From an optimization exercise on the open Yosys and OpenROAD flow, aimed at small area; shortcuts taken in it are not production practice.
The RTL was checked by simulation tests, not by an equivalence proof against the original design.
Not every run is shown, and edits may drop behaviour that the tests do not exercise.

==> flow/design.v <==
parameter pig_size = 50;     
parameter snack_size = 60;
parameter vegetable_size = 60;
parameter trail_width = 50;  
parameter move = 50;  
parameter growth = 8;
parameter shrink = 32;
parameter trail_points = 8;  
parameter array_size = 32;  
parameter bit_width = 4;
parameter edge_length = 5;   
parameter minX = edge_length;    
parameter minY = edge_length;    
parameter maxX = 639;            
parameter maxY = 479;            
parameter startX = 300;  
parameter startY = 250;  
parameter startX_trail = 6;
parameter startY_trail = 5;
`timescale 1ns / 1ps
module clock_divider(clk, rst, one_hz_clk, fast_clk, fast_tick, blink_clk);
    input clk, rst;
    output reg one_hz_clk, fast_clk, blink_clk;
    output wire fast_tick;   
    reg hold_1;
    reg [14:0] one_hz_clk_dv_inc;
	reg [6:0] fast_clk_inc;
	reg [12:0] blink_clk_inc;
    localparam ONE_HZ_LIMIT = 29999;   
    localparam FAST_LIMIT   = 99;      
    localparam BLINK_LIMIT  = 4999;    
    assign fast_tick = !rst && (fast_clk_inc == FAST_LIMIT) && !fast_clk;
    always @(posedge clk) begin
        if (rst) begin
          one_hz_clk <= 1'b0;
          one_hz_clk_dv_inc <= 15'b0;
          fast_clk_inc <= 7'b0;
          fast_clk <= 1'b0;
          blink_clk_inc <= 13'b0;
          blink_clk <= 1'b0;
          hold_1 <= 1'b0;
        end
        else begin
          if (one_hz_clk_dv_inc == ONE_HZ_LIMIT) begin  
              one_hz_clk_dv_inc <= 15'b0;
              one_hz_clk <= hold_1;
              hold_1 <= ~hold_1;
          end
          else begin
              one_hz_clk_dv_inc <= one_hz_clk_dv_inc+1;
              one_hz_clk <= 0;
          end
          if (fast_clk_inc == FAST_LIMIT) begin
            fast_clk_inc <= 7'b0;
            fast_clk <= ~fast_clk;
          end
          else begin
            fast_clk_inc <= fast_clk_inc + 1;
          end
          if (blink_clk_inc == BLINK_LIMIT) begin
            blink_clk_inc <= 13'b0;
            blink_clk <= ~blink_clk;
          end
          else begin
            blink_clk_inc <= blink_clk_inc + 1;
          end
        end
    end
endmodule
`timescale 1ns / 1ps
module counter(new_round, rst, clk, clk_1, count_s1, count_s0, game_over, game_state);
	input new_round, clk, clk_1, rst, game_state;
    output reg game_over;
	output wire [3:0] count_s1, count_s0;
	reg [5:0] count_s;
  always @(posedge clk) begin
		if (rst || new_round) begin  
			count_s <= 15;
            game_over <= 0;
		end
		else if (game_state && clk_1) begin  
			if (count_s == 0) begin
				game_over <= 1;
			end
			else begin
				count_s <= count_s - 1;
			end
		end
	end
	assign count_s1 = count_s / 10;
	assign count_s0 = count_s % 10;
endmodule
`timescale 1ns / 1ps
module Debouncer(rst, clk, button, press);
	input rst, clk, button;
    output reg press;
	reg state;
	reg in, in_0;
	reg [11:0] cnt;
	localparam LOCKOUT = 2999;   
    always @(posedge clk) begin
		in_0 <= button; 
	end
	always @(posedge clk) begin
		in <= in_0; 
	end
    always @ (posedge clk) begin		
        if (rst) begin
            state <= 0;
            cnt <= 0;
            press <= 0;
        end
        if (state == 0 && in == 1) begin
			state <= 1;
            press <= 1;
			cnt <= 0;
		end
        else if (state == 1) begin
			cnt <= cnt + 1;
            press <= 0;
		end
        if (cnt == LOCKOUT) begin  
			state <= 0;
			cnt <= 0;
            press <= 0;
		end
	 end
endmodule
`timescale 1ns / 1ps
module pig_locator(clk, game_over, game_state, is_fifth_round, vegetable_consumed, rst, up, down, right, left, snackX, snackY, vegetableX, vegetableY, posX, posY_end, posX_end, pig_growth, posY, score, new_round, extra_move);
parameter pig_size = 50;     
parameter snack_size = 60;
parameter vegetable_size = 60;
parameter trail_width = 50;  
parameter move = 50;  
parameter growth = 8;
parameter shrink = 32;
parameter trail_points = 8;  
parameter array_size = 32;  
parameter bit_width = 4;
parameter edge_length = 5;   
parameter minX = edge_length;    
parameter minY = edge_length;    
parameter maxX = 639;            
parameter maxY = 479;            
parameter startX = 300;  
parameter startY = 250;  
parameter startX_trail = 6;
parameter startY_trail = 5;
    input clk, game_state, is_fifth_round, rst, up, down, right, left, game_over;
	input [10:0] snackX, snackY;
  	input [10:0] vegetableX, vegetableY;
    output reg signed[10:0] posY, posX, pig_growth;
	output wire signed[10:0] posY_end, posX_end;
	output reg [7:0] score;
	output reg new_round;
    output reg vegetable_consumed;
    reg up2, down2, left2, right2;
    reg [3:0] last_dir;   
	output reg signed [10:0] extra_move;
    reg signed [10:0] extra_move_perp;   
    wire signed [10:0] posX_minus_move;
    wire signed [10:0] posY_minus_move;
    wire signed [10:0] posX_plus_move;
    wire signed [10:0] posY_plus_move;
    wire signed [10:0] posX_end_plus_move;
    wire signed [10:0] posY_end_plus_move;
    wire signed [10:0] pig_snack_overlapX_lower;
    wire signed [10:0] pig_snack_overlapX_upper;
    wire signed [10:0] pig_snack_overlapY_lower;
    wire signed [10:0] pig_snack_overlapY_upper;
    wire signed [10:0] pig_veg_overlapX_lower;
    wire signed [10:0] pig_veg_overlapX_upper;
    wire signed [10:0] pig_veg_overlapY_lower;
    wire signed [10:0] pig_veg_overlapY_upper;
    assign posX_minus_move = posX - move - extra_move;          
    assign posY_minus_move = posY - move - extra_move;          
    assign posX_plus_move = posX + move + extra_move;           
    assign posY_plus_move = posY + move + extra_move;           
    assign posX_end_plus_move = posX_end + move + extra_move;   
    assign posY_end_plus_move = posY_end + move + extra_move;   
	assign posY_end = posY + pig_size + pig_growth;
	assign posX_end = posX + pig_size + pig_growth;
    assign pig_snack_overlapX_lower = snackX - pig_size - pig_growth;
    assign pig_snack_overlapX_upper = snackX + snack_size;
    assign pig_snack_overlapY_lower = snackY - pig_size - pig_growth;
    assign pig_snack_overlapY_upper = snackY + snack_size;
    assign pig_veg_overlapX_lower = vegetableX - pig_size - pig_growth;
    assign pig_veg_overlapX_upper = vegetableX + vegetable_size;
    assign pig_veg_overlapY_lower = vegetableY - pig_size - pig_growth;
    assign pig_veg_overlapY_upper = vegetableY + vegetable_size;
    always @(posedge clk) begin
        if (rst) begin
            last_dir <= 0;
            extra_move <= 0;
            up2 <= 0;
            down2 <= 0;
            left2 <= 0;
            right2 <= 0;
        end
        else begin
            up2 <= up;
            down2 <= down;
            left2 <= left;
            right2 <= right;
            if (up2 && (posY_minus_move >= minY))
                last_dir <= 4'b1000;
            if (down2 && (posY_end_plus_move <= maxY))
                last_dir <= 4'b0100;
            if (left2 && (posX_minus_move >= minX))
                last_dir <= 4'b0010;
            if (right2 && ((posX_end_plus_move) <= maxX))
                last_dir <= 4'b0001;
        end
        if (last_dir == 4'b1000 && (left || right)) begin
            extra_move <= (pig_growth >> 1);
            extra_move_perp <= (pig_growth >> 1);
        end
        else if (last_dir == 4'b0100 && (left || right)) begin
            extra_move <= (pig_growth >> 1);
            extra_move_perp <= -(pig_growth >> 1);
        end
        else if (last_dir == 4'b0010 && (up || down)) begin
            extra_move <= (pig_growth >> 1);
            extra_move_perp <= (pig_growth >> 1);
        end
        else if (last_dir == 4'b0001 && (up || down)) begin
            extra_move <= (pig_growth >> 1);
            extra_move_perp <= -(pig_growth >> 1);
        end
        else begin
            extra_move <= 0;
            extra_move_perp <= 0;
        end
    end
    always @(posedge clk) begin
        if (rst) begin  
            posY <= startY;
            posX <= startX;
			pig_growth <= 0;
			new_round <= 0;
			score <= 0;
            vegetable_consumed <= 0;
        end
        else if (!game_over && game_state) begin
            if (up2 && (posY_minus_move >= minY)) begin
					if ((posY_minus_move) > pig_snack_overlapY_lower && (posY_minus_move) < pig_snack_overlapY_upper &&
                        posX > pig_snack_overlapX_lower && posX < pig_snack_overlapX_upper)
                    begin
						new_round <= 1;
						vegetable_consumed <= 0;
						score <= score + 1;
						pig_growth <= pig_growth + growth;
						posY <= posY - growth - move - extra_move;   
						posX <= posX - (growth>>1) + extra_move_perp;
					end
					else if ((posY_minus_move) > pig_veg_overlapY_lower && (posY_minus_move) < pig_veg_overlapY_upper &&
                        posX > pig_veg_overlapX_lower && posX < pig_veg_overlapX_upper)
                    begin
						if (is_fifth_round && !vegetable_consumed) begin
							pig_growth <= pig_growth - shrink;
							vegetable_consumed <= 1;
							posY <= posY - move + shrink - extra_move;  
							posX <= posX + (shrink >> 1) + extra_move_perp;  
						end
						else begin
							posY <= posY - move - extra_move;  
							posX <= posX + extra_move_perp;
						end
					end
					else begin 
						posY <= posY - move - extra_move;   
						posX <= posX + extra_move_perp;
					end
            end
            else if (down2 && ((posY_end_plus_move) <= maxY)) begin
                    if ((posY_plus_move) > pig_snack_overlapY_lower && (posY_plus_move) < pig_snack_overlapY_upper &&
                        posX > pig_snack_overlapX_lower && posX < pig_snack_overlapX_upper)
                    begin
                    	new_round <= 1;
						vegetable_consumed <= 0;
						score <= score + 1;
						pig_growth <= pig_growth + growth;
						posY <= posY + move + extra_move;   
						posX <= posX - (growth>>1) + extra_move_perp;
					end
					else if ((posY_plus_move) > pig_veg_overlapY_lower && (posY_plus_move) < pig_veg_overlapY_upper &&
                        posX > pig_veg_overlapX_lower && posX < pig_veg_overlapX_upper)
                    begin
						if (is_fifth_round && !vegetable_consumed) begin
                            pig_growth <= pig_growth - shrink;
							vegetable_consumed <= 1;
							posY <= posY + move + extra_move;   
							posX <= posX + (shrink >> 1) + extra_move_perp;  
						end
						else begin
							posY <= posY + move + extra_move;   
							posX <= posX + extra_move_perp;
						end
					end
					else begin
						posY <= posY + move + extra_move;   
						posX <= posX + extra_move_perp;
					end
            end
            else if (right2 && ((posX_end_plus_move) <= maxX)  ) begin
                    if (posY > pig_snack_overlapY_lower && posY < pig_snack_overlapY_upper &&
                        (posX_plus_move) > pig_snack_overlapX_lower && (posX_plus_move) < pig_snack_overlapX_upper)
                    begin
						new_round <= 1;
						vegetable_consumed <= 0;
						score <= score + 1;
						pig_growth <= pig_growth + growth;
						posX <= posX + move + extra_move;   
						posY <= posY - (growth>>1) + extra_move_perp;
					end
					else if (posY > pig_veg_overlapY_lower && posY < pig_veg_overlapY_upper &&
                        (posX_plus_move) > pig_veg_overlapX_lower && (posX_plus_move) < pig_veg_overlapX_upper)
                    begin
						if (is_fifth_round && !vegetable_consumed) begin
                            pig_growth <= pig_growth - shrink;
							vegetable_consumed <= 1;
							posX <= posX + move + extra_move;   
							posY <= posY + (shrink >> 1) + extra_move_perp;  
						end
						else begin
							posX <= posX + move + extra_move;   
							posY <= posY + extra_move_perp;
						end
					end
					else begin
						posX <= posX + move + extra_move;   
						posY <= posY + extra_move_perp;
					end
            end
            else if (left2 && (posX_minus_move >= minX)) begin
                    if (posY > pig_snack_overlapY_lower && posY < pig_snack_overlapY_upper &&
                        (posX_minus_move) > pig_snack_overlapX_lower && (posX_minus_move) < pig_snack_overlapX_upper)
                    begin
						new_round <= 1;
						vegetable_consumed <= 0;
						score <= score + 1;
						pig_growth <= pig_growth + growth;
						posX <= posX - growth - move - extra_move;  
						posY <= posY - (growth>>1) + extra_move_perp;
					end
					else if (posY > pig_veg_overlapY_lower && posY < pig_veg_overlapY_upper &&
                        (posX_minus_move) > pig_veg_overlapX_lower && (posX_minus_move) < pig_veg_overlapX_upper)
                    begin
						if (is_fifth_round && !vegetable_consumed) begin
                            pig_growth <= pig_growth - shrink;
							vegetable_consumed <= 1;
							posX <= posX - move + shrink - extra_move;   
							posY <= posY + (shrink >> 1) + extra_move_perp;
						end
						else begin
							posX <= posX - move - extra_move;   
							posY <= posY + extra_move_perp;
						end
					end
					else begin
						posX <= posX - move - extra_move;   
						posY <= posY + extra_move_perp;
					end
            end
			else begin
				new_round <= 0;
			end
        end
    end
endmodule
`timescale 1ns / 1ps
module snack_locator(clk, rst, new_round, pigX, pigY, pig_growth, posX, posY, start, posX_end, posY_end);
	input start, clk, rst, new_round;
	input wire [10:0] pigX, pigY, pig_growth;
	output reg [10:0] posX, posY;
	output wire [10:0] posX_end, posY_end;
parameter pig_size = 50;     
parameter snack_size = 60;
parameter vegetable_size = 60;
parameter trail_width = 50;  
parameter move = 50;  
parameter growth = 8;
parameter shrink = 32;
parameter trail_points = 8;  
parameter array_size = 32;  
parameter bit_width = 4;
parameter edge_length = 5;   
parameter minX = edge_length;    
parameter minY = edge_length;    
parameter maxX = 639;            
parameter maxY = 479;            
parameter startX = 300;  
parameter startY = 250;  
parameter startX_trail = 6;
parameter startY_trail = 5;
	reg[9:0] countX, countY;
	assign posX_end = posX + snack_size;
	assign posY_end = posY + snack_size;
	always @(posedge clk) begin
		if (rst) begin
			posX <= 0;
			posY <= 0;
			countX = minX;
            countY = minY;
		end
        else if (start || new_round) begin
            if (countX >= posX - snack_size - pig_growth && countX <= posX + pig_size &&
                countY >= posY - snack_size - pig_growth && countY <= posY + pig_size)                                                                            
            begin
                if (countY - pig_size > minY)
                    countY = countY - pig_size;   
                else if (countY + pig_size < maxY - snack_size)
                    countY = countY + pig_size;   
                else if (countX - pig_size > minX)
                    countX = countX - pig_size;   
                else if (countX + pig_size < maxX - snack_size)
                    countX = countX + pig_size;   
            end
            posX <= countX;	 
			posY <= countY;
        end
		else begin
			if (countX == maxX - snack_size)
				countX = minX;
			else
				countX = countX+1;
			if (countY == maxY - snack_size)
				countY = minY;
			else
				countY = countY+1;
		end
	end
endmodule
`timescale 1ns / 1ps
module vegetable_locator(clk, rst, start, new_round, pigX, pigY, pig_growth, posX, posY, posX_end, posY_end);
    input start, clk, rst, new_round;
	input wire [10:0] pigX, pigY, pig_growth;
    output reg [10:0] posX, posY;
    output wire [10:0] posX_end, posY_end;
parameter pig_size = 50;     
parameter snack_size = 60;
parameter vegetable_size = 60;
parameter trail_width = 50;  
parameter move = 50;  
parameter growth = 8;
parameter shrink = 32;
parameter trail_points = 8;  
parameter array_size = 32;  
parameter bit_width = 4;
parameter edge_length = 5;   
parameter minX = edge_length;    
parameter minY = edge_length;    
parameter maxX = 639;            
parameter maxY = 479;            
parameter startX = 300;  
parameter startY = 250;  
parameter startX_trail = 6;
parameter startY_trail = 5;
    reg[9:0] countX, countY;
    assign posX_end = posX + vegetable_size;
    assign posY_end = posY + vegetable_size;
    always @(posedge clk) begin
        if (rst) begin
            posX <= 0;
            posY <= 0;
            countX = 300;
            countY = 300;
        end
        else if (start || new_round) begin
            if (countX >= pigX - vegetable_size - pig_growth && countX <= pigX + pig_size &&
                countY >= pigY - vegetable_size - pig_growth && countY <= pigY + pig_size)                                                                            
            begin
                if (countY - pig_size > minY)
                    countY = countY - pig_size;   
                else if (countY + pig_size < maxY - vegetable_size)
                    countY = countY + pig_size;   
                else if (countX - pig_size > minX)
                    countX = countX - pig_size;   
                else if (countX + pig_size < maxX - vegetable_size)
                    countX = countX + pig_size;   
            end
            posX <= countX;   
            posY <= countY;
        end
        else begin
            if (countX == maxX - vegetable_size)
                countX = minX;
            else
                countX = countX+1;
            if (countY == maxY - vegetable_size)
                countY = minY;
            else
                countY = countY+1;
        end
    end
endmodule
`timescale 1ns / 1ps
module trail_locator(clk, rst, new_round, game_state, game_over, round, up, down, left, right, pigX, pigY, trailX, trailY, pig_growth, extra_move);
    input clk, rst, game_state, up, down, left, right, game_over, new_round;
	input [7:0] round;
    input [9:0] pigX, pigY, pig_growth;
    input signed [10:0] extra_move;
parameter pig_size = 50;     
parameter snack_size = 60;
parameter vegetable_size = 60;
parameter trail_width = 50;  
parameter move = 50;  
parameter growth = 8;
parameter shrink = 32;
parameter trail_points = 8;  
parameter array_size = 32;  
parameter bit_width = 4;
parameter edge_length = 5;   
parameter minX = edge_length;    
parameter minY = edge_length;    
parameter maxX = 639;            
parameter maxY = 479;            
parameter startX = 300;  
parameter startY = 250;  
parameter startX_trail = 6;
parameter startY_trail = 5;
    output reg [array_size-1:0] trailX, trailY;
	wire [9:0] ta;
	reg [4:0] tempX, tempY;
	reg first_move;
	reg [5:0] num_points;
	reg signed[10:0] pig_growth2;
	reg up2, down2, left2, right2;
	assign ta = bit_width*num_points;
    always @(posedge clk) begin
		if (!rst) begin
			up2<=up;
			right2<=right;
			down2<=down;
			left2<=left;
		end
        if (rst) begin
			trailX <= {array_size{1'b1}};
			trailY <= {array_size{1'b1}};
			num_points <= 0;
			tempX <= 0;
			tempY <= 0;
			up2<=0;
			right2<=0;
			down2<=0;
			left2<=0;
			first_move <= 0;
		  end
		  else if (!game_over && game_state && ((up2&&pigY>=minY+move+extra_move) || (down2&&pigY+pig_size+pig_growth+move+extra_move<=maxY) || (right2&&pigX+pig_size+pig_growth+move+extra_move<=maxX) || (left2&&pigX>=minX+move+extra_move))) begin
            if (first_move == 0) begin
				first_move <= 1;
				trailX[ta +: bit_width] <= startX_trail;
				trailY[ta +: bit_width] <= startY_trail;
				if (up2) begin
					tempX <= startX_trail;
					tempY <= startY_trail - 1;
				end
				else if (down2) begin
					tempX <= startX_trail;
					tempY <= startY_trail + 1;
				end
				if (right2) begin
					tempX <= startX_trail + 1;
					tempY <= startY_trail;
				end
				if (left2) begin
					tempX <= startX_trail - 1;
					tempY <= startY_trail;
				end
			end
			else if (up2) begin
				tempX <= tempX;
				tempY <= tempY - 1;
            end
            else if (down2) begin
				tempX <= tempX;
				tempY <= tempY + 1;
            end
            else if (right2) begin
				tempX <= tempX + 1;
				tempY <= tempY;
            end
            else if (left2) begin
				tempX <= tempX - 1;
				tempY <= tempY;
            end
			if (first_move != 0) begin
				trailX[ta +: bit_width] <= tempX;
				trailY[ta +: bit_width] <= tempY;
			end
			if (num_points == 2*round) begin
				num_points <= 0;
			end
			else if (num_points == trail_points-1) begin
				num_points <= 0;
			end
			else begin
				num_points <= num_points+1;
			end
        end
    end
endmodule
`timescale 1ns / 1ps
module ss_display(clk, fast_tick, blink_clk, game_over, rst, score, count_s1, count_s0, seg, an);
    input clk, fast_tick, blink_clk, rst, game_over;
    input wire [6:0] score;
	input wire [3:0] count_s1, count_s0;
    output reg [7:0] seg;    
    output wire [3:0] an;     
    reg [3:0] a;
    wire [3:0] score_1, score_2;
    assign score_1 = score % 10;
    assign score_2 = score / 10;
    always @(posedge clk) begin
        if (rst) begin
            a <= 1;
        end
        else if (fast_tick) begin
            if (a == 4'b1000) begin
                a <= 4'b0001;
            end
            else begin
                a <= a << 1;   
            end
        end
    end
    assign an = ~a;
    always @(*) begin
        if (rst == 1) begin
            seg = 8'b11111111;
        end
        else if (game_over && blink_clk) begin
            seg = 8'b11111111;
        end
        else if (game_over == 0) begin
            case (a)
                4'b0001: begin
                    case (count_s0)
                        0: begin
                            seg = ~8'b00111111;
                        end
                        1: begin
                            seg = ~8'b00000110;
                        end
                        2: begin
                            seg = ~8'b01011011;
                        end
                        3: begin
                            seg = ~8'b01001111;
                        end
                        4: begin
                            seg = ~8'b01100110;
                        end
                        5: begin
                            seg = ~8'b01101101;
                        end
                        6: begin
                            seg = ~8'b01111101;
                        end
                        7: begin
                            seg = ~8'b00000111;
                        end
                        8: begin
                            seg = ~8'b01111111;
                        end
                        9: begin
                            seg = ~8'b01100111;
                        end
                        default: begin
                            seg = 8'b11111111;
                        end
                    endcase
                end
                4'b0010: begin
                    case (count_s1)
                        0: begin
                            seg = ~8'b00111111;
                        end
                        1: begin
                            seg = ~8'b00000110;
                        end
                        2: begin
                            seg = ~8'b01011011;
                        end
                        3: begin
                            seg = ~8'b01001111;
                        end
                        4: begin
                            seg = ~8'b01100110;
                        end
                        5: begin
                            seg = ~8'b01101101;
                        end
                        6: begin
                            seg = ~8'b01111101;
                        end
                        7: begin
                            seg = ~8'b00000111;
                        end
                        8: begin
                            seg = ~8'b01111111;
                        end
                        9: begin
                            seg = ~8'b01100111;
                        end
                        default: begin
                            seg = 8'b11111111;
                        end
                    endcase
                end
                4'b0100: begin
                    seg = 8'b11111111;
                end
                4'b1000: begin
                    seg = 8'b11111111;
                end
                default: begin
                    seg = 8'b11111111;
                end
            endcase
        end
        else begin
            case (a)
                4'b0001: begin
                    case (score_1)
                        0: begin
                            seg = ~8'b00111111;
                        end
                        1: begin
                            seg = ~8'b00000110;
                        end
                        2: begin
                            seg = ~8'b01011011;
                        end
                        3: begin
                            seg = ~8'b01001111;
                        end
                        4: begin
                            seg = ~8'b01100110;
                        end
                        5: begin
                            seg = ~8'b01101101;
                        end
                        6: begin
                            seg = ~8'b01111101;
                        end
                        7: begin
                            seg = ~8'b00000111;
                        end
                        8: begin
                            seg = ~8'b01111111;
                        end
                        9: begin
                            seg = ~8'b01100111;
                        end
                        default: begin
                            seg = 8'b11111111;
                        end
                    endcase
                end
                4'b0010: begin
                    case (score_2)
                        0: begin
                            seg = ~8'b00111111;
                        end
                        1: begin
                            seg = ~8'b00000110;
                        end
                        2: begin
                            seg = ~8'b01011011;
                        end
                        3: begin
                            seg = ~8'b01001111;
                        end
                        4: begin
                            seg = ~8'b01100110;
                        end
                        5: begin
                            seg = ~8'b01101101;
                        end
                        6: begin
                            seg = ~8'b01111101;
                        end
                        7: begin
                            seg = ~8'b00000111;
                        end
                        8: begin
                            seg = ~8'b01111111;
                        end
                        9: begin
                            seg = ~8'b01100111;
                        end
                        default: begin
                            seg = 8'b11111111;
                        end
                       endcase
                   end
                   4'b0100: begin
                        seg = 8'b11111111;
                   end
                   4'b1000: begin
                        seg = 8'b11111111;
                   end
                   default: begin
                        seg = 8'b11111111;
                   end
             endcase
        end
    end
endmodule
`timescale 1ns / 1ps
module vga640x480(
	input wire dclk,			 
	input wire clr,	     
    input game_state,
	input game_over,
	input display_blue,
    input is_fifth_round,
    input vegetable_consumed,
	input wire [10:0] pigX,
	input wire [10:0] pigY,
	input wire [10:0] pigX_end,
	input wire [10:0] pigY_end,
	input wire [10:0] snackX,
	input wire [10:0] snackY,
	input wire [10:0] snackY_end, 
	input wire [10:0] snackX_end,
	input wire [10:0] vegetableX,
	input wire [10:0] vegetableY,
	input wire [10:0] vegetableY_end, 
	input wire [10:0] vegetableX_end,
	input wire [31:0] trailX,
	input wire [31:0] trailY,
	output wire hsync,		 
	output wire vsync,		 
	output reg [2:0] red,	 
	output reg [2:0] green,  
	output reg [1:0] blue	 
	);
parameter pig_size = 50;     
parameter snack_size = 60;
parameter vegetable_size = 60;
parameter trail_width = 50;  
parameter move = 50;  
parameter growth = 8;
parameter shrink = 32;
parameter trail_points = 8;  
parameter array_size = 32;  
parameter bit_width = 4;
parameter edge_length = 5;   
parameter minX = edge_length;    
parameter minY = edge_length;    
parameter maxX = 639;            
parameter maxY = 479;            
parameter startX = 300;  
parameter startY = 250;  
parameter startX_trail = 6;
parameter startY_trail = 5;
parameter hpixels = 800; 
parameter vlines = 521;  
parameter hpulse = 96; 	 
parameter vpulse = 2; 	 
parameter hbp = 144; 	 
parameter hfp = 784; 	 
parameter vbp = 31; 		 
parameter vfp = 511; 	 
reg [9:0] hc;
reg [9:0] vc;
wire [9:0] vga_pigX, vga_pigY;			 
wire [9:0] vga_pigX_end, vga_pigY_end;	 
wire [9:0] vga_snackX, vga_snackY;			 
wire [9:0] vga_snackX_end, vga_snackY_end;	 
wire [9:0] vga_vegetableX, vga_vegetableY;			 
wire [9:0] vga_vegetableX_end, vga_vegetableY_end;	 
reg displayPig, displaySnack, displayVegetable;
wire displayFart;
always @(posedge dclk)
begin
	if (clr == 1)
	begin
		hc <= 0;
		vc <= 0;
	end
	else
	begin
		if (hc < hpixels - 1)
			hc <= hc + 1;
		else
		begin
			hc <= 0;
			if (vc < vlines - 1)
				vc <= vc + 1;
			else
				vc <= 0;
		end
	end
end
assign hsync = (hc < hpulse) ? 0:1;
assign vsync = (vc < vpulse) ? 0:1;
assign vga_pigX = pigX + hbp;
assign vga_pigY = pigY + vbp;
assign vga_pigX_end = hbp + pigX_end;
assign vga_pigY_end = vbp + pigY_end;
assign vga_snackX = snackX + hbp;
assign vga_snackY = snackY + vbp;
assign vga_snackX_end = snackX_end + hbp;
assign vga_snackY_end = snackY_end + vbp;
assign vga_vegetableX = vegetableX + hbp;
assign vga_vegetableY = vegetableY + vbp;
assign vga_vegetableX_end = vegetableX_end + hbp;
assign vga_vegetableY_end = vegetableY_end + vbp;
reg [trail_points-1:0] TEST;
integer i;
assign displayFart = | TEST;
always @(posedge dclk) begin
	displayPig <= (hc >= vga_pigX && hc <= vga_pigX_end && vc >= vga_pigY && vc <= vga_pigY_end);
	displaySnack <= (hc >= vga_snackX && hc <= vga_snackX_end && vc >= vga_snackY && vc <= vga_snackY_end);
	if (is_fifth_round && !vegetable_consumed)
		displayVegetable <= (hc >= vga_vegetableX && hc <= vga_vegetableX_end && vc >= vga_vegetableY && vc <= vga_vegetableY_end);
	else
		displayVegetable <= 0;
	for(i = 0; i < trail_points; i=i+1) begin
		TEST[i] <= (trailX[bit_width*i +: bit_width] != 31 && trailY[bit_width*i +: bit_width] != 31 && hc >= (hbp + trail_width*trailX[bit_width*i +: bit_width]) && hc <= (hbp + trail_width*trailX[bit_width*i +: bit_width] + trail_width) && vc >= (vbp + trail_width*trailY[bit_width*i +: bit_width]) && vc <= (vbp + trail_width*trailY[bit_width*i +: bit_width] + trail_width));	
	end
end
reg [1:0] game_over_count;
always @(*) begin
	if (vc >= vbp && vc < vfp)
	begin
        if (hc >= hbp && hc < (hbp+640)) begin	 
			if (game_over && game_state && display_blue) begin   
				if (((hc >= hbp+edge_length+200 && hc <= hbp+edge_length+250) || (hc >= hbp+edge_length+384 && hc <= hbp+edge_length+434)) && vc >= vbp+edge_length+120 && vc <= vbp+edge_length+170) begin
					red = 3'b111;
					green = 3'b111;
					blue = 2'b11;
				end
				else if (hc >= hbp+edge_length+50 && hc <= hbp+edge_length+584 && vc >= vbp+edge_length+220 && vc <= vbp+edge_length+270) begin
					red = 3'b111;
					green = 3'b111;
					blue = 2'b11;
				end
				else if (((hc >= hbp+edge_length+50 && hc <= hbp+edge_length+100) || (hc >= hbp+edge_length+534 && hc <= hbp+edge_length+584)) && vc >= vbp+edge_length+270 && vc <= vbp+edge_length+320) begin
					red = 3'b111;
					green = 3'b111;
					blue = 2'b11;
				end
				else begin
					red = 3'b000;
					green = 3'b000;
					blue = 2'b11;
				end
			end
			else begin  
				if (displayPig) begin   
					red = 3'b111;
					green = 3'b000;
					blue = 2'b11;
				end
				else if (game_state && displaySnack) begin   
					red = 3'b000;
					green = 3'b000;
					blue = 2'b11;
				end
				else if (game_state && displayVegetable) begin   
					red = 3'b000;
					green = 3'b111;
					blue = 2'b00;
				end
				else if (game_state && displayFart) begin  
					red = 3'b111;
					green = 3'b100;
					blue = 2'b00;
				end
				else begin	 
					red = 3'b111;
					green = 3'b111;
					blue = 2'b11;    
				end
			end
        end
        else begin	 
            red = 0;
            green = 0;
            blue = 0;
        end
	end
	else
	begin
		red = 0;
		green = 0;
		blue = 0;
	end
end
endmodule
`timescale 1ns / 1ps
module top(rst, clk, start, btnU, btnR, btnD, btnL, seg, an, led, hsync, vsync, red, green, blue);
parameter pig_size = 50;     
parameter snack_size = 60;
parameter vegetable_size = 60;
parameter trail_width = 50;  
parameter move = 50;  
parameter growth = 8;
parameter shrink = 32;
parameter trail_points = 8;  
parameter array_size = 32;  
parameter bit_width = 4;
parameter edge_length = 5;   
parameter minX = edge_length;    
parameter minY = edge_length;    
parameter maxX = 639;            
parameter maxY = 479;            
parameter startX = 300;  
parameter startY = 250;  
parameter startX_trail = 6;
parameter startY_trail = 5;
    input rst, start, clk, btnU, btnR, btnD, btnL;
	output [7:0] seg;
	output [3:0] an;
    output reg [7:0] led;
	output wire hsync;		 
	output wire vsync;		 
	output wire [2:0] red;	 
	output wire [2:0] green;  
	output wire [1:0] blue;	 
    reg [1:0] game_over_count;
    reg display_blue;
    reg rst1, rst2, start1, start2;
    wire RST, NEW_START;
    reg game_state, START;
    wire[7:0] score;
    wire is_fifth_round, vegetable_consumed;
    wire [array_size-1:0] trailX, trailY;
    wire [3:0] s_0, s_1;
    wire clk_1, clk_fast, clk_blink, fast_tick;
    wire game_over, game_over1, new_round;
    wire btnU_press, btnD_press, btnR_press, btnL_press;
    wire [9:0] pigX, pigY, snackX, snackY, snackX_end, snackY_end, pigX_end, pigY_end, pig_growth;
    wire [9:0] vegetableX, vegetableY, vegetableX_end, vegetableY_end;
    wire signed [10:0] extra_move;
    wire [10:0] pigX_w, pigY_w, pigX_end_w, pigY_end_w, pig_growth_w;
    wire [10:0] snackX_w, snackY_w, snackX_end_w, snackY_end_w;
    wire [10:0] vegetableX_w, vegetableY_w, vegetableX_end_w, vegetableY_end_w;
    assign pigX = pigX_w[9:0];
    assign pigY = pigY_w[9:0];
    assign pigX_end = pigX_end_w[9:0];
    assign pigY_end = pigY_end_w[9:0];
    assign pig_growth = pig_growth_w[9:0];
    assign snackX = snackX_w[9:0];
    assign snackY = snackY_w[9:0];
    assign snackX_end = snackX_end_w[9:0];
    assign snackY_end = snackY_end_w[9:0];
    assign vegetableX = vegetableX_w[9:0];
    assign vegetableY = vegetableY_w[9:0];
    assign vegetableX_end = vegetableX_end_w[9:0];
    assign vegetableY_end = vegetableY_end_w[9:0];
    reg[trail_points-1:0] TEST;
    wire game_over3;
	assign game_over3 = | TEST;
    integer i;
    always @(posedge clk) begin
        if (!RST && !game_over) begin
            led <= score;
        end
        else if (!RST && game_over) begin
            led <= 0;
        end
		if (!RST && clk_1) begin
			if (game_over && game_state) begin
				game_over_count <= game_over_count + 1;
			end
			if (game_over_count == 2) begin
				display_blue <= 1;
			end
		end
        if (RST) begin
            game_state <= 0;
            START <= 0;
            TEST <= 0;
            game_over_count <= 0;
            display_blue <= 0;
        end
		else if(game_state) begin
			START <= 0;
			for(i = 0; i < trail_points; i=i+1) begin
                TEST[i] <= (trailX[bit_width*i +: bit_width] != 31 && trailY[bit_width*i +: bit_width] != 31 &&
                    ((pigX > trail_width*trailX[bit_width*i +: bit_width] && pigX < trail_width*trailX[bit_width*i +: bit_width] + trail_width) ||
                    (pigX_end > trail_width*trailX[bit_width*i +: bit_width] && pigX_end < trail_width*trailX[bit_width*i +: bit_width] + trail_width) ||
                    (pigX <= trail_width*trailX[bit_width*i +: bit_width] && pigX_end >= trail_width*trailX[bit_width*i +: bit_width] + trail_width)) &&
                    ((pigY > trail_width*trailY[bit_width*i +: bit_width] && pigY < trail_width*trailY[bit_width*i +: bit_width] + trail_width) ||
                    (pigY_end > trail_width*trailY[bit_width*i +: bit_width] && pigY_end < trail_width*trailY[bit_width*i +: bit_width] + trail_width) ||
                    (pigY <= trail_width*trailY[bit_width*i +: bit_width] && pigY_end >= trail_width*trailY[bit_width*i +: bit_width] + trail_width)));
            end
		end
		else if (NEW_START && !game_state) begin
            game_state <= 1;
            START <= 1;
        end
        rst1 <= rst;
        rst2 <= rst1;
        start1 <= start;
        start2 <= start1;
    end
	assign RST = rst1 ^ rst2;
    assign NEW_START = start1 ^ start2;
    assign game_over = game_over1 || game_over3;
    assign is_fifth_round = score != 0 && (score % 5) == 0;
    clock_divider CD(.rst(RST), .clk(clk), .one_hz_clk(clk_1), .fast_clk(clk_fast), .fast_tick(fast_tick),
        .blink_clk(clk_blink));
    counter COUNT(.new_round(new_round), .rst(RST), .clk(clk), .clk_1(clk_1), .count_s1(s_1), .count_s0(s_0),
        .game_over(game_over1), .game_state(game_state));
    Debouncer DEBOUNCEU(.rst(RST), .clk(clk), .button(btnU), .press(btnU_press));
    Debouncer DEBOUNCED(.rst(RST), .clk(clk), .button(btnD), .press(btnD_press));
    Debouncer DEBOUNCER(.rst(RST), .clk(clk), .button(btnR), .press(btnR_press));
    Debouncer DEBOUNCEL(.rst(RST), .clk(clk), .button(btnL), .press(btnL_press));
    pig_locator PIG(.game_state(game_state), .is_fifth_round(is_fifth_round), .clk(clk), .game_over(game_over),
        .rst(RST), .snackX({1'b0, snackX}), .vegetable_consumed(vegetable_consumed), .vegetableX({1'b0, vegetableX}), .vegetableY({1'b0, vegetableY}),
        .snackY({1'b0, snackY}), .up(btnU_press), .down(btnD_press),
        .right(btnR_press), .left(btnL_press), .posX(pigX_w), .posY(pigY_w), .new_round(new_round),
        .posX_end(pigX_end_w), .posY_end(pigY_end_w), .pig_growth(pig_growth_w), .score(score), .extra_move(extra_move));
    snack_locator SNACK(.clk(clk), .rst(RST), .new_round(new_round), .pigX({1'b0, pigX}), .pigY({1'b0, pigY}), .pig_growth({1'b0, pig_growth}),
		.posX(snackX_w), .posX_end(snackX_end_w),
        .posY_end(snackY_end_w), .posY(snackY_w), .start(START));
    vegetable_locator VEGETABLE(.pigX({1'b0, pigX}), .pigY({1'b0, pigY}), .pig_growth({1'b0, pig_growth}), .clk(clk), .rst(RST), .start(START), .new_round(new_round),
        .posX(vegetableX_w), .posY(vegetableY_w), .posX_end(vegetableX_end_w), .posY_end(vegetableY_end_w));
    trail_locator TRAIL(.clk(clk), .rst(RST), .round(score), .game_state(game_state), .new_round(new_round), .game_over(game_over), .up(btnU_press), .down(btnD_press),
        .left(btnL_press), .right(btnR_press), .pigX(pigX), .pigY(pigY), .pig_growth(pig_growth), .trailX(trailX),
        .trailY(trailY), .extra_move(extra_move));
    ss_display SS(.clk(clk), .fast_tick(fast_tick), .blink_clk(clk_blink), .game_over(game_over), .rst(RST), .score(score[6:0]),
        .count_s1(s_1), .count_s0(s_0), .seg(seg), .an(an));
    vga640x480 VGA(.game_state(game_state), .is_fifth_round(is_fifth_round), .vegetable_consumed(vegetable_consumed),
        .dclk(clk), .clr(RST), .game_over(game_over), .display_blue(display_blue),
        .pigX({1'b0, pigX}), .pigX_end({1'b0, pigX_end}), .pigY_end({1'b0, pigY_end}), .pigY({1'b0, pigY}), .snackX({1'b0, snackX}), .snackY({1'b0, snackY}),
        .snackY_end({1'b0, snackY_end}), .snackX_end({1'b0, snackX_end}), .vegetableX({1'b0, vegetableX}), .vegetableY({1'b0, vegetableY}),
        .vegetableX_end({1'b0, vegetableX_end}), .vegetableY_end({1'b0, vegetableY_end}), .trailX(trailX), .trailY(trailY),
        .hsync(hsync), .vsync(vsync), .red(red), .green(green), .blue(blue));
endmodule
==> flow/run.sh <==
#!/bin/bash
# synth_recipe.tcl (not shown) runs the flow's synth.tcl, then flattens the netlist and writes it again
# the make line also repeats each setting of config.mk as NAME=value (left out here)
make -C /OpenROAD-flow-scripts/flow DESIGN_CONFIG=/design/flow/config.mk WORK_HOME=/design/flow/orfs CLKGATE_MAP_FILE= SYNTH_SCRIPT=/design/flow/synth_recipe.tcl finish
==> flow/config.mk <==
export PLATFORM = sky130hd
export DESIGN_NAME = top
export DESIGN_NICKNAME = top
export VERILOG_FILES = /design/flow/design.v
export SDC_FILE = /design/flow/constraint.sdc
export NUM_CORES = 4
export LEC_CHECK = 0
export CAP_MARGIN = 20
export CORE_MARGIN = 2
export CORE_UTILIZATION = 40
export PLACE_DENSITY = 0.6
export SLEW_MARGIN = 20
==> flow/constraint.sdc <==
create_clock -name core_clock -period 12.0 [get_ports {clk}]
set_input_delay 2.4000 -clock core_clock [delete_from_list [all_inputs] [get_ports {clk}]]
set_output_delay 2.4000 -clock core_clock [all_outputs]
set_load 0.01 [all_outputs]
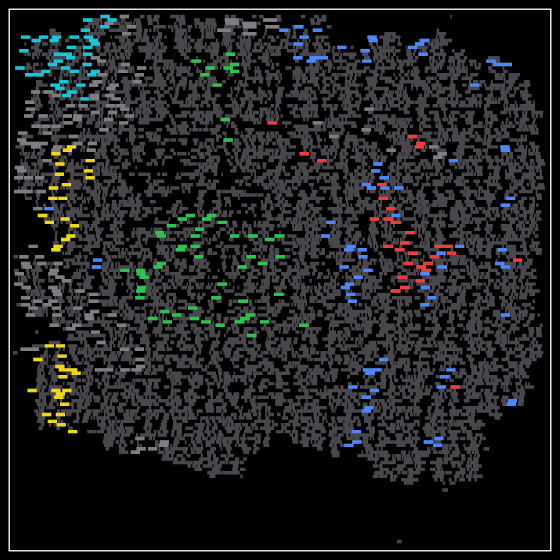
(run_1/by_instance.png)
Other sequential cells in the stronger gray, the rest of the logic in the fainter gray.
- VGA: red (sequential cells 31; where right middle)
- SNACK: yellow (sequential cells 40)
- TRAIL: blue (sequential cells 82)
- CD: cyan (sequential cells 39; where top left)
- PIG: green (sequential cells 59)
- not colored: 140
post-layout util: 43.3%
die area: 183000 sq um
Final Non-Filler Cells: 11.3k

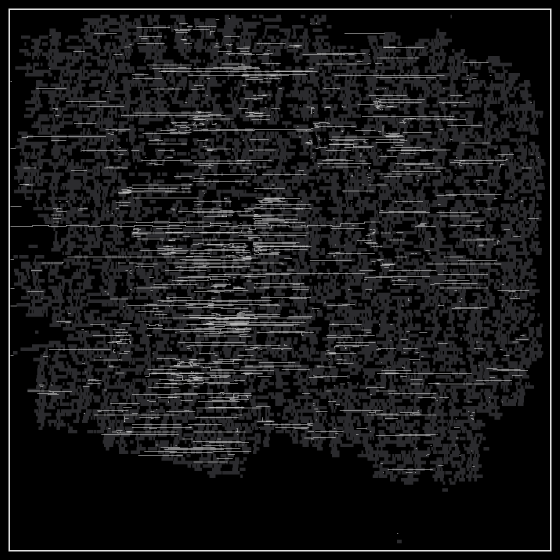
(run_1/layer_met3.png)
Cells faint in the background.
- wire length on this layer: 14600 microns
- share of all routed wire: 5.8%
final WL: 251000 microns
via count: 65.8k

==> summary.txt, run 1 <==
Setup path
  • Instance count on the critical path: 18
  • Worst setup path class: flip-flop to output pin
  • R2r startpoint: PIG.posY[1]
  • Crit path to: seg[4]
  • Worst R2R End: PIG.posX[4]
  • Crit path buffers/inverters: 2
  • CP startpoint kind: flip-flop
  • Worst Path Required: 9.60 ns
  • Worst Path Arrival: 6.02 ns
  • Top delay family on crit path: compound AO/OA/AOI/OAI gates
  • Max incr delay on CP: 0.90 ns

Yosys
  • Synth Area in Simple Gates: 18.5%
  • Syn Inst Count: 8884
  • Sequential share of the synthesized area: 11.0%
  • Xor-xnor portion of the synthesized cell area: 9.67%
  • Adder-cell area share of the yosys netlist: 35.7%
  • Mapped Area: 72000 sq um
  • Most common cell in the netlist: ha_1
  • Post-synthesis async set-or-reset flop share: 0%

STA
  • Unrepaired setup endpoints after global routing: false
  • Slew HR: 21.1%
  • Worst slew pin tran: 1.18 ns
  • Worst hold slack: 0.328 ns
  • Post-Route Skew: 0.0555 ns
  • Setup violations, final: 0
  • Final hold violation count: 0

Cells and area
  • Share of layout cells above drive strength 1: 3.99%
  • Sequential share of cell area: 10.3%
  • Final non-clock buffer share: 1.68%
  • Most common cell after layout, fill and taps aside: ha_1
  • P&R area growth vs syn: 7.60%
  • Antenna Cells: 0
  • Non-clk invs: 629
  • Final clock-cell share: 2.54%
  • Fill cells: 17.7k
  • FFs & Latches: 391
  • Largest regs: TRAIL.trailX: 32 flops, TRAIL.trailY: 32 flops, CD.one_hz_clk_dv_inc: 15 flops

Placed design
  • Pre-CTS setup slack: 3.92 ns
  • Post-detail-place hpwl: 190000 microns
  • Placed instance area: 75400 sq um

Routing
  • Wire length on met3: 14600 microns
  • 1st-iter DRT viols: 4849
  • Metal2 WL: 112000 microns
  • Post-Route M1 WL: 110000 microns
  • First drt pass iteration count: 6

GRT
  • Met2 GRT Util: 43.7%
  • GR Layer Usage met3: 2.83%
  • Wire length of the first global-routing pass: 382000 microns

Clock network
  • CTS Hold Bufs: 0
  • Clock Pin Slew Worst Setup and Hold Paths: 0.06 ns
  • Clock Tree Root: clkbuf_16
  • Setup bufs post-CTS: 0
  • Number of clock buffers inserted by TritonCTS: 54
  • Clock insertion delay at the later pin of the skew report: 0.70 ns
  • Clock sinks: 391

Hold path
  • Hold Crit Class: flip-flop to flip-flop
  • Hold Path End: DEBOUNCEL.in
  • Origin of the worst min-delay path: DEBOUNCEL.in_0

Flow run
  • Max-cap viol count: 0

Run status
  • Run status: no timing/DRC/antenna violations

Floorplan
  • Chip Width: 428 microns
  • Cell Rows: 155
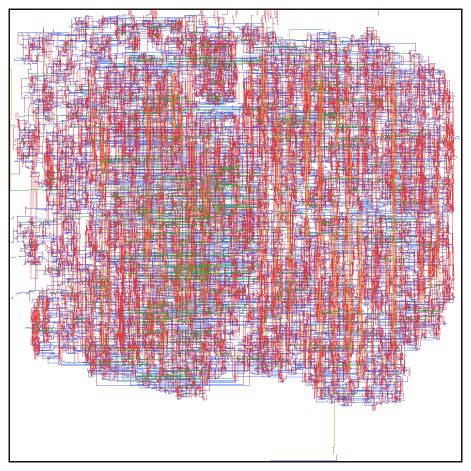
(run_1/wires.png)
- metal 2: red (wire length 112 mm)
- metal 1: blue (wire length 110 mm)
- metal 4: orange (wire length 14100 microns)
- metal 3: green (wire length 14600 microns)
DR WL/cell: 22.3 microns
gr usage total: 26.5%

==> run 2: a larger rewrite; changed files in full <==
==> flow/design.v <==
`timescale 1ns / 1ps
module Debouncer(rst, clk, button, press);
	input rst, clk, button;
    output reg press;
	reg state;
	reg in, in_0;
	reg [11:0] cnt;
	localparam LOCKOUT = 2999;   
    always @(posedge clk) begin
		in_0 <= button; 
	end
	always @(posedge clk) begin
		in <= in_0; 
	end
    always @ (posedge clk) begin		
        if (rst) begin
            state <= 0;
            cnt <= 0;
            press <= 0;
        end
        if (state == 0 && in == 1) begin
			state <= 1;
            press <= 1;
			cnt <= 0;
		end
        else if (state == 1) begin
			cnt <= cnt + 1;
            press <= 0;
		end
        if (cnt == LOCKOUT) begin  
			state <= 0;
			cnt <= 0;
            press <= 0;
		end
	 end
endmodule
`timescale 1ns / 1ps
module top(rst, clk, start, btnU, btnR, btnD, btnL, seg, an, led, hsync, vsync, red, green, blue);
    input rst, start, clk, btnU, btnR, btnD, btnL;
    output reg [7:0] seg;
    output [3:0] an;
    output reg [7:0] led;
    output wire hsync;
    output wire vsync;
    output reg [2:0] red;
    output reg [2:0] green;
    output reg [1:0] blue;
    reg rst1, rst2, start1, start2;
    always @(posedge clk) begin
        rst1 <= rst;
        rst2 <= rst1;
        start1 <= start;
        start2 <= start1;
    end
    wire RST = rst1 ^ rst2;
    wire NEW_START = start1 ^ start2;
    reg [6:0] c100;
    reg [5:0] c50;
    reg [3:0] c12;
    reg clk_1;
    wire w100 = (c100 == 7'd99);
    wire w50 = w100 && (c50 == 6'd49);
    always @(posedge clk) begin
        if (RST) begin
            c100 <= 0;
            c50 <= 0;
            c12 <= 0;
            clk_1 <= 0;
        end else begin
            c100 <= w100 ? 7'd0 : c100 + 7'd1;
            if (w100) c50 <= (c50 == 6'd49) ? 6'd0 : c50 + 6'd1;
            if (w50) c12 <= (c12 == 4'd11) ? 4'd0 : c12 + 4'd1;
            clk_1 <= w50 && (c12 == 4'd11);
        end
    end
    wire fast_tick = !RST && w100 && !c50[0];
    wire blink_clk = c12[0];
    wire pU, pD, pL, pR;
    Debouncer DEBOUNCEU(.rst(RST), .clk(clk), .button(btnU), .press(pU));
    Debouncer DEBOUNCED(.rst(RST), .clk(clk), .button(btnD), .press(pD));
    Debouncer DEBOUNCER(.rst(RST), .clk(clk), .button(btnR), .press(pR));
    Debouncer DEBOUNCEL(.rst(RST), .clk(clk), .button(btnL), .press(pL));
    reg game_state, START;
    reg [1:0] blue_st;           
    wire display_blue = (blue_st == 2'd3);
    reg go3;                     
    reg game_over1;              
    wire game_over = game_over1 | go3;
    reg signed [10:0] posX, posY, pig_growth;
    reg [7:0] score;
    reg new_round, veg_consumed;
    wire is_fifth_round = (score != 0) && (score % 5 == 0);
    reg [3:0] count_s;
    always @(posedge clk) begin
        if (RST || new_round) begin
            count_s <= 4'd15;
            game_over1 <= 0;
        end else if (game_state && clk_1) begin
            if (count_s == 0) game_over1 <= 1;
            else count_s <= count_s - 4'd1;
        end
    end
    wire ge10 = (count_s >= 4'd10);
    wire [3:0] s1 = {3'b000, ge10};
    wire [3:0] s0 = ge10 ? count_s - 4'd10 : count_s;
    reg up2, down2, left2, right2;
    reg ld_v, ld_vert, ld_neg;   
    reg [9:0] em;                
    reg em_neg;                  
    wire [10:0] em11 = {1'b0, em};
    wire [10:0] k = 11'd50 + em11;
    wire [10:0] g = 11'd50 + pig_growth;
    wire [10:0] posX_end = posX + g;
    wire [10:0] posY_end = posY + g;
    wire signed [10:0] pYm = posY - k;
    wire signed [10:0] pYp = posY + k;
    wire signed [10:0] pXm = posX - k;
    wire signed [10:0] pXp = posX + k;
    wire signed [10:0] pYep = posY_end + k;
    wire signed [10:0] pXep = posX_end + k;
    wire uv = pYm >= 11'sd5;
    wire dv = pYep <= 11'sd479;
    wire rv = pXep <= 11'sd639;
    wire lv = pXm >= 11'sd5;
    wire s_up = up2 & uv;
    wire s_dn = ~s_up & down2 & dv;
    wire s_rt = ~s_up & ~s_dn & right2 & rv;
    wire s_lf = ~s_up & ~s_dn & ~s_rt & left2 & lv;
    wire vert = s_up | s_dn;
    wire any_move = vert | s_rt | s_lf;
    wire signed [10:0] candM = s_up ? pYm : s_dn ? pYp : s_rt ? pXp : pXm;
    wire signed [10:0] cX = vert ? posX : candM;
    wire signed [10:0] cY = vert ? candM : posY;
    wire [9:0] snackX, snackY, vegX, vegY;
    wire signed [10:0] sXlo = {1'b0, snackX} - g;
    wire signed [10:0] sYlo = {1'b0, snackY} - g;
    wire signed [10:0] sXhi = {1'b0, snackX} + 11'd60;
    wire signed [10:0] sYhi = {1'b0, snackY} + 11'd60;
    wire signed [10:0] vXlo = {1'b0, vegX} - g;
    wire signed [10:0] vYlo = {1'b0, vegY} - g;
    wire signed [10:0] vXhi = {1'b0, vegX} + 11'd60;
    wire signed [10:0] vYhi = {1'b0, vegY} + 11'd60;
    wire hit_snack = cY > sYlo && cY < sYhi && cX > sXlo && cX < sXhi;
    wire hit_veg = cY > vYlo && cY < vYhi && cX > vXlo && cX < vXhi;
    wire eat_veg = ~hit_snack & hit_veg & is_fifth_round & ~veg_consumed;
    wire negdir = s_up | s_lf;
    wire [10:0] adjM = (negdir & hit_snack) ? -11'd8 : (negdir & eat_veg) ? 11'd32 : 11'd0;
    wire [10:0] adjP = hit_snack ? -11'd4 : eat_veg ? 11'd16 : 11'd0;
    wire [10:0] emp = em_neg ? -em11 : em11;
    wire [10:0] newM = candM + adjM;
    wire [10:0] newP = (vert ? posX : posY) + emp + adjP;
    wire turn = ld_v && (ld_vert ? (pL || pR) : (pU || pD));
    always @(posedge clk) begin
        if (RST) begin
            ld_v <= 0;
            up2 <= 0;
            down2 <= 0;
            left2 <= 0;
            right2 <= 0;
        end else begin
            up2 <= pU;
            down2 <= pD;
            left2 <= pL;
            right2 <= pR;
            if (right2 && rv) begin
                ld_v <= 1; ld_vert <= 0; ld_neg <= 1;
            end else if (left2 && lv) begin
                ld_v <= 1; ld_vert <= 0; ld_neg <= 0;
            end else if (down2 && dv) begin
                ld_v <= 1; ld_vert <= 1; ld_neg <= 1;
            end else if (up2 && uv) begin
                ld_v <= 1; ld_vert <= 1; ld_neg <= 0;
            end
        end
        em <= turn ? pig_growth[10:1] : 10'd0;
        em_neg <= ld_neg;
    end
    always @(posedge clk) begin
        if (RST) begin
            posY <= 250;
            posX <= 300;
            pig_growth <= 0;
            new_round <= 0;
            score <= 0;
            veg_consumed <= 0;
        end else if (!game_over && game_state) begin
            if (any_move) begin
                if (hit_snack) begin
                    new_round <= 1;
                    veg_consumed <= 0;
                    score <= score + 8'd1;
                    pig_growth <= pig_growth + 11'd8;
                end else if (eat_veg) begin
                    veg_consumed <= 1;
                    pig_growth <= pig_growth - 11'd32;
                end
                posX <= vert ? newP : newM;
                posY <= vert ? newM : newP;
            end else begin
                new_round <= 0;
            end
        end
    end
    wire [9:0] pigX = posX[9:0];
    wire [9:0] pigY = posY[9:0];
    wire [9:0] pigXe = posX_end[9:0];
    wire [9:0] pigYe = posY_end[9:0];
    wire [9:0] pg10 = pig_growth[9:0];
    reg [9:0] sX, sY, scX, scY;
    assign snackX = sX;
    assign snackY = sY;
    wire [12:0] sDx = {3'b000, sX} - {3'b000, pg10} - 13'd60;
    wire [12:0] sDy = {3'b000, sY} - {3'b000, pg10} - 13'd60;
    wire s_rel = !sDx[12] && ({3'b000, scX} >= sDx) && ({1'b0, scX} <= {1'b0, sX} + 11'd50) &&
                 !sDy[12] && ({3'b000, scY} >= sDy) && ({1'b0, scY} <= {1'b0, sY} + 11'd50);
    wire s_up_ok = (scY < 10'd50) || (scY > 10'd55);
    wire s_dn_ok = scY < 10'd369;
    wire s_lf_ok = (scX < 10'd50) || (scX > 10'd55);
    wire s_rt_ok = scX < 10'd529;
    wire [9:0] s_nY = (s_rel && s_up_ok) ? scY - 10'd50 : (s_rel && s_dn_ok) ? scY + 10'd50 : scY;
    wire [9:0] s_nX = (s_rel && !s_up_ok && !s_dn_ok && s_lf_ok) ? scX - 10'd50 :
                      (s_rel && !s_up_ok && !s_dn_ok && s_rt_ok) ? scX + 10'd50 : scX;
    always @(posedge clk) begin
        if (RST) begin
            sX <= 0;
            sY <= 0;
            scX <= 5;
            scY <= 5;
        end else if (START || new_round) begin
            scX <= s_nX;
            scY <= s_nY;
            sX <= s_nX;
            sY <= s_nY;
        end else begin
            scX <= (scX == 10'd579) ? 10'd5 : scX + 10'd1;
            scY <= (scY == 10'd419) ? 10'd5 : scY + 10'd1;
        end
    end
    reg [9:0] vX, vY, vcX, vcY;
    assign vegX = vX;
    assign vegY = vY;
    wire [12:0] vDx = {3'b000, pigX} - {3'b000, pg10} - 13'd60;
    wire [12:0] vDy = {3'b000, pigY} - {3'b000, pg10} - 13'd60;
    wire v_rel = !vDx[12] && ({3'b000, vcX} >= vDx) && ({1'b0, vcX} <= {1'b0, pigX} + 11'd50) &&
                 !vDy[12] && ({3'b000, vcY} >= vDy) && ({1'b0, vcY} <= {1'b0, pigY} + 11'd50);
    wire v_up_ok = (vcY < 10'd50) || (vcY > 10'd55);
    wire v_dn_ok = vcY < 10'd369;
    wire v_lf_ok = (vcX < 10'd50) || (vcX > 10'd55);
    wire v_rt_ok = vcX < 10'd529;
    wire [9:0] v_nY = (v_rel && v_up_ok) ? vcY - 10'd50 : (v_rel && v_dn_ok) ? vcY + 10'd50 : vcY;
    wire [9:0] v_nX = (v_rel && !v_up_ok && !v_dn_ok && v_lf_ok) ? vcX - 10'd50 :
                      (v_rel && !v_up_ok && !v_dn_ok && v_rt_ok) ? vcX + 10'd50 : vcX;
    always @(posedge clk) begin
        if (RST) begin
            vX <= 0;
            vY <= 0;
            vcX <= 300;
            vcY <= 300;
        end else if (START || new_round) begin
            vcX <= v_nX;
            vcY <= v_nY;
            vX <= v_nX;
            vY <= v_nY;
        end else begin
            vcX <= (vcX == 10'd579) ? 10'd5 : vcX + 10'd1;
            vcY <= (vcY == 10'd419) ? 10'd5 : vcY + 10'd1;
        end
    end
    reg [31:0] trailX, trailY;
    reg [3:0] tempX, tempY;
    reg first_move;
    reg [2:0] np;
    wire [11:0] tyd = {2'b00, pigY} + {2'b00, pg10} + {2'b00, em};
    wire [11:0] txd = {2'b00, pigX} + {2'b00, pg10} + {2'b00, em};
    wire t_ok = (up2 && {1'b0, pigY} >= 11'd55 + em11) || (down2 && tyd <= 12'd379) ||
                (right2 && txd <= 12'd539) || (left2 && {1'b0, pigX} >= 11'd55 + em11);
    wire t_move = !game_over && game_state && t_ok;
    wire np_wrap = (np == 3'd7) || (score[7:2] == 6'd0 && np == {score[1:0], 1'b0});
    wire [3:0] wX = first_move ? tempX : 4'd6;
    wire [3:0] wY = first_move ? tempY : 4'd5;
    integer i;
    always @(posedge clk) begin
        if (RST) begin
            trailX <= 32'hffffffff;
            trailY <= 32'hffffffff;
            np <= 0;
            tempX <= 0;
            tempY <= 0;
            first_move <= 0;
        end else if (t_move) begin
            if (!first_move) begin
                first_move <= 1;
                if (left2) begin
                    tempX <= 4'd5; tempY <= 4'd5;
                end else if (right2) begin
                    tempX <= 4'd7; tempY <= 4'd5;
                end else if (up2) begin
                    tempX <= 4'd6; tempY <= 4'd4;
                end else if (down2) begin
                    tempX <= 4'd6; tempY <= 4'd6;
                end
            end else if (up2) tempY <= tempY - 4'd1;
            else if (down2) tempY <= tempY + 4'd1;
            else if (right2) tempX <= tempX + 4'd1;
            else if (left2) tempX <= tempX - 4'd1;
            for (i = 0; i < 8; i = i + 1)
                if (np == i) begin
                    trailX[4*i +: 4] <= wX;
                    trailY[4*i +: 4] <= wY;
                end
            np <= np_wrap ? 3'd0 : np + 3'd1;
        end
    end
    reg [15:0] ovX, ovY;
    integer t;
    always @(*) begin
        for (t = 0; t < 16; t = t + 1) begin
            ovX[t] = ({2'b00, pigX} > 12'd50 * t && {2'b00, pigX} < 12'd50 * t + 12'd50) ||
                     ({2'b00, pigXe} > 12'd50 * t && {2'b00, pigXe} < 12'd50 * t + 12'd50) ||
                     ({2'b00, pigX} <= 12'd50 * t && {2'b00, pigXe} >= 12'd50 * t + 12'd50);
            ovY[t] = ({2'b00, pigY} > 12'd50 * t && {2'b00, pigY} < 12'd50 * t + 12'd50) ||
                     ({2'b00, pigYe} > 12'd50 * t && {2'b00, pigYe} < 12'd50 * t + 12'd50) ||
                     ({2'b00, pigY} <= 12'd50 * t && {2'b00, pigYe} >= 12'd50 * t + 12'd50);
        end
    end
    reg hit_trail;
    always @(*) begin
        hit_trail = 0;
        for (i = 0; i < 8; i = i + 1)
            hit_trail = hit_trail | (ovX[trailX[4*i +: 4]] & ovY[trailY[4*i +: 4]]);
    end
    always @(posedge clk) begin
        if (!RST) led <= game_over ? 8'd0 : score;
        if (RST) begin
            game_state <= 0;
            START <= 0;
            go3 <= 0;
            blue_st <= 0;
        end else begin
            if (clk_1) begin
                if (blue_st == 2'd2) blue_st <= 2'd3;
                else if (game_over && game_state && blue_st != 2'd3) blue_st <= blue_st + 2'd1;
            end
            if (game_state) begin
                START <= 0;
                go3 <= hit_trail;
            end else if (NEW_START) begin
                game_state <= 1;
                START <= 1;
            end
        end
    end
    reg [1:0] digit;
    always @(posedge clk) begin
        if (RST) digit <= 0;
        else if (fast_tick) digit <= digit + 2'd1;
    end
    assign an = ~(4'b0001 << digit);
    wire [6:0] sc = score[6:0];
    wire [3:0] sc1 = sc % 10;
    wire [3:0] sc2 = sc / 10;
    wire [3:0] dval = game_over ? (digit[0] ? sc2 : sc1) : (digit[0] ? s1 : s0);
    reg [7:0] dseg;
    always @(*) begin
        case (dval)
            4'd0: dseg = ~8'b00111111;
            4'd1: dseg = ~8'b00000110;
            4'd2: dseg = ~8'b01011011;
            4'd3: dseg = ~8'b01001111;
            4'd4: dseg = ~8'b01100110;
            4'd5: dseg = ~8'b01101101;
            4'd6: dseg = ~8'b01111101;
            4'd7: dseg = ~8'b00000111;
            4'd8: dseg = ~8'b01111111;
            4'd9: dseg = ~8'b01100111;
            default: dseg = 8'hff;
        endcase
        if (RST || (game_over && blink_clk) || digit[1]) seg = 8'hff;
        else seg = dseg;
    end
    reg [9:0] hc, vc;
    always @(posedge clk) begin
        if (RST) begin
            hc <= 0;
            vc <= 0;
        end else if (hc < 10'd799) begin
            hc <= hc + 10'd1;
        end else begin
            hc <= 0;
            vc <= (vc < 10'd520) ? vc + 10'd1 : 10'd0;
        end
    end
    assign hsync = (hc >= 10'd96);
    assign vsync = (vc >= 10'd2);
    wire [9:0] vpx = pigX + 10'd144;
    wire [9:0] vpxe = pigXe + 10'd144;
    wire [9:0] vpy = pigY + 10'd31;
    wire [9:0] vpye = pigYe + 10'd31;
    wire [9:0] vsx = sX + 10'd144;
    wire [9:0] vsxe = sX + 10'd204;
    wire [9:0] vsy = sY + 10'd31;
    wire [9:0] vsye = sY + 10'd91;
    wire [9:0] vvx = vX + 10'd144;
    wire [9:0] vvxe = vX + 10'd204;
    wire [9:0] vvy = vY + 10'd31;
    wire [9:0] vvye = vY + 10'd91;
    reg [15:0] colm, rowm;
    always @(*) begin
        for (t = 0; t < 16; t = t + 1) begin
            colm[t] = ({1'b0, hc} >= 11'd144 + 11'd50 * t) && ({1'b0, hc} <= 11'd194 + 11'd50 * t);
            rowm[t] = ({1'b0, vc} >= 11'd31 + 11'd50 * t) && ({1'b0, vc} <= 11'd81 + 11'd50 * t);
        end
    end
    reg show_trail;
    always @(*) begin
        show_trail = 0;
        for (i = 0; i < 8; i = i + 1)
            show_trail = show_trail | (colm[trailX[4*i +: 4]] & rowm[trailY[4*i +: 4]]);
    end
    reg dPig, dSnack, dVeg, dFart;
    always @(posedge clk) begin
        dPig <= hc >= vpx && hc <= vpxe && vc >= vpy && vc <= vpye;
        dSnack <= hc >= vsx && hc <= vsxe && vc >= vsy && vc <= vsye;
        dVeg <= is_fifth_round && !veg_consumed && hc >= vvx && hc <= vvxe && vc >= vvy && vc <= vvye;
        dFart <= show_trail;
    end
    wire eyes = ((hc >= 10'd349 && hc <= 10'd399) || (hc >= 10'd533 && hc <= 10'd583)) && vc >= 10'd156 && vc <= 10'd206;
    wire lips = hc >= 10'd199 && hc <= 10'd733 && vc >= 10'd256 && vc <= 10'd306;
    wire frown = ((hc >= 10'd199 && hc <= 10'd249) || (hc >= 10'd683 && hc <= 10'd733)) && vc >= 10'd306 && vc <= 10'd356;
    always @(*) begin
        if (vc >= 10'd31 && vc < 10'd511 && hc >= 10'd144 && hc < 10'd784) begin
            if (game_over && game_state && display_blue) begin
                if (eyes || lips || frown) begin
                    red = 3'b111; green = 3'b111; blue = 2'b11;
                end else begin
                    red = 3'b000; green = 3'b000; blue = 2'b11;
                end
            end else if (dPig) begin
                red = 3'b111; green = 3'b000; blue = 2'b11;
            end else if (game_state && dSnack) begin
                red = 3'b000; green = 3'b000; blue = 2'b11;
            end else if (game_state && dVeg) begin
                red = 3'b000; green = 3'b111; blue = 2'b00;
            end else if (game_state && dFart) begin
                red = 3'b111; green = 3'b100; blue = 2'b00;
            end else begin
                red = 3'b111; green = 3'b111; blue = 2'b11;
            end
        end else begin
            red = 0; green = 0; blue = 0;
        end
    end
endmodule
==> summary.txt, run 2 <==
Cells and area
  • Sequential share of cell area: 14.9% (+4.7 points)
  • Largest cell class: multi-input combinational cells
  • Largest regs: trailX: 32 flops, trailY: 32 flops
  • Post-layout util: 43.4% (+0.047 points)
  • Antenna Cells: 0 (unchanged)
  • Share of layout cells above drive strength 1: 7.10% (+3.1 points)
  • Final non-clock buffer share: 2.41% (+0.73 points)
  • Final Non-Filler Cells: 6965 (-38%)
  • Fill cells: 10.9k (-39%)
  • Final clock-cell share: 3.47% (+0.93 points)
  • FFs & Latches: 342 (-13%)
  • P&R area growth vs syn: 7.54% (about the same)
  • Non-clk invs: 270 (-57%)

STA
  • Post-Route Skew: 0.0331 ns (-0.0224 ns)
  • Slew HR: 18.8% (-2.3 points)
  • Unrepaired setup endpoints after global routing: false
  • Final hold violation count: 0 (unchanged)
  • Setup violations, final: 0 (unchanged)
  • Worst slew pin tran: 1.22 ns (+0.0400 ns)

Clock network
  • CTS tree: yes
  • Clock Tree Root: clkbuf_16
  • Clock Pin Slew Worst Setup and Hold Paths: 0.07 ns (about the same)
  • CTS Hold Bufs: 0 (unchanged)
  • Clock sinks: 342 (-13%)
  • Number of clock buffers inserted by TritonCTS: 45 (-17%)
  • Clock insertion delay at the later pin of the skew report: 0.65 ns (-0.05 ns)
  • Setup bufs post-CTS: 0 (unchanged)

Floorplan
  • Chip Width: 333 microns (-22%)
  • Cell Rows: 120 (-23%)
  • Die area: 111000 sq um (-40%)

Yosys
  • Xor-xnor portion of the synthesized cell area: 7.15% (-2.5 points)
  • Synth Area in Simple Gates: 22.1% (+3.6 points)
  • Most common cell in the netlist: ha_1
  • Adder-cell area share of the yosys netlist: 18.2% (-17 points)
  • Sequential share of the synthesized area: 16.1% (+5.1 points)
  • Syn Inst Count: 5685 (-36%)
  • Mapped Area: 43300 sq um (-40%)

Setup path
  • CP startpoint kind: flip-flop
  • R2r startpoint: pig_growth[5]
  • Max incr delay on CP: 0.57 ns (-0.33 ns)
  • Worst R2R End: posY[10]
  • Top delay family on crit path: compound AO/OA/AOI/OAI gates
  • Instance count on the critical path: 47 (+29)
  • Worst setup path class: flip-flop to flip-flop
  • Crit path buffers/inverters: 7 (+5)

Hold path
  • Hold Path End: DEBOUNCER.in
  • Origin of the worst min-delay path: DEBOUNCER.in_0
  • Hold Crit Class: flip-flop to flip-flop

Routing
  • First drt pass iteration count: 8 (+2)
  • 1st-iter DRT viols: 4554 (-6.1%)
  • Wire length on met3: 12800 microns (-12%)
  • Post-Route M1 WL: 67800 microns (-39%)
  • Drt drc: 0
  • Metal2 WL: 67400 microns (-40%)

Flow run
  • Max-cap viol count: 0 (unchanged)

Placed design
  • Placed instance area: 44800 sq um (-41%)
  • Pre-CTS setup slack: 0.939 ns (-2.98 ns)
  • Post-detail-place hpwl: 116000 microns (-39%)

GRT
  • Wire length of the first global-routing pass: 239000 microns (-37%)
  • Met2 GRT Util: 42.0% (-1.6 points)

Run status
  • Run status: no timing/DRC/antenna violations
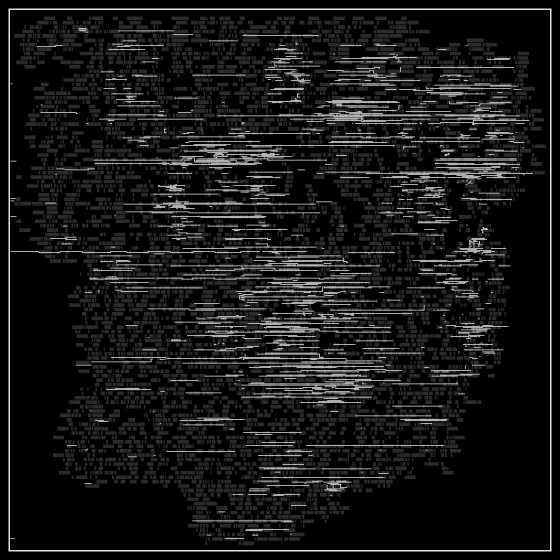
(run_2/layer_met3.png)
Cells faint in the background.
- share of all routed wire: 8.3%
- wire length on this layer: 12800 microns
- nets with wire on the layer: 582
GR Layer Usage met3: 4.35%
final WL: 154000 microns
via count: 43.0k

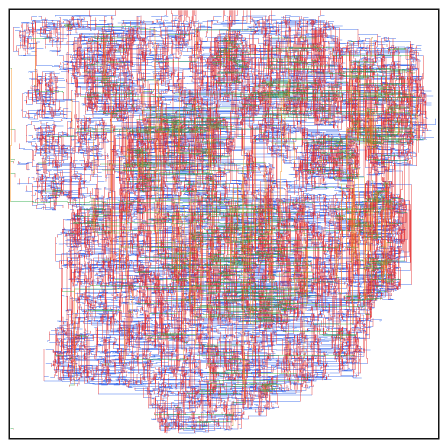
(run_2/wires.png)
- metal 4: orange (wire length 6150 microns)
- metal 2: red (wire length 67.4 mm)
- metal 3: green (wire length 12800 microns)
- metal 1: blue (wire length 67.8 mm)
DR WL/cell: 22.1 microns
gr usage total: 26.9%

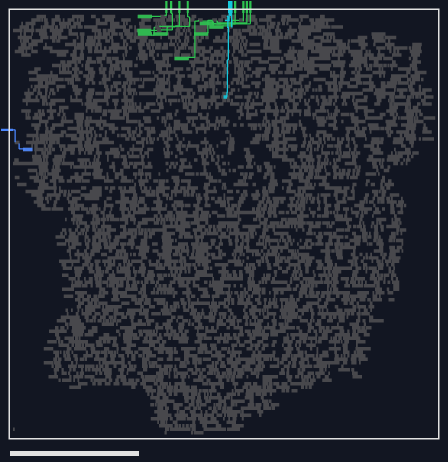
(run_2/io_fan.png)
Bar = 100 microns.
- led: green (bits 8; direction output; end cells 8; buffers 8; wire 299 microns)
- btnU: blue (bits 1; direction input; end cells 1; buffers 1; wire 21.7 microns)
- red: cyan (bits 3; direction output; end cells 1; buffers 3; wire 93.7 microns)
Ports: 37
Buffers on Ports: 35

--- run 3 (changed files replaced; the others as in run 2) ---
==> flow/design.v <==
`timescale 1ns / 1ps
module Debouncer(rst, clk, button, press);
    input rst, clk, button;
    output reg press;
    reg state;
    reg in, in_0;
    reg [11:0] cnt;
    wire hit = (cnt == 12'h9c6);
    always @(posedge clk) begin
        in_0 <= button;
        in <= in_0;
        press <= !hit && !state && in;
        if (state) state <= !hit && !rst;
        else state <= !hit && in;
        if (hit || !state) cnt <= 12'd1;
        else cnt <= {cnt[10:0], cnt[11] ^ cnt[10]};
    end
endmodule
`timescale 1ns / 1ps
module top(rst, clk, start, btnU, btnR, btnD, btnL, seg, an, led, hsync, vsync, red, green, blue);
    input rst, start, clk, btnU, btnR, btnD, btnL;
    output reg [7:0] seg;
    output [3:0] an;
    output reg [7:0] led;
    output wire hsync;
    output wire vsync;
    output reg [2:0] red;
    output reg [2:0] green;
    output reg [1:0] blue;
    function automatic ule(input [10:0] a, input [10:0] b);
        integer n;
        reg r;
        begin
            r = 1'b1;
            for (n = 0; n < 11; n = n + 1) r = (~a[n] & b[n]) | ((~a[n] | b[n]) & r);
            ule = r;
        end
    endfunction
    function automatic ult(input [10:0] a, input [10:0] b);
        integer n;
        reg r;
        begin
            r = 1'b0;
            for (n = 0; n < 11; n = n + 1) r = (~a[n] & b[n]) | ((~a[n] | b[n]) & r);
            ult = r;
        end
    endfunction
    function automatic slt(input [10:0] a, input [10:0] b);
        slt = ult({~a[10], a[9:0]}, {~b[10], b[9:0]});
    endfunction
    reg rst1, rst2, start1, start2;
    always @(posedge clk) begin
        rst1 <= rst;
        rst2 <= rst1;
        start1 <= start;
        start2 <= start1;
    end
    wire RST = rst1 ^ rst2;
    wire NEW_START = start1 ^ start2;
    reg [6:0] c100;
    reg [5:0] c50;
    reg [3:0] c12;
    reg clk_1;
    wire w100 = (c100 == 7'h5d);
    wire w50 = w100 && (c50 == 6'd49);
    always @(posedge clk) begin
        if (RST) begin
            c100 <= 7'd1;
            c50 <= 0;
            c12 <= 0;
            clk_1 <= 0;
        end else begin
            c100 <= w100 ? 7'd1 : {c100[5:0], c100[6] ^ c100[5]};
            if (w100) c50 <= (c50 == 6'd49) ? 6'd0 : c50 + 6'd1;
            if (w50) c12 <= (c12 == 4'd11) ? 4'd0 : c12 + 4'd1;
            clk_1 <= w50 && (c12 == 4'd11);
        end
    end
    wire fast_tick = !RST && w100 && !c50[0];
    wire blink_clk = c12[0];
    wire pU, pD, pL, pR;
    Debouncer DEBOUNCEU(.rst(RST), .clk(clk), .button(btnU), .press(pU));
    Debouncer DEBOUNCED(.rst(RST), .clk(clk), .button(btnD), .press(pD));
    Debouncer DEBOUNCER(.rst(RST), .clk(clk), .button(btnR), .press(pR));
    Debouncer DEBOUNCEL(.rst(RST), .clk(clk), .button(btnL), .press(pL));
    reg game_state, START;
    reg [1:0] blue_st;           
    wire display_blue = (blue_st == 2'd3);
    reg go3;                     
    reg game_over1;              
    wire game_over = game_over1 | go3;
    reg [10:0] posX, posY, pig_growth;
    reg [7:0] score;
    reg [3:0] sc1, sc2;          
    reg new_round, veg_consumed;
    wire is_fifth_round = (score != 0) &&
        (score[7] ? (sc1 == 4'd2 || sc1 == 4'd7) : (sc1 == 4'd0 || sc1 == 4'd5));
    reg [3:0] count_s;
    always @(posedge clk) begin
        if (RST || new_round) begin
            count_s <= 4'd15;
            game_over1 <= 0;
        end else if (game_state && clk_1) begin
            if (count_s == 0) game_over1 <= 1;
            else count_s <= count_s - 4'd1;
        end
    end
    wire ge10 = (count_s >= 4'd10);
    wire [3:0] s1 = {3'b000, ge10};
    wire [3:0] s0 = ge10 ? count_s - 4'd10 : count_s;
    reg up2, down2, left2, right2;
    reg ld_v, ld_vert, ld_neg;   
    reg [9:0] em;                
    reg em_neg;                  
    wire [10:0] em11 = {1'b0, em};
    wire [10:0] k = 11'd50 + em11;
    wire [10:0] g = 11'd50 + pig_growth;
    wire [10:0] posX_end = posX + g;
    wire [10:0] posY_end = posY + g;
    wire [10:0] pYm = posY - k;
    wire [10:0] pYp = posY + k;
    wire [10:0] pXm = posX - k;
    wire [10:0] pXp = posX + k;
    wire [10:0] pYep = posY_end + k;
    wire [10:0] pXep = posX_end + k;
    wire uv = !slt(pYm, 11'd5);
    wire dv = !slt(11'd479, pYep);
    wire rv = !slt(11'd639, pXep);
    wire lv = !slt(pXm, 11'd5);
    wire s_up = up2 & uv;
    wire s_dn = ~s_up & down2 & dv;
    wire s_rt = ~s_up & ~s_dn & right2 & rv;
    wire s_lf = ~s_up & ~s_dn & ~s_rt & left2 & lv;
    wire vert = s_up | s_dn;
    wire any_move = vert | s_rt | s_lf;
    wire [10:0] candM = s_up ? pYm : s_dn ? pYp : s_rt ? pXp : pXm;
    wire [10:0] cX = vert ? posX : candM;
    wire [10:0] cY = vert ? candM : posY;
    reg [9:0] sX, sY, vX, vY;
    wire [10:0] sXlo = {1'b0, sX} - g;
    wire [10:0] sYlo = {1'b0, sY} - g;
    wire [10:0] sXhi = {1'b0, sX} + 11'd60;
    wire [10:0] sYhi = {1'b0, sY} + 11'd60;
    wire [10:0] vXlo = {1'b0, vX} - g;
    wire [10:0] vYlo = {1'b0, vY} - g;
    wire [10:0] vXhi = {1'b0, vX} + 11'd60;
    wire [10:0] vYhi = {1'b0, vY} + 11'd60;
    wire hit_snack = slt(sYlo, cY) && slt(cY, sYhi) && slt(sXlo, cX) && slt(cX, sXhi);
    wire hit_veg = slt(vYlo, cY) && slt(cY, vYhi) && slt(vXlo, cX) && slt(cX, vXhi);
    wire eat_veg = ~hit_snack & hit_veg & is_fifth_round & ~veg_consumed;
    wire negdir = s_up | s_lf;
    wire [10:0] adjM = (negdir & hit_snack) ? -11'd8 : (negdir & eat_veg) ? 11'd32 : 11'd0;
    wire [10:0] adjP = hit_snack ? -11'd4 : eat_veg ? 11'd16 : 11'd0;
    wire [10:0] emp = em_neg ? -em11 : em11;
    wire [10:0] newM = candM + adjM;
    wire [10:0] newP = (vert ? posX : posY) + emp + adjP;
    wire turn = ld_v && (ld_vert ? (pL || pR) : (pU || pD));
    always @(posedge clk) begin
        if (RST) begin
            ld_v <= 0;
            up2 <= 0;
            down2 <= 0;
            left2 <= 0;
            right2 <= 0;
        end else begin
            up2 <= pU;
            down2 <= pD;
            left2 <= pL;
            right2 <= pR;
            if (right2 && rv) begin
                ld_v <= 1; ld_vert <= 0; ld_neg <= 1;
            end else if (left2 && lv) begin
                ld_v <= 1; ld_vert <= 0; ld_neg <= 0;
            end else if (down2 && dv) begin
                ld_v <= 1; ld_vert <= 1; ld_neg <= 1;
            end else if (up2 && uv) begin
                ld_v <= 1; ld_vert <= 1; ld_neg <= 0;
            end
        end
        em <= turn ? pig_growth[10:1] : 10'd0;
        em_neg <= ld_neg;
    end
    always @(posedge clk) begin
        if (RST) begin
            posY <= 250;
            posX <= 300;
            pig_growth <= 0;
            new_round <= 0;
            score <= 0;
            sc1 <= 0;
            sc2 <= 0;
            veg_consumed <= 0;
        end else if (!game_over && game_state) begin
            if (any_move) begin
                if (hit_snack) begin
                    new_round <= 1;
                    veg_consumed <= 0;
                    score <= score + 8'd1;
                    if (sc2 == 4'd12 && sc1 == 4'd7) begin
                        sc2 <= 0;
                        sc1 <= 0;
                    end else if (sc1 == 4'd9) begin
                        sc2 <= sc2 + 4'd1;
                        sc1 <= 0;
                    end else begin
                        sc1 <= sc1 + 4'd1;
                    end
                    pig_growth <= pig_growth + 11'd8;
                end else if (eat_veg) begin
                    veg_consumed <= 1;
                    pig_growth <= pig_growth - 11'd32;
                end
                posX <= vert ? newP : newM;
                posY <= vert ? newM : newP;
            end else begin
                new_round <= 0;
            end
        end
    end
    wire [9:0] pigX = posX[9:0];
    wire [9:0] pigY = posY[9:0];
    wire [9:0] pigXe = posX_end[9:0];
    wire [9:0] pigYe = posY_end[9:0];
    wire [9:0] pg10 = pig_growth[9:0];
    wire [10:0] P60 = {1'b0, pg10} + 11'd60;
    function automatic [19:0] place(input [9:0] x, input [9:0] y, input [9:0] cx, input [9:0] cy,
                                    input [10:0] p60);
        reg rel, up_ok, dn_ok, lf_ok, rt_ok;
        reg [11:0] ex, ey;
        reg [9:0] nx, ny;
        begin
            ex = {2'b00, x} - {1'b0, p60};
            ey = {2'b00, y} - {1'b0, p60};
            rel = !ex[11] && ule(ex[10:0], {1'b0, cx}) && ule({1'b0, cx}, {1'b0, x} + 11'd50) &&
                  !ey[11] && ule(ey[10:0], {1'b0, cy}) && ule({1'b0, cy}, {1'b0, y} + 11'd50);
            up_ok = (cy < 10'd50) || (cy > 10'd55);
            dn_ok = cy < 10'd369;
            lf_ok = (cx < 10'd50) || (cx > 10'd55);
            rt_ok = cx < 10'd529;
            nx = cx;
            ny = cy;
            if (rel) begin
                if (up_ok) ny = cy - 10'd50;
                else if (dn_ok) ny = cy + 10'd50;
                else if (lf_ok) nx = cx - 10'd50;
                else if (rt_ok) nx = cx + 10'd50;
            end
            place = {nx, ny};
        end
    endfunction
    reg [9:0] scX, scY, vcX, vcY;
    wire [19:0] s_n = place(sX, sY, scX, scY, P60);
    wire [19:0] v_n = place(pigX, pigY, vcX, vcY, P60);
    wire place_now = START || new_round;
    always @(posedge clk) begin
        if (RST) begin
            sX <= 0;
            sY <= 0;
            scX <= 5;
            scY <= 5;
            vX <= 0;
            vY <= 0;
            vcX <= 300;
            vcY <= 300;
        end else if (place_now) begin
            {scX, scY} <= s_n;
            {sX, sY} <= s_n;
            {vcX, vcY} <= v_n;
            {vX, vY} <= v_n;
        end else begin
            scX <= (scX == 10'd579) ? 10'd5 : scX + 10'd1;
            scY <= (scY == 10'd419) ? 10'd5 : scY + 10'd1;
            vcX <= (vcX == 10'd579) ? 10'd5 : vcX + 10'd1;
            vcY <= (vcY == 10'd419) ? 10'd5 : vcY + 10'd1;
        end
    end
    reg [31:0] trailX, trailY;
    reg [3:0] tempX, tempY;
    reg first_move;
    reg [2:0] np;
    wire [11:0] pe12 = {2'b00, pg10} + {2'b00, em};
    wire [11:0] tyd = {2'b00, pigY} + pe12;
    wire [11:0] txd = {2'b00, pigX} + pe12;
    wire [10:0] em55 = 11'd55 + em11;
    wire t_ok = (up2 && ule(em55, {1'b0, pigY})) || (down2 && tyd <= 12'd379) ||
                (right2 && txd <= 12'd539) || (left2 && ule(em55, {1'b0, pigX}));
    wire t_move = !game_over && game_state && t_ok;
    wire np_wrap = (np == 3'd7) || (score[7:2] == 6'd0 && np == {score[1:0], 1'b0});
    wire [3:0] wX = first_move ? tempX : 4'd6;
    wire [3:0] wY = first_move ? tempY : 4'd5;
    integer i;
    always @(posedge clk) begin
        if (RST) begin
            trailX <= 32'hffffffff;
            trailY <= 32'hffffffff;
            np <= 0;
            tempX <= 0;
            tempY <= 0;
            first_move <= 0;
        end else if (t_move) begin
            if (!first_move) begin
                first_move <= 1;
                if (left2) begin
                    tempX <= 4'd5; tempY <= 4'd5;
                end else if (right2) begin
                    tempX <= 4'd7; tempY <= 4'd5;
                end else if (up2) begin
                    tempX <= 4'd6; tempY <= 4'd4;
                end else if (down2) begin
                    tempX <= 4'd6; tempY <= 4'd6;
                end
            end else if (up2) tempY <= tempY - 4'd1;
            else if (down2) tempY <= tempY + 4'd1;
            else if (right2) tempX <= tempX + 4'd1;
            else if (left2) tempX <= tempX - 4'd1;
            for (i = 0; i < 8; i = i + 1)
                if (np == i) begin
                    trailX[4*i +: 4] <= wX;
                    trailY[4*i +: 4] <= wY;
                end
            np <= np_wrap ? 3'd0 : np + 3'd1;
        end
    end
    reg [15:0] ovX, ovY;
    integer t;
    always @(*) begin
        for (t = 0; t < 16; t = t + 1) begin
            ovX[t] = ({2'b00, pigX} > 12'd50 * t && {2'b00, pigX} < 12'd50 * t + 12'd50) ||
                     ({2'b00, pigXe} > 12'd50 * t && {2'b00, pigXe} < 12'd50 * t + 12'd50) ||
                     ({2'b00, pigX} <= 12'd50 * t && {2'b00, pigXe} >= 12'd50 * t + 12'd50);
            ovY[t] = ({2'b00, pigY} > 12'd50 * t && {2'b00, pigY} < 12'd50 * t + 12'd50) ||
                     ({2'b00, pigYe} > 12'd50 * t && {2'b00, pigYe} < 12'd50 * t + 12'd50) ||
                     ({2'b00, pigY} <= 12'd50 * t && {2'b00, pigYe} >= 12'd50 * t + 12'd50);
        end
    end
    reg hit_trail;
    always @(*) begin
        hit_trail = 0;
        for (i = 0; i < 8; i = i + 1)
            hit_trail = hit_trail | (ovX[trailX[4*i +: 4]] & ovY[trailY[4*i +: 4]]);
    end
    always @(posedge clk) begin
        if (!RST) led <= game_over ? 8'd0 : score;
        if (RST) begin
            game_state <= 0;
            START <= 0;
            go3 <= 0;
            blue_st <= 0;
        end else begin
            if (clk_1) begin
                if (blue_st == 2'd2) blue_st <= 2'd3;
                else if (game_over && game_state && blue_st != 2'd3) blue_st <= blue_st + 2'd1;
            end
            if (game_state) begin
                START <= 0;
                go3 <= hit_trail;
            end else if (NEW_START) begin
                game_state <= 1;
                START <= 1;
            end
        end
    end
    reg [1:0] digit;
    always @(posedge clk) begin
        if (RST) digit <= 0;
        else if (fast_tick) digit <= digit + 2'd1;
    end
    assign an = ~(4'b0001 << digit);
    wire [3:0] dval = game_over ? (digit[0] ? sc2 : sc1) : (digit[0] ? s1 : s0);
    reg [7:0] dseg;
    always @(*) begin
        case (dval)
            4'd0: dseg = ~8'b00111111;
            4'd1: dseg = ~8'b00000110;
            4'd2: dseg = ~8'b01011011;
            4'd3: dseg = ~8'b01001111;
            4'd4: dseg = ~8'b01100110;
            4'd5: dseg = ~8'b01101101;
            4'd6: dseg = ~8'b01111101;
            4'd7: dseg = ~8'b00000111;
            4'd8: dseg = ~8'b01111111;
            4'd9: dseg = ~8'b01100111;
            default: dseg = 8'hff;
        endcase
        if (RST || (game_over && blink_clk) || digit[1]) seg = 8'hff;
        else seg = dseg;
    end
    reg [9:0] hx, vy;
    always @(posedge clk) begin
        if (RST) begin
            hx <= 10'd880;
            vy <= 10'd993;
        end else if (hx != 10'd655) begin
            hx <= hx + 10'd1;
        end else begin
            hx <= 10'd880;
            vy <= (vy != 10'd489) ? vy + 10'd1 : 10'd993;
        end
    end
    assign hsync = !(hx >= 10'd880 && hx <= 10'd975);
    assign vsync = !(vy == 10'd993 || vy == 10'd994);
    wire hA = hx < 10'd656;      
    wire vA = vy < 10'd490;      
    function automatic h_ge(input [9:0] h, input a, input [9:0] x);
        h_ge = (x < 10'd880) ? (a & ule({1'b0, x}, {1'b0, h})) : (a | ule({1'b0, x}, {1'b0, h}));
    endfunction
    function automatic h_le(input [9:0] h, input a, input [9:0] x);
        h_le = (x < 10'd880) ? (!a | ule({1'b0, h}, {1'b0, x})) : (!a & ule({1'b0, h}, {1'b0, x}));
    endfunction
    function automatic v_ge(input [9:0] v, input a, input [9:0] y);
        v_ge = (y < 10'd993) ? (a & ule({1'b0, y}, {1'b0, v})) : (a | ule({1'b0, y}, {1'b0, v}));
    endfunction
    function automatic v_le(input [9:0] v, input a, input [9:0] y);
        v_le = (y < 10'd993) ? (!a | ule({1'b0, v}, {1'b0, y})) : (!a & ule({1'b0, v}, {1'b0, y}));
    endfunction
    wire [9:0] dsx = hx - sX;
    wire [9:0] dsy = vy - sY;
    wire [9:0] dvx = hx - vX;
    wire [9:0] dvy = vy - vY;
    wire in_snack = dsx <= 10'd60 && !(sX >= 10'd820 && sX <= 10'd879) &&
                    dsy <= 10'd60 && !(sY >= 10'd933 && sY <= 10'd992);
    wire in_veg = dvx <= 10'd60 && !(vX >= 10'd820 && vX <= 10'd879) &&
                  dvy <= 10'd60 && !(vY >= 10'd933 && vY <= 10'd992);
    wire in_pig = h_ge(hx, hA, pigX) && h_le(hx, hA, pigXe) && v_ge(vy, vA, pigY) && v_le(vy, vA, pigYe);
    reg [15:0] colm, rowm;
    always @(*) begin
        for (t = 0; t < 16; t = t + 1) begin
            colm[t] = (t < 14) && ({1'b0, hx} >= 11'd50 * t) && ({1'b0, hx} <= 11'd50 * t + 11'd50);
            rowm[t] = (t < 10) && ({1'b0, vy} >= 11'd50 * t) && ({1'b0, vy} <= 11'd50 * t + 11'd50);
        end
    end
    reg show_trail;
    always @(*) begin
        show_trail = 0;
        for (i = 0; i < 8; i = i + 1)
            show_trail = show_trail | (colm[trailX[4*i +: 4]] & rowm[trailY[4*i +: 4]]);
    end
    reg dPig, dSnack, dVeg, dFart;
    always @(posedge clk) begin
        dPig <= in_pig;
        dSnack <= in_snack;
        dVeg <= is_fifth_round && !veg_consumed && in_veg;
        dFart <= show_trail;
    end
    wire eyes = ((hx >= 10'd205 && hx <= 10'd255) || (hx >= 10'd389 && hx <= 10'd439)) && vy >= 10'd125 && vy <= 10'd175;
    wire lips = hx >= 10'd55 && hx <= 10'd589 && vy >= 10'd225 && vy <= 10'd275;
    wire frown = ((hx >= 10'd55 && hx <= 10'd105) || (hx >= 10'd539 && hx <= 10'd589)) && vy >= 10'd275 && vy <= 10'd325;
    always @(*) begin
        if (vy < 10'd480 && hx < 10'd640) begin
            if (game_over && game_state && display_blue) begin
                if (eyes || lips || frown) begin
                    red = 3'b111; green = 3'b111; blue = 2'b11;
                end else begin
                    red = 3'b000; green = 3'b000; blue = 2'b11;
                end
            end else if (dPig) begin
                red = 3'b111; green = 3'b000; blue = 2'b11;
            end else if (game_state && dSnack) begin
                red = 3'b000; green = 3'b000; blue = 2'b11;
            end else if (game_state && dVeg) begin
                red = 3'b000; green = 3'b111; blue = 2'b00;
            end else if (game_state && dFart) begin
                red = 3'b111; green = 3'b100; blue = 2'b00;
            end else begin
                red = 3'b111; green = 3'b111; blue = 2'b11;
            end
        end else begin
            red = 0; green = 0; blue = 0;
        end
    end
endmodule
==> flow/config.mk <==
export PLATFORM = sky130hd
export DESIGN_NAME = top
export DESIGN_NICKNAME = top
export VERILOG_FILES = /design/flow/design.v
export SDC_FILE = /design/flow/constraint.sdc
export NUM_CORES = 4
export LEC_CHECK = 0
export ABC_AREA = 1
export CAP_MARGIN = 20
export CORE_MARGIN = 2
export CORE_UTILIZATION = 40
export PLACE_DENSITY = 0.6
export SLEW_MARGIN = 20
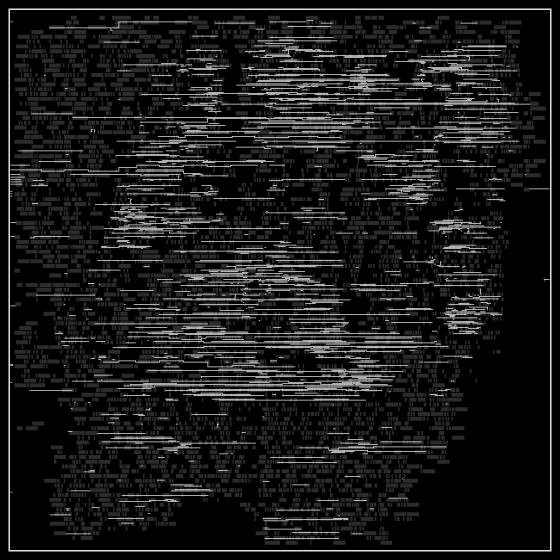
(run_3/layer_met3.png)
Cells faint in the background.
- nets with wire on the layer: 632
- longest straight run: 145 microns
via count: 41.0k
final WL: 149000 microns
GR Layer Usage met3: 6.19%

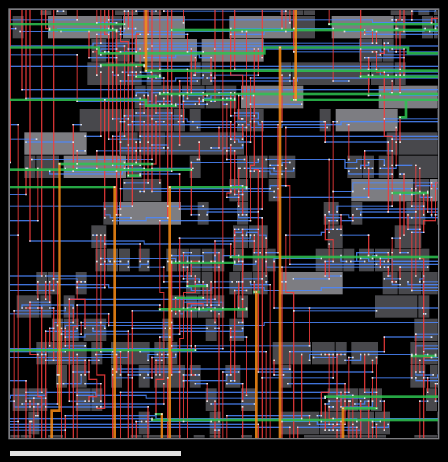
(run_3/detail.png)
Bar = 20 microns. Region (129, 190) to (179, 240) microns. Cells in gray, sequential cells in the stronger gray; small squares are vias.
- metal 4: orange
- metal 1: blue
- metal 2: red
- metal 3: green
- sequential cells in the window: 14
- most frequent: nand2_1 (36), inv_1 (25)
- netlist names of flops here include: tempY (4), tempX (3), trailY (3)
- cells with their middle in the window: 164

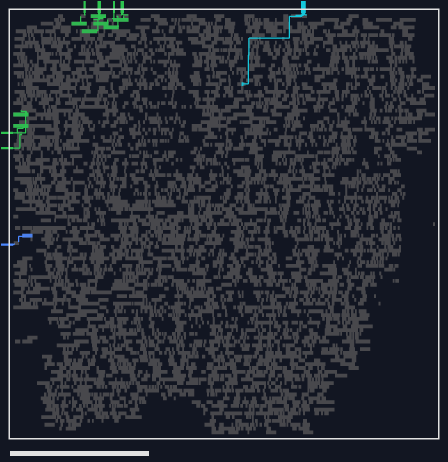
(run_3/io_fan.png)
Bar = 100 microns.
- led: green (bits 8; direction output; end cells 8; buffers 8; wire 142 microns)
- btnU: blue (bits 1; direction input; end cells 1; buffers 1; wire 11.4 microns)
- red: cyan (bits 3; direction output; end cells 1; buffers 3; wire 110 microns)

==> summary.txt, run 3 <==
Cells and area
  • Most common cell after layout, fill and taps aside: nand2_1
  • Most frequent cells in the layout: nand2_1 (1243), inv_1 (805), nor2_1 (529)
  • Final non-clock buffer share: 2.05% (-0.36 points)
  • Register area: 7110 sq um
  • Non-clk invs: 846 (+210%)
  • Clock buffer count: 65
  • Antenna Cells: 0 (unchanged)
  • Largest cell class: multi-input combinational cells
  • Fraction of area in multi-input gates: 64.4%
  • Final Non-Filler Cells: 7061 (+1.4%)
  • Share of layout cells above drive strength 1: 4.36% (-2.7 points)
  • Final instance area: 40100 sq um
  • #MultiIn Comb: 4498
  • Fill cells: 9701 (-11%)
  • FFs & Latches: 350 (+2.3%)
  • Final clock-cell share: 4.22% (+0.75 points)
  • Post-layout util: 43.8% (+0.40 points)
  • Sequential share of cell area: 17.7% (+2.8 points)
  • Largest regs: trailX: 32 flops, trailY: 32 flops
  • P&R area growth vs syn: 8.66%

Clock network
  • Clock Tree Root: clkbuf_16
  • Number of clock buffers inserted by TritonCTS: 47 (+4.4%)
  • PostCTS Resize Cnt: 0
  • CTS Hold Bufs: 0 (unchanged)
  • Htree depth: 2
  • Clock insertion delay at the later pin of the skew report: 0.65 ns (about the same)
  • Clock buffer depth: 3
  • Setup bufs post-CTS: 0 (unchanged)
  • CTS tree: yes
  • Clock Pin Slew Worst Setup and Hold Paths: 0.06 ns (about the same)
  • Clock sinks: 350 (+2.3%)

STA
  • Setup TNS: 0 ns
  • Period Utilization, post-route: 81.0%
  • Setup violations, final: 0 (unchanged)
  • Unrepaired setup endpoints after global routing: false
  • Post-Route Skew: 0.0428 ns (+0.00962 ns)
  • Fmax: 103 MHz
  • Worst slew pin tran: 1.16 ns (-0.0541 ns)
  • Final hold violation count: 0 (unchanged)
  • Final WS setup: 2.28 ns
  • Slew HR: 22.1% (+3.3 points)
  • Tmin final: 9.72 ns

GRT
  • Met1 Track Usage GR: 42.5%
  • Gr usage total: 30.6% (+3.7 points)
  • Largest net degree at the start of global routing: 75
  • Gr ovfl total: 0
  • GRT busiest layer: met2
  • Antenna violations before repair: 2
  • Wire length of the first global-routing pass: 226000 microns (-5.4%)
  • Vias in the first global route: 37.4k
  • Met2 GRT Util: 46.0% (+3.9 points)

Hold path
  • Origin of the worst min-delay path: DEBOUNCED.in_0
  • Hold Path End: DEBOUNCED.in
  • Hold Crit Class: flip-flop to flip-flop
  • Hold depth: 0

Floorplan
  • Cell Rows: 111 (-7.5%)
  • Core Region: 91500 sq um
  • # Taps: 1186
  • Chip Width: 308 microns (-7.6%)
  • Initial core utilization: 40.3%
  • Height of the die: 308 microns
  • Die area: 94700 sq um (-15%)
  • Ports: 37 (unchanged)

Yosys
  • Synth Area in Simple Gates: 28.7% (+6.6 points)
  • Largest family of logic cells by synthesized area: simple AND/OR/NAND/NOR gates
  • Post-synth top area share: 18.5%
  • Sequential share of the synthesized area: 19.3% (+3.2 points)
  • Xor-xnor portion of the synthesized cell area: 5.27% (-1.9 points)
  • Synth area leader: dfxtp_1
  • Mapped Area: 36900 sq um (-15%)
  • EDFF count, synth: 10
  • Syn Inst Count: 5902 (+3.8%)
  • Top cells by area, synth: dfxtp_1 (18%), nand2_1 (13%), ha_1 (9.9%), inv_1 (8.2%), o21ai_0 (6.0%)
  • Synth Area in Compound Gates: 24.3%
  • Unique masters post-synth: 82
  • Most common cell in the netlist: nand2_1
  • Post-synth top flop: dfxtp_1
  • Adder-cell area share of the yosys netlist: 11.4% (-6.8 points)

Setup path
  • Worst Path Required: 12.47 ns
  • Worst setup path class: flip-flop to flip-flop
  • Top delay family on crit path: simple AND/OR/NAND/NOR gates
  • CP startpoint kind: flip-flop
  • Worst R2R End: posY[10]
  • Max incr delay on CP: 0.79 ns (+0.22 ns)
  • Worst Setup SP: pig_growth[4]
  • Crit path buffers/inverters: 11 (+4)
  • Crit-path max FO: 32
  • Instance count on the critical path: 56 (+19%)
  • Reg2reg setup slack: 2.28 ns
  • Reg2Reg Depth: 56
  • Worst Path Arrival: 10.19 ns
  • Critical path's most frequent cell: nand2_1
  • R2r startpoint: pig_growth[4]

Routing
  • ANT nets after route: 0
  • Highest routed metal layer: met4
  • First drt pass iteration count: 6 (-2)
  • Wire length on met3: 14700 microns (+15%)
  • 1st-iter DRT viols: 4913 (+7.9%)
  • Drt drc: 0 (unchanged)
  • Metal2 WL: 62200 microns (-7.7%)
  • Vias per cell: 5.81
  • DR WL/cell: 21.1 microns (-4.6%)
  • Post-Route M1 WL: 65700 microns (-3.0%)

Placed design
  • Buffers on Ports: 35 (unchanged)
  • Placed instance area: 38400 sq um (-14%)
  • Post-detail-place hpwl: 114000 microns (-1.7%)
  • Pre-CTS setup slack: 2.52 ns (+1.58 ns)

Run status
  • Run status: no timing/DRC/antenna violations

Flow run
  • Max-cap viol count: 0 (unchanged)
## Run 4: what changed since run 3
--- a/flow/design.v
+++ b/flow/design.v
@@ -114,15 +114,22 @@
     reg em_neg;                  
     wire [10:0] em11 = {1'b0, em};
     wire [10:0] k = 11'd50 + em11;
+    wire [10:0] e100 = 11'd100 + em11;
     wire [10:0] g = 11'd50 + pig_growth;
-    wire [10:0] posX_end = posX + g;
-    wire [10:0] posY_end = posY + g;
-    wire [10:0] pYm = posY - k;
+    wire [10:0] vXs = {1'b0, posX[9:0]} + {1'b0, pig_growth[9:0]};
+    wire [10:0] vYs = {1'b0, posY[9:0]} + {1'b0, pig_growth[9:0]};
+    wire [9:0] pigXe = vXs[9:0] + 10'd50;
+    wire [9:0] pigYe = vYs[9:0] + 10'd50;
+    wire [11:0] uX = {1'b0, vXs} + {1'b0, e100};    
+    wire [11:0] uY = {1'b0, vYs} + {1'b0, e100};
+    wire [11:0] mX = {2'b00, posX[9:0]} - {1'b0, k};   
+    wire [11:0] mY = {2'b00, posY[9:0]} - {1'b0, k};
+    wire [10:0] pYm = {mY[10] ^ posY[10], mY[9:0]};
+    wire [10:0] pXm = {mX[10] ^ posX[10], mX[9:0]};
+    wire [10:0] pYep = {uY[10] ^ posY[10] ^ pig_growth[10], uY[9:0]};
+    wire [10:0] pXep = {uX[10] ^ posX[10] ^ pig_growth[10], uX[9:0]};
     wire [10:0] pYp = posY + k;
-    wire [10:0] pXm = posX - k;
     wire [10:0] pXp = posX + k;
-    wire [10:0] pYep = posY_end + k;
-    wire [10:0] pXep = posX_end + k;
     wire uv = !slt(pYm, 11'd5);
     wire dv = !slt(11'd479, pYep);
     wire rv = !slt(11'd639, pXep);
@@ -219,15 +226,12 @@
     end
     wire [9:0] pigX = posX[9:0];
     wire [9:0] pigY = posY[9:0];
-    wire [9:0] pigXe = posX_end[9:0];
-    wire [9:0] pigYe = posY_end[9:0];
     wire [9:0] pg10 = pig_growth[9:0];
     wire [10:0] P60 = {1'b0, pg10} + 11'd60;
-    function automatic [19:0] place(input [9:0] x, input [9:0] y, input [9:0] cx, input [9:0] cy,
+    function automatic [3:0] place(input [9:0] x, input [9:0] y, input [9:0] cx, input [9:0] cy,
                                     input [10:0] p60);
         reg rel, up_ok, dn_ok, lf_ok, rt_ok;
         reg [11:0] ex, ey;
-        reg [9:0] nx, ny;
         begin
             ex = {2'b00, x} - {1'b0, p60};
             ey = {2'b00, y} - {1'b0, p60};
@@ -237,21 +241,22 @@
             dn_ok = cy < 10'd369;
             lf_ok = (cx < 10'd50) || (cx > 10'd55);
             rt_ok = cx < 10'd529;
-            nx = cx;
-            ny = cy;
-            if (rel) begin
-                if (up_ok) ny = cy - 10'd50;
-                else if (dn_ok) ny = cy + 10'd50;
-                else if (lf_ok) nx = cx - 10'd50;
-                else if (rt_ok) nx = cx + 10'd50;
-            end
-            place = {nx, ny};
+            place = {rel && !up_ok && !dn_ok && lf_ok, rel && !up_ok && !dn_ok && !lf_ok && rt_ok,
+                     rel && up_ok, rel && !up_ok && dn_ok};
         end
     endfunction
     reg [9:0] scX, scY, vcX, vcY;
-    wire [19:0] s_n = place(sX, sY, scX, scY, P60);
-    wire [19:0] v_n = place(pigX, pigY, vcX, vcY, P60);
+    wire [3:0] s_mv = place(sX, sY, scX, scY, P60);
+    wire [3:0] v_mv = place(pigX, pigY, vcX, vcY, P60);
     wire place_now = START || new_round;
+    function automatic [9:0] step(input [9:0] c, input pl, input minus, input plus, input wrap);
+        step = (!pl && wrap) ? 10'd5 :
+               c + (!pl ? 10'd1 : minus ? 10'd974 : plus ? 10'd50 : 10'd0);
+    endfunction
+    wire [9:0] scX_n = step(scX, place_now, s_mv[3], s_mv[2], scX == 10'd579);
+    wire [9:0] scY_n = step(scY, place_now, s_mv[1], s_mv[0], scY == 10'd419);
+    wire [9:0] vcX_n = step(vcX, place_now, v_mv[3], v_mv[2], vcX == 10'd579);
+    wire [9:0] vcY_n = step(vcY, place_now, v_mv[1], v_mv[0], vcY == 10'd419);
     always @(posedge clk) begin
         if (RST) begin
             sX <= 0;
@@ -262,28 +267,25 @@
             vY <= 0;
             vcX <= 300;
             vcY <= 300;
-        end else if (place_now) begin
-            {scX, scY} <= s_n;
-            {sX, sY} <= s_n;
-            {vcX, vcY} <= v_n;
-            {vX, vY} <= v_n;
         end else begin
-            scX <= (scX == 10'd579) ? 10'd5 : scX + 10'd1;
-            scY <= (scY == 10'd419) ? 10'd5 : scY + 10'd1;
-            vcX <= (vcX == 10'd579) ? 10'd5 : vcX + 10'd1;
-            vcY <= (vcY == 10'd419) ? 10'd5 : vcY + 10'd1;
+            scX <= scX_n;
+            scY <= scY_n;
+            vcX <= vcX_n;
+            vcY <= vcY_n;
+            if (place_now) begin
+                sX <= scX_n;
+                sY <= scY_n;
+                vX <= vcX_n;
+                vY <= vcY_n;
+            end
         end
     end
     reg [31:0] trailX, trailY;
     reg [3:0] tempX, tempY;
     reg first_move;
     reg [2:0] np;
-    wire [11:0] pe12 = {2'b00, pg10} + {2'b00, em};
-    wire [11:0] tyd = {2'b00, pigY} + pe12;
-    wire [11:0] txd = {2'b00, pigX} + pe12;
-    wire [10:0] em55 = 11'd55 + em11;
-    wire t_ok = (up2 && ule(em55, {1'b0, pigY})) || (down2 && tyd <= 12'd379) ||
-                (right2 && txd <= 12'd539) || (left2 && ule(em55, {1'b0, pigX}));
+    wire t_ok = (up2 && !mY[11] && mY[10:0] >= 11'd5) || (down2 && uY <= 12'd479) ||
+                (right2 && uX <= 12'd639) || (left2 && !mX[11] && mX[10:0] >= 11'd5);
     wire t_move = !game_over && game_state && t_ok;
     wire np_wrap = (np == 3'd7) || (score[7:2] == 6'd0 && np == {score[1:0], 1'b0});
     wire [3:0] wX = first_move ? tempX : 4'd6;
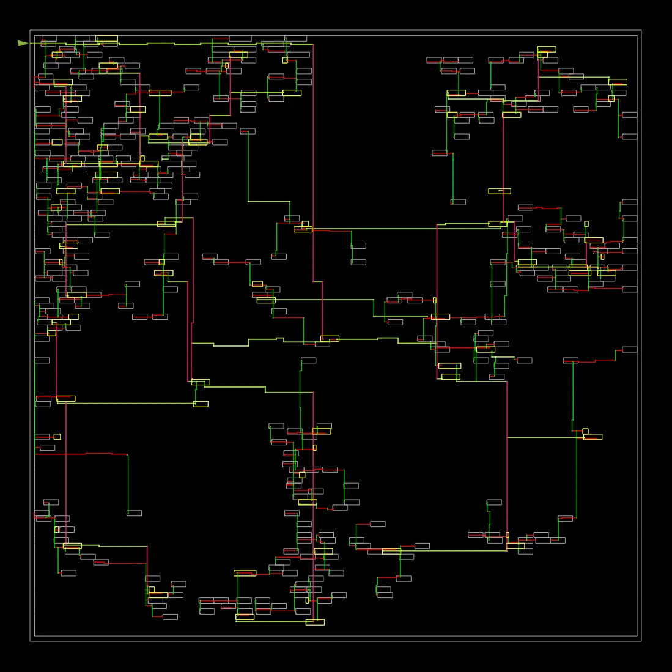
(run_4/clocks.png)
FFs & Latches: 350
Post-Route Skew: 0.0791 ns
number of clock buffers inserted by TritonCTS: 44

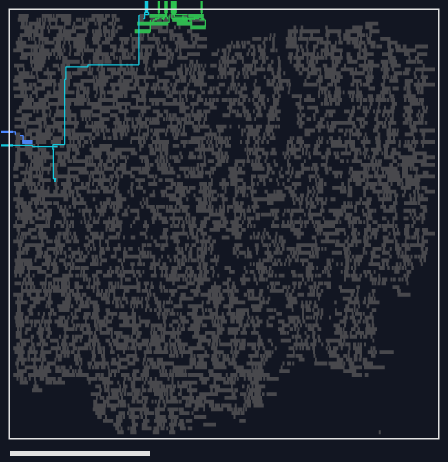
(run_4/io_fan.png)
Bar = 100 microns.
- btnU: blue (bits 1; direction input; end cells 1; buffers 1; wire 13.2 microns)
- red: cyan (bits 3; direction output; end cells 1; buffers 3; wire 230 microns)
- led: green (bits 8; direction output; end cells 8; buffers 8; wire 141 microns)

==> summary.txt, run 4 <==
Setup path
  • Worst setup path class: flip-flop to flip-flop
  • Max incr delay on CP: 0.69 ns (-0.10 ns)
  • Worst R2R End: posX[10]
  • Crit path buffers/inverters: 6 (-5)
  • Worst Path Arrival: 10.02 ns (-0.17 ns)
  • Reg2reg setup slack: 2.55 ns (+0.27 ns)
  • Critical path's most frequent cell: nand2_1
  • Worst Path Required: 12.57 ns (+0.10 ns)
  • R2r startpoint: posY[4]
  • Worst Setup SP: posY[4]
  • Crit-path max FO: 44 (+38%)
  • Top delay family on crit path: simple AND/OR/NAND/NOR gates
  • Reg2Reg Depth: 53 (-5.4%)
  • CP startpoint kind: flip-flop
  • Instance count on the critical path: 53 (-5.4%)

STA
  • Period Utilization, post-route: 78.8% (-2.3 points)
  • Setup violations, final: 0 (unchanged)
  • Final hold violation count: 0 (unchanged)
  • Worst slew pin tran: 1.18 ns (+0.0190 ns)
  • Setup TNS: 0 ns (unchanged)
  • Fmax: 106 MHz (+2.9%)
  • Slew HR: 20.8% (-1.3 points)
  • Tmin final: 9.45 ns (-0.271 ns)
  • Final WS setup: 2.55 ns (+0.271 ns)
  • Unrepaired setup endpoints after global routing: false

Cells and area
  • Most common cell after layout, fill and taps aside: nand2_1
  • Final clock-cell share: 3.99% (-0.23 points)
  • Antenna Cells: 2 (+2)
  • Most frequent cells in the layout: nand2_1 (1159), inv_1 (826), nor2_1 (643)
  • Multi-input gate area: 25200 sq um
  • Fraction of area in multi-input gates: 64.0% (-0.37 points)
  • Non-clk invs: 863 (+2.0%)
  • Share of layout cells above drive strength 1: 3.95% (-0.41 points)
  • Fill cells: 9664 (-0.38%)
  • P&R area growth vs syn: 8.74% (about the same)
  • Final instance area: 39400 sq um (-1.8%)
  • Largest cell class: multi-input combinational cells
  • Sequential share of cell area: 18.1% (+0.33 points)
  • Clock buffer count: 60 (-7.7%)
  • Post-layout util: 43.8% (about the same)
  • Final Non-Filler Cells: 6998 (-0.89%)
  • Final non-clock buffer share: 1.98% (-0.076 points)
  • Register area: 7110 sq um (unchanged)
  • Largest regs: trailX: 32 flops, trailY: 32 flops

Hold path
  • Hold depth: 0 (unchanged)
  • Hold Crit Class: flip-flop to flip-flop
  • Hold Path End: DEBOUNCEU.in
  • Origin of the worst min-delay path: DEBOUNCEU.in_0

Clock network
  • Setup bufs post-CTS: 0 (unchanged)
  • Htree depth: 2 (unchanged)
  • CTS tree: yes
  • CTS Hold Bufs: 0 (unchanged)
  • Clock sinks: 350 (unchanged)
  • PostCTS Resize Cnt: 0 (unchanged)
  • Clock insertion delay at the later pin of the skew report: 0.66 ns (about the same)
  • Clock Pin Slew Worst Setup and Hold Paths: 0.06 ns (about the same)
  • Clock buffer depth: 3 (unchanged)
  • Clock Tree Root: clkbuf_16

GRT
  • GRT busiest layer: met2
  • Vias in the first global route: 37.1k (-0.65%)
  • Met1 Track Usage GR: 38.5% (-4.0 points)
  • Wire length of the first global-routing pass: 222000 microns (-1.9%)
  • Largest net degree at the start of global routing: 80 (+6.7%)
  • GR Layer Usage met3: 5.18% (-1.0 points)
  • Met2 GRT Util: 49.8% (+3.8 points)
  • Antenna violations before repair: 7 (+5)
  • Gr usage total: 30.6% (-0.041 points)
  • Gr ovfl total: 0 (unchanged)

Floorplan
  • Die area: 92900 sq um (-1.9%)
  • # Taps: 1176 (-0.84%)
  • Cell Rows: 110 (-0.90%)
  • Chip Width: 305 microns (-0.94%)
  • Height of the die: 305 microns (-0.94%)
  • Core Region: 89900 sq um (-1.8%)
  • Ports: 37 (unchanged)

Routing
  • ANT nets after route: 0 (unchanged)
  • Vias per cell: 5.73 (-1.5%)
  • Highest routed metal layer: met5
  • First drt pass iteration count: 8 (+2)
  • Wire length on met3: 11900 microns (-18%)
  • Drt drc: 0 (unchanged)
  • Via count: 40.1k (-2.4%)
  • Metal2 WL: 65700 microns (+5.6%)
  • Post-Route M1 WL: 60900 microns (-7.3%)
  • Final WL: 147000 microns (-1.3%)
  • DR WL/cell: 21.0 microns (-0.45%)
  • 1st-iter DRT viols: 4001 (-19%)

Flow run
  • Max-cap viol count: 0 (unchanged)

Yosys
  • Sequential share of the synthesized area: 19.6% (+0.37 points)
  • Synth Area in Compound Gates: 23.0% (-1.3 points)
  • EDFF count, synth: 10 (unchanged)
  • Unique masters post-synth: 78 (-4.9%)
  • Post-synth top flop: dfxtp_1
  • Top cells by area, synth: dfxtp_1 (19%), nand2_1 (12%), ha_1 (10%), inv_1 (8.6%), nor2_1 (6.7%)
  • Xor-xnor portion of the synthesized cell area: 4.94% (-0.33 points)
  • Most common cell in the netlist: nand2_1
  • Post-synth top area share: 18.8% (+0.36 points)
  • Synth Area in Simple Gates: 29.3% (+0.61 points)
  • Mapped Area: 36200 sq um (-1.9%)
  • Largest family of logic cells by synthesized area: simple AND/OR/NAND/NOR gates
  • Adder-cell area share of the yosys netlist: 11.9% (+0.59 points)
  • Synth area leader: dfxtp_1

Placed design
  • Buffers on Ports: 35 (unchanged)
  • Placed instance area: 37800 sq um (-1.6%)
  • Pre-CTS setup slack: 2.69 ns (+0.168 ns)
  • Post-detail-place hpwl: 114000 microns (-0.20%)

Run status
  • Run status: no timing/DRC/antenna violations
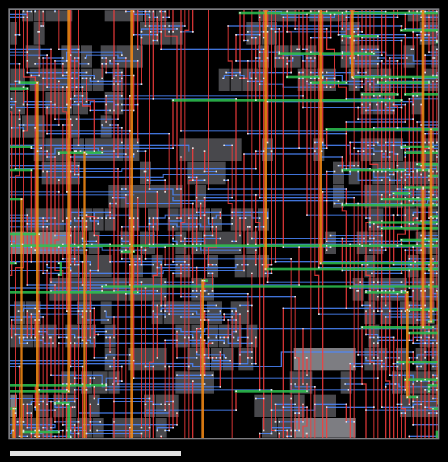
(run_4/detail.png)
Bar = 20 microns. Region (127, 188) to (177, 238) microns. Cells in gray, sequential cells in the stronger gray; small squares are vias.
- metal 4: orange
- metal 3: green
- metal 2: red
- metal 1: blue
- most frequent: nand2_1 (59), inv_1 (37), nor2_1 (19)
- sequential cells in the window: 3
- netlist names of flops here include: posX (2), pig_growth (1)
- cells with their middle in the window: 197

## Run 5: what changed since run 4
==> flow/flow/run.sh (new file) <==
#!/bin/bash
set -uo pipefail
W=$PWD
rm -rf "$W/scripts_area"
cp -r "$FLOW_HOME/scripts" "$W/scripts_area"
cp "$W/flow/abc_area.script" "$W/scripts_area/abc_area.script"
export SCRIPTS_DIR="$W/scripts_area"
bash "$W/standard.sh" finish > "$W/standard_flow.log" 2>&1
status=$?
tail -40 "$W/standard_flow.log"
exit $status
==> flow/flow/abc_area.script (new file) <==
strash
&get -n
&fraig -x
&put
scorr
dc2
strash
&get -n
&synch2
&put
dc2
strash
dch -f
map -a
mfs2
strash
&get -n
&synch2
&put
dc2
strash
dch -f
map -a
mfs2
strash
dch -f
map -a
topo
dnsize -c
==> flow/standard.sh (new file) <==
#!/bin/bash
# synth_recipe.tcl (not shown) runs the flow's synth.tcl, then flattens the netlist and writes it again
# the make line also repeats each setting of config.mk as NAME=value (left out here)
make -C /OpenROAD-flow-scripts/flow DESIGN_CONFIG=/design/flow/config.mk WORK_HOME=/design/flow/orfs CLKGATE_MAP_FILE= SYNTH_SCRIPT=/design/flow/synth_recipe.tcl "${@:-finish}"
removed: flow/run.sh
==> summary.txt, run 5 <==
Run status
  • Run status: no timing/DRC/antenna violations

Cells and area
  • Share of layout cells above drive strength 1: 3.15% (-0.81 points)
  • Largest regs: trailX: 32 flops, trailY: 32 flops
  • #MultiIn Comb: 3753
  • Buffers, non-clock: 90
  • Final non-clock buffer share: 2.11% (+0.14 points)
  • Largest cell class: multi-input combinational cells
  • Fraction of area in multi-input gates: 61.6% (-2.4 points)
  • Clock buffer count: 59 (-1.7%)
  • Most common cell after layout, fill and taps aside: clkinv_1
  • FFs & Latches: 350 (unchanged)
  • Most frequent cells in the layout: clkinv_1 (807), nor2_1 (689), a21oi_1 (557)
  • Final clock-cell share: 4.54% (+0.56 points)
  • Non-clk invs: 808 (-6.4%)
  • NumNets Final: 5381
  • P&R area growth vs syn: 11.8%
  • Register area: 7110 sq um (unchanged)
  • Sequential share of cell area: 19.7% (+1.6 points)
  • Fill cells: 8480 (-12%)
  • Final Non-Filler Cells: 6146 (-12%)
  • Antenna Cells: 1 (-1)
  • Final instance area: 36100 sq um (-8.2%)
  • Post-layout util: 45.0% (+1.2 points)
  • Multi-input gate area: 22200 sq um (-12%)

Setup path
  • Reg2Reg Depth: 47 (-11%)
  • Instance count on the critical path: 47 (-11%)
  • Crit path buffers/inverters: 10 (+4)
  • Max incr delay on CP: 0.62 ns (-0.07 ns)
  • Crit-path max FO: 11 (-75%)
  • Slowest-stage cell, CP: nor2_1
  • Worst Path Arrival: 10.82 ns (+0.80 ns)
  • Worst R2R End: posX[10]
  • Reg2reg setup slack: 1.62 ns (-0.93 ns)
  • Worst setup path class: flip-flop to flip-flop
  • Crit. End Element: flip-flop
  • Crit path to: posX[10]
  • Worst Path Required: 12.44 ns (-0.13 ns)
  • Critical path's most frequent cell: clkinv_1
  • Top delay family on crit path: compound AO/OA/AOI/OAI gates
  • Worst Setup SP: em[4]
  • R2r startpoint: em[4]
  • CP startpoint kind: flip-flop

Yosys
  • Unique masters post-synth: 52 (-33%)
  • Post-synth top flop: dfxtp_1
  • Post-synth top area share: 21.1% (+2.3 points)
  • EDFF count, synth: 10 (unchanged)
  • Synthesized area per cell: 6.60 sq um
  • Adder-cell area share of the yosys netlist: 13.4% (+1.4 points)
  • Synth Area in Simple Gates: 19.5% (-9.9 points)
  • Sequential share of the synthesized area: 22.0% (+2.4 points)
  • Xor-xnor portion of the synthesized cell area: 5.48% (+0.54 points)
  • Post-synthesis async set-or-reset flop share: 0%
  • Most common cell in the netlist: clkinv_1
  • Largest family of logic cells by synthesized area: compound AO/OA/AOI/OAI gates
  • Top cells by area, synth: dfxtp_1 (21%), ha_1 (11%), clkinv_1 (9.4%), a21oi_1 (8.6%), o21ai_0 (8.4%)
  • Synth cell count leaders: clkinv_1 (808), nor2_1 (694), a21oi_1 (557)
  • Synth Area in Compound Gates: 30.2% (+7.1 points)
  • Multiplexer share of the synthesized area: 0%
  • Syn Inst Count: 4899
  • Mapped Area: 32300 sq um (-11%)
  • Synth area leader: dfxtp_1
  • Number of synthesized register bits: 350
  • Yosys warns: 2

Flow run
  • Max-cap viol count: 0 (unchanged)

Placed design
  • Post-detail-place hpwl: 104000 microns (-8.6%)
  • Placed cell count: 6061
  • GP Congestion: 1.01
  • Placed instance area: 34500 sq um (-8.8%)
  • Buffers on Ports: 35 (unchanged)
  • Pre-CTS setup slack: 1.92 ns (-0.774 ns)

Clock network
  • Clock Tree Root: clkbuf_16
  • CTS Hold Bufs: 0 (unchanged)
  • CTS tree: yes
  • Clock buffer depth: 3 (unchanged)
  • Clock sinks: 350 (unchanged)
  • Setup bufs post-CTS: 0 (unchanged)
  • Clock Pin Slew Worst Setup and Hold Paths: 0.06 ns (about the same)
  • Htree depth: 2 (unchanged)
  • PostCTS Resize Cnt: 0 (unchanged)
  • Number of clock buffers inserted by TritonCTS: 45 (+2.3%)
  • Clock insertion delay at the later pin of the skew report: 0.64 ns (-0.02 ns)

Hold path
  • Hold depth: 0 (unchanged)
  • Hold Crit Class: flip-flop to flip-flop
  • Origin of the worst min-delay path: DEBOUNCER.in_0
  • Hold Path End: DEBOUNCER.in

GRT
  • Wire length of the first global-routing pass: 202000 microns (-8.8%)
  • Largest net degree at the start of global routing: 62 (-23%)
  • Antenna violations before repair: 3 (-4)
  • Met1 Track Usage GR: 43.9% (+5.4 points)
  • Met2 GRT Util: 46.7% (-3.1 points)
  • Gr usage total: 31.4% (+0.84 points)
  • GRT busiest layer: met2
  • GR Layer Usage met3: 6.56% (+1.4 points)
  • Gr ovfl total: 0 (unchanged)
  • Vias in the first global route: 33.1k (-11%)

STA
  • Unrepaired setup endpoints after global routing: false
  • Tmin final: 10.38 ns (+0.928 ns)
  • Worst hold slack: 0.327 ns
  • Period Utilization, post-route: 86.5% (+7.7 points)
  • Final hold violation count: 0 (unchanged)
  • Fmax: 96.3 MHz (-8.9%)
  • Final WS setup: 1.62 ns (-0.928 ns)
  • Setup TNS: 0 ns (unchanged)
  • Setup violations, final: 0 (unchanged)
  • Worst slew pin tran: 1.26 ns (+0.0736 ns)
  • Post-Route Skew: 0.0377 ns (-0.0414 ns)
  • Slew Viols, Final: 0
  • Slew HR: 16.0% (-4.8 points)

Floorplan
  • Core Region: 80300 sq um (-11%)
  • Height of the die: 288 microns (-5.4%)
  • Cell Rows: 104 (-5.5%)
  • Chip Width: 288 microns (-5.4%)
  • Initial core utilization: 40.2%
  • Die area: 83100 sq um (-11%)
  • # Taps: 1060 (-9.9%)
  • Ports: 37 (unchanged)

Routing
  • Metal2 WL: 55000 microns (-16%)
  • Wire length on met3: 13300 microns (+11%)
  • Vias per cell: 5.92 (+3.4%)
  • Post-Route M1 WL: 58700 microns (-3.6%)
  • 1st-iter DRT viols: 3832 (-4.2%)
  • ANT nets after route: 0 (unchanged)
  • Highest routed metal layer: met5
  • First drt pass iteration count: 6 (-2)
  • Drt drc: 0 (unchanged)
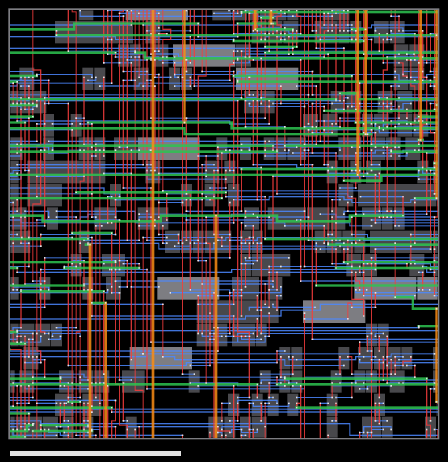
(run_5/detail.png)
Bar = 20 microns. Region (119, 177) to (169, 227) microns. Cells in gray, sequential cells in the stronger gray; small squares are vias.
- metal 1: blue
- metal 2: red
- metal 4: orange
- metal 3: green
- sequential cells in the window: 7
- most frequent: nand2_1 (30), o21ai_0 (27), nor2_1 (24)
- netlist names of flops here include: tempX (4), trailY (3)
- cells with their middle in the window: 170

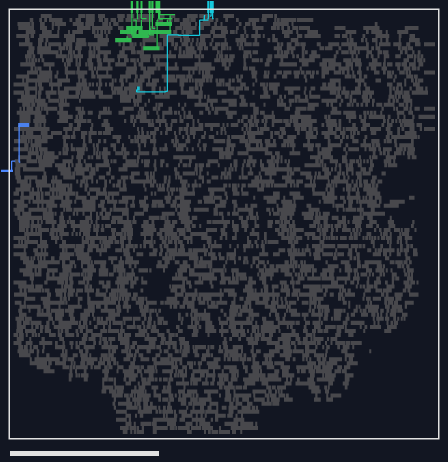
(run_5/io_fan.png)
Bar = 100 microns.
- led: green (bits 8; direction output; end cells 8; buffers 8; wire 162 microns)
- btnU: blue (bits 1; direction input; end cells 1; buffers 1; wire 35.3 microns)
- red: cyan (bits 3; direction output; end cells 1; buffers 3; wire 120 microns)

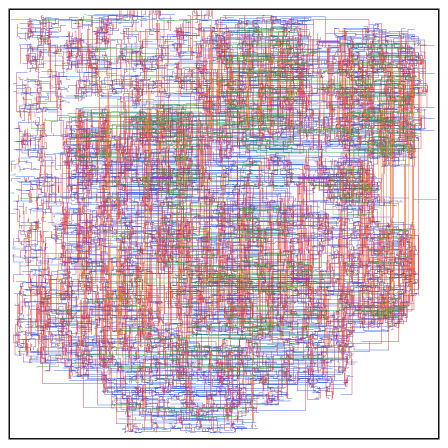
(run_5/wires.png)
- metal 5: purple (wire length 57.0 microns)
- metal 4: orange (wire length 6060 microns)
- metal 1: blue (wire length 58.7 mm)
- metal 2: red (wire length 55.0 mm)
- metal 3: green (wire length 13300 microns)
DR WL/cell: 21.7 microns
via count: 36.4k
final WL: 133000 microns

## Run 6: what changed since run 5
--- a/flow/flow/run.sh
+++ b/flow/flow/run.sh
@@ -5,6 +5,7 @@
 cp -r "$FLOW_HOME/scripts" "$W/scripts_area"
 cp "$W/flow/abc_area.script" "$W/scripts_area/abc_area.script"
 export SCRIPTS_DIR="$W/scripts_area"
+export ADDER_MAP_FILE=
 bash "$W/standard.sh" finish > "$W/standard_flow.log" 2>&1
 status=$?
 tail -40 "$W/standard_flow.log"
==> flow/flow/abc_area.script (replaced) <==
strash
&get -n
&fraig -x
&put
scorr
dc2
strash
&get -n
&deepsyn -T 240
&put
dc2
strash
dch -f
map -a
mfs2
strash
dch -f
map -a
topo
dnsize -c
==> flow/config.mk (replaced) <==
export PLATFORM = sky130hd
export DESIGN_NAME = top
export DESIGN_NICKNAME = top
export VERILOG_FILES = /design/flow/design.v
export SDC_FILE = /design/flow/constraint.sdc
export NUM_CORES = 4
export LEC_CHECK = 0
export ABC_AREA = 1
export CAP_MARGIN = 0
export CORE_MARGIN = 2
export CORE_UTILIZATION = 50
export CTS_CLUSTER_DIAMETER = 80
export CTS_CLUSTER_SIZE = 30
export PLACE_DENSITY = 0.65
export SLEW_MARGIN = 0
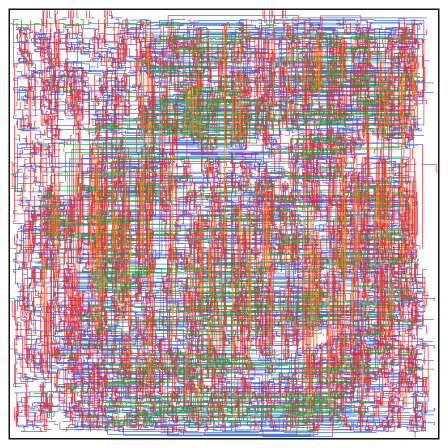
(run_6/wires.png)
- metal 1: blue (wire length 51.9 mm)
- metal 4: orange (wire length 7170 microns)
- metal 5: purple (wire length 25.8 microns)
- metal 3: green (wire length 17000 microns)
- metal 2: red (wire length 51.4 mm)
final WL: 128000 microns
gr usage total: 41.5%
via count: 36.0k
DR WL/cell: 22.4 microns

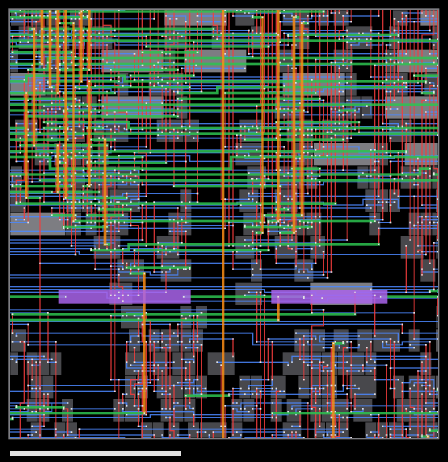
(run_6/detail.png)
Bar = 20 microns. Region (97, 145) to (147, 195) microns. Cells in gray, sequential cells in the stronger gray; small squares are vias.
- metal 1: blue
- metal 5: purple
- metal 4: orange
- metal 2: red
- metal 3: green
- netlist names of flops here include: trailY (10)
- most frequent: clkinv_1 (42), nor2_1 (38), nand2_1 (21)
- cells with their middle in the window: 205
- sequential cells in the window: 12

==> summary.txt, run 6 <==
Run status
  • Run status: finished with violations
  • SO Faults: max-capacitance violations, max-slew violations

Cells and area
  • Non-clk invs: 782 (-3.2%)
  • Sequential share of cell area: 22.6% (+2.9 points)
  • Share of layout cells above drive strength 1: 3.09% (-0.052 points)
  • Post-layout util: 55.7% (+11 points)
  • Final clock-cell share: 3.18% (-1.4 points)
  • P&R area growth vs syn: 9.95%
  • FFs & Latches: 350 (unchanged)
  • Register area: 7110 sq um (about the same)
  • Most common cell after layout, fill and taps aside: nor2_1
  • Multi-input gate area: 18600 sq um (-16%)
  • NumNets Final: 4931 (-8.4%)
  • Final non-clock buffer share: 2.83% (+0.72 points)
  • Final Non-Filler Cells: 5702 (-7.2%)
  • Final instance area: 31500 sq um (-13%)
  • Largest regs: trailX: 32 flops, trailY: 32 flops
  • Largest cell class: multi-input combinational cells
  • Antenna Cells: 2 (+1)
  • Fraction of area in multi-input gates: 59.0% (-2.6 points)
  • Buffers, non-clock: 107 (+19%)
  • #MultiIn Comb: 3656 (-2.6%)

Floorplan
  • Chip Width: 243 microns (-16%)
  • Cell Rows: 87 (-16%)
  • Initial core utilization: 50.7% (+10 points)
  • Core Region: 56500 sq um (-30%)
  • Die area: 59200 sq um (-29%)
  • Height of the die: 243 microns (-16%)
  • # Taps: 756 (-29%)
  • Ports: 37 (unchanged)

Routing
  • Drt drc: 0 (unchanged)
  • ANT nets after route: 0 (unchanged)
  • First drt pass iteration count: 9 (+3)
  • Vias per cell: 6.32 (+6.7%)
  • Highest routed metal layer: met5
  • 1st-iter DRT viols: 4689 (+22%)
  • Metal2 WL: 51400 microns (-6.6%)
  • Post-Route M1 WL: 51900 microns (-12%)

Yosys
  • Synth Area in Simple Gates: 29.4% (+10 points)
  • Syn Inst Count: 4793 (-2.2%)
  • Mapped Area: 28600 sq um (-11%)
  • Post-synth top area share: 23.8% (+2.7 points)
  • Sequential share of the synthesized area: 24.8% (+2.8 points)
  • Synthesized area per cell: 5.97 sq um (-9.5%)
  • Synth area leader: dfxtp_1
  • Number of synthesized register bits: 350 (unchanged)
  • Post-synth top flop: dfxtp_1
  • Top cells by area, synth: dfxtp_1 (24%), nor2_1 (14%), clkinv_1 (10%), nand2_1 (8.9%), o21ai_0 (7.4%)
  • EDFF count, synth: 10 (unchanged)
  • Adder-cell area share of the yosys netlist: 0.385% (-13 points)
  • Multiplexer share of the synthesized area: 0.0350% (+0.035 points)
  • Unique masters post-synth: 59 (+13%)
  • Yosys warns: 2 (unchanged)
  • Xor-xnor portion of the synthesized cell area: 4.56% (-0.92 points)
  • Synth cell count leaders: nor2_1 (1052), clkinv_1 (782), nand2_1 (681)
  • Largest family of logic cells by synthesized area: compound AO/OA/AOI/OAI gates

Setup path
  • Worst R2R End: posX[10]
  • Crit. End Element: flip-flop
  • Crit path buffers/inverters: 12 (+2)
  • Worst Path Required: 12.52 ns (+0.08 ns)
  • Critical path's most frequent cell: nand2_1
  • Crit path to: posX[10]
  • Reg2reg setup slack: 1.35 ns (-0.27 ns)
  • Worst Setup SP: posY[4]
  • Instance count on the critical path: 71 (+51%)
  • Top delay family on crit path: simple AND/OR/NAND/NOR gates
  • Max incr delay on CP: 0.43 ns (-0.19 ns)
  • Worst setup path class: flip-flop to flip-flop

STA
  • Slew Viols, Final: 16 (+16)
  • Setup TNS: 0 ns (unchanged)
  • Fmax: 93.9 MHz (-2.5%)
  • Tmin final: 10.65 ns (+0.271 ns)
  • Worst slew pin tran: 1.53 ns (+0.275 ns)
  • Slew HR: -3.19% (-19 points)
  • Unrepaired setup endpoints after global routing: false
  • Setup violations, final: 0 (unchanged)
  • Period Utilization, post-route: 88.8% (+2.3 points)
  • Final hold violation count: 0 (unchanged)

Clock network
  • PostCTS Resize Cnt: 0 (unchanged)
  • Setup bufs post-CTS: 0 (unchanged)
  • Clock buffer depth: 3 (unchanged)
  • Clock Pin Slew Worst Setup and Hold Paths: 0.10 ns (+0.04 ns)
  • CTS Hold Bufs: 0 (unchanged)
  • Clock Tree Root: clkbuf_16
  • Clock sinks: 350 (unchanged)
  • Htree depth: 1 (-1)

Placed design
  • Pre-CTS setup slack: 1.03 ns (-0.885 ns)
  • Post-detail-place hpwl: 99500 microns (-4.1%)
  • GP Congestion: 1.08 (+6.7%)
  • Buffers on Ports: 35 (unchanged)
  • Placed instance area: 30400 sq um (-12%)
  • Placed cell count: 5651 (-6.8%)

GRT
  • Met2 GRT Util: 60.0% (+13 points)
  • Met1 Track Usage GR: 56.2% (+12 points)
  • Largest net degree at the start of global routing: 46 (-26%)
  • GRT busiest layer: met2
  • GR Layer Usage met3: 12.4% (+5.8 points)
  • Gr ovfl total: 0 (unchanged)
  • Vias in the first global route: 32.3k (-2.7%)
  • Antenna violations before repair: 3 (unchanged)

Hold path
  • Origin of the worst min-delay path: DEBOUNCER.in_0
  • Hold depth: 0 (unchanged)

Flow run
  • Max-cap viol count: 2 (+2)
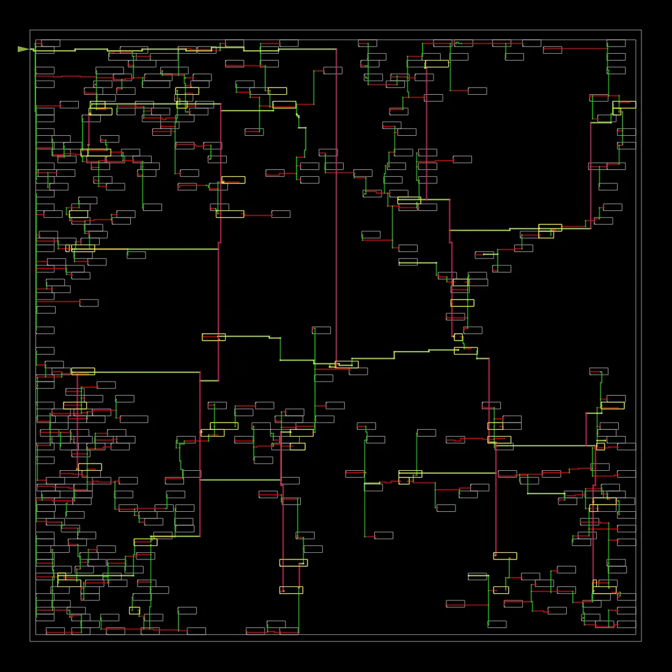
(run_6/clocks.png)
number of clock buffers inserted by TritonCTS: 27
clock buffer count: 30
clock insertion delay at the later pin of the skew report: 0.64 ns
Post-Route Skew: 0.0570 ns

## Run 7: what changed since run 6
--- a/flow/design.v
+++ b/flow/design.v
@@ -5,14 +5,14 @@
     reg state;
     reg in, in_0;
     reg [11:0] cnt;
-    wire hit = (cnt == 12'h9c6);
+    wire hit = &cnt;
     always @(posedge clk) begin
         in_0 <= button;
         in <= in_0;
         press <= !hit && !state && in;
         if (state) state <= !hit && !rst;
         else state <= !hit && in;
-        if (hit || !state) cnt <= 12'd1;
+        if (hit || !state) cnt <= 12'h215;
         else cnt <= {cnt[10:0], cnt[11] ^ cnt[10]};
     end
 endmodule
@@ -57,20 +57,19 @@
     end
     wire RST = rst1 ^ rst2;
     wire NEW_START = start1 ^ start2;
-    reg [6:0] c100;
+    reg [9:0] hx, vy;
     reg [5:0] c50;
     reg [3:0] c12;
     reg clk_1;
-    wire w100 = (c100 == 7'h5d);
+    wire w100 = hx == 10'd979 || hx == 10'd55 || hx == 10'd155 || hx == 10'd255 ||
+                hx == 10'd355 || hx == 10'd455 || hx == 10'd555 || hx == 10'd655;
     wire w50 = w100 && (c50 == 6'd49);
     always @(posedge clk) begin
         if (RST) begin
-            c100 <= 7'd1;
             c50 <= 0;
             c12 <= 0;
             clk_1 <= 0;
         end else begin
-            c100 <= w100 ? 7'd1 : {c100[5:0], c100[6] ^ c100[5]};
             if (w100) c50 <= (c50 == 6'd49) ? 6'd0 : c50 + 6'd1;
             if (w50) c12 <= (c12 == 4'd11) ? 4'd0 : c12 + 4'd1;
             clk_1 <= w50 && (c12 == 4'd11);
@@ -387,7 +386,6 @@
         if (RST || (game_over && blink_clk) || digit[1]) seg = 8'hff;
         else seg = dseg;
     end
-    reg [9:0] hx, vy;
     always @(posedge clk) begin
         if (RST) begin
             hx <= 10'd880;
==> flow/flow/abc_area.script (replaced) <==
strash
&get -n
&fraig -x
&put
scorr
dc2
strash
&get -n
&deepsyn -T 60
&put
dc2
strash
dch -f
map -a
mfs2
strash
dch -f
map -a
topo
dnsize -c
==> flow/config.mk (replaced) <==
export PLATFORM = sky130hd
export DESIGN_NAME = top
export DESIGN_NICKNAME = top
export VERILOG_FILES = /design/flow/design.v
export SDC_FILE = /design/flow/constraint.sdc
export NUM_CORES = 4
export LEC_CHECK = 0
export ABC_AREA = 1
export CAP_MARGIN = 10
export CORE_MARGIN = 2
export CORE_UTILIZATION = 55
export CTS_CLUSTER_DIAMETER = 80
export CTS_CLUSTER_SIZE = 30
export PLACE_DENSITY = 0.7
export SLEW_MARGIN = 10
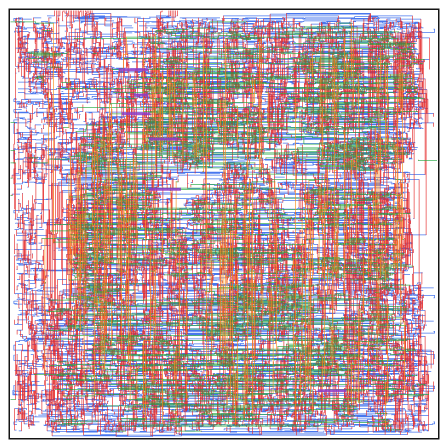
(run_7/wires.png)
- metal 1: blue (wire length 49.3 mm)
- metal 5: purple (wire length 78.2 microns)
- metal 4: orange (wire length 9120 microns)
- metal 2: red (wire length 47.4 mm)
- metal 3: green (wire length 20.2 mm)
gr usage total: 45.4%
DR WL/cell: 22.5 microns
final WL: 126000 microns
via count: 36.3k

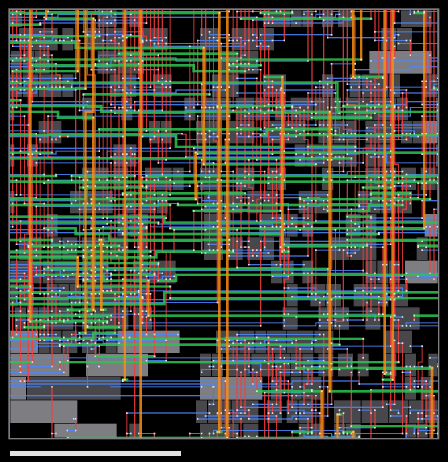
(run_7/detail.png)
Bar = 20 microns. Region (91, 137) to (141, 187) microns. Cells in gray, sequential cells in the stronger gray; small squares are vias.
- metal 1: blue
- metal 3: green
- metal 2: red
- metal 4: orange
- netlist names of flops here include: trailY (3)
- sequential cells in the window: 8
- most frequent: clkinv_1 (48), nand2_1 (26)
- cells with their middle in the window: 229

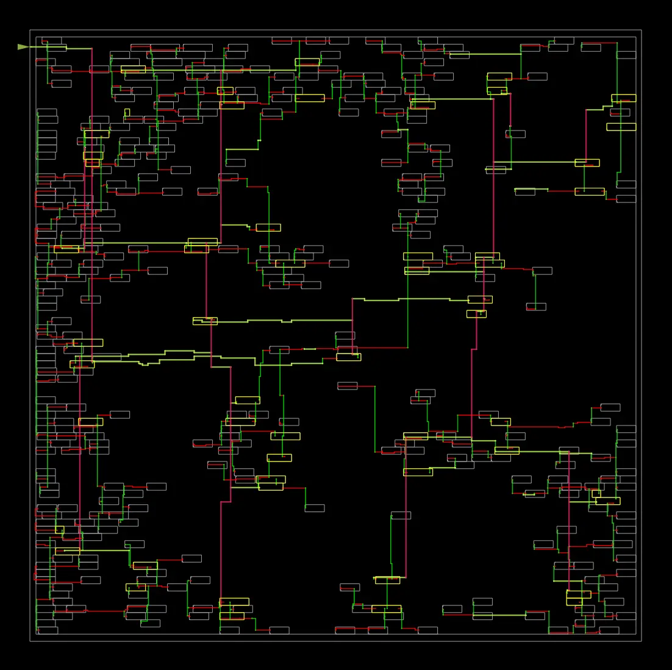
(run_7/clocks.png)
clock sinks: 343
number of clock buffers inserted by TritonCTS: 29
clock insertion delay at the later pin of the skew report: 0.66 ns
FFs & Latches: 343

==> summary.txt, run 7 <==
Cells and area
  • Fraction of area in multi-input gates: 59.2% (+0.19 points)
  • Share of layout cells above drive strength 1: 2.97% (-0.13 points)
  • Final clock-cell share: 4.14% (+0.96 points)
  • Most common cell after layout, fill and taps aside: nor2_1
  • P&R area growth vs syn: 10.2%
  • Antenna Cells: 1 (-1)
  • Non-clk invs: 766 (-2.0%)
  • Final Non-Filler Cells: 5603 (-1.7%)
  • Register area: 6970 sq um (-2.0%)
  • Multi-input gate area: 18500 sq um (-0.28%)

Floorplan
  • Chip Width: 231 microns (-5.0%)
  • Initial core utilization: 55.4% (+4.8 points)
  • Ports: 37 (unchanged)
  • # Taps: 680 (-10%)
  • Die area: 53400 sq um (-9.7%)
  • Height of the die: 231 microns (-5.0%)

Yosys
  • Top cells by area, synth: dfxtp_1 (23%), nor2_1 (14%), clkinv_1 (10%), nand2_1 (9.5%), o21ai_0 (7.6%)
  • Unique masters post-synth: 55 (-6.8%)
  • Yosys warns: 2 (unchanged)
  • Post-synth top flop: dfxtp_1
  • Synth area leader: dfxtp_1
  • Synth cell count leaders: nor2_1 (1035), clkinv_1 (766), nand2_1 (715)
  • Adder-cell area share of the yosys netlist: 0.635% (+0.25 points)
  • Synthesized area per cell: 5.93 sq um (-0.63%)
  • Number of synthesized register bits: 343 (-2.0%)
  • Syn Inst Count: 4783 (-0.21%)
  • Sequential share of the synthesized area: 24.5% (-0.28 points)
  • Mapped Area: 28400 sq um (-0.83%)

GRT
  • Largest net degree at the start of global routing: 62 (+35%)
  • GRT busiest layer: met2
  • Antenna violations before repair: 8 (+5)
  • Vias in the first global route: 31.8k (-1.4%)
  • Met2 GRT Util: 62.0% (+2.0 points)
  • GR Layer Usage met3: 16.3% (+3.9 points)

Placed design
  • Post-detail-place hpwl: 96700 microns (-2.8%)
  • Placed instance area: 30000 sq um (-1.5%)
  • GP Congestion: 1.14 (+5.4%)

STA
  • Worst slew pin tran: 1.40 ns (-0.133 ns)
  • Slew HR: 5.54% (+8.7 points)
  • Tmin final: 10.91 ns (+0.254 ns)
  • Setup TNS: 0 ns (unchanged)
  • Slew Viols, Final: 0 (-16)
  • Unrepaired setup endpoints after global routing: false
  • Period Utilization, post-route: 90.9% (+2.1 points)

Routing
  • Drt drc: 0 (unchanged)
  • 1st-iter DRT viols: 5850 (+25%)
  • ANT nets after route: 0 (unchanged)

Clock network
  • Setup bufs post-CTS: 0 (unchanged)
  • CTS Hold Bufs: 0 (unchanged)
  • Clock buffer depth: 3 (unchanged)

Hold path
  • Hold depth: 0 (unchanged)
  • Origin of the worst min-delay path: DEBOUNCEU.in_0

Flow run
  • Max-cap viol count: 0 (-2)

Setup path
  • Top delay family on crit path: simple AND/OR/NAND/NOR gates
  • Instance count on the critical path: 58 (-18%)
  • Max incr delay on CP: 0.60 ns (+0.17 ns)
  • Crit. End Element: flip-flop
  • Worst Path Required: 12.55 ns (+0.03 ns)
  • Crit path to: posY[10]

Run status
  • Run status: no timing/DRC/antenna violations
## Run 8: what changed since run 7
--- a/flow/config.mk
+++ b/flow/config.mk
@@ -6,10 +6,10 @@
 export NUM_CORES = 4
 export LEC_CHECK = 0
 export ABC_AREA = 1
-export CAP_MARGIN = 10
+export CAP_MARGIN = 20
 export CORE_MARGIN = 2
 export CORE_UTILIZATION = 55
 export CTS_CLUSTER_DIAMETER = 80
 export CTS_CLUSTER_SIZE = 30
 export PLACE_DENSITY = 0.7
-export SLEW_MARGIN = 10
+export SLEW_MARGIN = 20
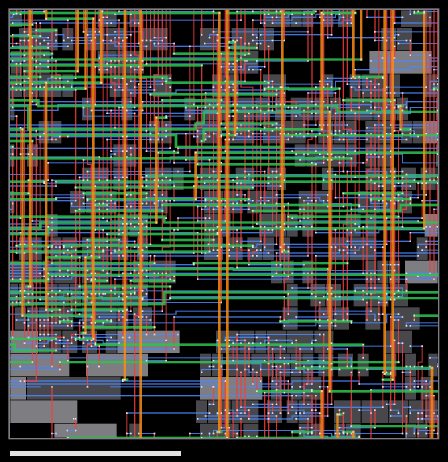
(run_8/detail.png)
Bar = 20 microns. Region (91, 137) to (141, 187) microns. Cells in gray, sequential cells in the stronger gray; small squares are vias.
- metal 4: orange
- metal 2: red
- metal 3: green
- metal 1: blue
- netlist names of flops here include: trailY (3)
- cells with their middle in the window: 229
- most frequent: clkinv_1 (48), nand2_1 (26)
- sequential cells in the window: 8

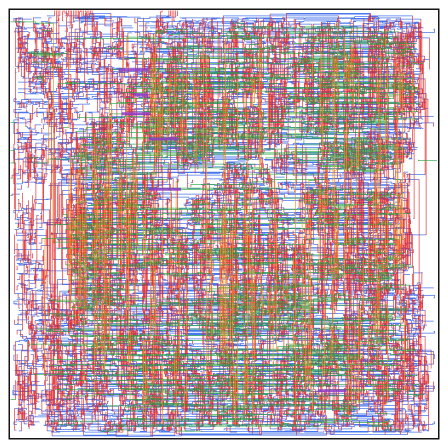
(run_8/wires.png)
- metal 2: red (wire length 47.3 mm)
- metal 4: orange (wire length 9110 microns)
- metal 5: purple (wire length 78.2 microns)
- metal 1: blue (wire length 49.3 mm)
- metal 3: green (wire length 20.3 mm)
final WL: 126000 microns
DR WL/cell: 22.5 microns
via count: 36.3k

==> summary.txt, run 8 <==
Yosys
  • Post-synth top area share: 23.5%
  • Post-synth top flop: dfxtp_1
  • Adder-cell area share of the yosys netlist: 0.635% (unchanged)
  • Sequential share of the synthesized area: 24.5% (unchanged)
  • Synth cell count leaders: nor2_1 (1035), clkinv_1 (766), nand2_1 (715)
  • Mapped Area: 28400 sq um (unchanged)
  • Yosys warns: 2 (unchanged)
  • Synth Area in Compound Gates: 29.8%
  • Top cells by area, synth: dfxtp_1 (23%), nor2_1 (14%), clkinv_1 (10%), nand2_1 (9.5%), o21ai_0 (7.6%)
  • Unique masters post-synth: 55 (unchanged)
  • Number of synthesized register bits: 343 (unchanged)
  • Syn Inst Count: 4783 (unchanged)
  • Synthesized area per cell: 5.93 sq um (unchanged)
  • Synth area leader: dfxtp_1

Run status
  • Run status: no timing/DRC/antenna violations

Cells and area
  • Largest regs: trailX: 32 flops, trailY: 32 flops
  • #MultiIn Comb: 3669
  • Share of layout cells above drive strength 1: 2.97% (unchanged)
  • Final Non-Filler Cells: 5602 (-0.018%)
  • Most common cell after layout, fill and taps aside: nor2_1
  • Largest cell class: multi-input combinational cells
  • Multi-input gate area: 18500 sq um (about the same)
  • Final clock-cell share: 4.14% (about the same)
  • Non-clk invs: 766 (unchanged)
  • Antenna Cells: 0 (-1)
  • Register area: 6970 sq um (unchanged)
  • Final instance area: 31300 sq um
  • Fraction of area in multi-input gates: 59.2% (about the same)
  • P&R area growth vs syn: 10.2% (about the same)
  • Fill cells: 5011
  • FFs & Latches: 343 (unchanged)
  • Most frequent cells in the layout: nor2_1 (1035), clkinv_1 (765), nand2_1 (714)

Placed design
  • Placed instance area: 30000 sq um (unchanged)
  • Buffers on Ports: 35
  • Pre-CTS setup slack: 1.66 ns
  • GP Congestion: 1.14 (unchanged)
  • Post-detail-place hpwl: 96700 microns (unchanged)

Setup path
  • Reg2Reg Depth: 58
  • Max incr delay on CP: 0.59 ns (about the same)
  • Worst R2R End: posX[10]
  • Slowest-stage cell, CP: nor2_1
  • Worst Setup SP: posY[1]
  • Crit-path max FO: 23
  • Worst Path Required: 12.54 ns (about the same)
  • R2r startpoint: posY[1]
  • Top delay family on crit path: simple AND/OR/NAND/NOR gates
  • Instance count on the critical path: 58 (unchanged)
  • Crit. End Element: flip-flop
  • Crit path to: posX[10]
  • CP startpoint kind: flip-flop
  • Reg2reg setup slack: 1.07 ns

STA
  • Setup TNS: 0 ns (unchanged)
  • Worst slew pin tran: 1.21 ns (-0.193 ns)
  • Period Utilization, post-route: 91.1% (+0.16 points)
  • Final hold violation count: 0
  • Slew HR: 19.3% (+14 points)
  • Worst hold slack: 0.338 ns
  • Unrepaired setup endpoints after global routing: false
  • Final WS setup: 1.07 ns
  • Fmax: 91.5 MHz
  • Slew Viols, Final: 0 (unchanged)
  • Tmin final: 10.93 ns (+0.0195 ns)

Routing
  • Wire length on met3: 20300 microns
  • Drt drc: 0 (unchanged)
  • Metal2 WL: 47300 microns
  • 1st-iter DRT viols: 5787 (-1.1%)
  • ANT nets after route: 0 (unchanged)

Clock network
  • Clock insertion delay at the later pin of the skew report: 0.66 ns (about the same)
  • Clock sinks: 343 (unchanged)
  • Number of clock buffers inserted by TritonCTS: 29 (unchanged)
  • CTS Hold Bufs: 0 (unchanged)
  • Clock buffer depth: 3 (unchanged)
  • Setup bufs post-CTS: 0 (unchanged)
  • PostCTS Resize Cnt: 0

Floorplan
  • Height of the die: 231 microns (unchanged)
  • Initial core utilization: 55.4% (unchanged)
  • Cell Rows: 83
  • Chip Width: 231 microns (unchanged)
  • Ports: 37 (unchanged)
  • Die area: 53400 sq um (unchanged)
  • # Taps: 680 (unchanged)

GRT
  • Met2 GRT Util: 62.0% (unchanged)
  • Wire length of the first global-routing pass: 188000 microns
  • GRT busiest layer: met2
  • GR Layer Usage met3: 16.3% (unchanged)
  • Vias in the first global route: 31.8k (unchanged)
  • Largest net degree at the start of global routing: 62 (unchanged)
  • Met1 Track Usage GR: 61.2%
  • Antenna violations before repair: 8 (unchanged)
  • Gr usage total: 45.4% (unchanged)

Hold path
  • Origin of the worst min-delay path: DEBOUNCEU.in_0
  • Hold depth: 0 (unchanged)

Flow run
  • Max-cap viol count: 0 (unchanged)
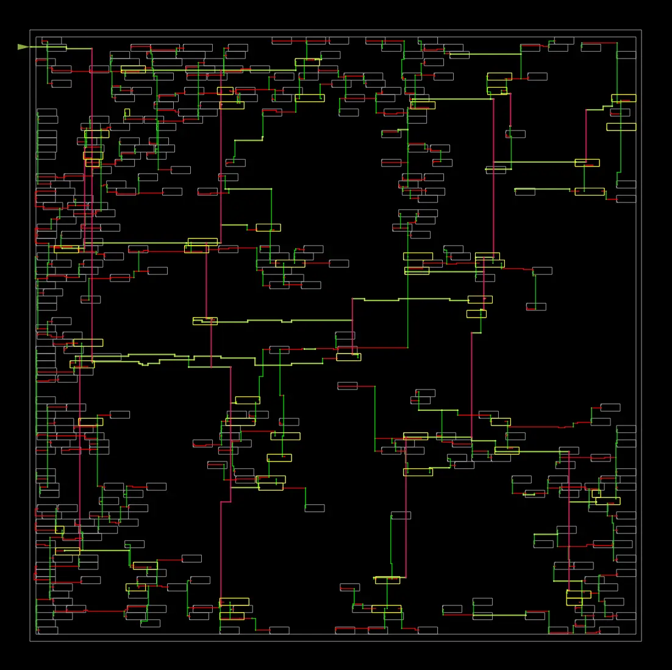
(run_8/clocks.png)
Post-Route Skew: 0.0487 ns

## Run 9: what changed since run 8
==> flow/config.mk (replaced) <==
export PLATFORM = sky130hd
export DESIGN_NAME = top
export DESIGN_NICKNAME = top
export VERILOG_FILES = /design/flow/design.v
export SDC_FILE = /design/flow/constraint.sdc
export NUM_CORES = 4
export LEC_CHECK = 0
export ABC_AREA = 1
export CAP_MARGIN = 10
export CORE_MARGIN = 2
export CORE_UTILIZATION = 62
export CTS_CLUSTER_DIAMETER = 80
export CTS_CLUSTER_SIZE = 30
export PLACE_DENSITY = 0.75
export SLEW_MARGIN = 10
==> summary.txt, run 9 <==
GRT
  • Gr ovfl total: 0
  • Antenna violations before repair: 2 (-6)
  • Wire length of the first global-routing pass: 191000 microns (+1.5%)
  • Largest net degree at the start of global routing: 61 (-1.6%)
  • GRT busiest layer: met2
  • Met2 GRT Util: 72.6% (+11 points)
  • Vias in the first global route: 33.3k (+4.8%)
  • Met1 Track Usage GR: 66.8% (+5.6 points)
  • Gr usage total: 51.7% (+6.3 points)

Routing
  • 1st-iter DRT viols: 6708 (+16%)
  • Wire length on met3: 23400 microns (+15%)
  • DR WL/cell: 23.2 microns (+3.3%)
  • Drt drc: 0 (unchanged)
  • ANT nets after route: 0 (unchanged)
  • First drt pass iteration count: 12
  • Metal2 WL: 48800 microns (+3.2%)

Placed design
  • GP Congestion: 1.17 (+3.0%)
  • Buffers on Ports: 35 (unchanged)
  • Pre-CTS setup slack: 1.66 ns (-0.00808 ns)
  • Post-detail-place hpwl: 96600 microns (-0.15%)
  • Placed instance area: 29800 sq um (-0.53%)

Setup path
  • Reg2Reg Depth: 57 (-1.7%)
  • Worst setup path class: flip-flop to flip-flop
  • R2r startpoint: posY[1]
  • Crit path buffers/inverters: 6
  • Crit path to: posY[10]
  • Worst Path Arrival: 11.22 ns
  • Slowest-stage cell, CP: o311ai_0
  • Worst R2R End: posY[10]
  • Top delay family on crit path: simple AND/OR/NAND/NOR gates
  • Crit-path max FO: 19 (-17%)
  • Max incr delay on CP: 0.69 ns (+0.10 ns)
  • Worst Setup SP: posY[1]
  • Crit. End Element: flip-flop
  • Instance count on the critical path: 57 (-1.7%)
  • Reg2reg setup slack: 1.31 ns (+0.24 ns)
  • CP startpoint kind: flip-flop
  • Worst Path Required: 12.53 ns (about the same)

STA
  • Worst hold slack: 0.336 ns (-0.00250 ns)
  • Final hold violation count: 0 (unchanged)
  • Slew Viols, Final: 0 (unchanged)
  • Unrepaired setup endpoints after global routing: false
  • Tmin final: 10.69 ns (-0.235 ns)
  • Setup TNS: 0 ns (unchanged)
  • Slew HR: 2.72% (-17 points)
  • Setup violations, final: 0
  • Period Utilization, post-route: 89.1% (-2.0 points)
  • Worst slew pin tran: 1.45 ns (+0.243 ns)
  • Final WS setup: 1.31 ns (+0.235 ns)
  • Fmax: 93.5 MHz (+2.2%)
  • Post-Route Skew: 0.0541 ns (+0.00541 ns)

Clock network
  • Clock sinks: 343 (unchanged)
  • PostCTS Resize Cnt: 0 (unchanged)
  • Clock buffer depth: 3 (unchanged)
  • Clock insertion delay at the later pin of the skew report: 0.67 ns (about the same)
  • Number of clock buffers inserted by TritonCTS: 27 (-6.9%)
  • CTS Hold Bufs: 0 (unchanged)
  • Clock Tree Root: clkbuf_16
  • Setup bufs post-CTS: 0 (unchanged)

Cells and area
  • Final Non-Filler Cells: 5516 (-1.5%)
  • Largest cell class: multi-input combinational cells
  • Sequential share of cell area: 22.5%
  • Most common cell after layout, fill and taps aside: nor2_1
  • Fraction of area in multi-input gates: 59.8% (+0.62 points)
  • Fill cells: 4111 (-18%)
  • Antenna Cells: 3 (+3)
  • Most frequent cells in the layout: nor2_1 (1034), clkinv_1 (765), nand2_1 (714)
  • Multi-input gate area: 18500 sq um (about the same)
  • Final instance area: 31000 sq um (-1.1%)
  • Share of layout cells above drive strength 1: 2.75% (-0.22 points)
  • P&R area growth vs syn: 9.05%
  • #MultiIn Comb: 3669 (unchanged)
  • FFs & Latches: 343 (unchanged)
  • Register area: 6970 sq um (unchanged)
  • Largest regs: trailX: 32 flops, trailY: 32 flops
  • Non-clk invs: 766 (unchanged)
  • Final clock-cell share: 3.58% (-0.56 points)

Yosys
  • Unique masters post-synth: 55 (unchanged)
  • Syn Inst Count: 4783 (unchanged)
  • Synthesized area per cell: 5.93 sq um (unchanged)
  • Xor-xnor portion of the synthesized cell area: 4.47%
  • Synth area leader: dfxtp_1
  • Number of synthesized register bits: 343 (unchanged)
  • Post-synth top flop: dfxtp_1
  • Mapped Area: 28400 sq um (unchanged)
  • Sequential share of the synthesized area: 24.5% (unchanged)
  • Adder-cell area share of the yosys netlist: 0.635% (unchanged)
  • Yosys warns: 2 (unchanged)
  • Top cells by area, synth: dfxtp_1 (23%), nor2_1 (14%), clkinv_1 (10%), nand2_1 (9.5%), o21ai_0 (7.6%)
  • Synth Area in Compound Gates: 29.8% (unchanged)
  • Most common cell in the netlist: nor2_1
  • Post-synth top area share: 23.5% (unchanged)
  • Largest family of logic cells by synthesized area: simple AND/OR/NAND/NOR gates
  • Synth cell count leaders: nor2_1 (1035), clkinv_1 (766), nand2_1 (715)

Hold path
  • Hold Path End: DEBOUNCEL.in
  • Hold depth: 0 (unchanged)
  • Origin of the worst min-delay path: DEBOUNCEL.in_0

Floorplan
  • Chip Width: 218 microns (-5.7%)
  • Initial core utilization: 62.7% (+7.2 points)
  • Core Region: 45300 sq um
  • Ports: 37 (unchanged)
  • Cell Rows: 78 (-6.0%)
  • Height of the die: 218 microns (-5.7%)
  • Die area: 47500 sq um (-11%)
  • # Taps: 600 (-12%)

Run status
  • Run status: no timing/DRC/antenna violations

Flow run
  • Max-cap viol count: 0 (unchanged)
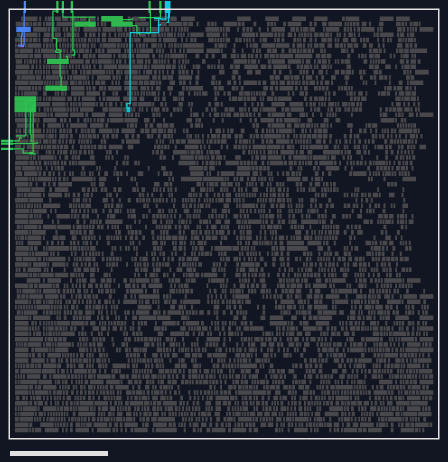
(run_9/io_fan.png)
Bar = 50 microns.
- red: cyan (bits 3; direction output; end cells 1; buffers 3; wire 86.1 microns)
- btnU: blue (bits 1; direction input; end cells 1; buffers 1; wire 33.7 microns)
- led: green (bits 8; direction output; end cells 8; buffers 8; wire 264 microns)

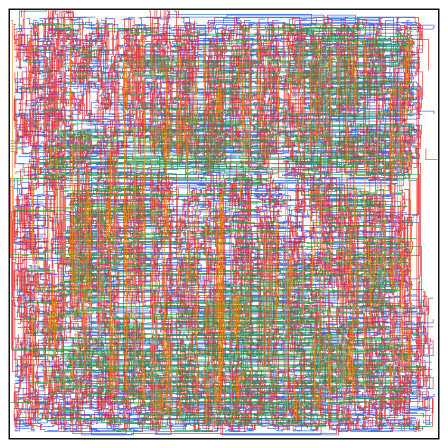
(run_9/wires.png)
- metal 1: blue (wire length 46.2 mm)
- metal 2: red (wire length 48.8 mm)
- metal 4: orange (wire length 9800 microns)
- metal 3: green (wire length 23.4 mm)
final WL: 128000 microns
via count: 37.6k

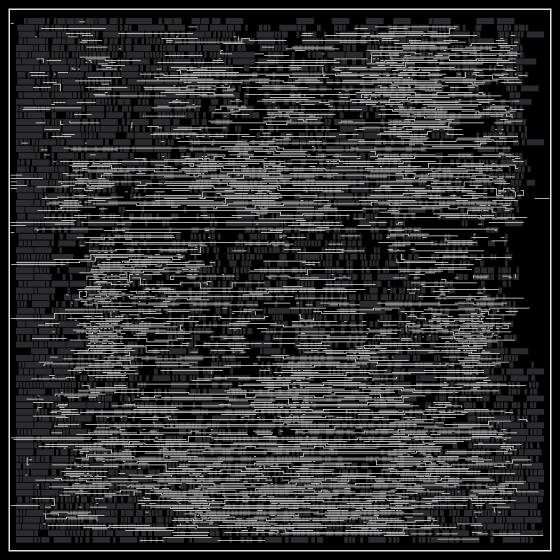
(run_9/layer_met3.png)
Cells faint in the background.
- share of all routed wire: 18%
- main direction: horizontal
- nets with wire on the layer: 1016
GR Layer Usage met3: 21.0%

## Run 10: what changed since run 9
--- a/flow/flow/run.sh
+++ b/flow/flow/run.sh
@@ -6,6 +6,7 @@
 cp "$W/flow/abc_area.script" "$W/scripts_area/abc_area.script"
 export SCRIPTS_DIR="$W/scripts_area"
 export ADDER_MAP_FILE=
+export BUFFER_PORTS_ARGS="-buffer_cell sky130_fd_sc_hd__buf_1"
 bash "$W/standard.sh" finish > "$W/standard_flow.log" 2>&1
 status=$?
 tail -40 "$W/standard_flow.log"
--- a/flow/config.mk
+++ b/flow/config.mk
@@ -8,8 +8,8 @@
 export ABC_AREA = 1
 export CAP_MARGIN = 10
 export CORE_MARGIN = 2
-export CORE_UTILIZATION = 62
+export CORE_UTILIZATION = 55
 export CTS_CLUSTER_DIAMETER = 80
 export CTS_CLUSTER_SIZE = 30
-export PLACE_DENSITY = 0.75
+export PLACE_DENSITY = 0.7
 export SLEW_MARGIN = 10
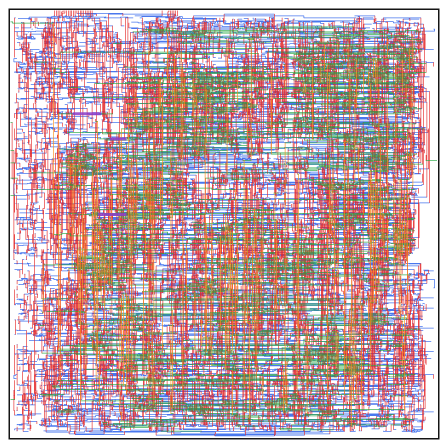
(run_10/wires.png)
- metal 4: orange (wire length 8280 microns)
- metal 2: red (wire length 47.3 mm)
- metal 3: green (wire length 19800 microns)
- metal 1: blue (wire length 49.2 mm)
- metal 5: purple (wire length 35.0 microns)
via count: 36.1k
gr usage total: 45.3%
final WL: 125000 microns
DR WL/cell: 22.3 microns

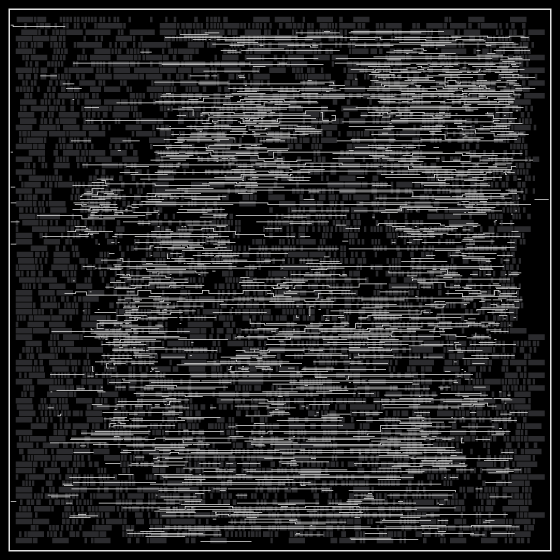
(run_10/layer_met3.png)
Cells faint in the background.
- nets with wire on the layer: 821
- longest straight run: 162 microns
- main direction: horizontal
- share of all routed wire: 16%
- wire length on this layer: 19800 microns
GR Layer Usage met3: 15.4%

==> summary.txt, run 10 <==
Run status
  • Run status: no timing/DRC/antenna violations

Clock network
  • CTS Hold Bufs: 0 (unchanged)
  • Setup bufs post-CTS: 0 (unchanged)
  • Clock Tree Root: clkbuf_16
  • Clock insertion delay at the later pin of the skew report: 0.66 ns (about the same)
  • Clock Pin Slew Worst Setup and Hold Paths: 0.10 ns
  • PostCTS Resize Cnt: 0 (unchanged)
  • Htree depth: 1
  • Clock sinks: 343 (unchanged)
  • Number of clock buffers inserted by TritonCTS: 28 (+3.7%)
  • Clock buffer depth: 3 (unchanged)

Yosys
  • Post-synth top flop: dfxtp_1
  • Adder-cell area share of the yosys netlist: 0.635% (unchanged)
  • Xor-xnor portion of the synthesized cell area: 4.47% (unchanged)
  • Synth area leader: dfxtp_1
  • Syn Inst Count: 4783 (unchanged)
  • Synth cell count leaders: nor2_1 (1035), clkinv_1 (766), nand2_1 (715)
  • Largest family of logic cells by synthesized area: simple AND/OR/NAND/NOR gates
  • Synthesized area per cell: 5.93 sq um (unchanged)
  • Top cells by area, synth: dfxtp_1 (23%), nor2_1 (14%), clkinv_1 (10%), nand2_1 (9.5%), o21ai_0 (7.6%)
  • Number of synthesized register bits: 343 (unchanged)
  • Synth Area in Compound Gates: 29.8% (unchanged)
  • Mapped Area: 28400 sq um (unchanged)
  • Sequential share of the synthesized area: 24.5% (unchanged)
  • Yosys warns: 2 (unchanged)
  • Unique masters post-synth: 55 (unchanged)
  • Most common cell in the netlist: nor2_1
  • Post-synth top area share: 23.5% (unchanged)

Setup path
  • Slowest-stage cell, CP: o311ai_0
  • Worst Path Arrival: 11.30 ns (+0.08 ns)
  • Top delay family on crit path: simple AND/OR/NAND/NOR gates
  • Crit path buffers/inverters: 8 (+2)
  • CP startpoint kind: flip-flop
  • Crit. End Element: flip-flop
  • Crit path to: posX[10]
  • R2r startpoint: posY[1]
  • Worst R2R End: posX[10]
  • Worst Path Required: 12.53 ns (about the same)
  • Worst setup path class: flip-flop to flip-flop
  • Reg2Reg Depth: 58 (+1.8%)
  • Max incr delay on CP: 0.62 ns (-0.07 ns)
  • Crit-path max FO: 23 (+4)
  • Instance count on the critical path: 58 (+1.8%)
  • Worst Setup SP: posY[1]

Cells and area
  • Final Non-Filler Cells: 5597 (+1.5%)
  • FFs & Latches: 343 (unchanged)
  • Multi-input gate area: 18500 sq um (about the same)
  • Most common cell after layout, fill and taps aside: nor2_1
  • Antenna Cells: 0 (-3)
  • Share of layout cells above drive strength 1: 2.83% (+0.079 points)
  • Final clock-cell share: 4.00% (+0.42 points)
  • Non-clk invs: 766 (unchanged)
  • #MultiIn Comb: 3669 (unchanged)
  • Largest cell class: multi-input combinational cells
  • Register area: 6970 sq um (unchanged)
  • Fraction of area in multi-input gates: 59.8% (about the same)
  • Most frequent cells in the layout: nor2_1 (1035), clkinv_1 (765), nand2_1 (714)
  • P&R area growth vs syn: 9.12% (about the same)
  • Final instance area: 31000 sq um (about the same)
  • Largest regs: trailX: 32 flops, trailY: 32 flops
  • Fill cells: 5144 (+25%)
  • Sequential share of cell area: 22.5% (about the same)

Hold path
  • Hold depth: 0 (unchanged)
  • Origin of the worst min-delay path: DEBOUNCEL.in_0

Placed design
  • Pre-CTS setup slack: 1.68 ns (+0.0275 ns)
  • Post-detail-place hpwl: 96100 microns (-0.49%)
  • Buffers on Ports: 35 (unchanged)
  • GP Congestion: 1.14 (-2.9%)

Routing
  • 1st-iter DRT viols: 5837 (-13%)
  • Wire length on met3: 19800 microns (-16%)
  • ANT nets after route: 0 (unchanged)
  • Metal2 WL: 47300 microns (-3.2%)
  • First drt pass iteration count: 8 (-4)

STA
  • Final WS setup: 1.24 ns (-0.0710 ns)
  • Fmax: 92.9 MHz (-0.66%)
  • Unrepaired setup endpoints after global routing: false
  • Slew Viols, Final: 0 (unchanged)
  • Slew HR: 9.79% (+7.1 points)
  • Tmin final: 10.76 ns (+0.0710 ns)
  • Period Utilization, post-route: 89.7% (+0.59 points)
  • Setup violations, final: 0 (unchanged)
  • Worst slew pin tran: 1.34 ns (-0.113 ns)
  • Final hold violation count: 0 (unchanged)

GRT
  • Met1 Track Usage GR: 61.7% (-5.0 points)
  • GRT busiest layer: met2
  • Wire length of the first global-routing pass: 189000 microns (-1.1%)
  • Gr ovfl total: 0 (unchanged)
  • Antenna violations before repair: 4 (+2)
  • Largest net degree at the start of global routing: 51 (-16%)
  • Met2 GRT Util: 62.6% (-10 points)
  • Vias in the first global route: 32.3k (-2.9%)

Floorplan
  • Ports: 37 (unchanged)
  • Height of the die: 231 microns (+6.1%)
  • Cell Rows: 83 (+6.4%)
  • Initial core utilization: 55.4% (-7.2 points)
  • Chip Width: 231 microns (+6.1%)
  • Core Region: 51200 sq um (+13%)
  • Die area: 53400 sq um (+12%)
  • # Taps: 680 (+13%)

Flow run
  • Max-cap viol count: 0 (unchanged)
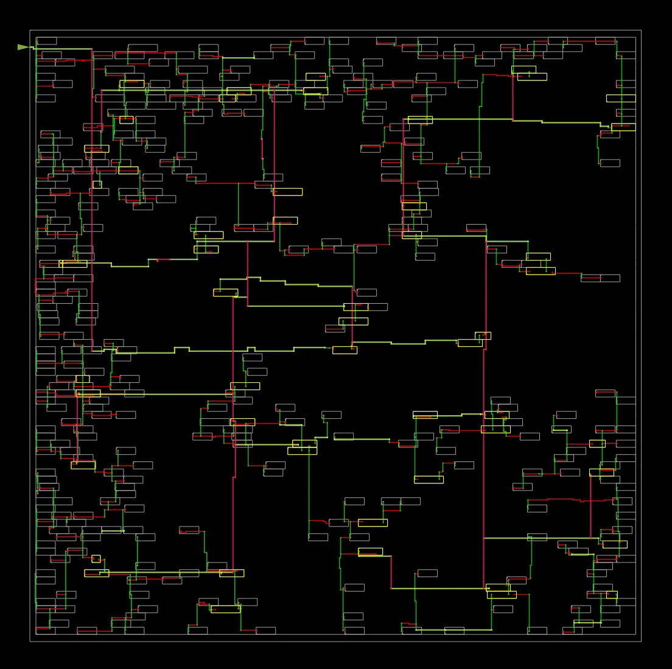
(run_10/clocks.png)
clock buffer count: 31
Post-Route Skew: 0.0397 ns

## Run 11: what changed since run 10
--- a/flow/flow/run.sh
+++ b/flow/flow/run.sh
@@ -7,6 +7,9 @@
 export SCRIPTS_DIR="$W/scripts_area"
 export ADDER_MAP_FILE=
 export BUFFER_PORTS_ARGS="-buffer_cell sky130_fd_sc_hd__buf_1"
+CTS_SIZE=$(sed -n 's/^export CTS_CLUSTER_SIZE = //p' "$W/config.mk")
+CTS_DIAM=$(sed -n 's/^export CTS_CLUSTER_DIAMETER = //p' "$W/config.mk")
+export CTS_ARGS="-sink_clustering_enable -repair_clock_nets -dont_use_dummy_load -sink_clustering_size ${CTS_SIZE:-30} -sink_clustering_max_diameter ${CTS_DIAM:-80}"
 bash "$W/standard.sh" finish > "$W/standard_flow.log" 2>&1
 status=$?
 tail -40 "$W/standard_flow.log"
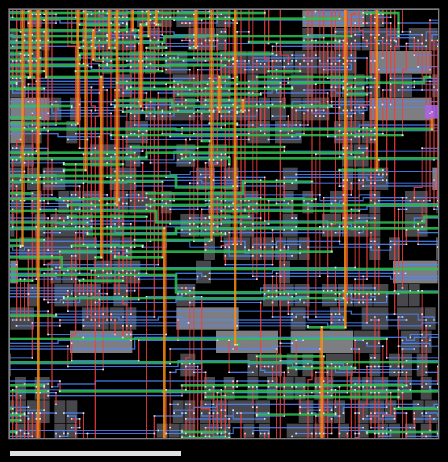
(run_11/detail.png)
Bar = 20 microns. Region (91, 137) to (141, 187) microns. Cells in gray, sequential cells in the stronger gray; small squares are vias.
- metal 3: green
- metal 1: blue
- metal 2: red
- metal 5: purple
- metal 4: orange
- sequential cells in the window: 9
- netlist names of flops here include: trailY (5), em (2)
- cells with their middle in the window: 233
- most frequent: clkinv_1 (45), nor2_1 (36), nand2_1 (28)

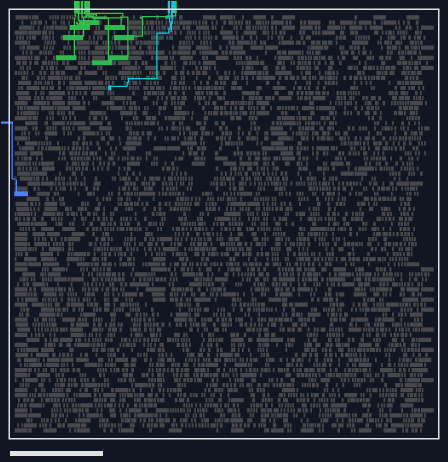
(run_11/io_fan.png)
Bar = 50 microns.
- led: green (bits 8; direction output; end cells 8; buffers 8; wire 230 microns)
- btnU: blue (bits 1; direction input; end cells 1; buffers 1; wire 40.1 microns)
- red: cyan (bits 3; direction output; end cells 1; buffers 3; wire 93.9 microns)

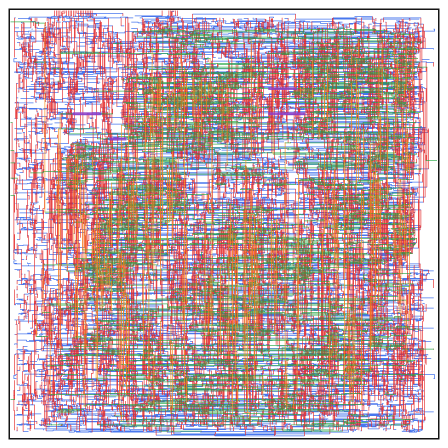
(run_11/wires.png)
- metal 5: purple (wire length 53.4 microns)
- metal 2: red (wire length 47.4 mm)
- metal 4: orange (wire length 7990 microns)
- metal 3: green (wire length 19900 microns)
- metal 1: blue (wire length 48.8 mm)
DR WL/cell: 22.3 microns
via count: 36.1k
gr usage total: 45.2%
final WL: 124000 microns

==> summary.txt, run 11 <==
Placed design
  • GP Congestion: 1.14 (unchanged)
  • Post-detail-place hpwl: 96100 microns (unchanged)
  • Pre-CTS setup slack: 1.68 ns (unchanged)
  • Buffers on Ports: 35 (unchanged)

Cells and area
  • Most frequent cells in the layout: nor2_1 (1035), clkinv_1 (765), nand2_1 (714)
  • FFs & Latches: 343 (unchanged)
  • Register area: 6970 sq um (unchanged)
  • Sequential share of cell area: 22.9% (+0.39 points)
  • Largest regs: trailX: 32 flops, trailY: 32 flops
  • Most common cell after layout, fill and taps aside: nor2_1
  • Share of layout cells above drive strength 1: 2.37% (-0.46 points)
  • Final Non-Filler Cells: 5576 (-0.38%)
  • Largest cell class: multi-input combinational cells
  • P&R area growth vs syn: 7.25%
  • Non-clk invs: 766 (unchanged)
  • #MultiIn Comb: 3669 (unchanged)
  • Clock buffer count: 28 (-9.7%)
  • Final instance area: 30400 sq um (-1.7%)
  • Antenna Cells: 3 (+3)
  • Fill cells: 5214 (+1.4%)

Setup path
  • Instance count on the critical path: 58 (unchanged)
  • Slowest-stage cell, CP: o311ai_0
  • Worst Path Required: 12.46 ns (-0.07 ns)
  • Top delay family on crit path: simple AND/OR/NAND/NOR gates
  • Worst Setup SP: posY[2]
  • R2r startpoint: posY[2]
  • CP startpoint kind: flip-flop
  • Worst R2R End: posX[10]
  • Crit-path max FO: 23 (unchanged)
  • Worst Path Arrival: 11.30 ns (about the same)
  • Worst setup path class: flip-flop to flip-flop
  • Reg2Reg Depth: 58 (unchanged)
  • Max incr delay on CP: 0.64 ns (+0.02 ns)
  • Crit path buffers/inverters: 8 (unchanged)

Floorplan
  • Initial core utilization: 55.4% (unchanged)
  • # Taps: 680 (unchanged)
  • Chip Width: 231 microns (unchanged)
  • Core Region: 51200 sq um (unchanged)
  • Cell Rows: 83 (unchanged)
  • Ports: 37 (unchanged)
  • Die area: 53400 sq um (unchanged)
  • Height of the die: 231 microns (unchanged)

STA
  • Final hold violation count: 0 (unchanged)
  • Unrepaired setup endpoints after global routing: false
  • Period Utilization, post-route: 90.3% (+0.58 points)
  • Slew HR: 9.58% (-0.21 points)
  • Final WS setup: 1.17 ns (-0.0699 ns)
  • Slew Viols, Final: 0 (unchanged)

Hold path
  • Origin of the worst min-delay path: DEBOUNCEL.in_0
  • Hold depth: 0 (unchanged)

Yosys
  • Post-synth top area share: 23.5% (unchanged)
  • Adder-cell area share of the yosys netlist: 0.635% (unchanged)
  • Sequential share of the synthesized area: 24.5% (unchanged)
  • Most common cell in the netlist: nor2_1
  • Synth cell count leaders: nor2_1 (1035), clkinv_1 (766), nand2_1 (715)
  • Yosys warns: 2 (unchanged)
  • Synth Area in Compound Gates: 29.8% (unchanged)
  • Syn Inst Count: 4783 (unchanged)
  • Number of synthesized register bits: 343 (unchanged)
  • Synthesized area per cell: 5.93 sq um (unchanged)
  • Top cells by area, synth: dfxtp_1 (23%), nor2_1 (14%), clkinv_1 (10%), nand2_1 (9.5%), o21ai_0 (7.6%)
  • Mapped Area: 28400 sq um (unchanged)
  • Unique masters post-synth: 55 (unchanged)
  • Synth area leader: dfxtp_1
  • Largest family of logic cells by synthesized area: simple AND/OR/NAND/NOR gates

GRT
  • Antenna violations before repair: 6 (+2)
  • Largest net degree at the start of global routing: 51 (unchanged)
  • Vias in the first global route: 32.3k (-0.27%)
  • Met1 Track Usage GR: 61.5% (-0.19 points)
  • Met2 GRT Util: 62.5% (-0.075 points)
  • Wire length of the first global-routing pass: 188000 microns (-0.37%)
  • GRT busiest layer: met2
  • Gr ovfl total: 0 (unchanged)
  • GR Layer Usage met3: 15.4% (-0.086 points)

Clock network
  • CTS Hold Bufs: 0 (unchanged)
  • Setup bufs post-CTS: 0 (unchanged)
  • Clock insertion delay at the later pin of the skew report: 0.66 ns (about the same)
  • Number of clock buffers inserted by TritonCTS: 28 (unchanged)
  • Clock buffer depth: 3 (unchanged)
  • PostCTS Resize Cnt: 0 (unchanged)
  • Clock Pin Slew Worst Setup and Hold Paths: 0.10 ns (about the same)
  • Clock sinks: 343 (unchanged)
  • Clock Tree Root: clkbuf_16
  • Htree depth: 1 (unchanged)

Routing
  • 1st-iter DRT viols: 5790 (-0.81%)
  • ANT nets after route: 0 (unchanged)
  • First drt pass iteration count: 12 (+4)
  • Metal2 WL: 47400 microns (+0.33%)

Run status
  • Run status: no timing/DRC/antenna violations

Flow run
  • Max-cap viol count: 0 (unchanged)
## Run 12: what changed since run 11
==> flow/flow/abc_area.script (replaced) <==
strash
&get -n
&fraig -x
&put
scorr
dc2
strash
&get -n
&deepsyn -T 60
&put
dc2
strash
&get -n
&dch -f
&nf -R 30 -p -F 8 -a
&put
mfs2
strash
&get -n
&dch -f
&nf -R 30 -p -F 8 -a
&put
topo
dnsize -c
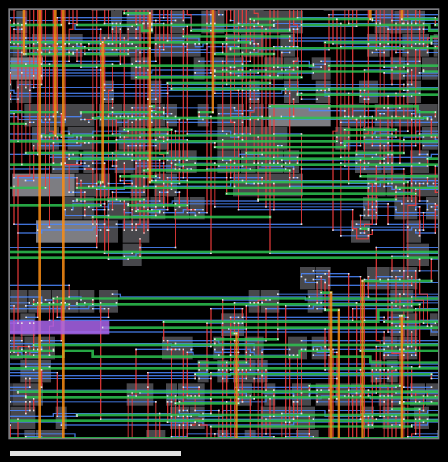
(run_12/detail.png)
Bar = 20 microns. Region (89, 135) to (139, 185) microns. Cells in gray, sequential cells in the stronger gray; small squares are vias.
- metal 5: purple
- metal 4: orange
- metal 2: red
- metal 3: green
- metal 1: blue
- most frequent: o21ai_0 (17), a21oi_1 (15), nand2_1 (14)
- netlist names of flops here include: trailY (4)
- sequential cells in the window: 4
- cells with their middle in the window: 159

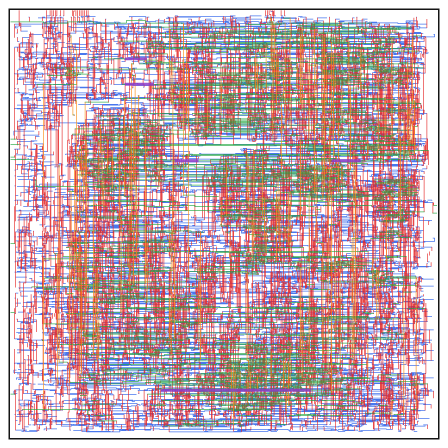
(run_12/wires.png)
- metal 4: orange (wire length 6230 microns)
- metal 3: green (wire length 16700 microns)
- metal 2: red (wire length 44.6 mm)
- metal 1: blue (wire length 45.8 mm)
- metal 5: purple (wire length 127 microns)
gr usage total: 41.4%
via count: 32.0k
final WL: 114000 microns
DR WL/cell: 24.5 microns

==> summary.txt, run 12 <==
GRT
  • Met1 Track Usage GR: 57.7% (-3.8 points)
  • Largest net degree at the start of global routing: 91 (+78%)
  • Antenna violations before repair: 5 (-1)
  • Met2 GRT Util: 58.0% (-4.6 points)
  • GRT busiest layer: met2
  • GR Layer Usage met3: 12.7% (-2.6 points)
  • Wire length of the first global-routing pass: 169000 microns (-10%)

STA
  • Slew HR: 6.27% (-3.3 points)
  • Period Utilization, post-route: 90.8% (+0.57 points)
  • Final WS setup: 1.10 ns (-0.0684 ns)
  • Final hold violation count: 0 (unchanged)
  • Unrepaired setup endpoints after global routing: false

Cells and area
  • Sequential share of cell area: 23.2% (+0.32 points)
  • P&R area growth vs syn: 8.41%
  • Register area: 6970 sq um (unchanged)
  • Final Non-Filler Cells: 4642 (-17%)
  • #MultiIn Comb: 3356 (-8.5%)
  • Non-clk invs: 114 (-85%)
  • Clock buffer count: 23 (-18%)
  • Share of layout cells above drive strength 1: 3.55% (+1.2 points)
  • Final instance area: 30000 sq um (-1.4%)
  • Largest cell class: multi-input combinational cells
  • Most common cell after layout, fill and taps aside: nor2_1

Yosys
  • Yosys warns: 2 (unchanged)
  • Synthesized area per cell: 7.25 sq um (+22%)
  • Number of synthesized register bits: 343 (unchanged)
  • Unique masters post-synth: 66 (+20%)
  • Top cells by area, synth: dfxtp_1 (24%), xnor2_1 (6.8%), a21oi_1 (6.2%), o21ai_0 (6.2%), nor2_1 (5.7%)
  • Sequential share of the synthesized area: 25.2% (+0.61 points)
  • Mapped Area: 27700 sq um (-2.4%)
  • Synth cell count leaders: nor2_1 (420), nand2_1 (413), a21oi_1 (343)
  • Synth area leader: dfxtp_1
  • Largest family of logic cells by synthesized area: compound AO/OA/AOI/OAI gates
  • Adder-cell area share of the yosys netlist: 3.47% (+2.8 points)
  • Most common cell in the netlist: nor2_1

Routing
  • First drt pass iteration count: 7 (-5)
  • Metal2 WL: 44600 microns (-5.9%)

Placed design
  • Buffers on Ports: 35 (unchanged)
  • Post-detail-place hpwl: 82700 microns (-14%)

Setup path
  • Top delay family on crit path: compound AO/OA/AOI/OAI gates
  • Slowest-stage cell, CP: a221oi_1
  • Worst Path Required: 12.53 ns (+0.07 ns)
  • Instance count on the critical path: 40 (-31%)
  • CP startpoint kind: flip-flop
  • Max incr delay on CP: 0.92 ns (+0.28 ns)
  • R2r startpoint: posY[1]
  • Worst Setup SP: posY[1]
  • Crit path buffers/inverters: 2 (-6)
  • Reg2Reg Depth: 40 (-31%)
  • Worst Path Arrival: 11.43 ns (+0.13 ns)
  • Worst R2R End: posX[10]

Hold path
  • Hold depth: 0 (unchanged)

Floorplan
  • Ports: 37 (unchanged)
  • Initial core utilization: 55.4% (about the same)
  • Die area: 52200 sq um (-2.4%)
  • Chip Width: 228 microns (-1.2%)
  • Height of the die: 228 microns (-1.2%)

Flow run
  • Max-cap viol count: 0 (unchanged)

Clock network
  • Setup bufs post-CTS: 0 (unchanged)
  • Clock Tree Root: clkbuf_16
  • Clock Pin Slew Worst Setup and Hold Paths: 0.11 ns (about the same)
  • Clock sinks: 343 (unchanged)
  • CTS Hold Bufs: 0 (unchanged)
  • Number of clock buffers inserted by TritonCTS: 23 (-18%)
  • Clock buffer depth: 3 (unchanged)
  • Htree depth: 1 (unchanged)

Run status
  • Run status: no timing/DRC/antenna violations
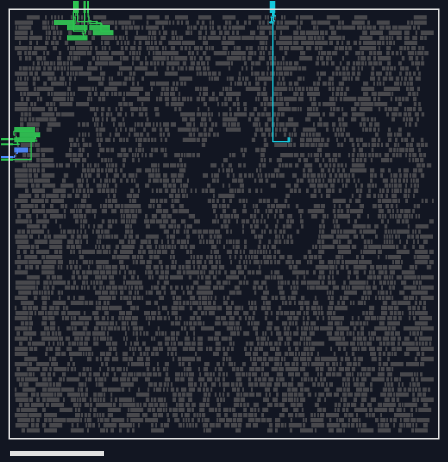
(run_12/io_fan.png)
Bar = 50 microns.
- led: green (bits 8; direction output; end cells 8; buffers 8; wire 156 microns)
- red: cyan (bits 3; direction output; end cells 1; buffers 3; wire 95.1 microns)
- btnU: blue (bits 1; direction input; end cells 1; buffers 1; wire 5.50 microns)

## Run 13: what changed since run 12
==> flow/flow/abc_area.script (replaced) <==
strash
&get -n
&fraig -x
&put
scorr
dc2
strash
&get -n
&deepsyn -T 60
&put
dc2
strash
dch -f
map -a
mfs2
strash
dch -f
map -a
topo
dnsize -c
--- a/flow/config.mk
+++ b/flow/config.mk
@@ -8,8 +8,8 @@
 export ABC_AREA = 1
 export CAP_MARGIN = 10
 export CORE_MARGIN = 2
-export CORE_UTILIZATION = 55
+export CORE_UTILIZATION = 60
 export CTS_CLUSTER_DIAMETER = 80
 export CTS_CLUSTER_SIZE = 30
-export PLACE_DENSITY = 0.7
+export PLACE_DENSITY = 0.75
 export SLEW_MARGIN = 10
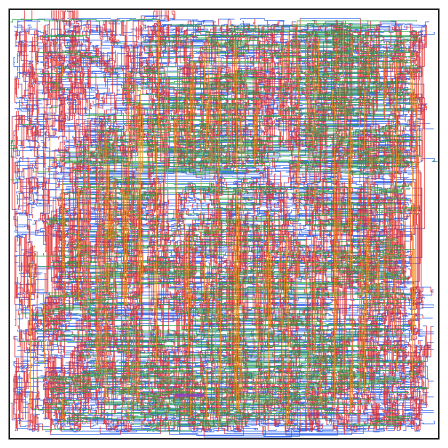
(run_13/wires.png)
- metal 2: red (wire length 47.3 mm)
- metal 1: blue (wire length 46.4 mm)
- metal 4: orange (wire length 8940 microns)
- metal 5: purple (wire length 13.8 microns)
- metal 3: green (wire length 21.6 mm)
gr usage total: 48.3%
final WL: 124000 microns
DR WL/cell: 22.6 microns
via count: 36.6k

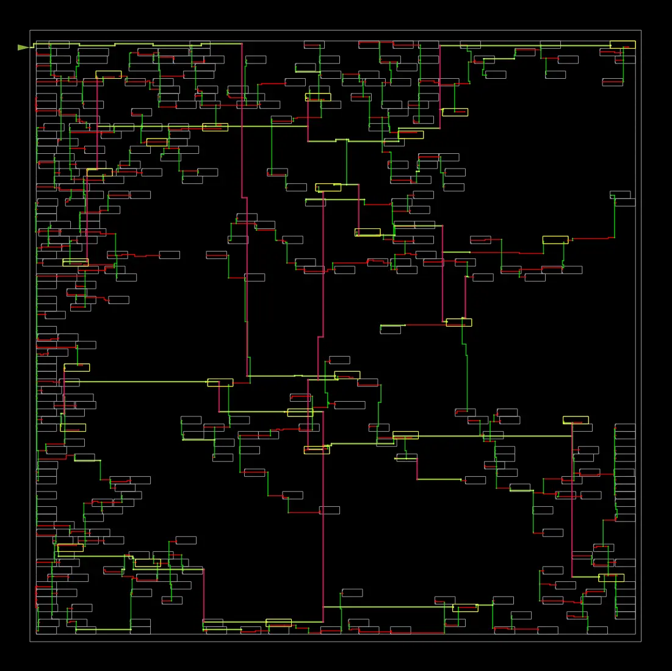
(run_13/clocks.png)
clock insertion delay at the later pin of the skew report: 0.63 ns
number of clock buffers inserted by TritonCTS: 25
clock buffer count: 25

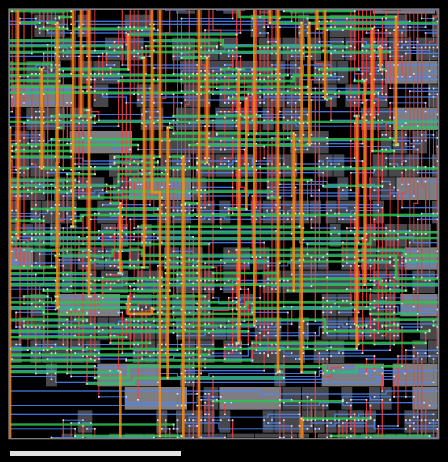
(run_13/detail.png)
Bar = 20 microns. Region (86, 130) to (136, 180) microns. Cells in gray, sequential cells in the stronger gray; small squares are vias.
- metal 2: red
- metal 3: green
- metal 4: orange
- metal 1: blue
- most frequent: clkinv_1 (44), nor2_1 (27)
- netlist names of flops here include: trailY (12), em (2)
- sequential cells in the window: 14
- cells with their middle in the window: 241

==> summary.txt, run 13 <==
Run status
  • Run status: no timing/DRC/antenna violations

Yosys
  • Largest family of logic cells by synthesized area: simple AND/OR/NAND/NOR gates
  • Number of synthesized register bits: 343 (unchanged)
  • Xor-xnor portion of the synthesized cell area: 4.47%
  • Sequential share of the synthesized area: 24.5% (-0.61 points)
  • Synth cell count leaders: nor2_1 (1035), clkinv_1 (766), nand2_1 (715)
  • Mapped Area: 28400 sq um (+2.5%)
  • Post-synth top flop: dfxtp_1
  • Top cells by area, synth: dfxtp_1 (23%), nor2_1 (14%), clkinv_1 (10%), nand2_1 (9.5%), o21ai_0 (7.6%)
  • EDFF count, synth: 10
  • Yosys warns: 2 (unchanged)
  • Adder-cell area share of the yosys netlist: 0.635% (-2.8 points)
  • Unique masters post-synth: 55 (-17%)
  • Most common cell in the netlist: nor2_1
  • Synthesized area per cell: 5.93 sq um (-18%)
  • Synth Area in Compound Gates: 29.8%
  • Post-synthesis async set-or-reset flop share: 0%
  • Synth area leader: dfxtp_1

Cells and area
  • Final instance area: 30300 sq um (+0.87%)
  • Final Non-Filler Cells: 5500 (+18%)
  • Register area: 6970 sq um (unchanged)
  • Final non-clock buffer share: 1.75%
  • Final clock-cell share: 2.07%
  • Multi-input gate area: 18500 sq um
  • Antenna Cells: 2
  • Largest cell class: multi-input combinational cells
  • Sequential share of cell area: 23.0% (-0.20 points)
  • P&R area growth vs syn: 6.68%
  • Most frequent cells in the layout: nor2_1 (1034), clkinv_1 (765), nand2_1 (714)
  • Non-clk invs: 766 (+570%)
  • Most common cell after layout, fill and taps aside: nor2_1
  • NumNets Final: 4900
  • Fill cells: 4466
  • #MultiIn Comb: 3669 (+9.3%)
  • Largest regs: trailX: 32 flops, trailY: 32 flops
  • Post-layout util: 64.9%
  • Share of layout cells above drive strength 1: 2.35% (-1.2 points)

Hold path
  • Origin of the worst min-delay path: DEBOUNCEL.in_0
  • Hold depth: 0 (unchanged)
  • Hold Path End: DEBOUNCEL.in
  • Hold Crit Class: flip-flop to flip-flop

GRT
  • Antenna violations before repair: 2 (-3)
  • GRT busiest layer: met2
  • Wire length of the first global-routing pass: 186000 microns (+10%)
  • Gr ovfl total: 0
  • Met2 GRT Util: 66.9% (+8.9 points)
  • Vias in the first global route: 32.3k
  • Largest net degree at the start of global routing: 45 (-51%)
  • Met1 Track Usage GR: 63.4% (+5.7 points)
  • GR Layer Usage met3: 18.4% (+5.7 points)

STA
  • Period Utilization, post-route: 89.5% (-1.4 points)
  • Final hold violation count: 0 (unchanged)
  • Tmin final: 10.74 ns
  • Worst slew pin tran: 1.38 ns
  • Setup violations, final: 0
  • Final WS setup: 1.26 ns (+0.164 ns)
  • Post-Route Skew: 0.0857 ns
  • Slew Viols, Final: 0
  • Worst hold slack: 0.272 ns
  • Unrepaired setup endpoints after global routing: false
  • Setup TNS: 0 ns
  • Fmax: 93.1 MHz
  • Slew HR: 6.93% (+0.66 points)

Setup path
  • Worst Setup SP: posY[4]
  • Instance count on the critical path: 58 (+45%)
  • Top delay family on crit path: simple AND/OR/NAND/NOR gates
  • Crit. End Element: flip-flop
  • Slowest-stage cell, CP: dfxtp_1
  • R2r startpoint: posY[4]
  • Worst Path Required: 12.46 ns (-0.07 ns)
  • Reg2reg setup slack: 1.26 ns
  • Crit path to: posX[10]
  • Reg2Reg Depth: 58 (+45%)
  • Worst setup path class: flip-flop to flip-flop
  • Worst Path Arrival: 11.20 ns (-0.23 ns)
  • Crit-path max FO: 23
  • Max incr delay on CP: 0.68 ns (-0.24 ns)
  • Critical path's most frequent cell: nor2_1
  • Crit path buffers/inverters: 10 (+8)
  • Worst R2R End: posX[10]
  • CP startpoint kind: flip-flop

Clock network
  • Setup bufs post-CTS: 0 (unchanged)
  • Clock Tree Root: clkbuf_16
  • CTS Hold Bufs: 0 (unchanged)
  • Clock Pin Slew Worst Setup and Hold Paths: 0.11 ns (about the same)
  • Clock buffer depth: 3 (unchanged)
  • CTS tree: yes
  • Htree depth: 1 (unchanged)
  • Clock sinks: 343 (unchanged)

Placed design
  • Post-detail-place hpwl: 95600 microns (+16%)
  • Pre-CTS setup slack: 1.56 ns
  • Placed cell count: 5473
  • Placed instance area: 29600 sq um
  • Buffers on Ports: 35 (unchanged)

Floorplan
  • Ports: 37 (unchanged)
  • Chip Width: 221 microns (-3.0%)
  • Height of the die: 221 microns (-3.0%)
  • Die area: 49100 sq um (-5.9%)
  • Cell Rows: 79
  • Initial core utilization: 60.8% (+5.4 points)
  • # Taps: 607

Routing
  • First drt pass iteration count: 7 (unchanged)
  • Highest routed metal layer: met5
  • Wire length on met3: 21600 microns
  • Drt drc: 0
  • Post-Route M1 WL: 46400 microns
  • ANT nets after route: 0
  • Metal2 WL: 47300 microns (+6.1%)

Flow run
  • Max-cap viol count: 0 (unchanged)
## Run 14: what changed since run 13
==> flow/flow/abc_area.script (replaced) <==
strash
&get -n
&fraig -x
&put
scorr
dc2
strash
&get -n
&deepsyn -T 60
&put
dc2
strash
&get -n
&dch -f
&nf -R 30 -p -F 16 -A 4 -a
&put
mfs2
strash
&get -n
&dch -f
&nf -R 30 -p -F 16 -A 4 -a
&put
topo
dnsize -c
==> summary.txt, run 14 <==
STA
  • Slew Viols, Final: 0 (unchanged)
  • Final hold violation count: 0 (unchanged)
  • Unrepaired setup endpoints after global routing: false
  • Final WS setup: 1.48 ns (+0.218 ns)
  • Fmax: 95.1 MHz (+2.1%)
  • Worst slew pin tran: 1.25 ns (-0.131 ns)
  • Worst hold slack: 0.337 ns (+0.0645 ns)
  • Post-Route Skew: 0.0666 ns (-0.0191 ns)
  • Setup violations, final: 0 (unchanged)
  • Tmin final: 10.52 ns (-0.217 ns)
  • Period Utilization, post-route: 87.7% (-1.8 points)
  • Setup TNS: 0 ns (unchanged)
  • Slew HR: 16.5% (+9.5 points)

Cells and area
  • Final instance area: 30100 sq um (-0.67%)
  • Fill cells: 4164 (-6.8%)
  • Clock buffer count: 24 (-4.0%)
  • Most common cell after layout, fill and taps aside: nor2_1
  • Register area: 6970 sq um (unchanged)
  • Final clock-cell share: 2.00% (-0.069 points)
  • P&R area growth vs syn: 8.21%
  • Sequential share of cell area: 23.2% (+0.16 points)
  • Buffers, non-clock: 136
  • FFs & Latches: 343
  • Final Non-Filler Cells: 4618 (-16%)
  • Most frequent cells in the layout: nor2_1 (442), nand2_1 (428), a21oi_1 (361)
  • Non-clk invs: 107 (-86%)
  • Share of layout cells above drive strength 1: 3.73% (+1.4 points)
  • #MultiIn Comb: 3408 (-7.1%)
  • Fraction of area in multi-input gates: 68.0%
  • Antenna Cells: 0 (-2)
  • Largest cell class: multi-input combinational cells
  • Multi-input gate area: 20500 sq um (+10%)
  • NumNets Final: 4027 (-18%)
  • Final non-clock buffer share: 3.00% (+1.3 points)
  • Post-layout util: 66.0% (+1.1 points)
  • Largest regs: trailX: 32 flops, trailY: 32 flops

Yosys
  • Adder-cell area share of the yosys netlist: 2.92% (+2.3 points)
  • Post-synth top flop: dfxtp_1
  • Xor-xnor portion of the synthesized cell area: 10.4% (+5.9 points)
  • Largest family of logic cells by synthesized area: compound AO/OA/AOI/OAI gates
  • Sequential share of the synthesized area: 25.1% (+0.52 points)
  • Post-synth top area share: 24.0%
  • Synth cell count leaders: nor2_1 (442), nand2_1 (428), a21oi_1 (361)
  • EDFF count, synth: 10 (unchanged)
  • Top cells by area, synth: dfxtp_1 (24%), a21oi_1 (6.5%), o21ai_0 (6.2%), xnor2_1 (6.2%), nor2_1 (6.0%)
  • Synth Area in Simple Gates: 27.4%
  • Yosys warns: 2 (unchanged)
  • Synthesized area per cell: 7.20 sq um (+21%)
  • Syn Inst Count: 3863
  • Unique masters post-synth: 70 (+27%)
  • Mapped Area: 27800 sq um (-2.1%)
  • Synth area leader: dfxtp_1
  • Most common cell in the netlist: nor2_1
  • Number of synthesized register bits: 343 (unchanged)
  • Post-synthesis async set-or-reset flop share: 0% (unchanged)
  • Multiplexer share of the synthesized area: 2.30%
  • Synth Area in Compound Gates: 30.4% (+0.58 points)

Placed design
  • Placed cell count: 4594 (-16%)
  • Placed instance area: 29500 sq um (-0.57%)
  • Post-detail-place hpwl: 80300 microns (-16%)
  • Pre-CTS setup slack: 1.80 ns (+0.241 ns)
  • GP Congestion: 1.08
  • Buffers on Ports: 35 (unchanged)

GRT
  • Wire length of the first global-routing pass: 166000 microns (-11%)
  • Largest net degree at the start of global routing: 87 (+93%)
  • Gr usage total: 44.3% (-4.0 points)
  • Gr ovfl total: 0 (unchanged)
  • Met1 Track Usage GR: 61.4% (-2.0 points)
  • GRT busiest layer: met2
  • Antenna violations before repair: 1 (-1)
  • Vias in the first global route: 28.1k (-13%)
  • GR Layer Usage met3: 13.2% (-5.3 points)
  • Met2 GRT Util: 62.1% (-4.8 points)

Clock network
  • Clock sinks: 343 (unchanged)
  • Clock Pin Slew Worst Setup and Hold Paths: 0.10 ns (about the same)
  • Htree depth: 1 (unchanged)
  • CTS Hold Bufs: 0 (unchanged)
  • Setup bufs post-CTS: 0 (unchanged)
  • Clock Tree Root: clkbuf_16
  • Number of clock buffers inserted by TritonCTS: 24 (-4.0%)
  • PostCTS Resize Cnt: 0
  • Clock insertion delay at the later pin of the skew report: 0.59 ns (-0.04 ns)
  • Clock buffer depth: 3 (unchanged)
  • CTS tree: yes

Floorplan
  • Cell Rows: 78 (-1.3%)
  • Core Region: 45600 sq um
  • Ports: 37 (unchanged)
  • Chip Width: 219 microns (-1.0%)
  • Height of the die: 219 microns (-1.0%)
  • Die area: 48100 sq um (-2.0%)
  • Initial core utilization: 61.0% (+0.15 points)
  • # Taps: 600 (-1.2%)

Routing
  • Metal2 WL: 42900 microns (-9.3%)
  • ANT nets after route: 0 (unchanged)
  • 1st-iter DRT viols: 4960
  • First drt pass iteration count: 10 (+3)
  • Drt drc: 0 (unchanged)
  • Post-Route M1 WL: 43700 microns (-5.9%)
  • Highest routed metal layer: met5
  • Vias per cell: 6.98
  • Wire length on met3: 16300 microns (-24%)

Setup path
  • R2r startpoint: posX[4]
  • Worst Path Arrival: 10.94 ns (-0.26 ns)
  • Crit. End Element: flip-flop
  • Reg2reg setup slack: 1.48 ns (+0.22 ns)
  • CP startpoint kind: flip-flop
  • Worst Path Required: 12.43 ns (-0.03 ns)
  • Crit path buffers/inverters: 2 (-8)
  • Crit path to: posX[10]
  • Slowest-stage cell, CP: xnor2_1
  • Worst Setup SP: posX[4]
  • Max incr delay on CP: 0.86 ns (+0.18 ns)
  • Crit-path max FO: 25 (+8.7%)
  • Top delay family on crit path: compound AO/OA/AOI/OAI gates
  • Reg2Reg Depth: 40 (-31%)
  • Worst R2R End: posX[10]
  • Instance count on the critical path: 40 (-31%)
  • Worst setup path class: flip-flop to flip-flop

Run status
  • Run status: no timing/DRC/antenna violations

Flow run
  • Max-cap viol count: 0 (unchanged)

Hold path
  • Hold Path End: DEBOUNCEU.in
  • Hold Crit Class: flip-flop to flip-flop
  • Hold depth: 0 (unchanged)
  • Origin of the worst min-delay path: DEBOUNCEU.in_0
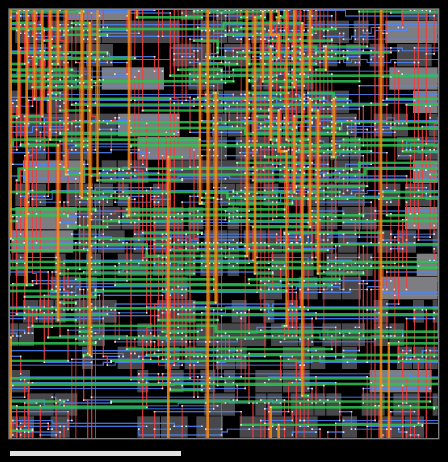
(run_14/detail.png)
Bar = 20 microns. Region (85, 128) to (135, 178) microns. Cells in gray, sequential cells in the stronger gray; small squares are vias.
- metal 2: red
- metal 3: green
- metal 4: orange
- metal 1: blue
- netlist names of flops here include: trailX (10), posX (1)
- sequential cells in the window: 11
- most frequent: o21ai_0 (24), nand2_1 (21), nor2_1 (20)
- cells with their middle in the window: 219

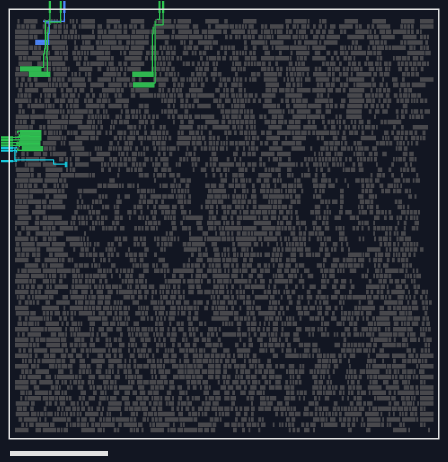
(run_14/io_fan.png)
Bar = 50 microns.
- led: green (bits 8; direction output; end cells 8; buffers 8; wire 220 microns)
- red: cyan (bits 3; direction output; end cells 1; buffers 3; wire 44.9 microns)
- btnU: blue (bits 1; direction input; end cells 1; buffers 1; wire 33.5 microns)

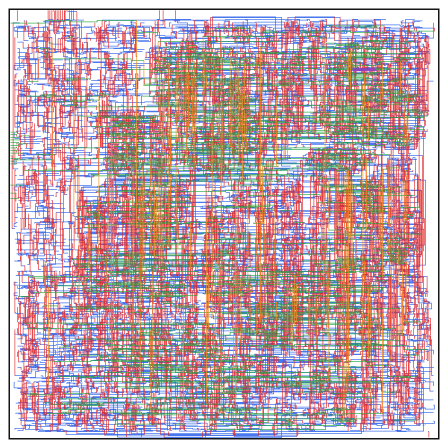
(run_14/wires.png)
- metal 4: orange (wire length 6460 microns)
- metal 1: blue (wire length 43.7 mm)
- metal 3: green (wire length 16300 microns)
- metal 5: purple (wire length 10.1 microns)
- metal 2: red (wire length 42.9 mm)
via count: 32.2k
final WL: 109000 microns
DR WL/cell: 23.7 microns

## separate check: timing with driven ports
How much do the figures lean on ideal ports? The routed layouts below were timed once more, with nothing changed but the port constraints. Step 1: set_driving_cell puts a clkbuf_16 on clk and a buf_2 on each other input, an assumption about the parent block. Step 2 moves the port delays by t, midway between the first and last clock arrival at a register: inputs arrive t later, outputs are due t later. That takes back most of the time a late clock gives input paths. Three values: ideal ports, drivers, drivers and shift; two values: the first two.
| run | t, ns | setup WS [ns] | latest minus earliest clock arrival (ns) | worst data-port slew with drivers (ns) | pins driven straight from the clock port |
|---|---|---|---|---|---|
| run 1 | 0.744 | 3.576 / 3.505 / 4.250 | 0.056 / 0.055 | 0.05 | 1 |
| run 2 | 0.696 | 1.038 / 1.038 / 1.038 | 0.033 / 0.033 | 0.07 | 1 |
| run 3 | 0.700 | 2.276 / 2.276 / 2.276 | 0.043 / 0.044 | 0.06 | 1 |
| run 4 | 0.689 | 2.547 / 2.547 / 2.547 | 0.079 / 0.079 | 0.03 | 1 |
| run 5 | 0.690 | 1.618 / 1.618 / 1.618 | 0.038 / 0.038 | 0.03 | 1 |
| run 6 | 0.677 | 1.348 / 1.348 / 1.348 | 0.057 / 0.058 | 0.04 | 1 |
| run 7 | 0.708 | 1.093 / 1.093 / 1.093 | 0.049 / 0.050 | 0.05 | 1 |
| run 8 | 0.708 | 1.074 / 1.074 / 1.074 | 0.050 / 0.051 | 0.05 | 1 |
| run 9 | 0.704 | 1.309 / 1.309 / 1.309 | 0.054 / 0.054 | 0.05 | 1 |
| run 10 | 0.711 | 1.238 / 1.238 / 1.238 | 0.040 / 0.040 | 0.06 | 1 |
| run 11 | 0.676 | 1.168 / 1.168 / 1.168 | 0.093 / 0.092 | 0.06 | 1 |
| run 12 | 0.625 | 1.099 / 1.099 / 1.099 | 0.066 / 0.065 | 0.04 | 1 |
| run 13 | 0.647 | 1.264 / 1.264 / 1.264 | 0.085 / 0.085 | 0.04 | 1 |
| run 14 | 0.619 | 1.481 / 1.481 / 1.481 | 0.071 / 0.070 | 0.04 | 1 |
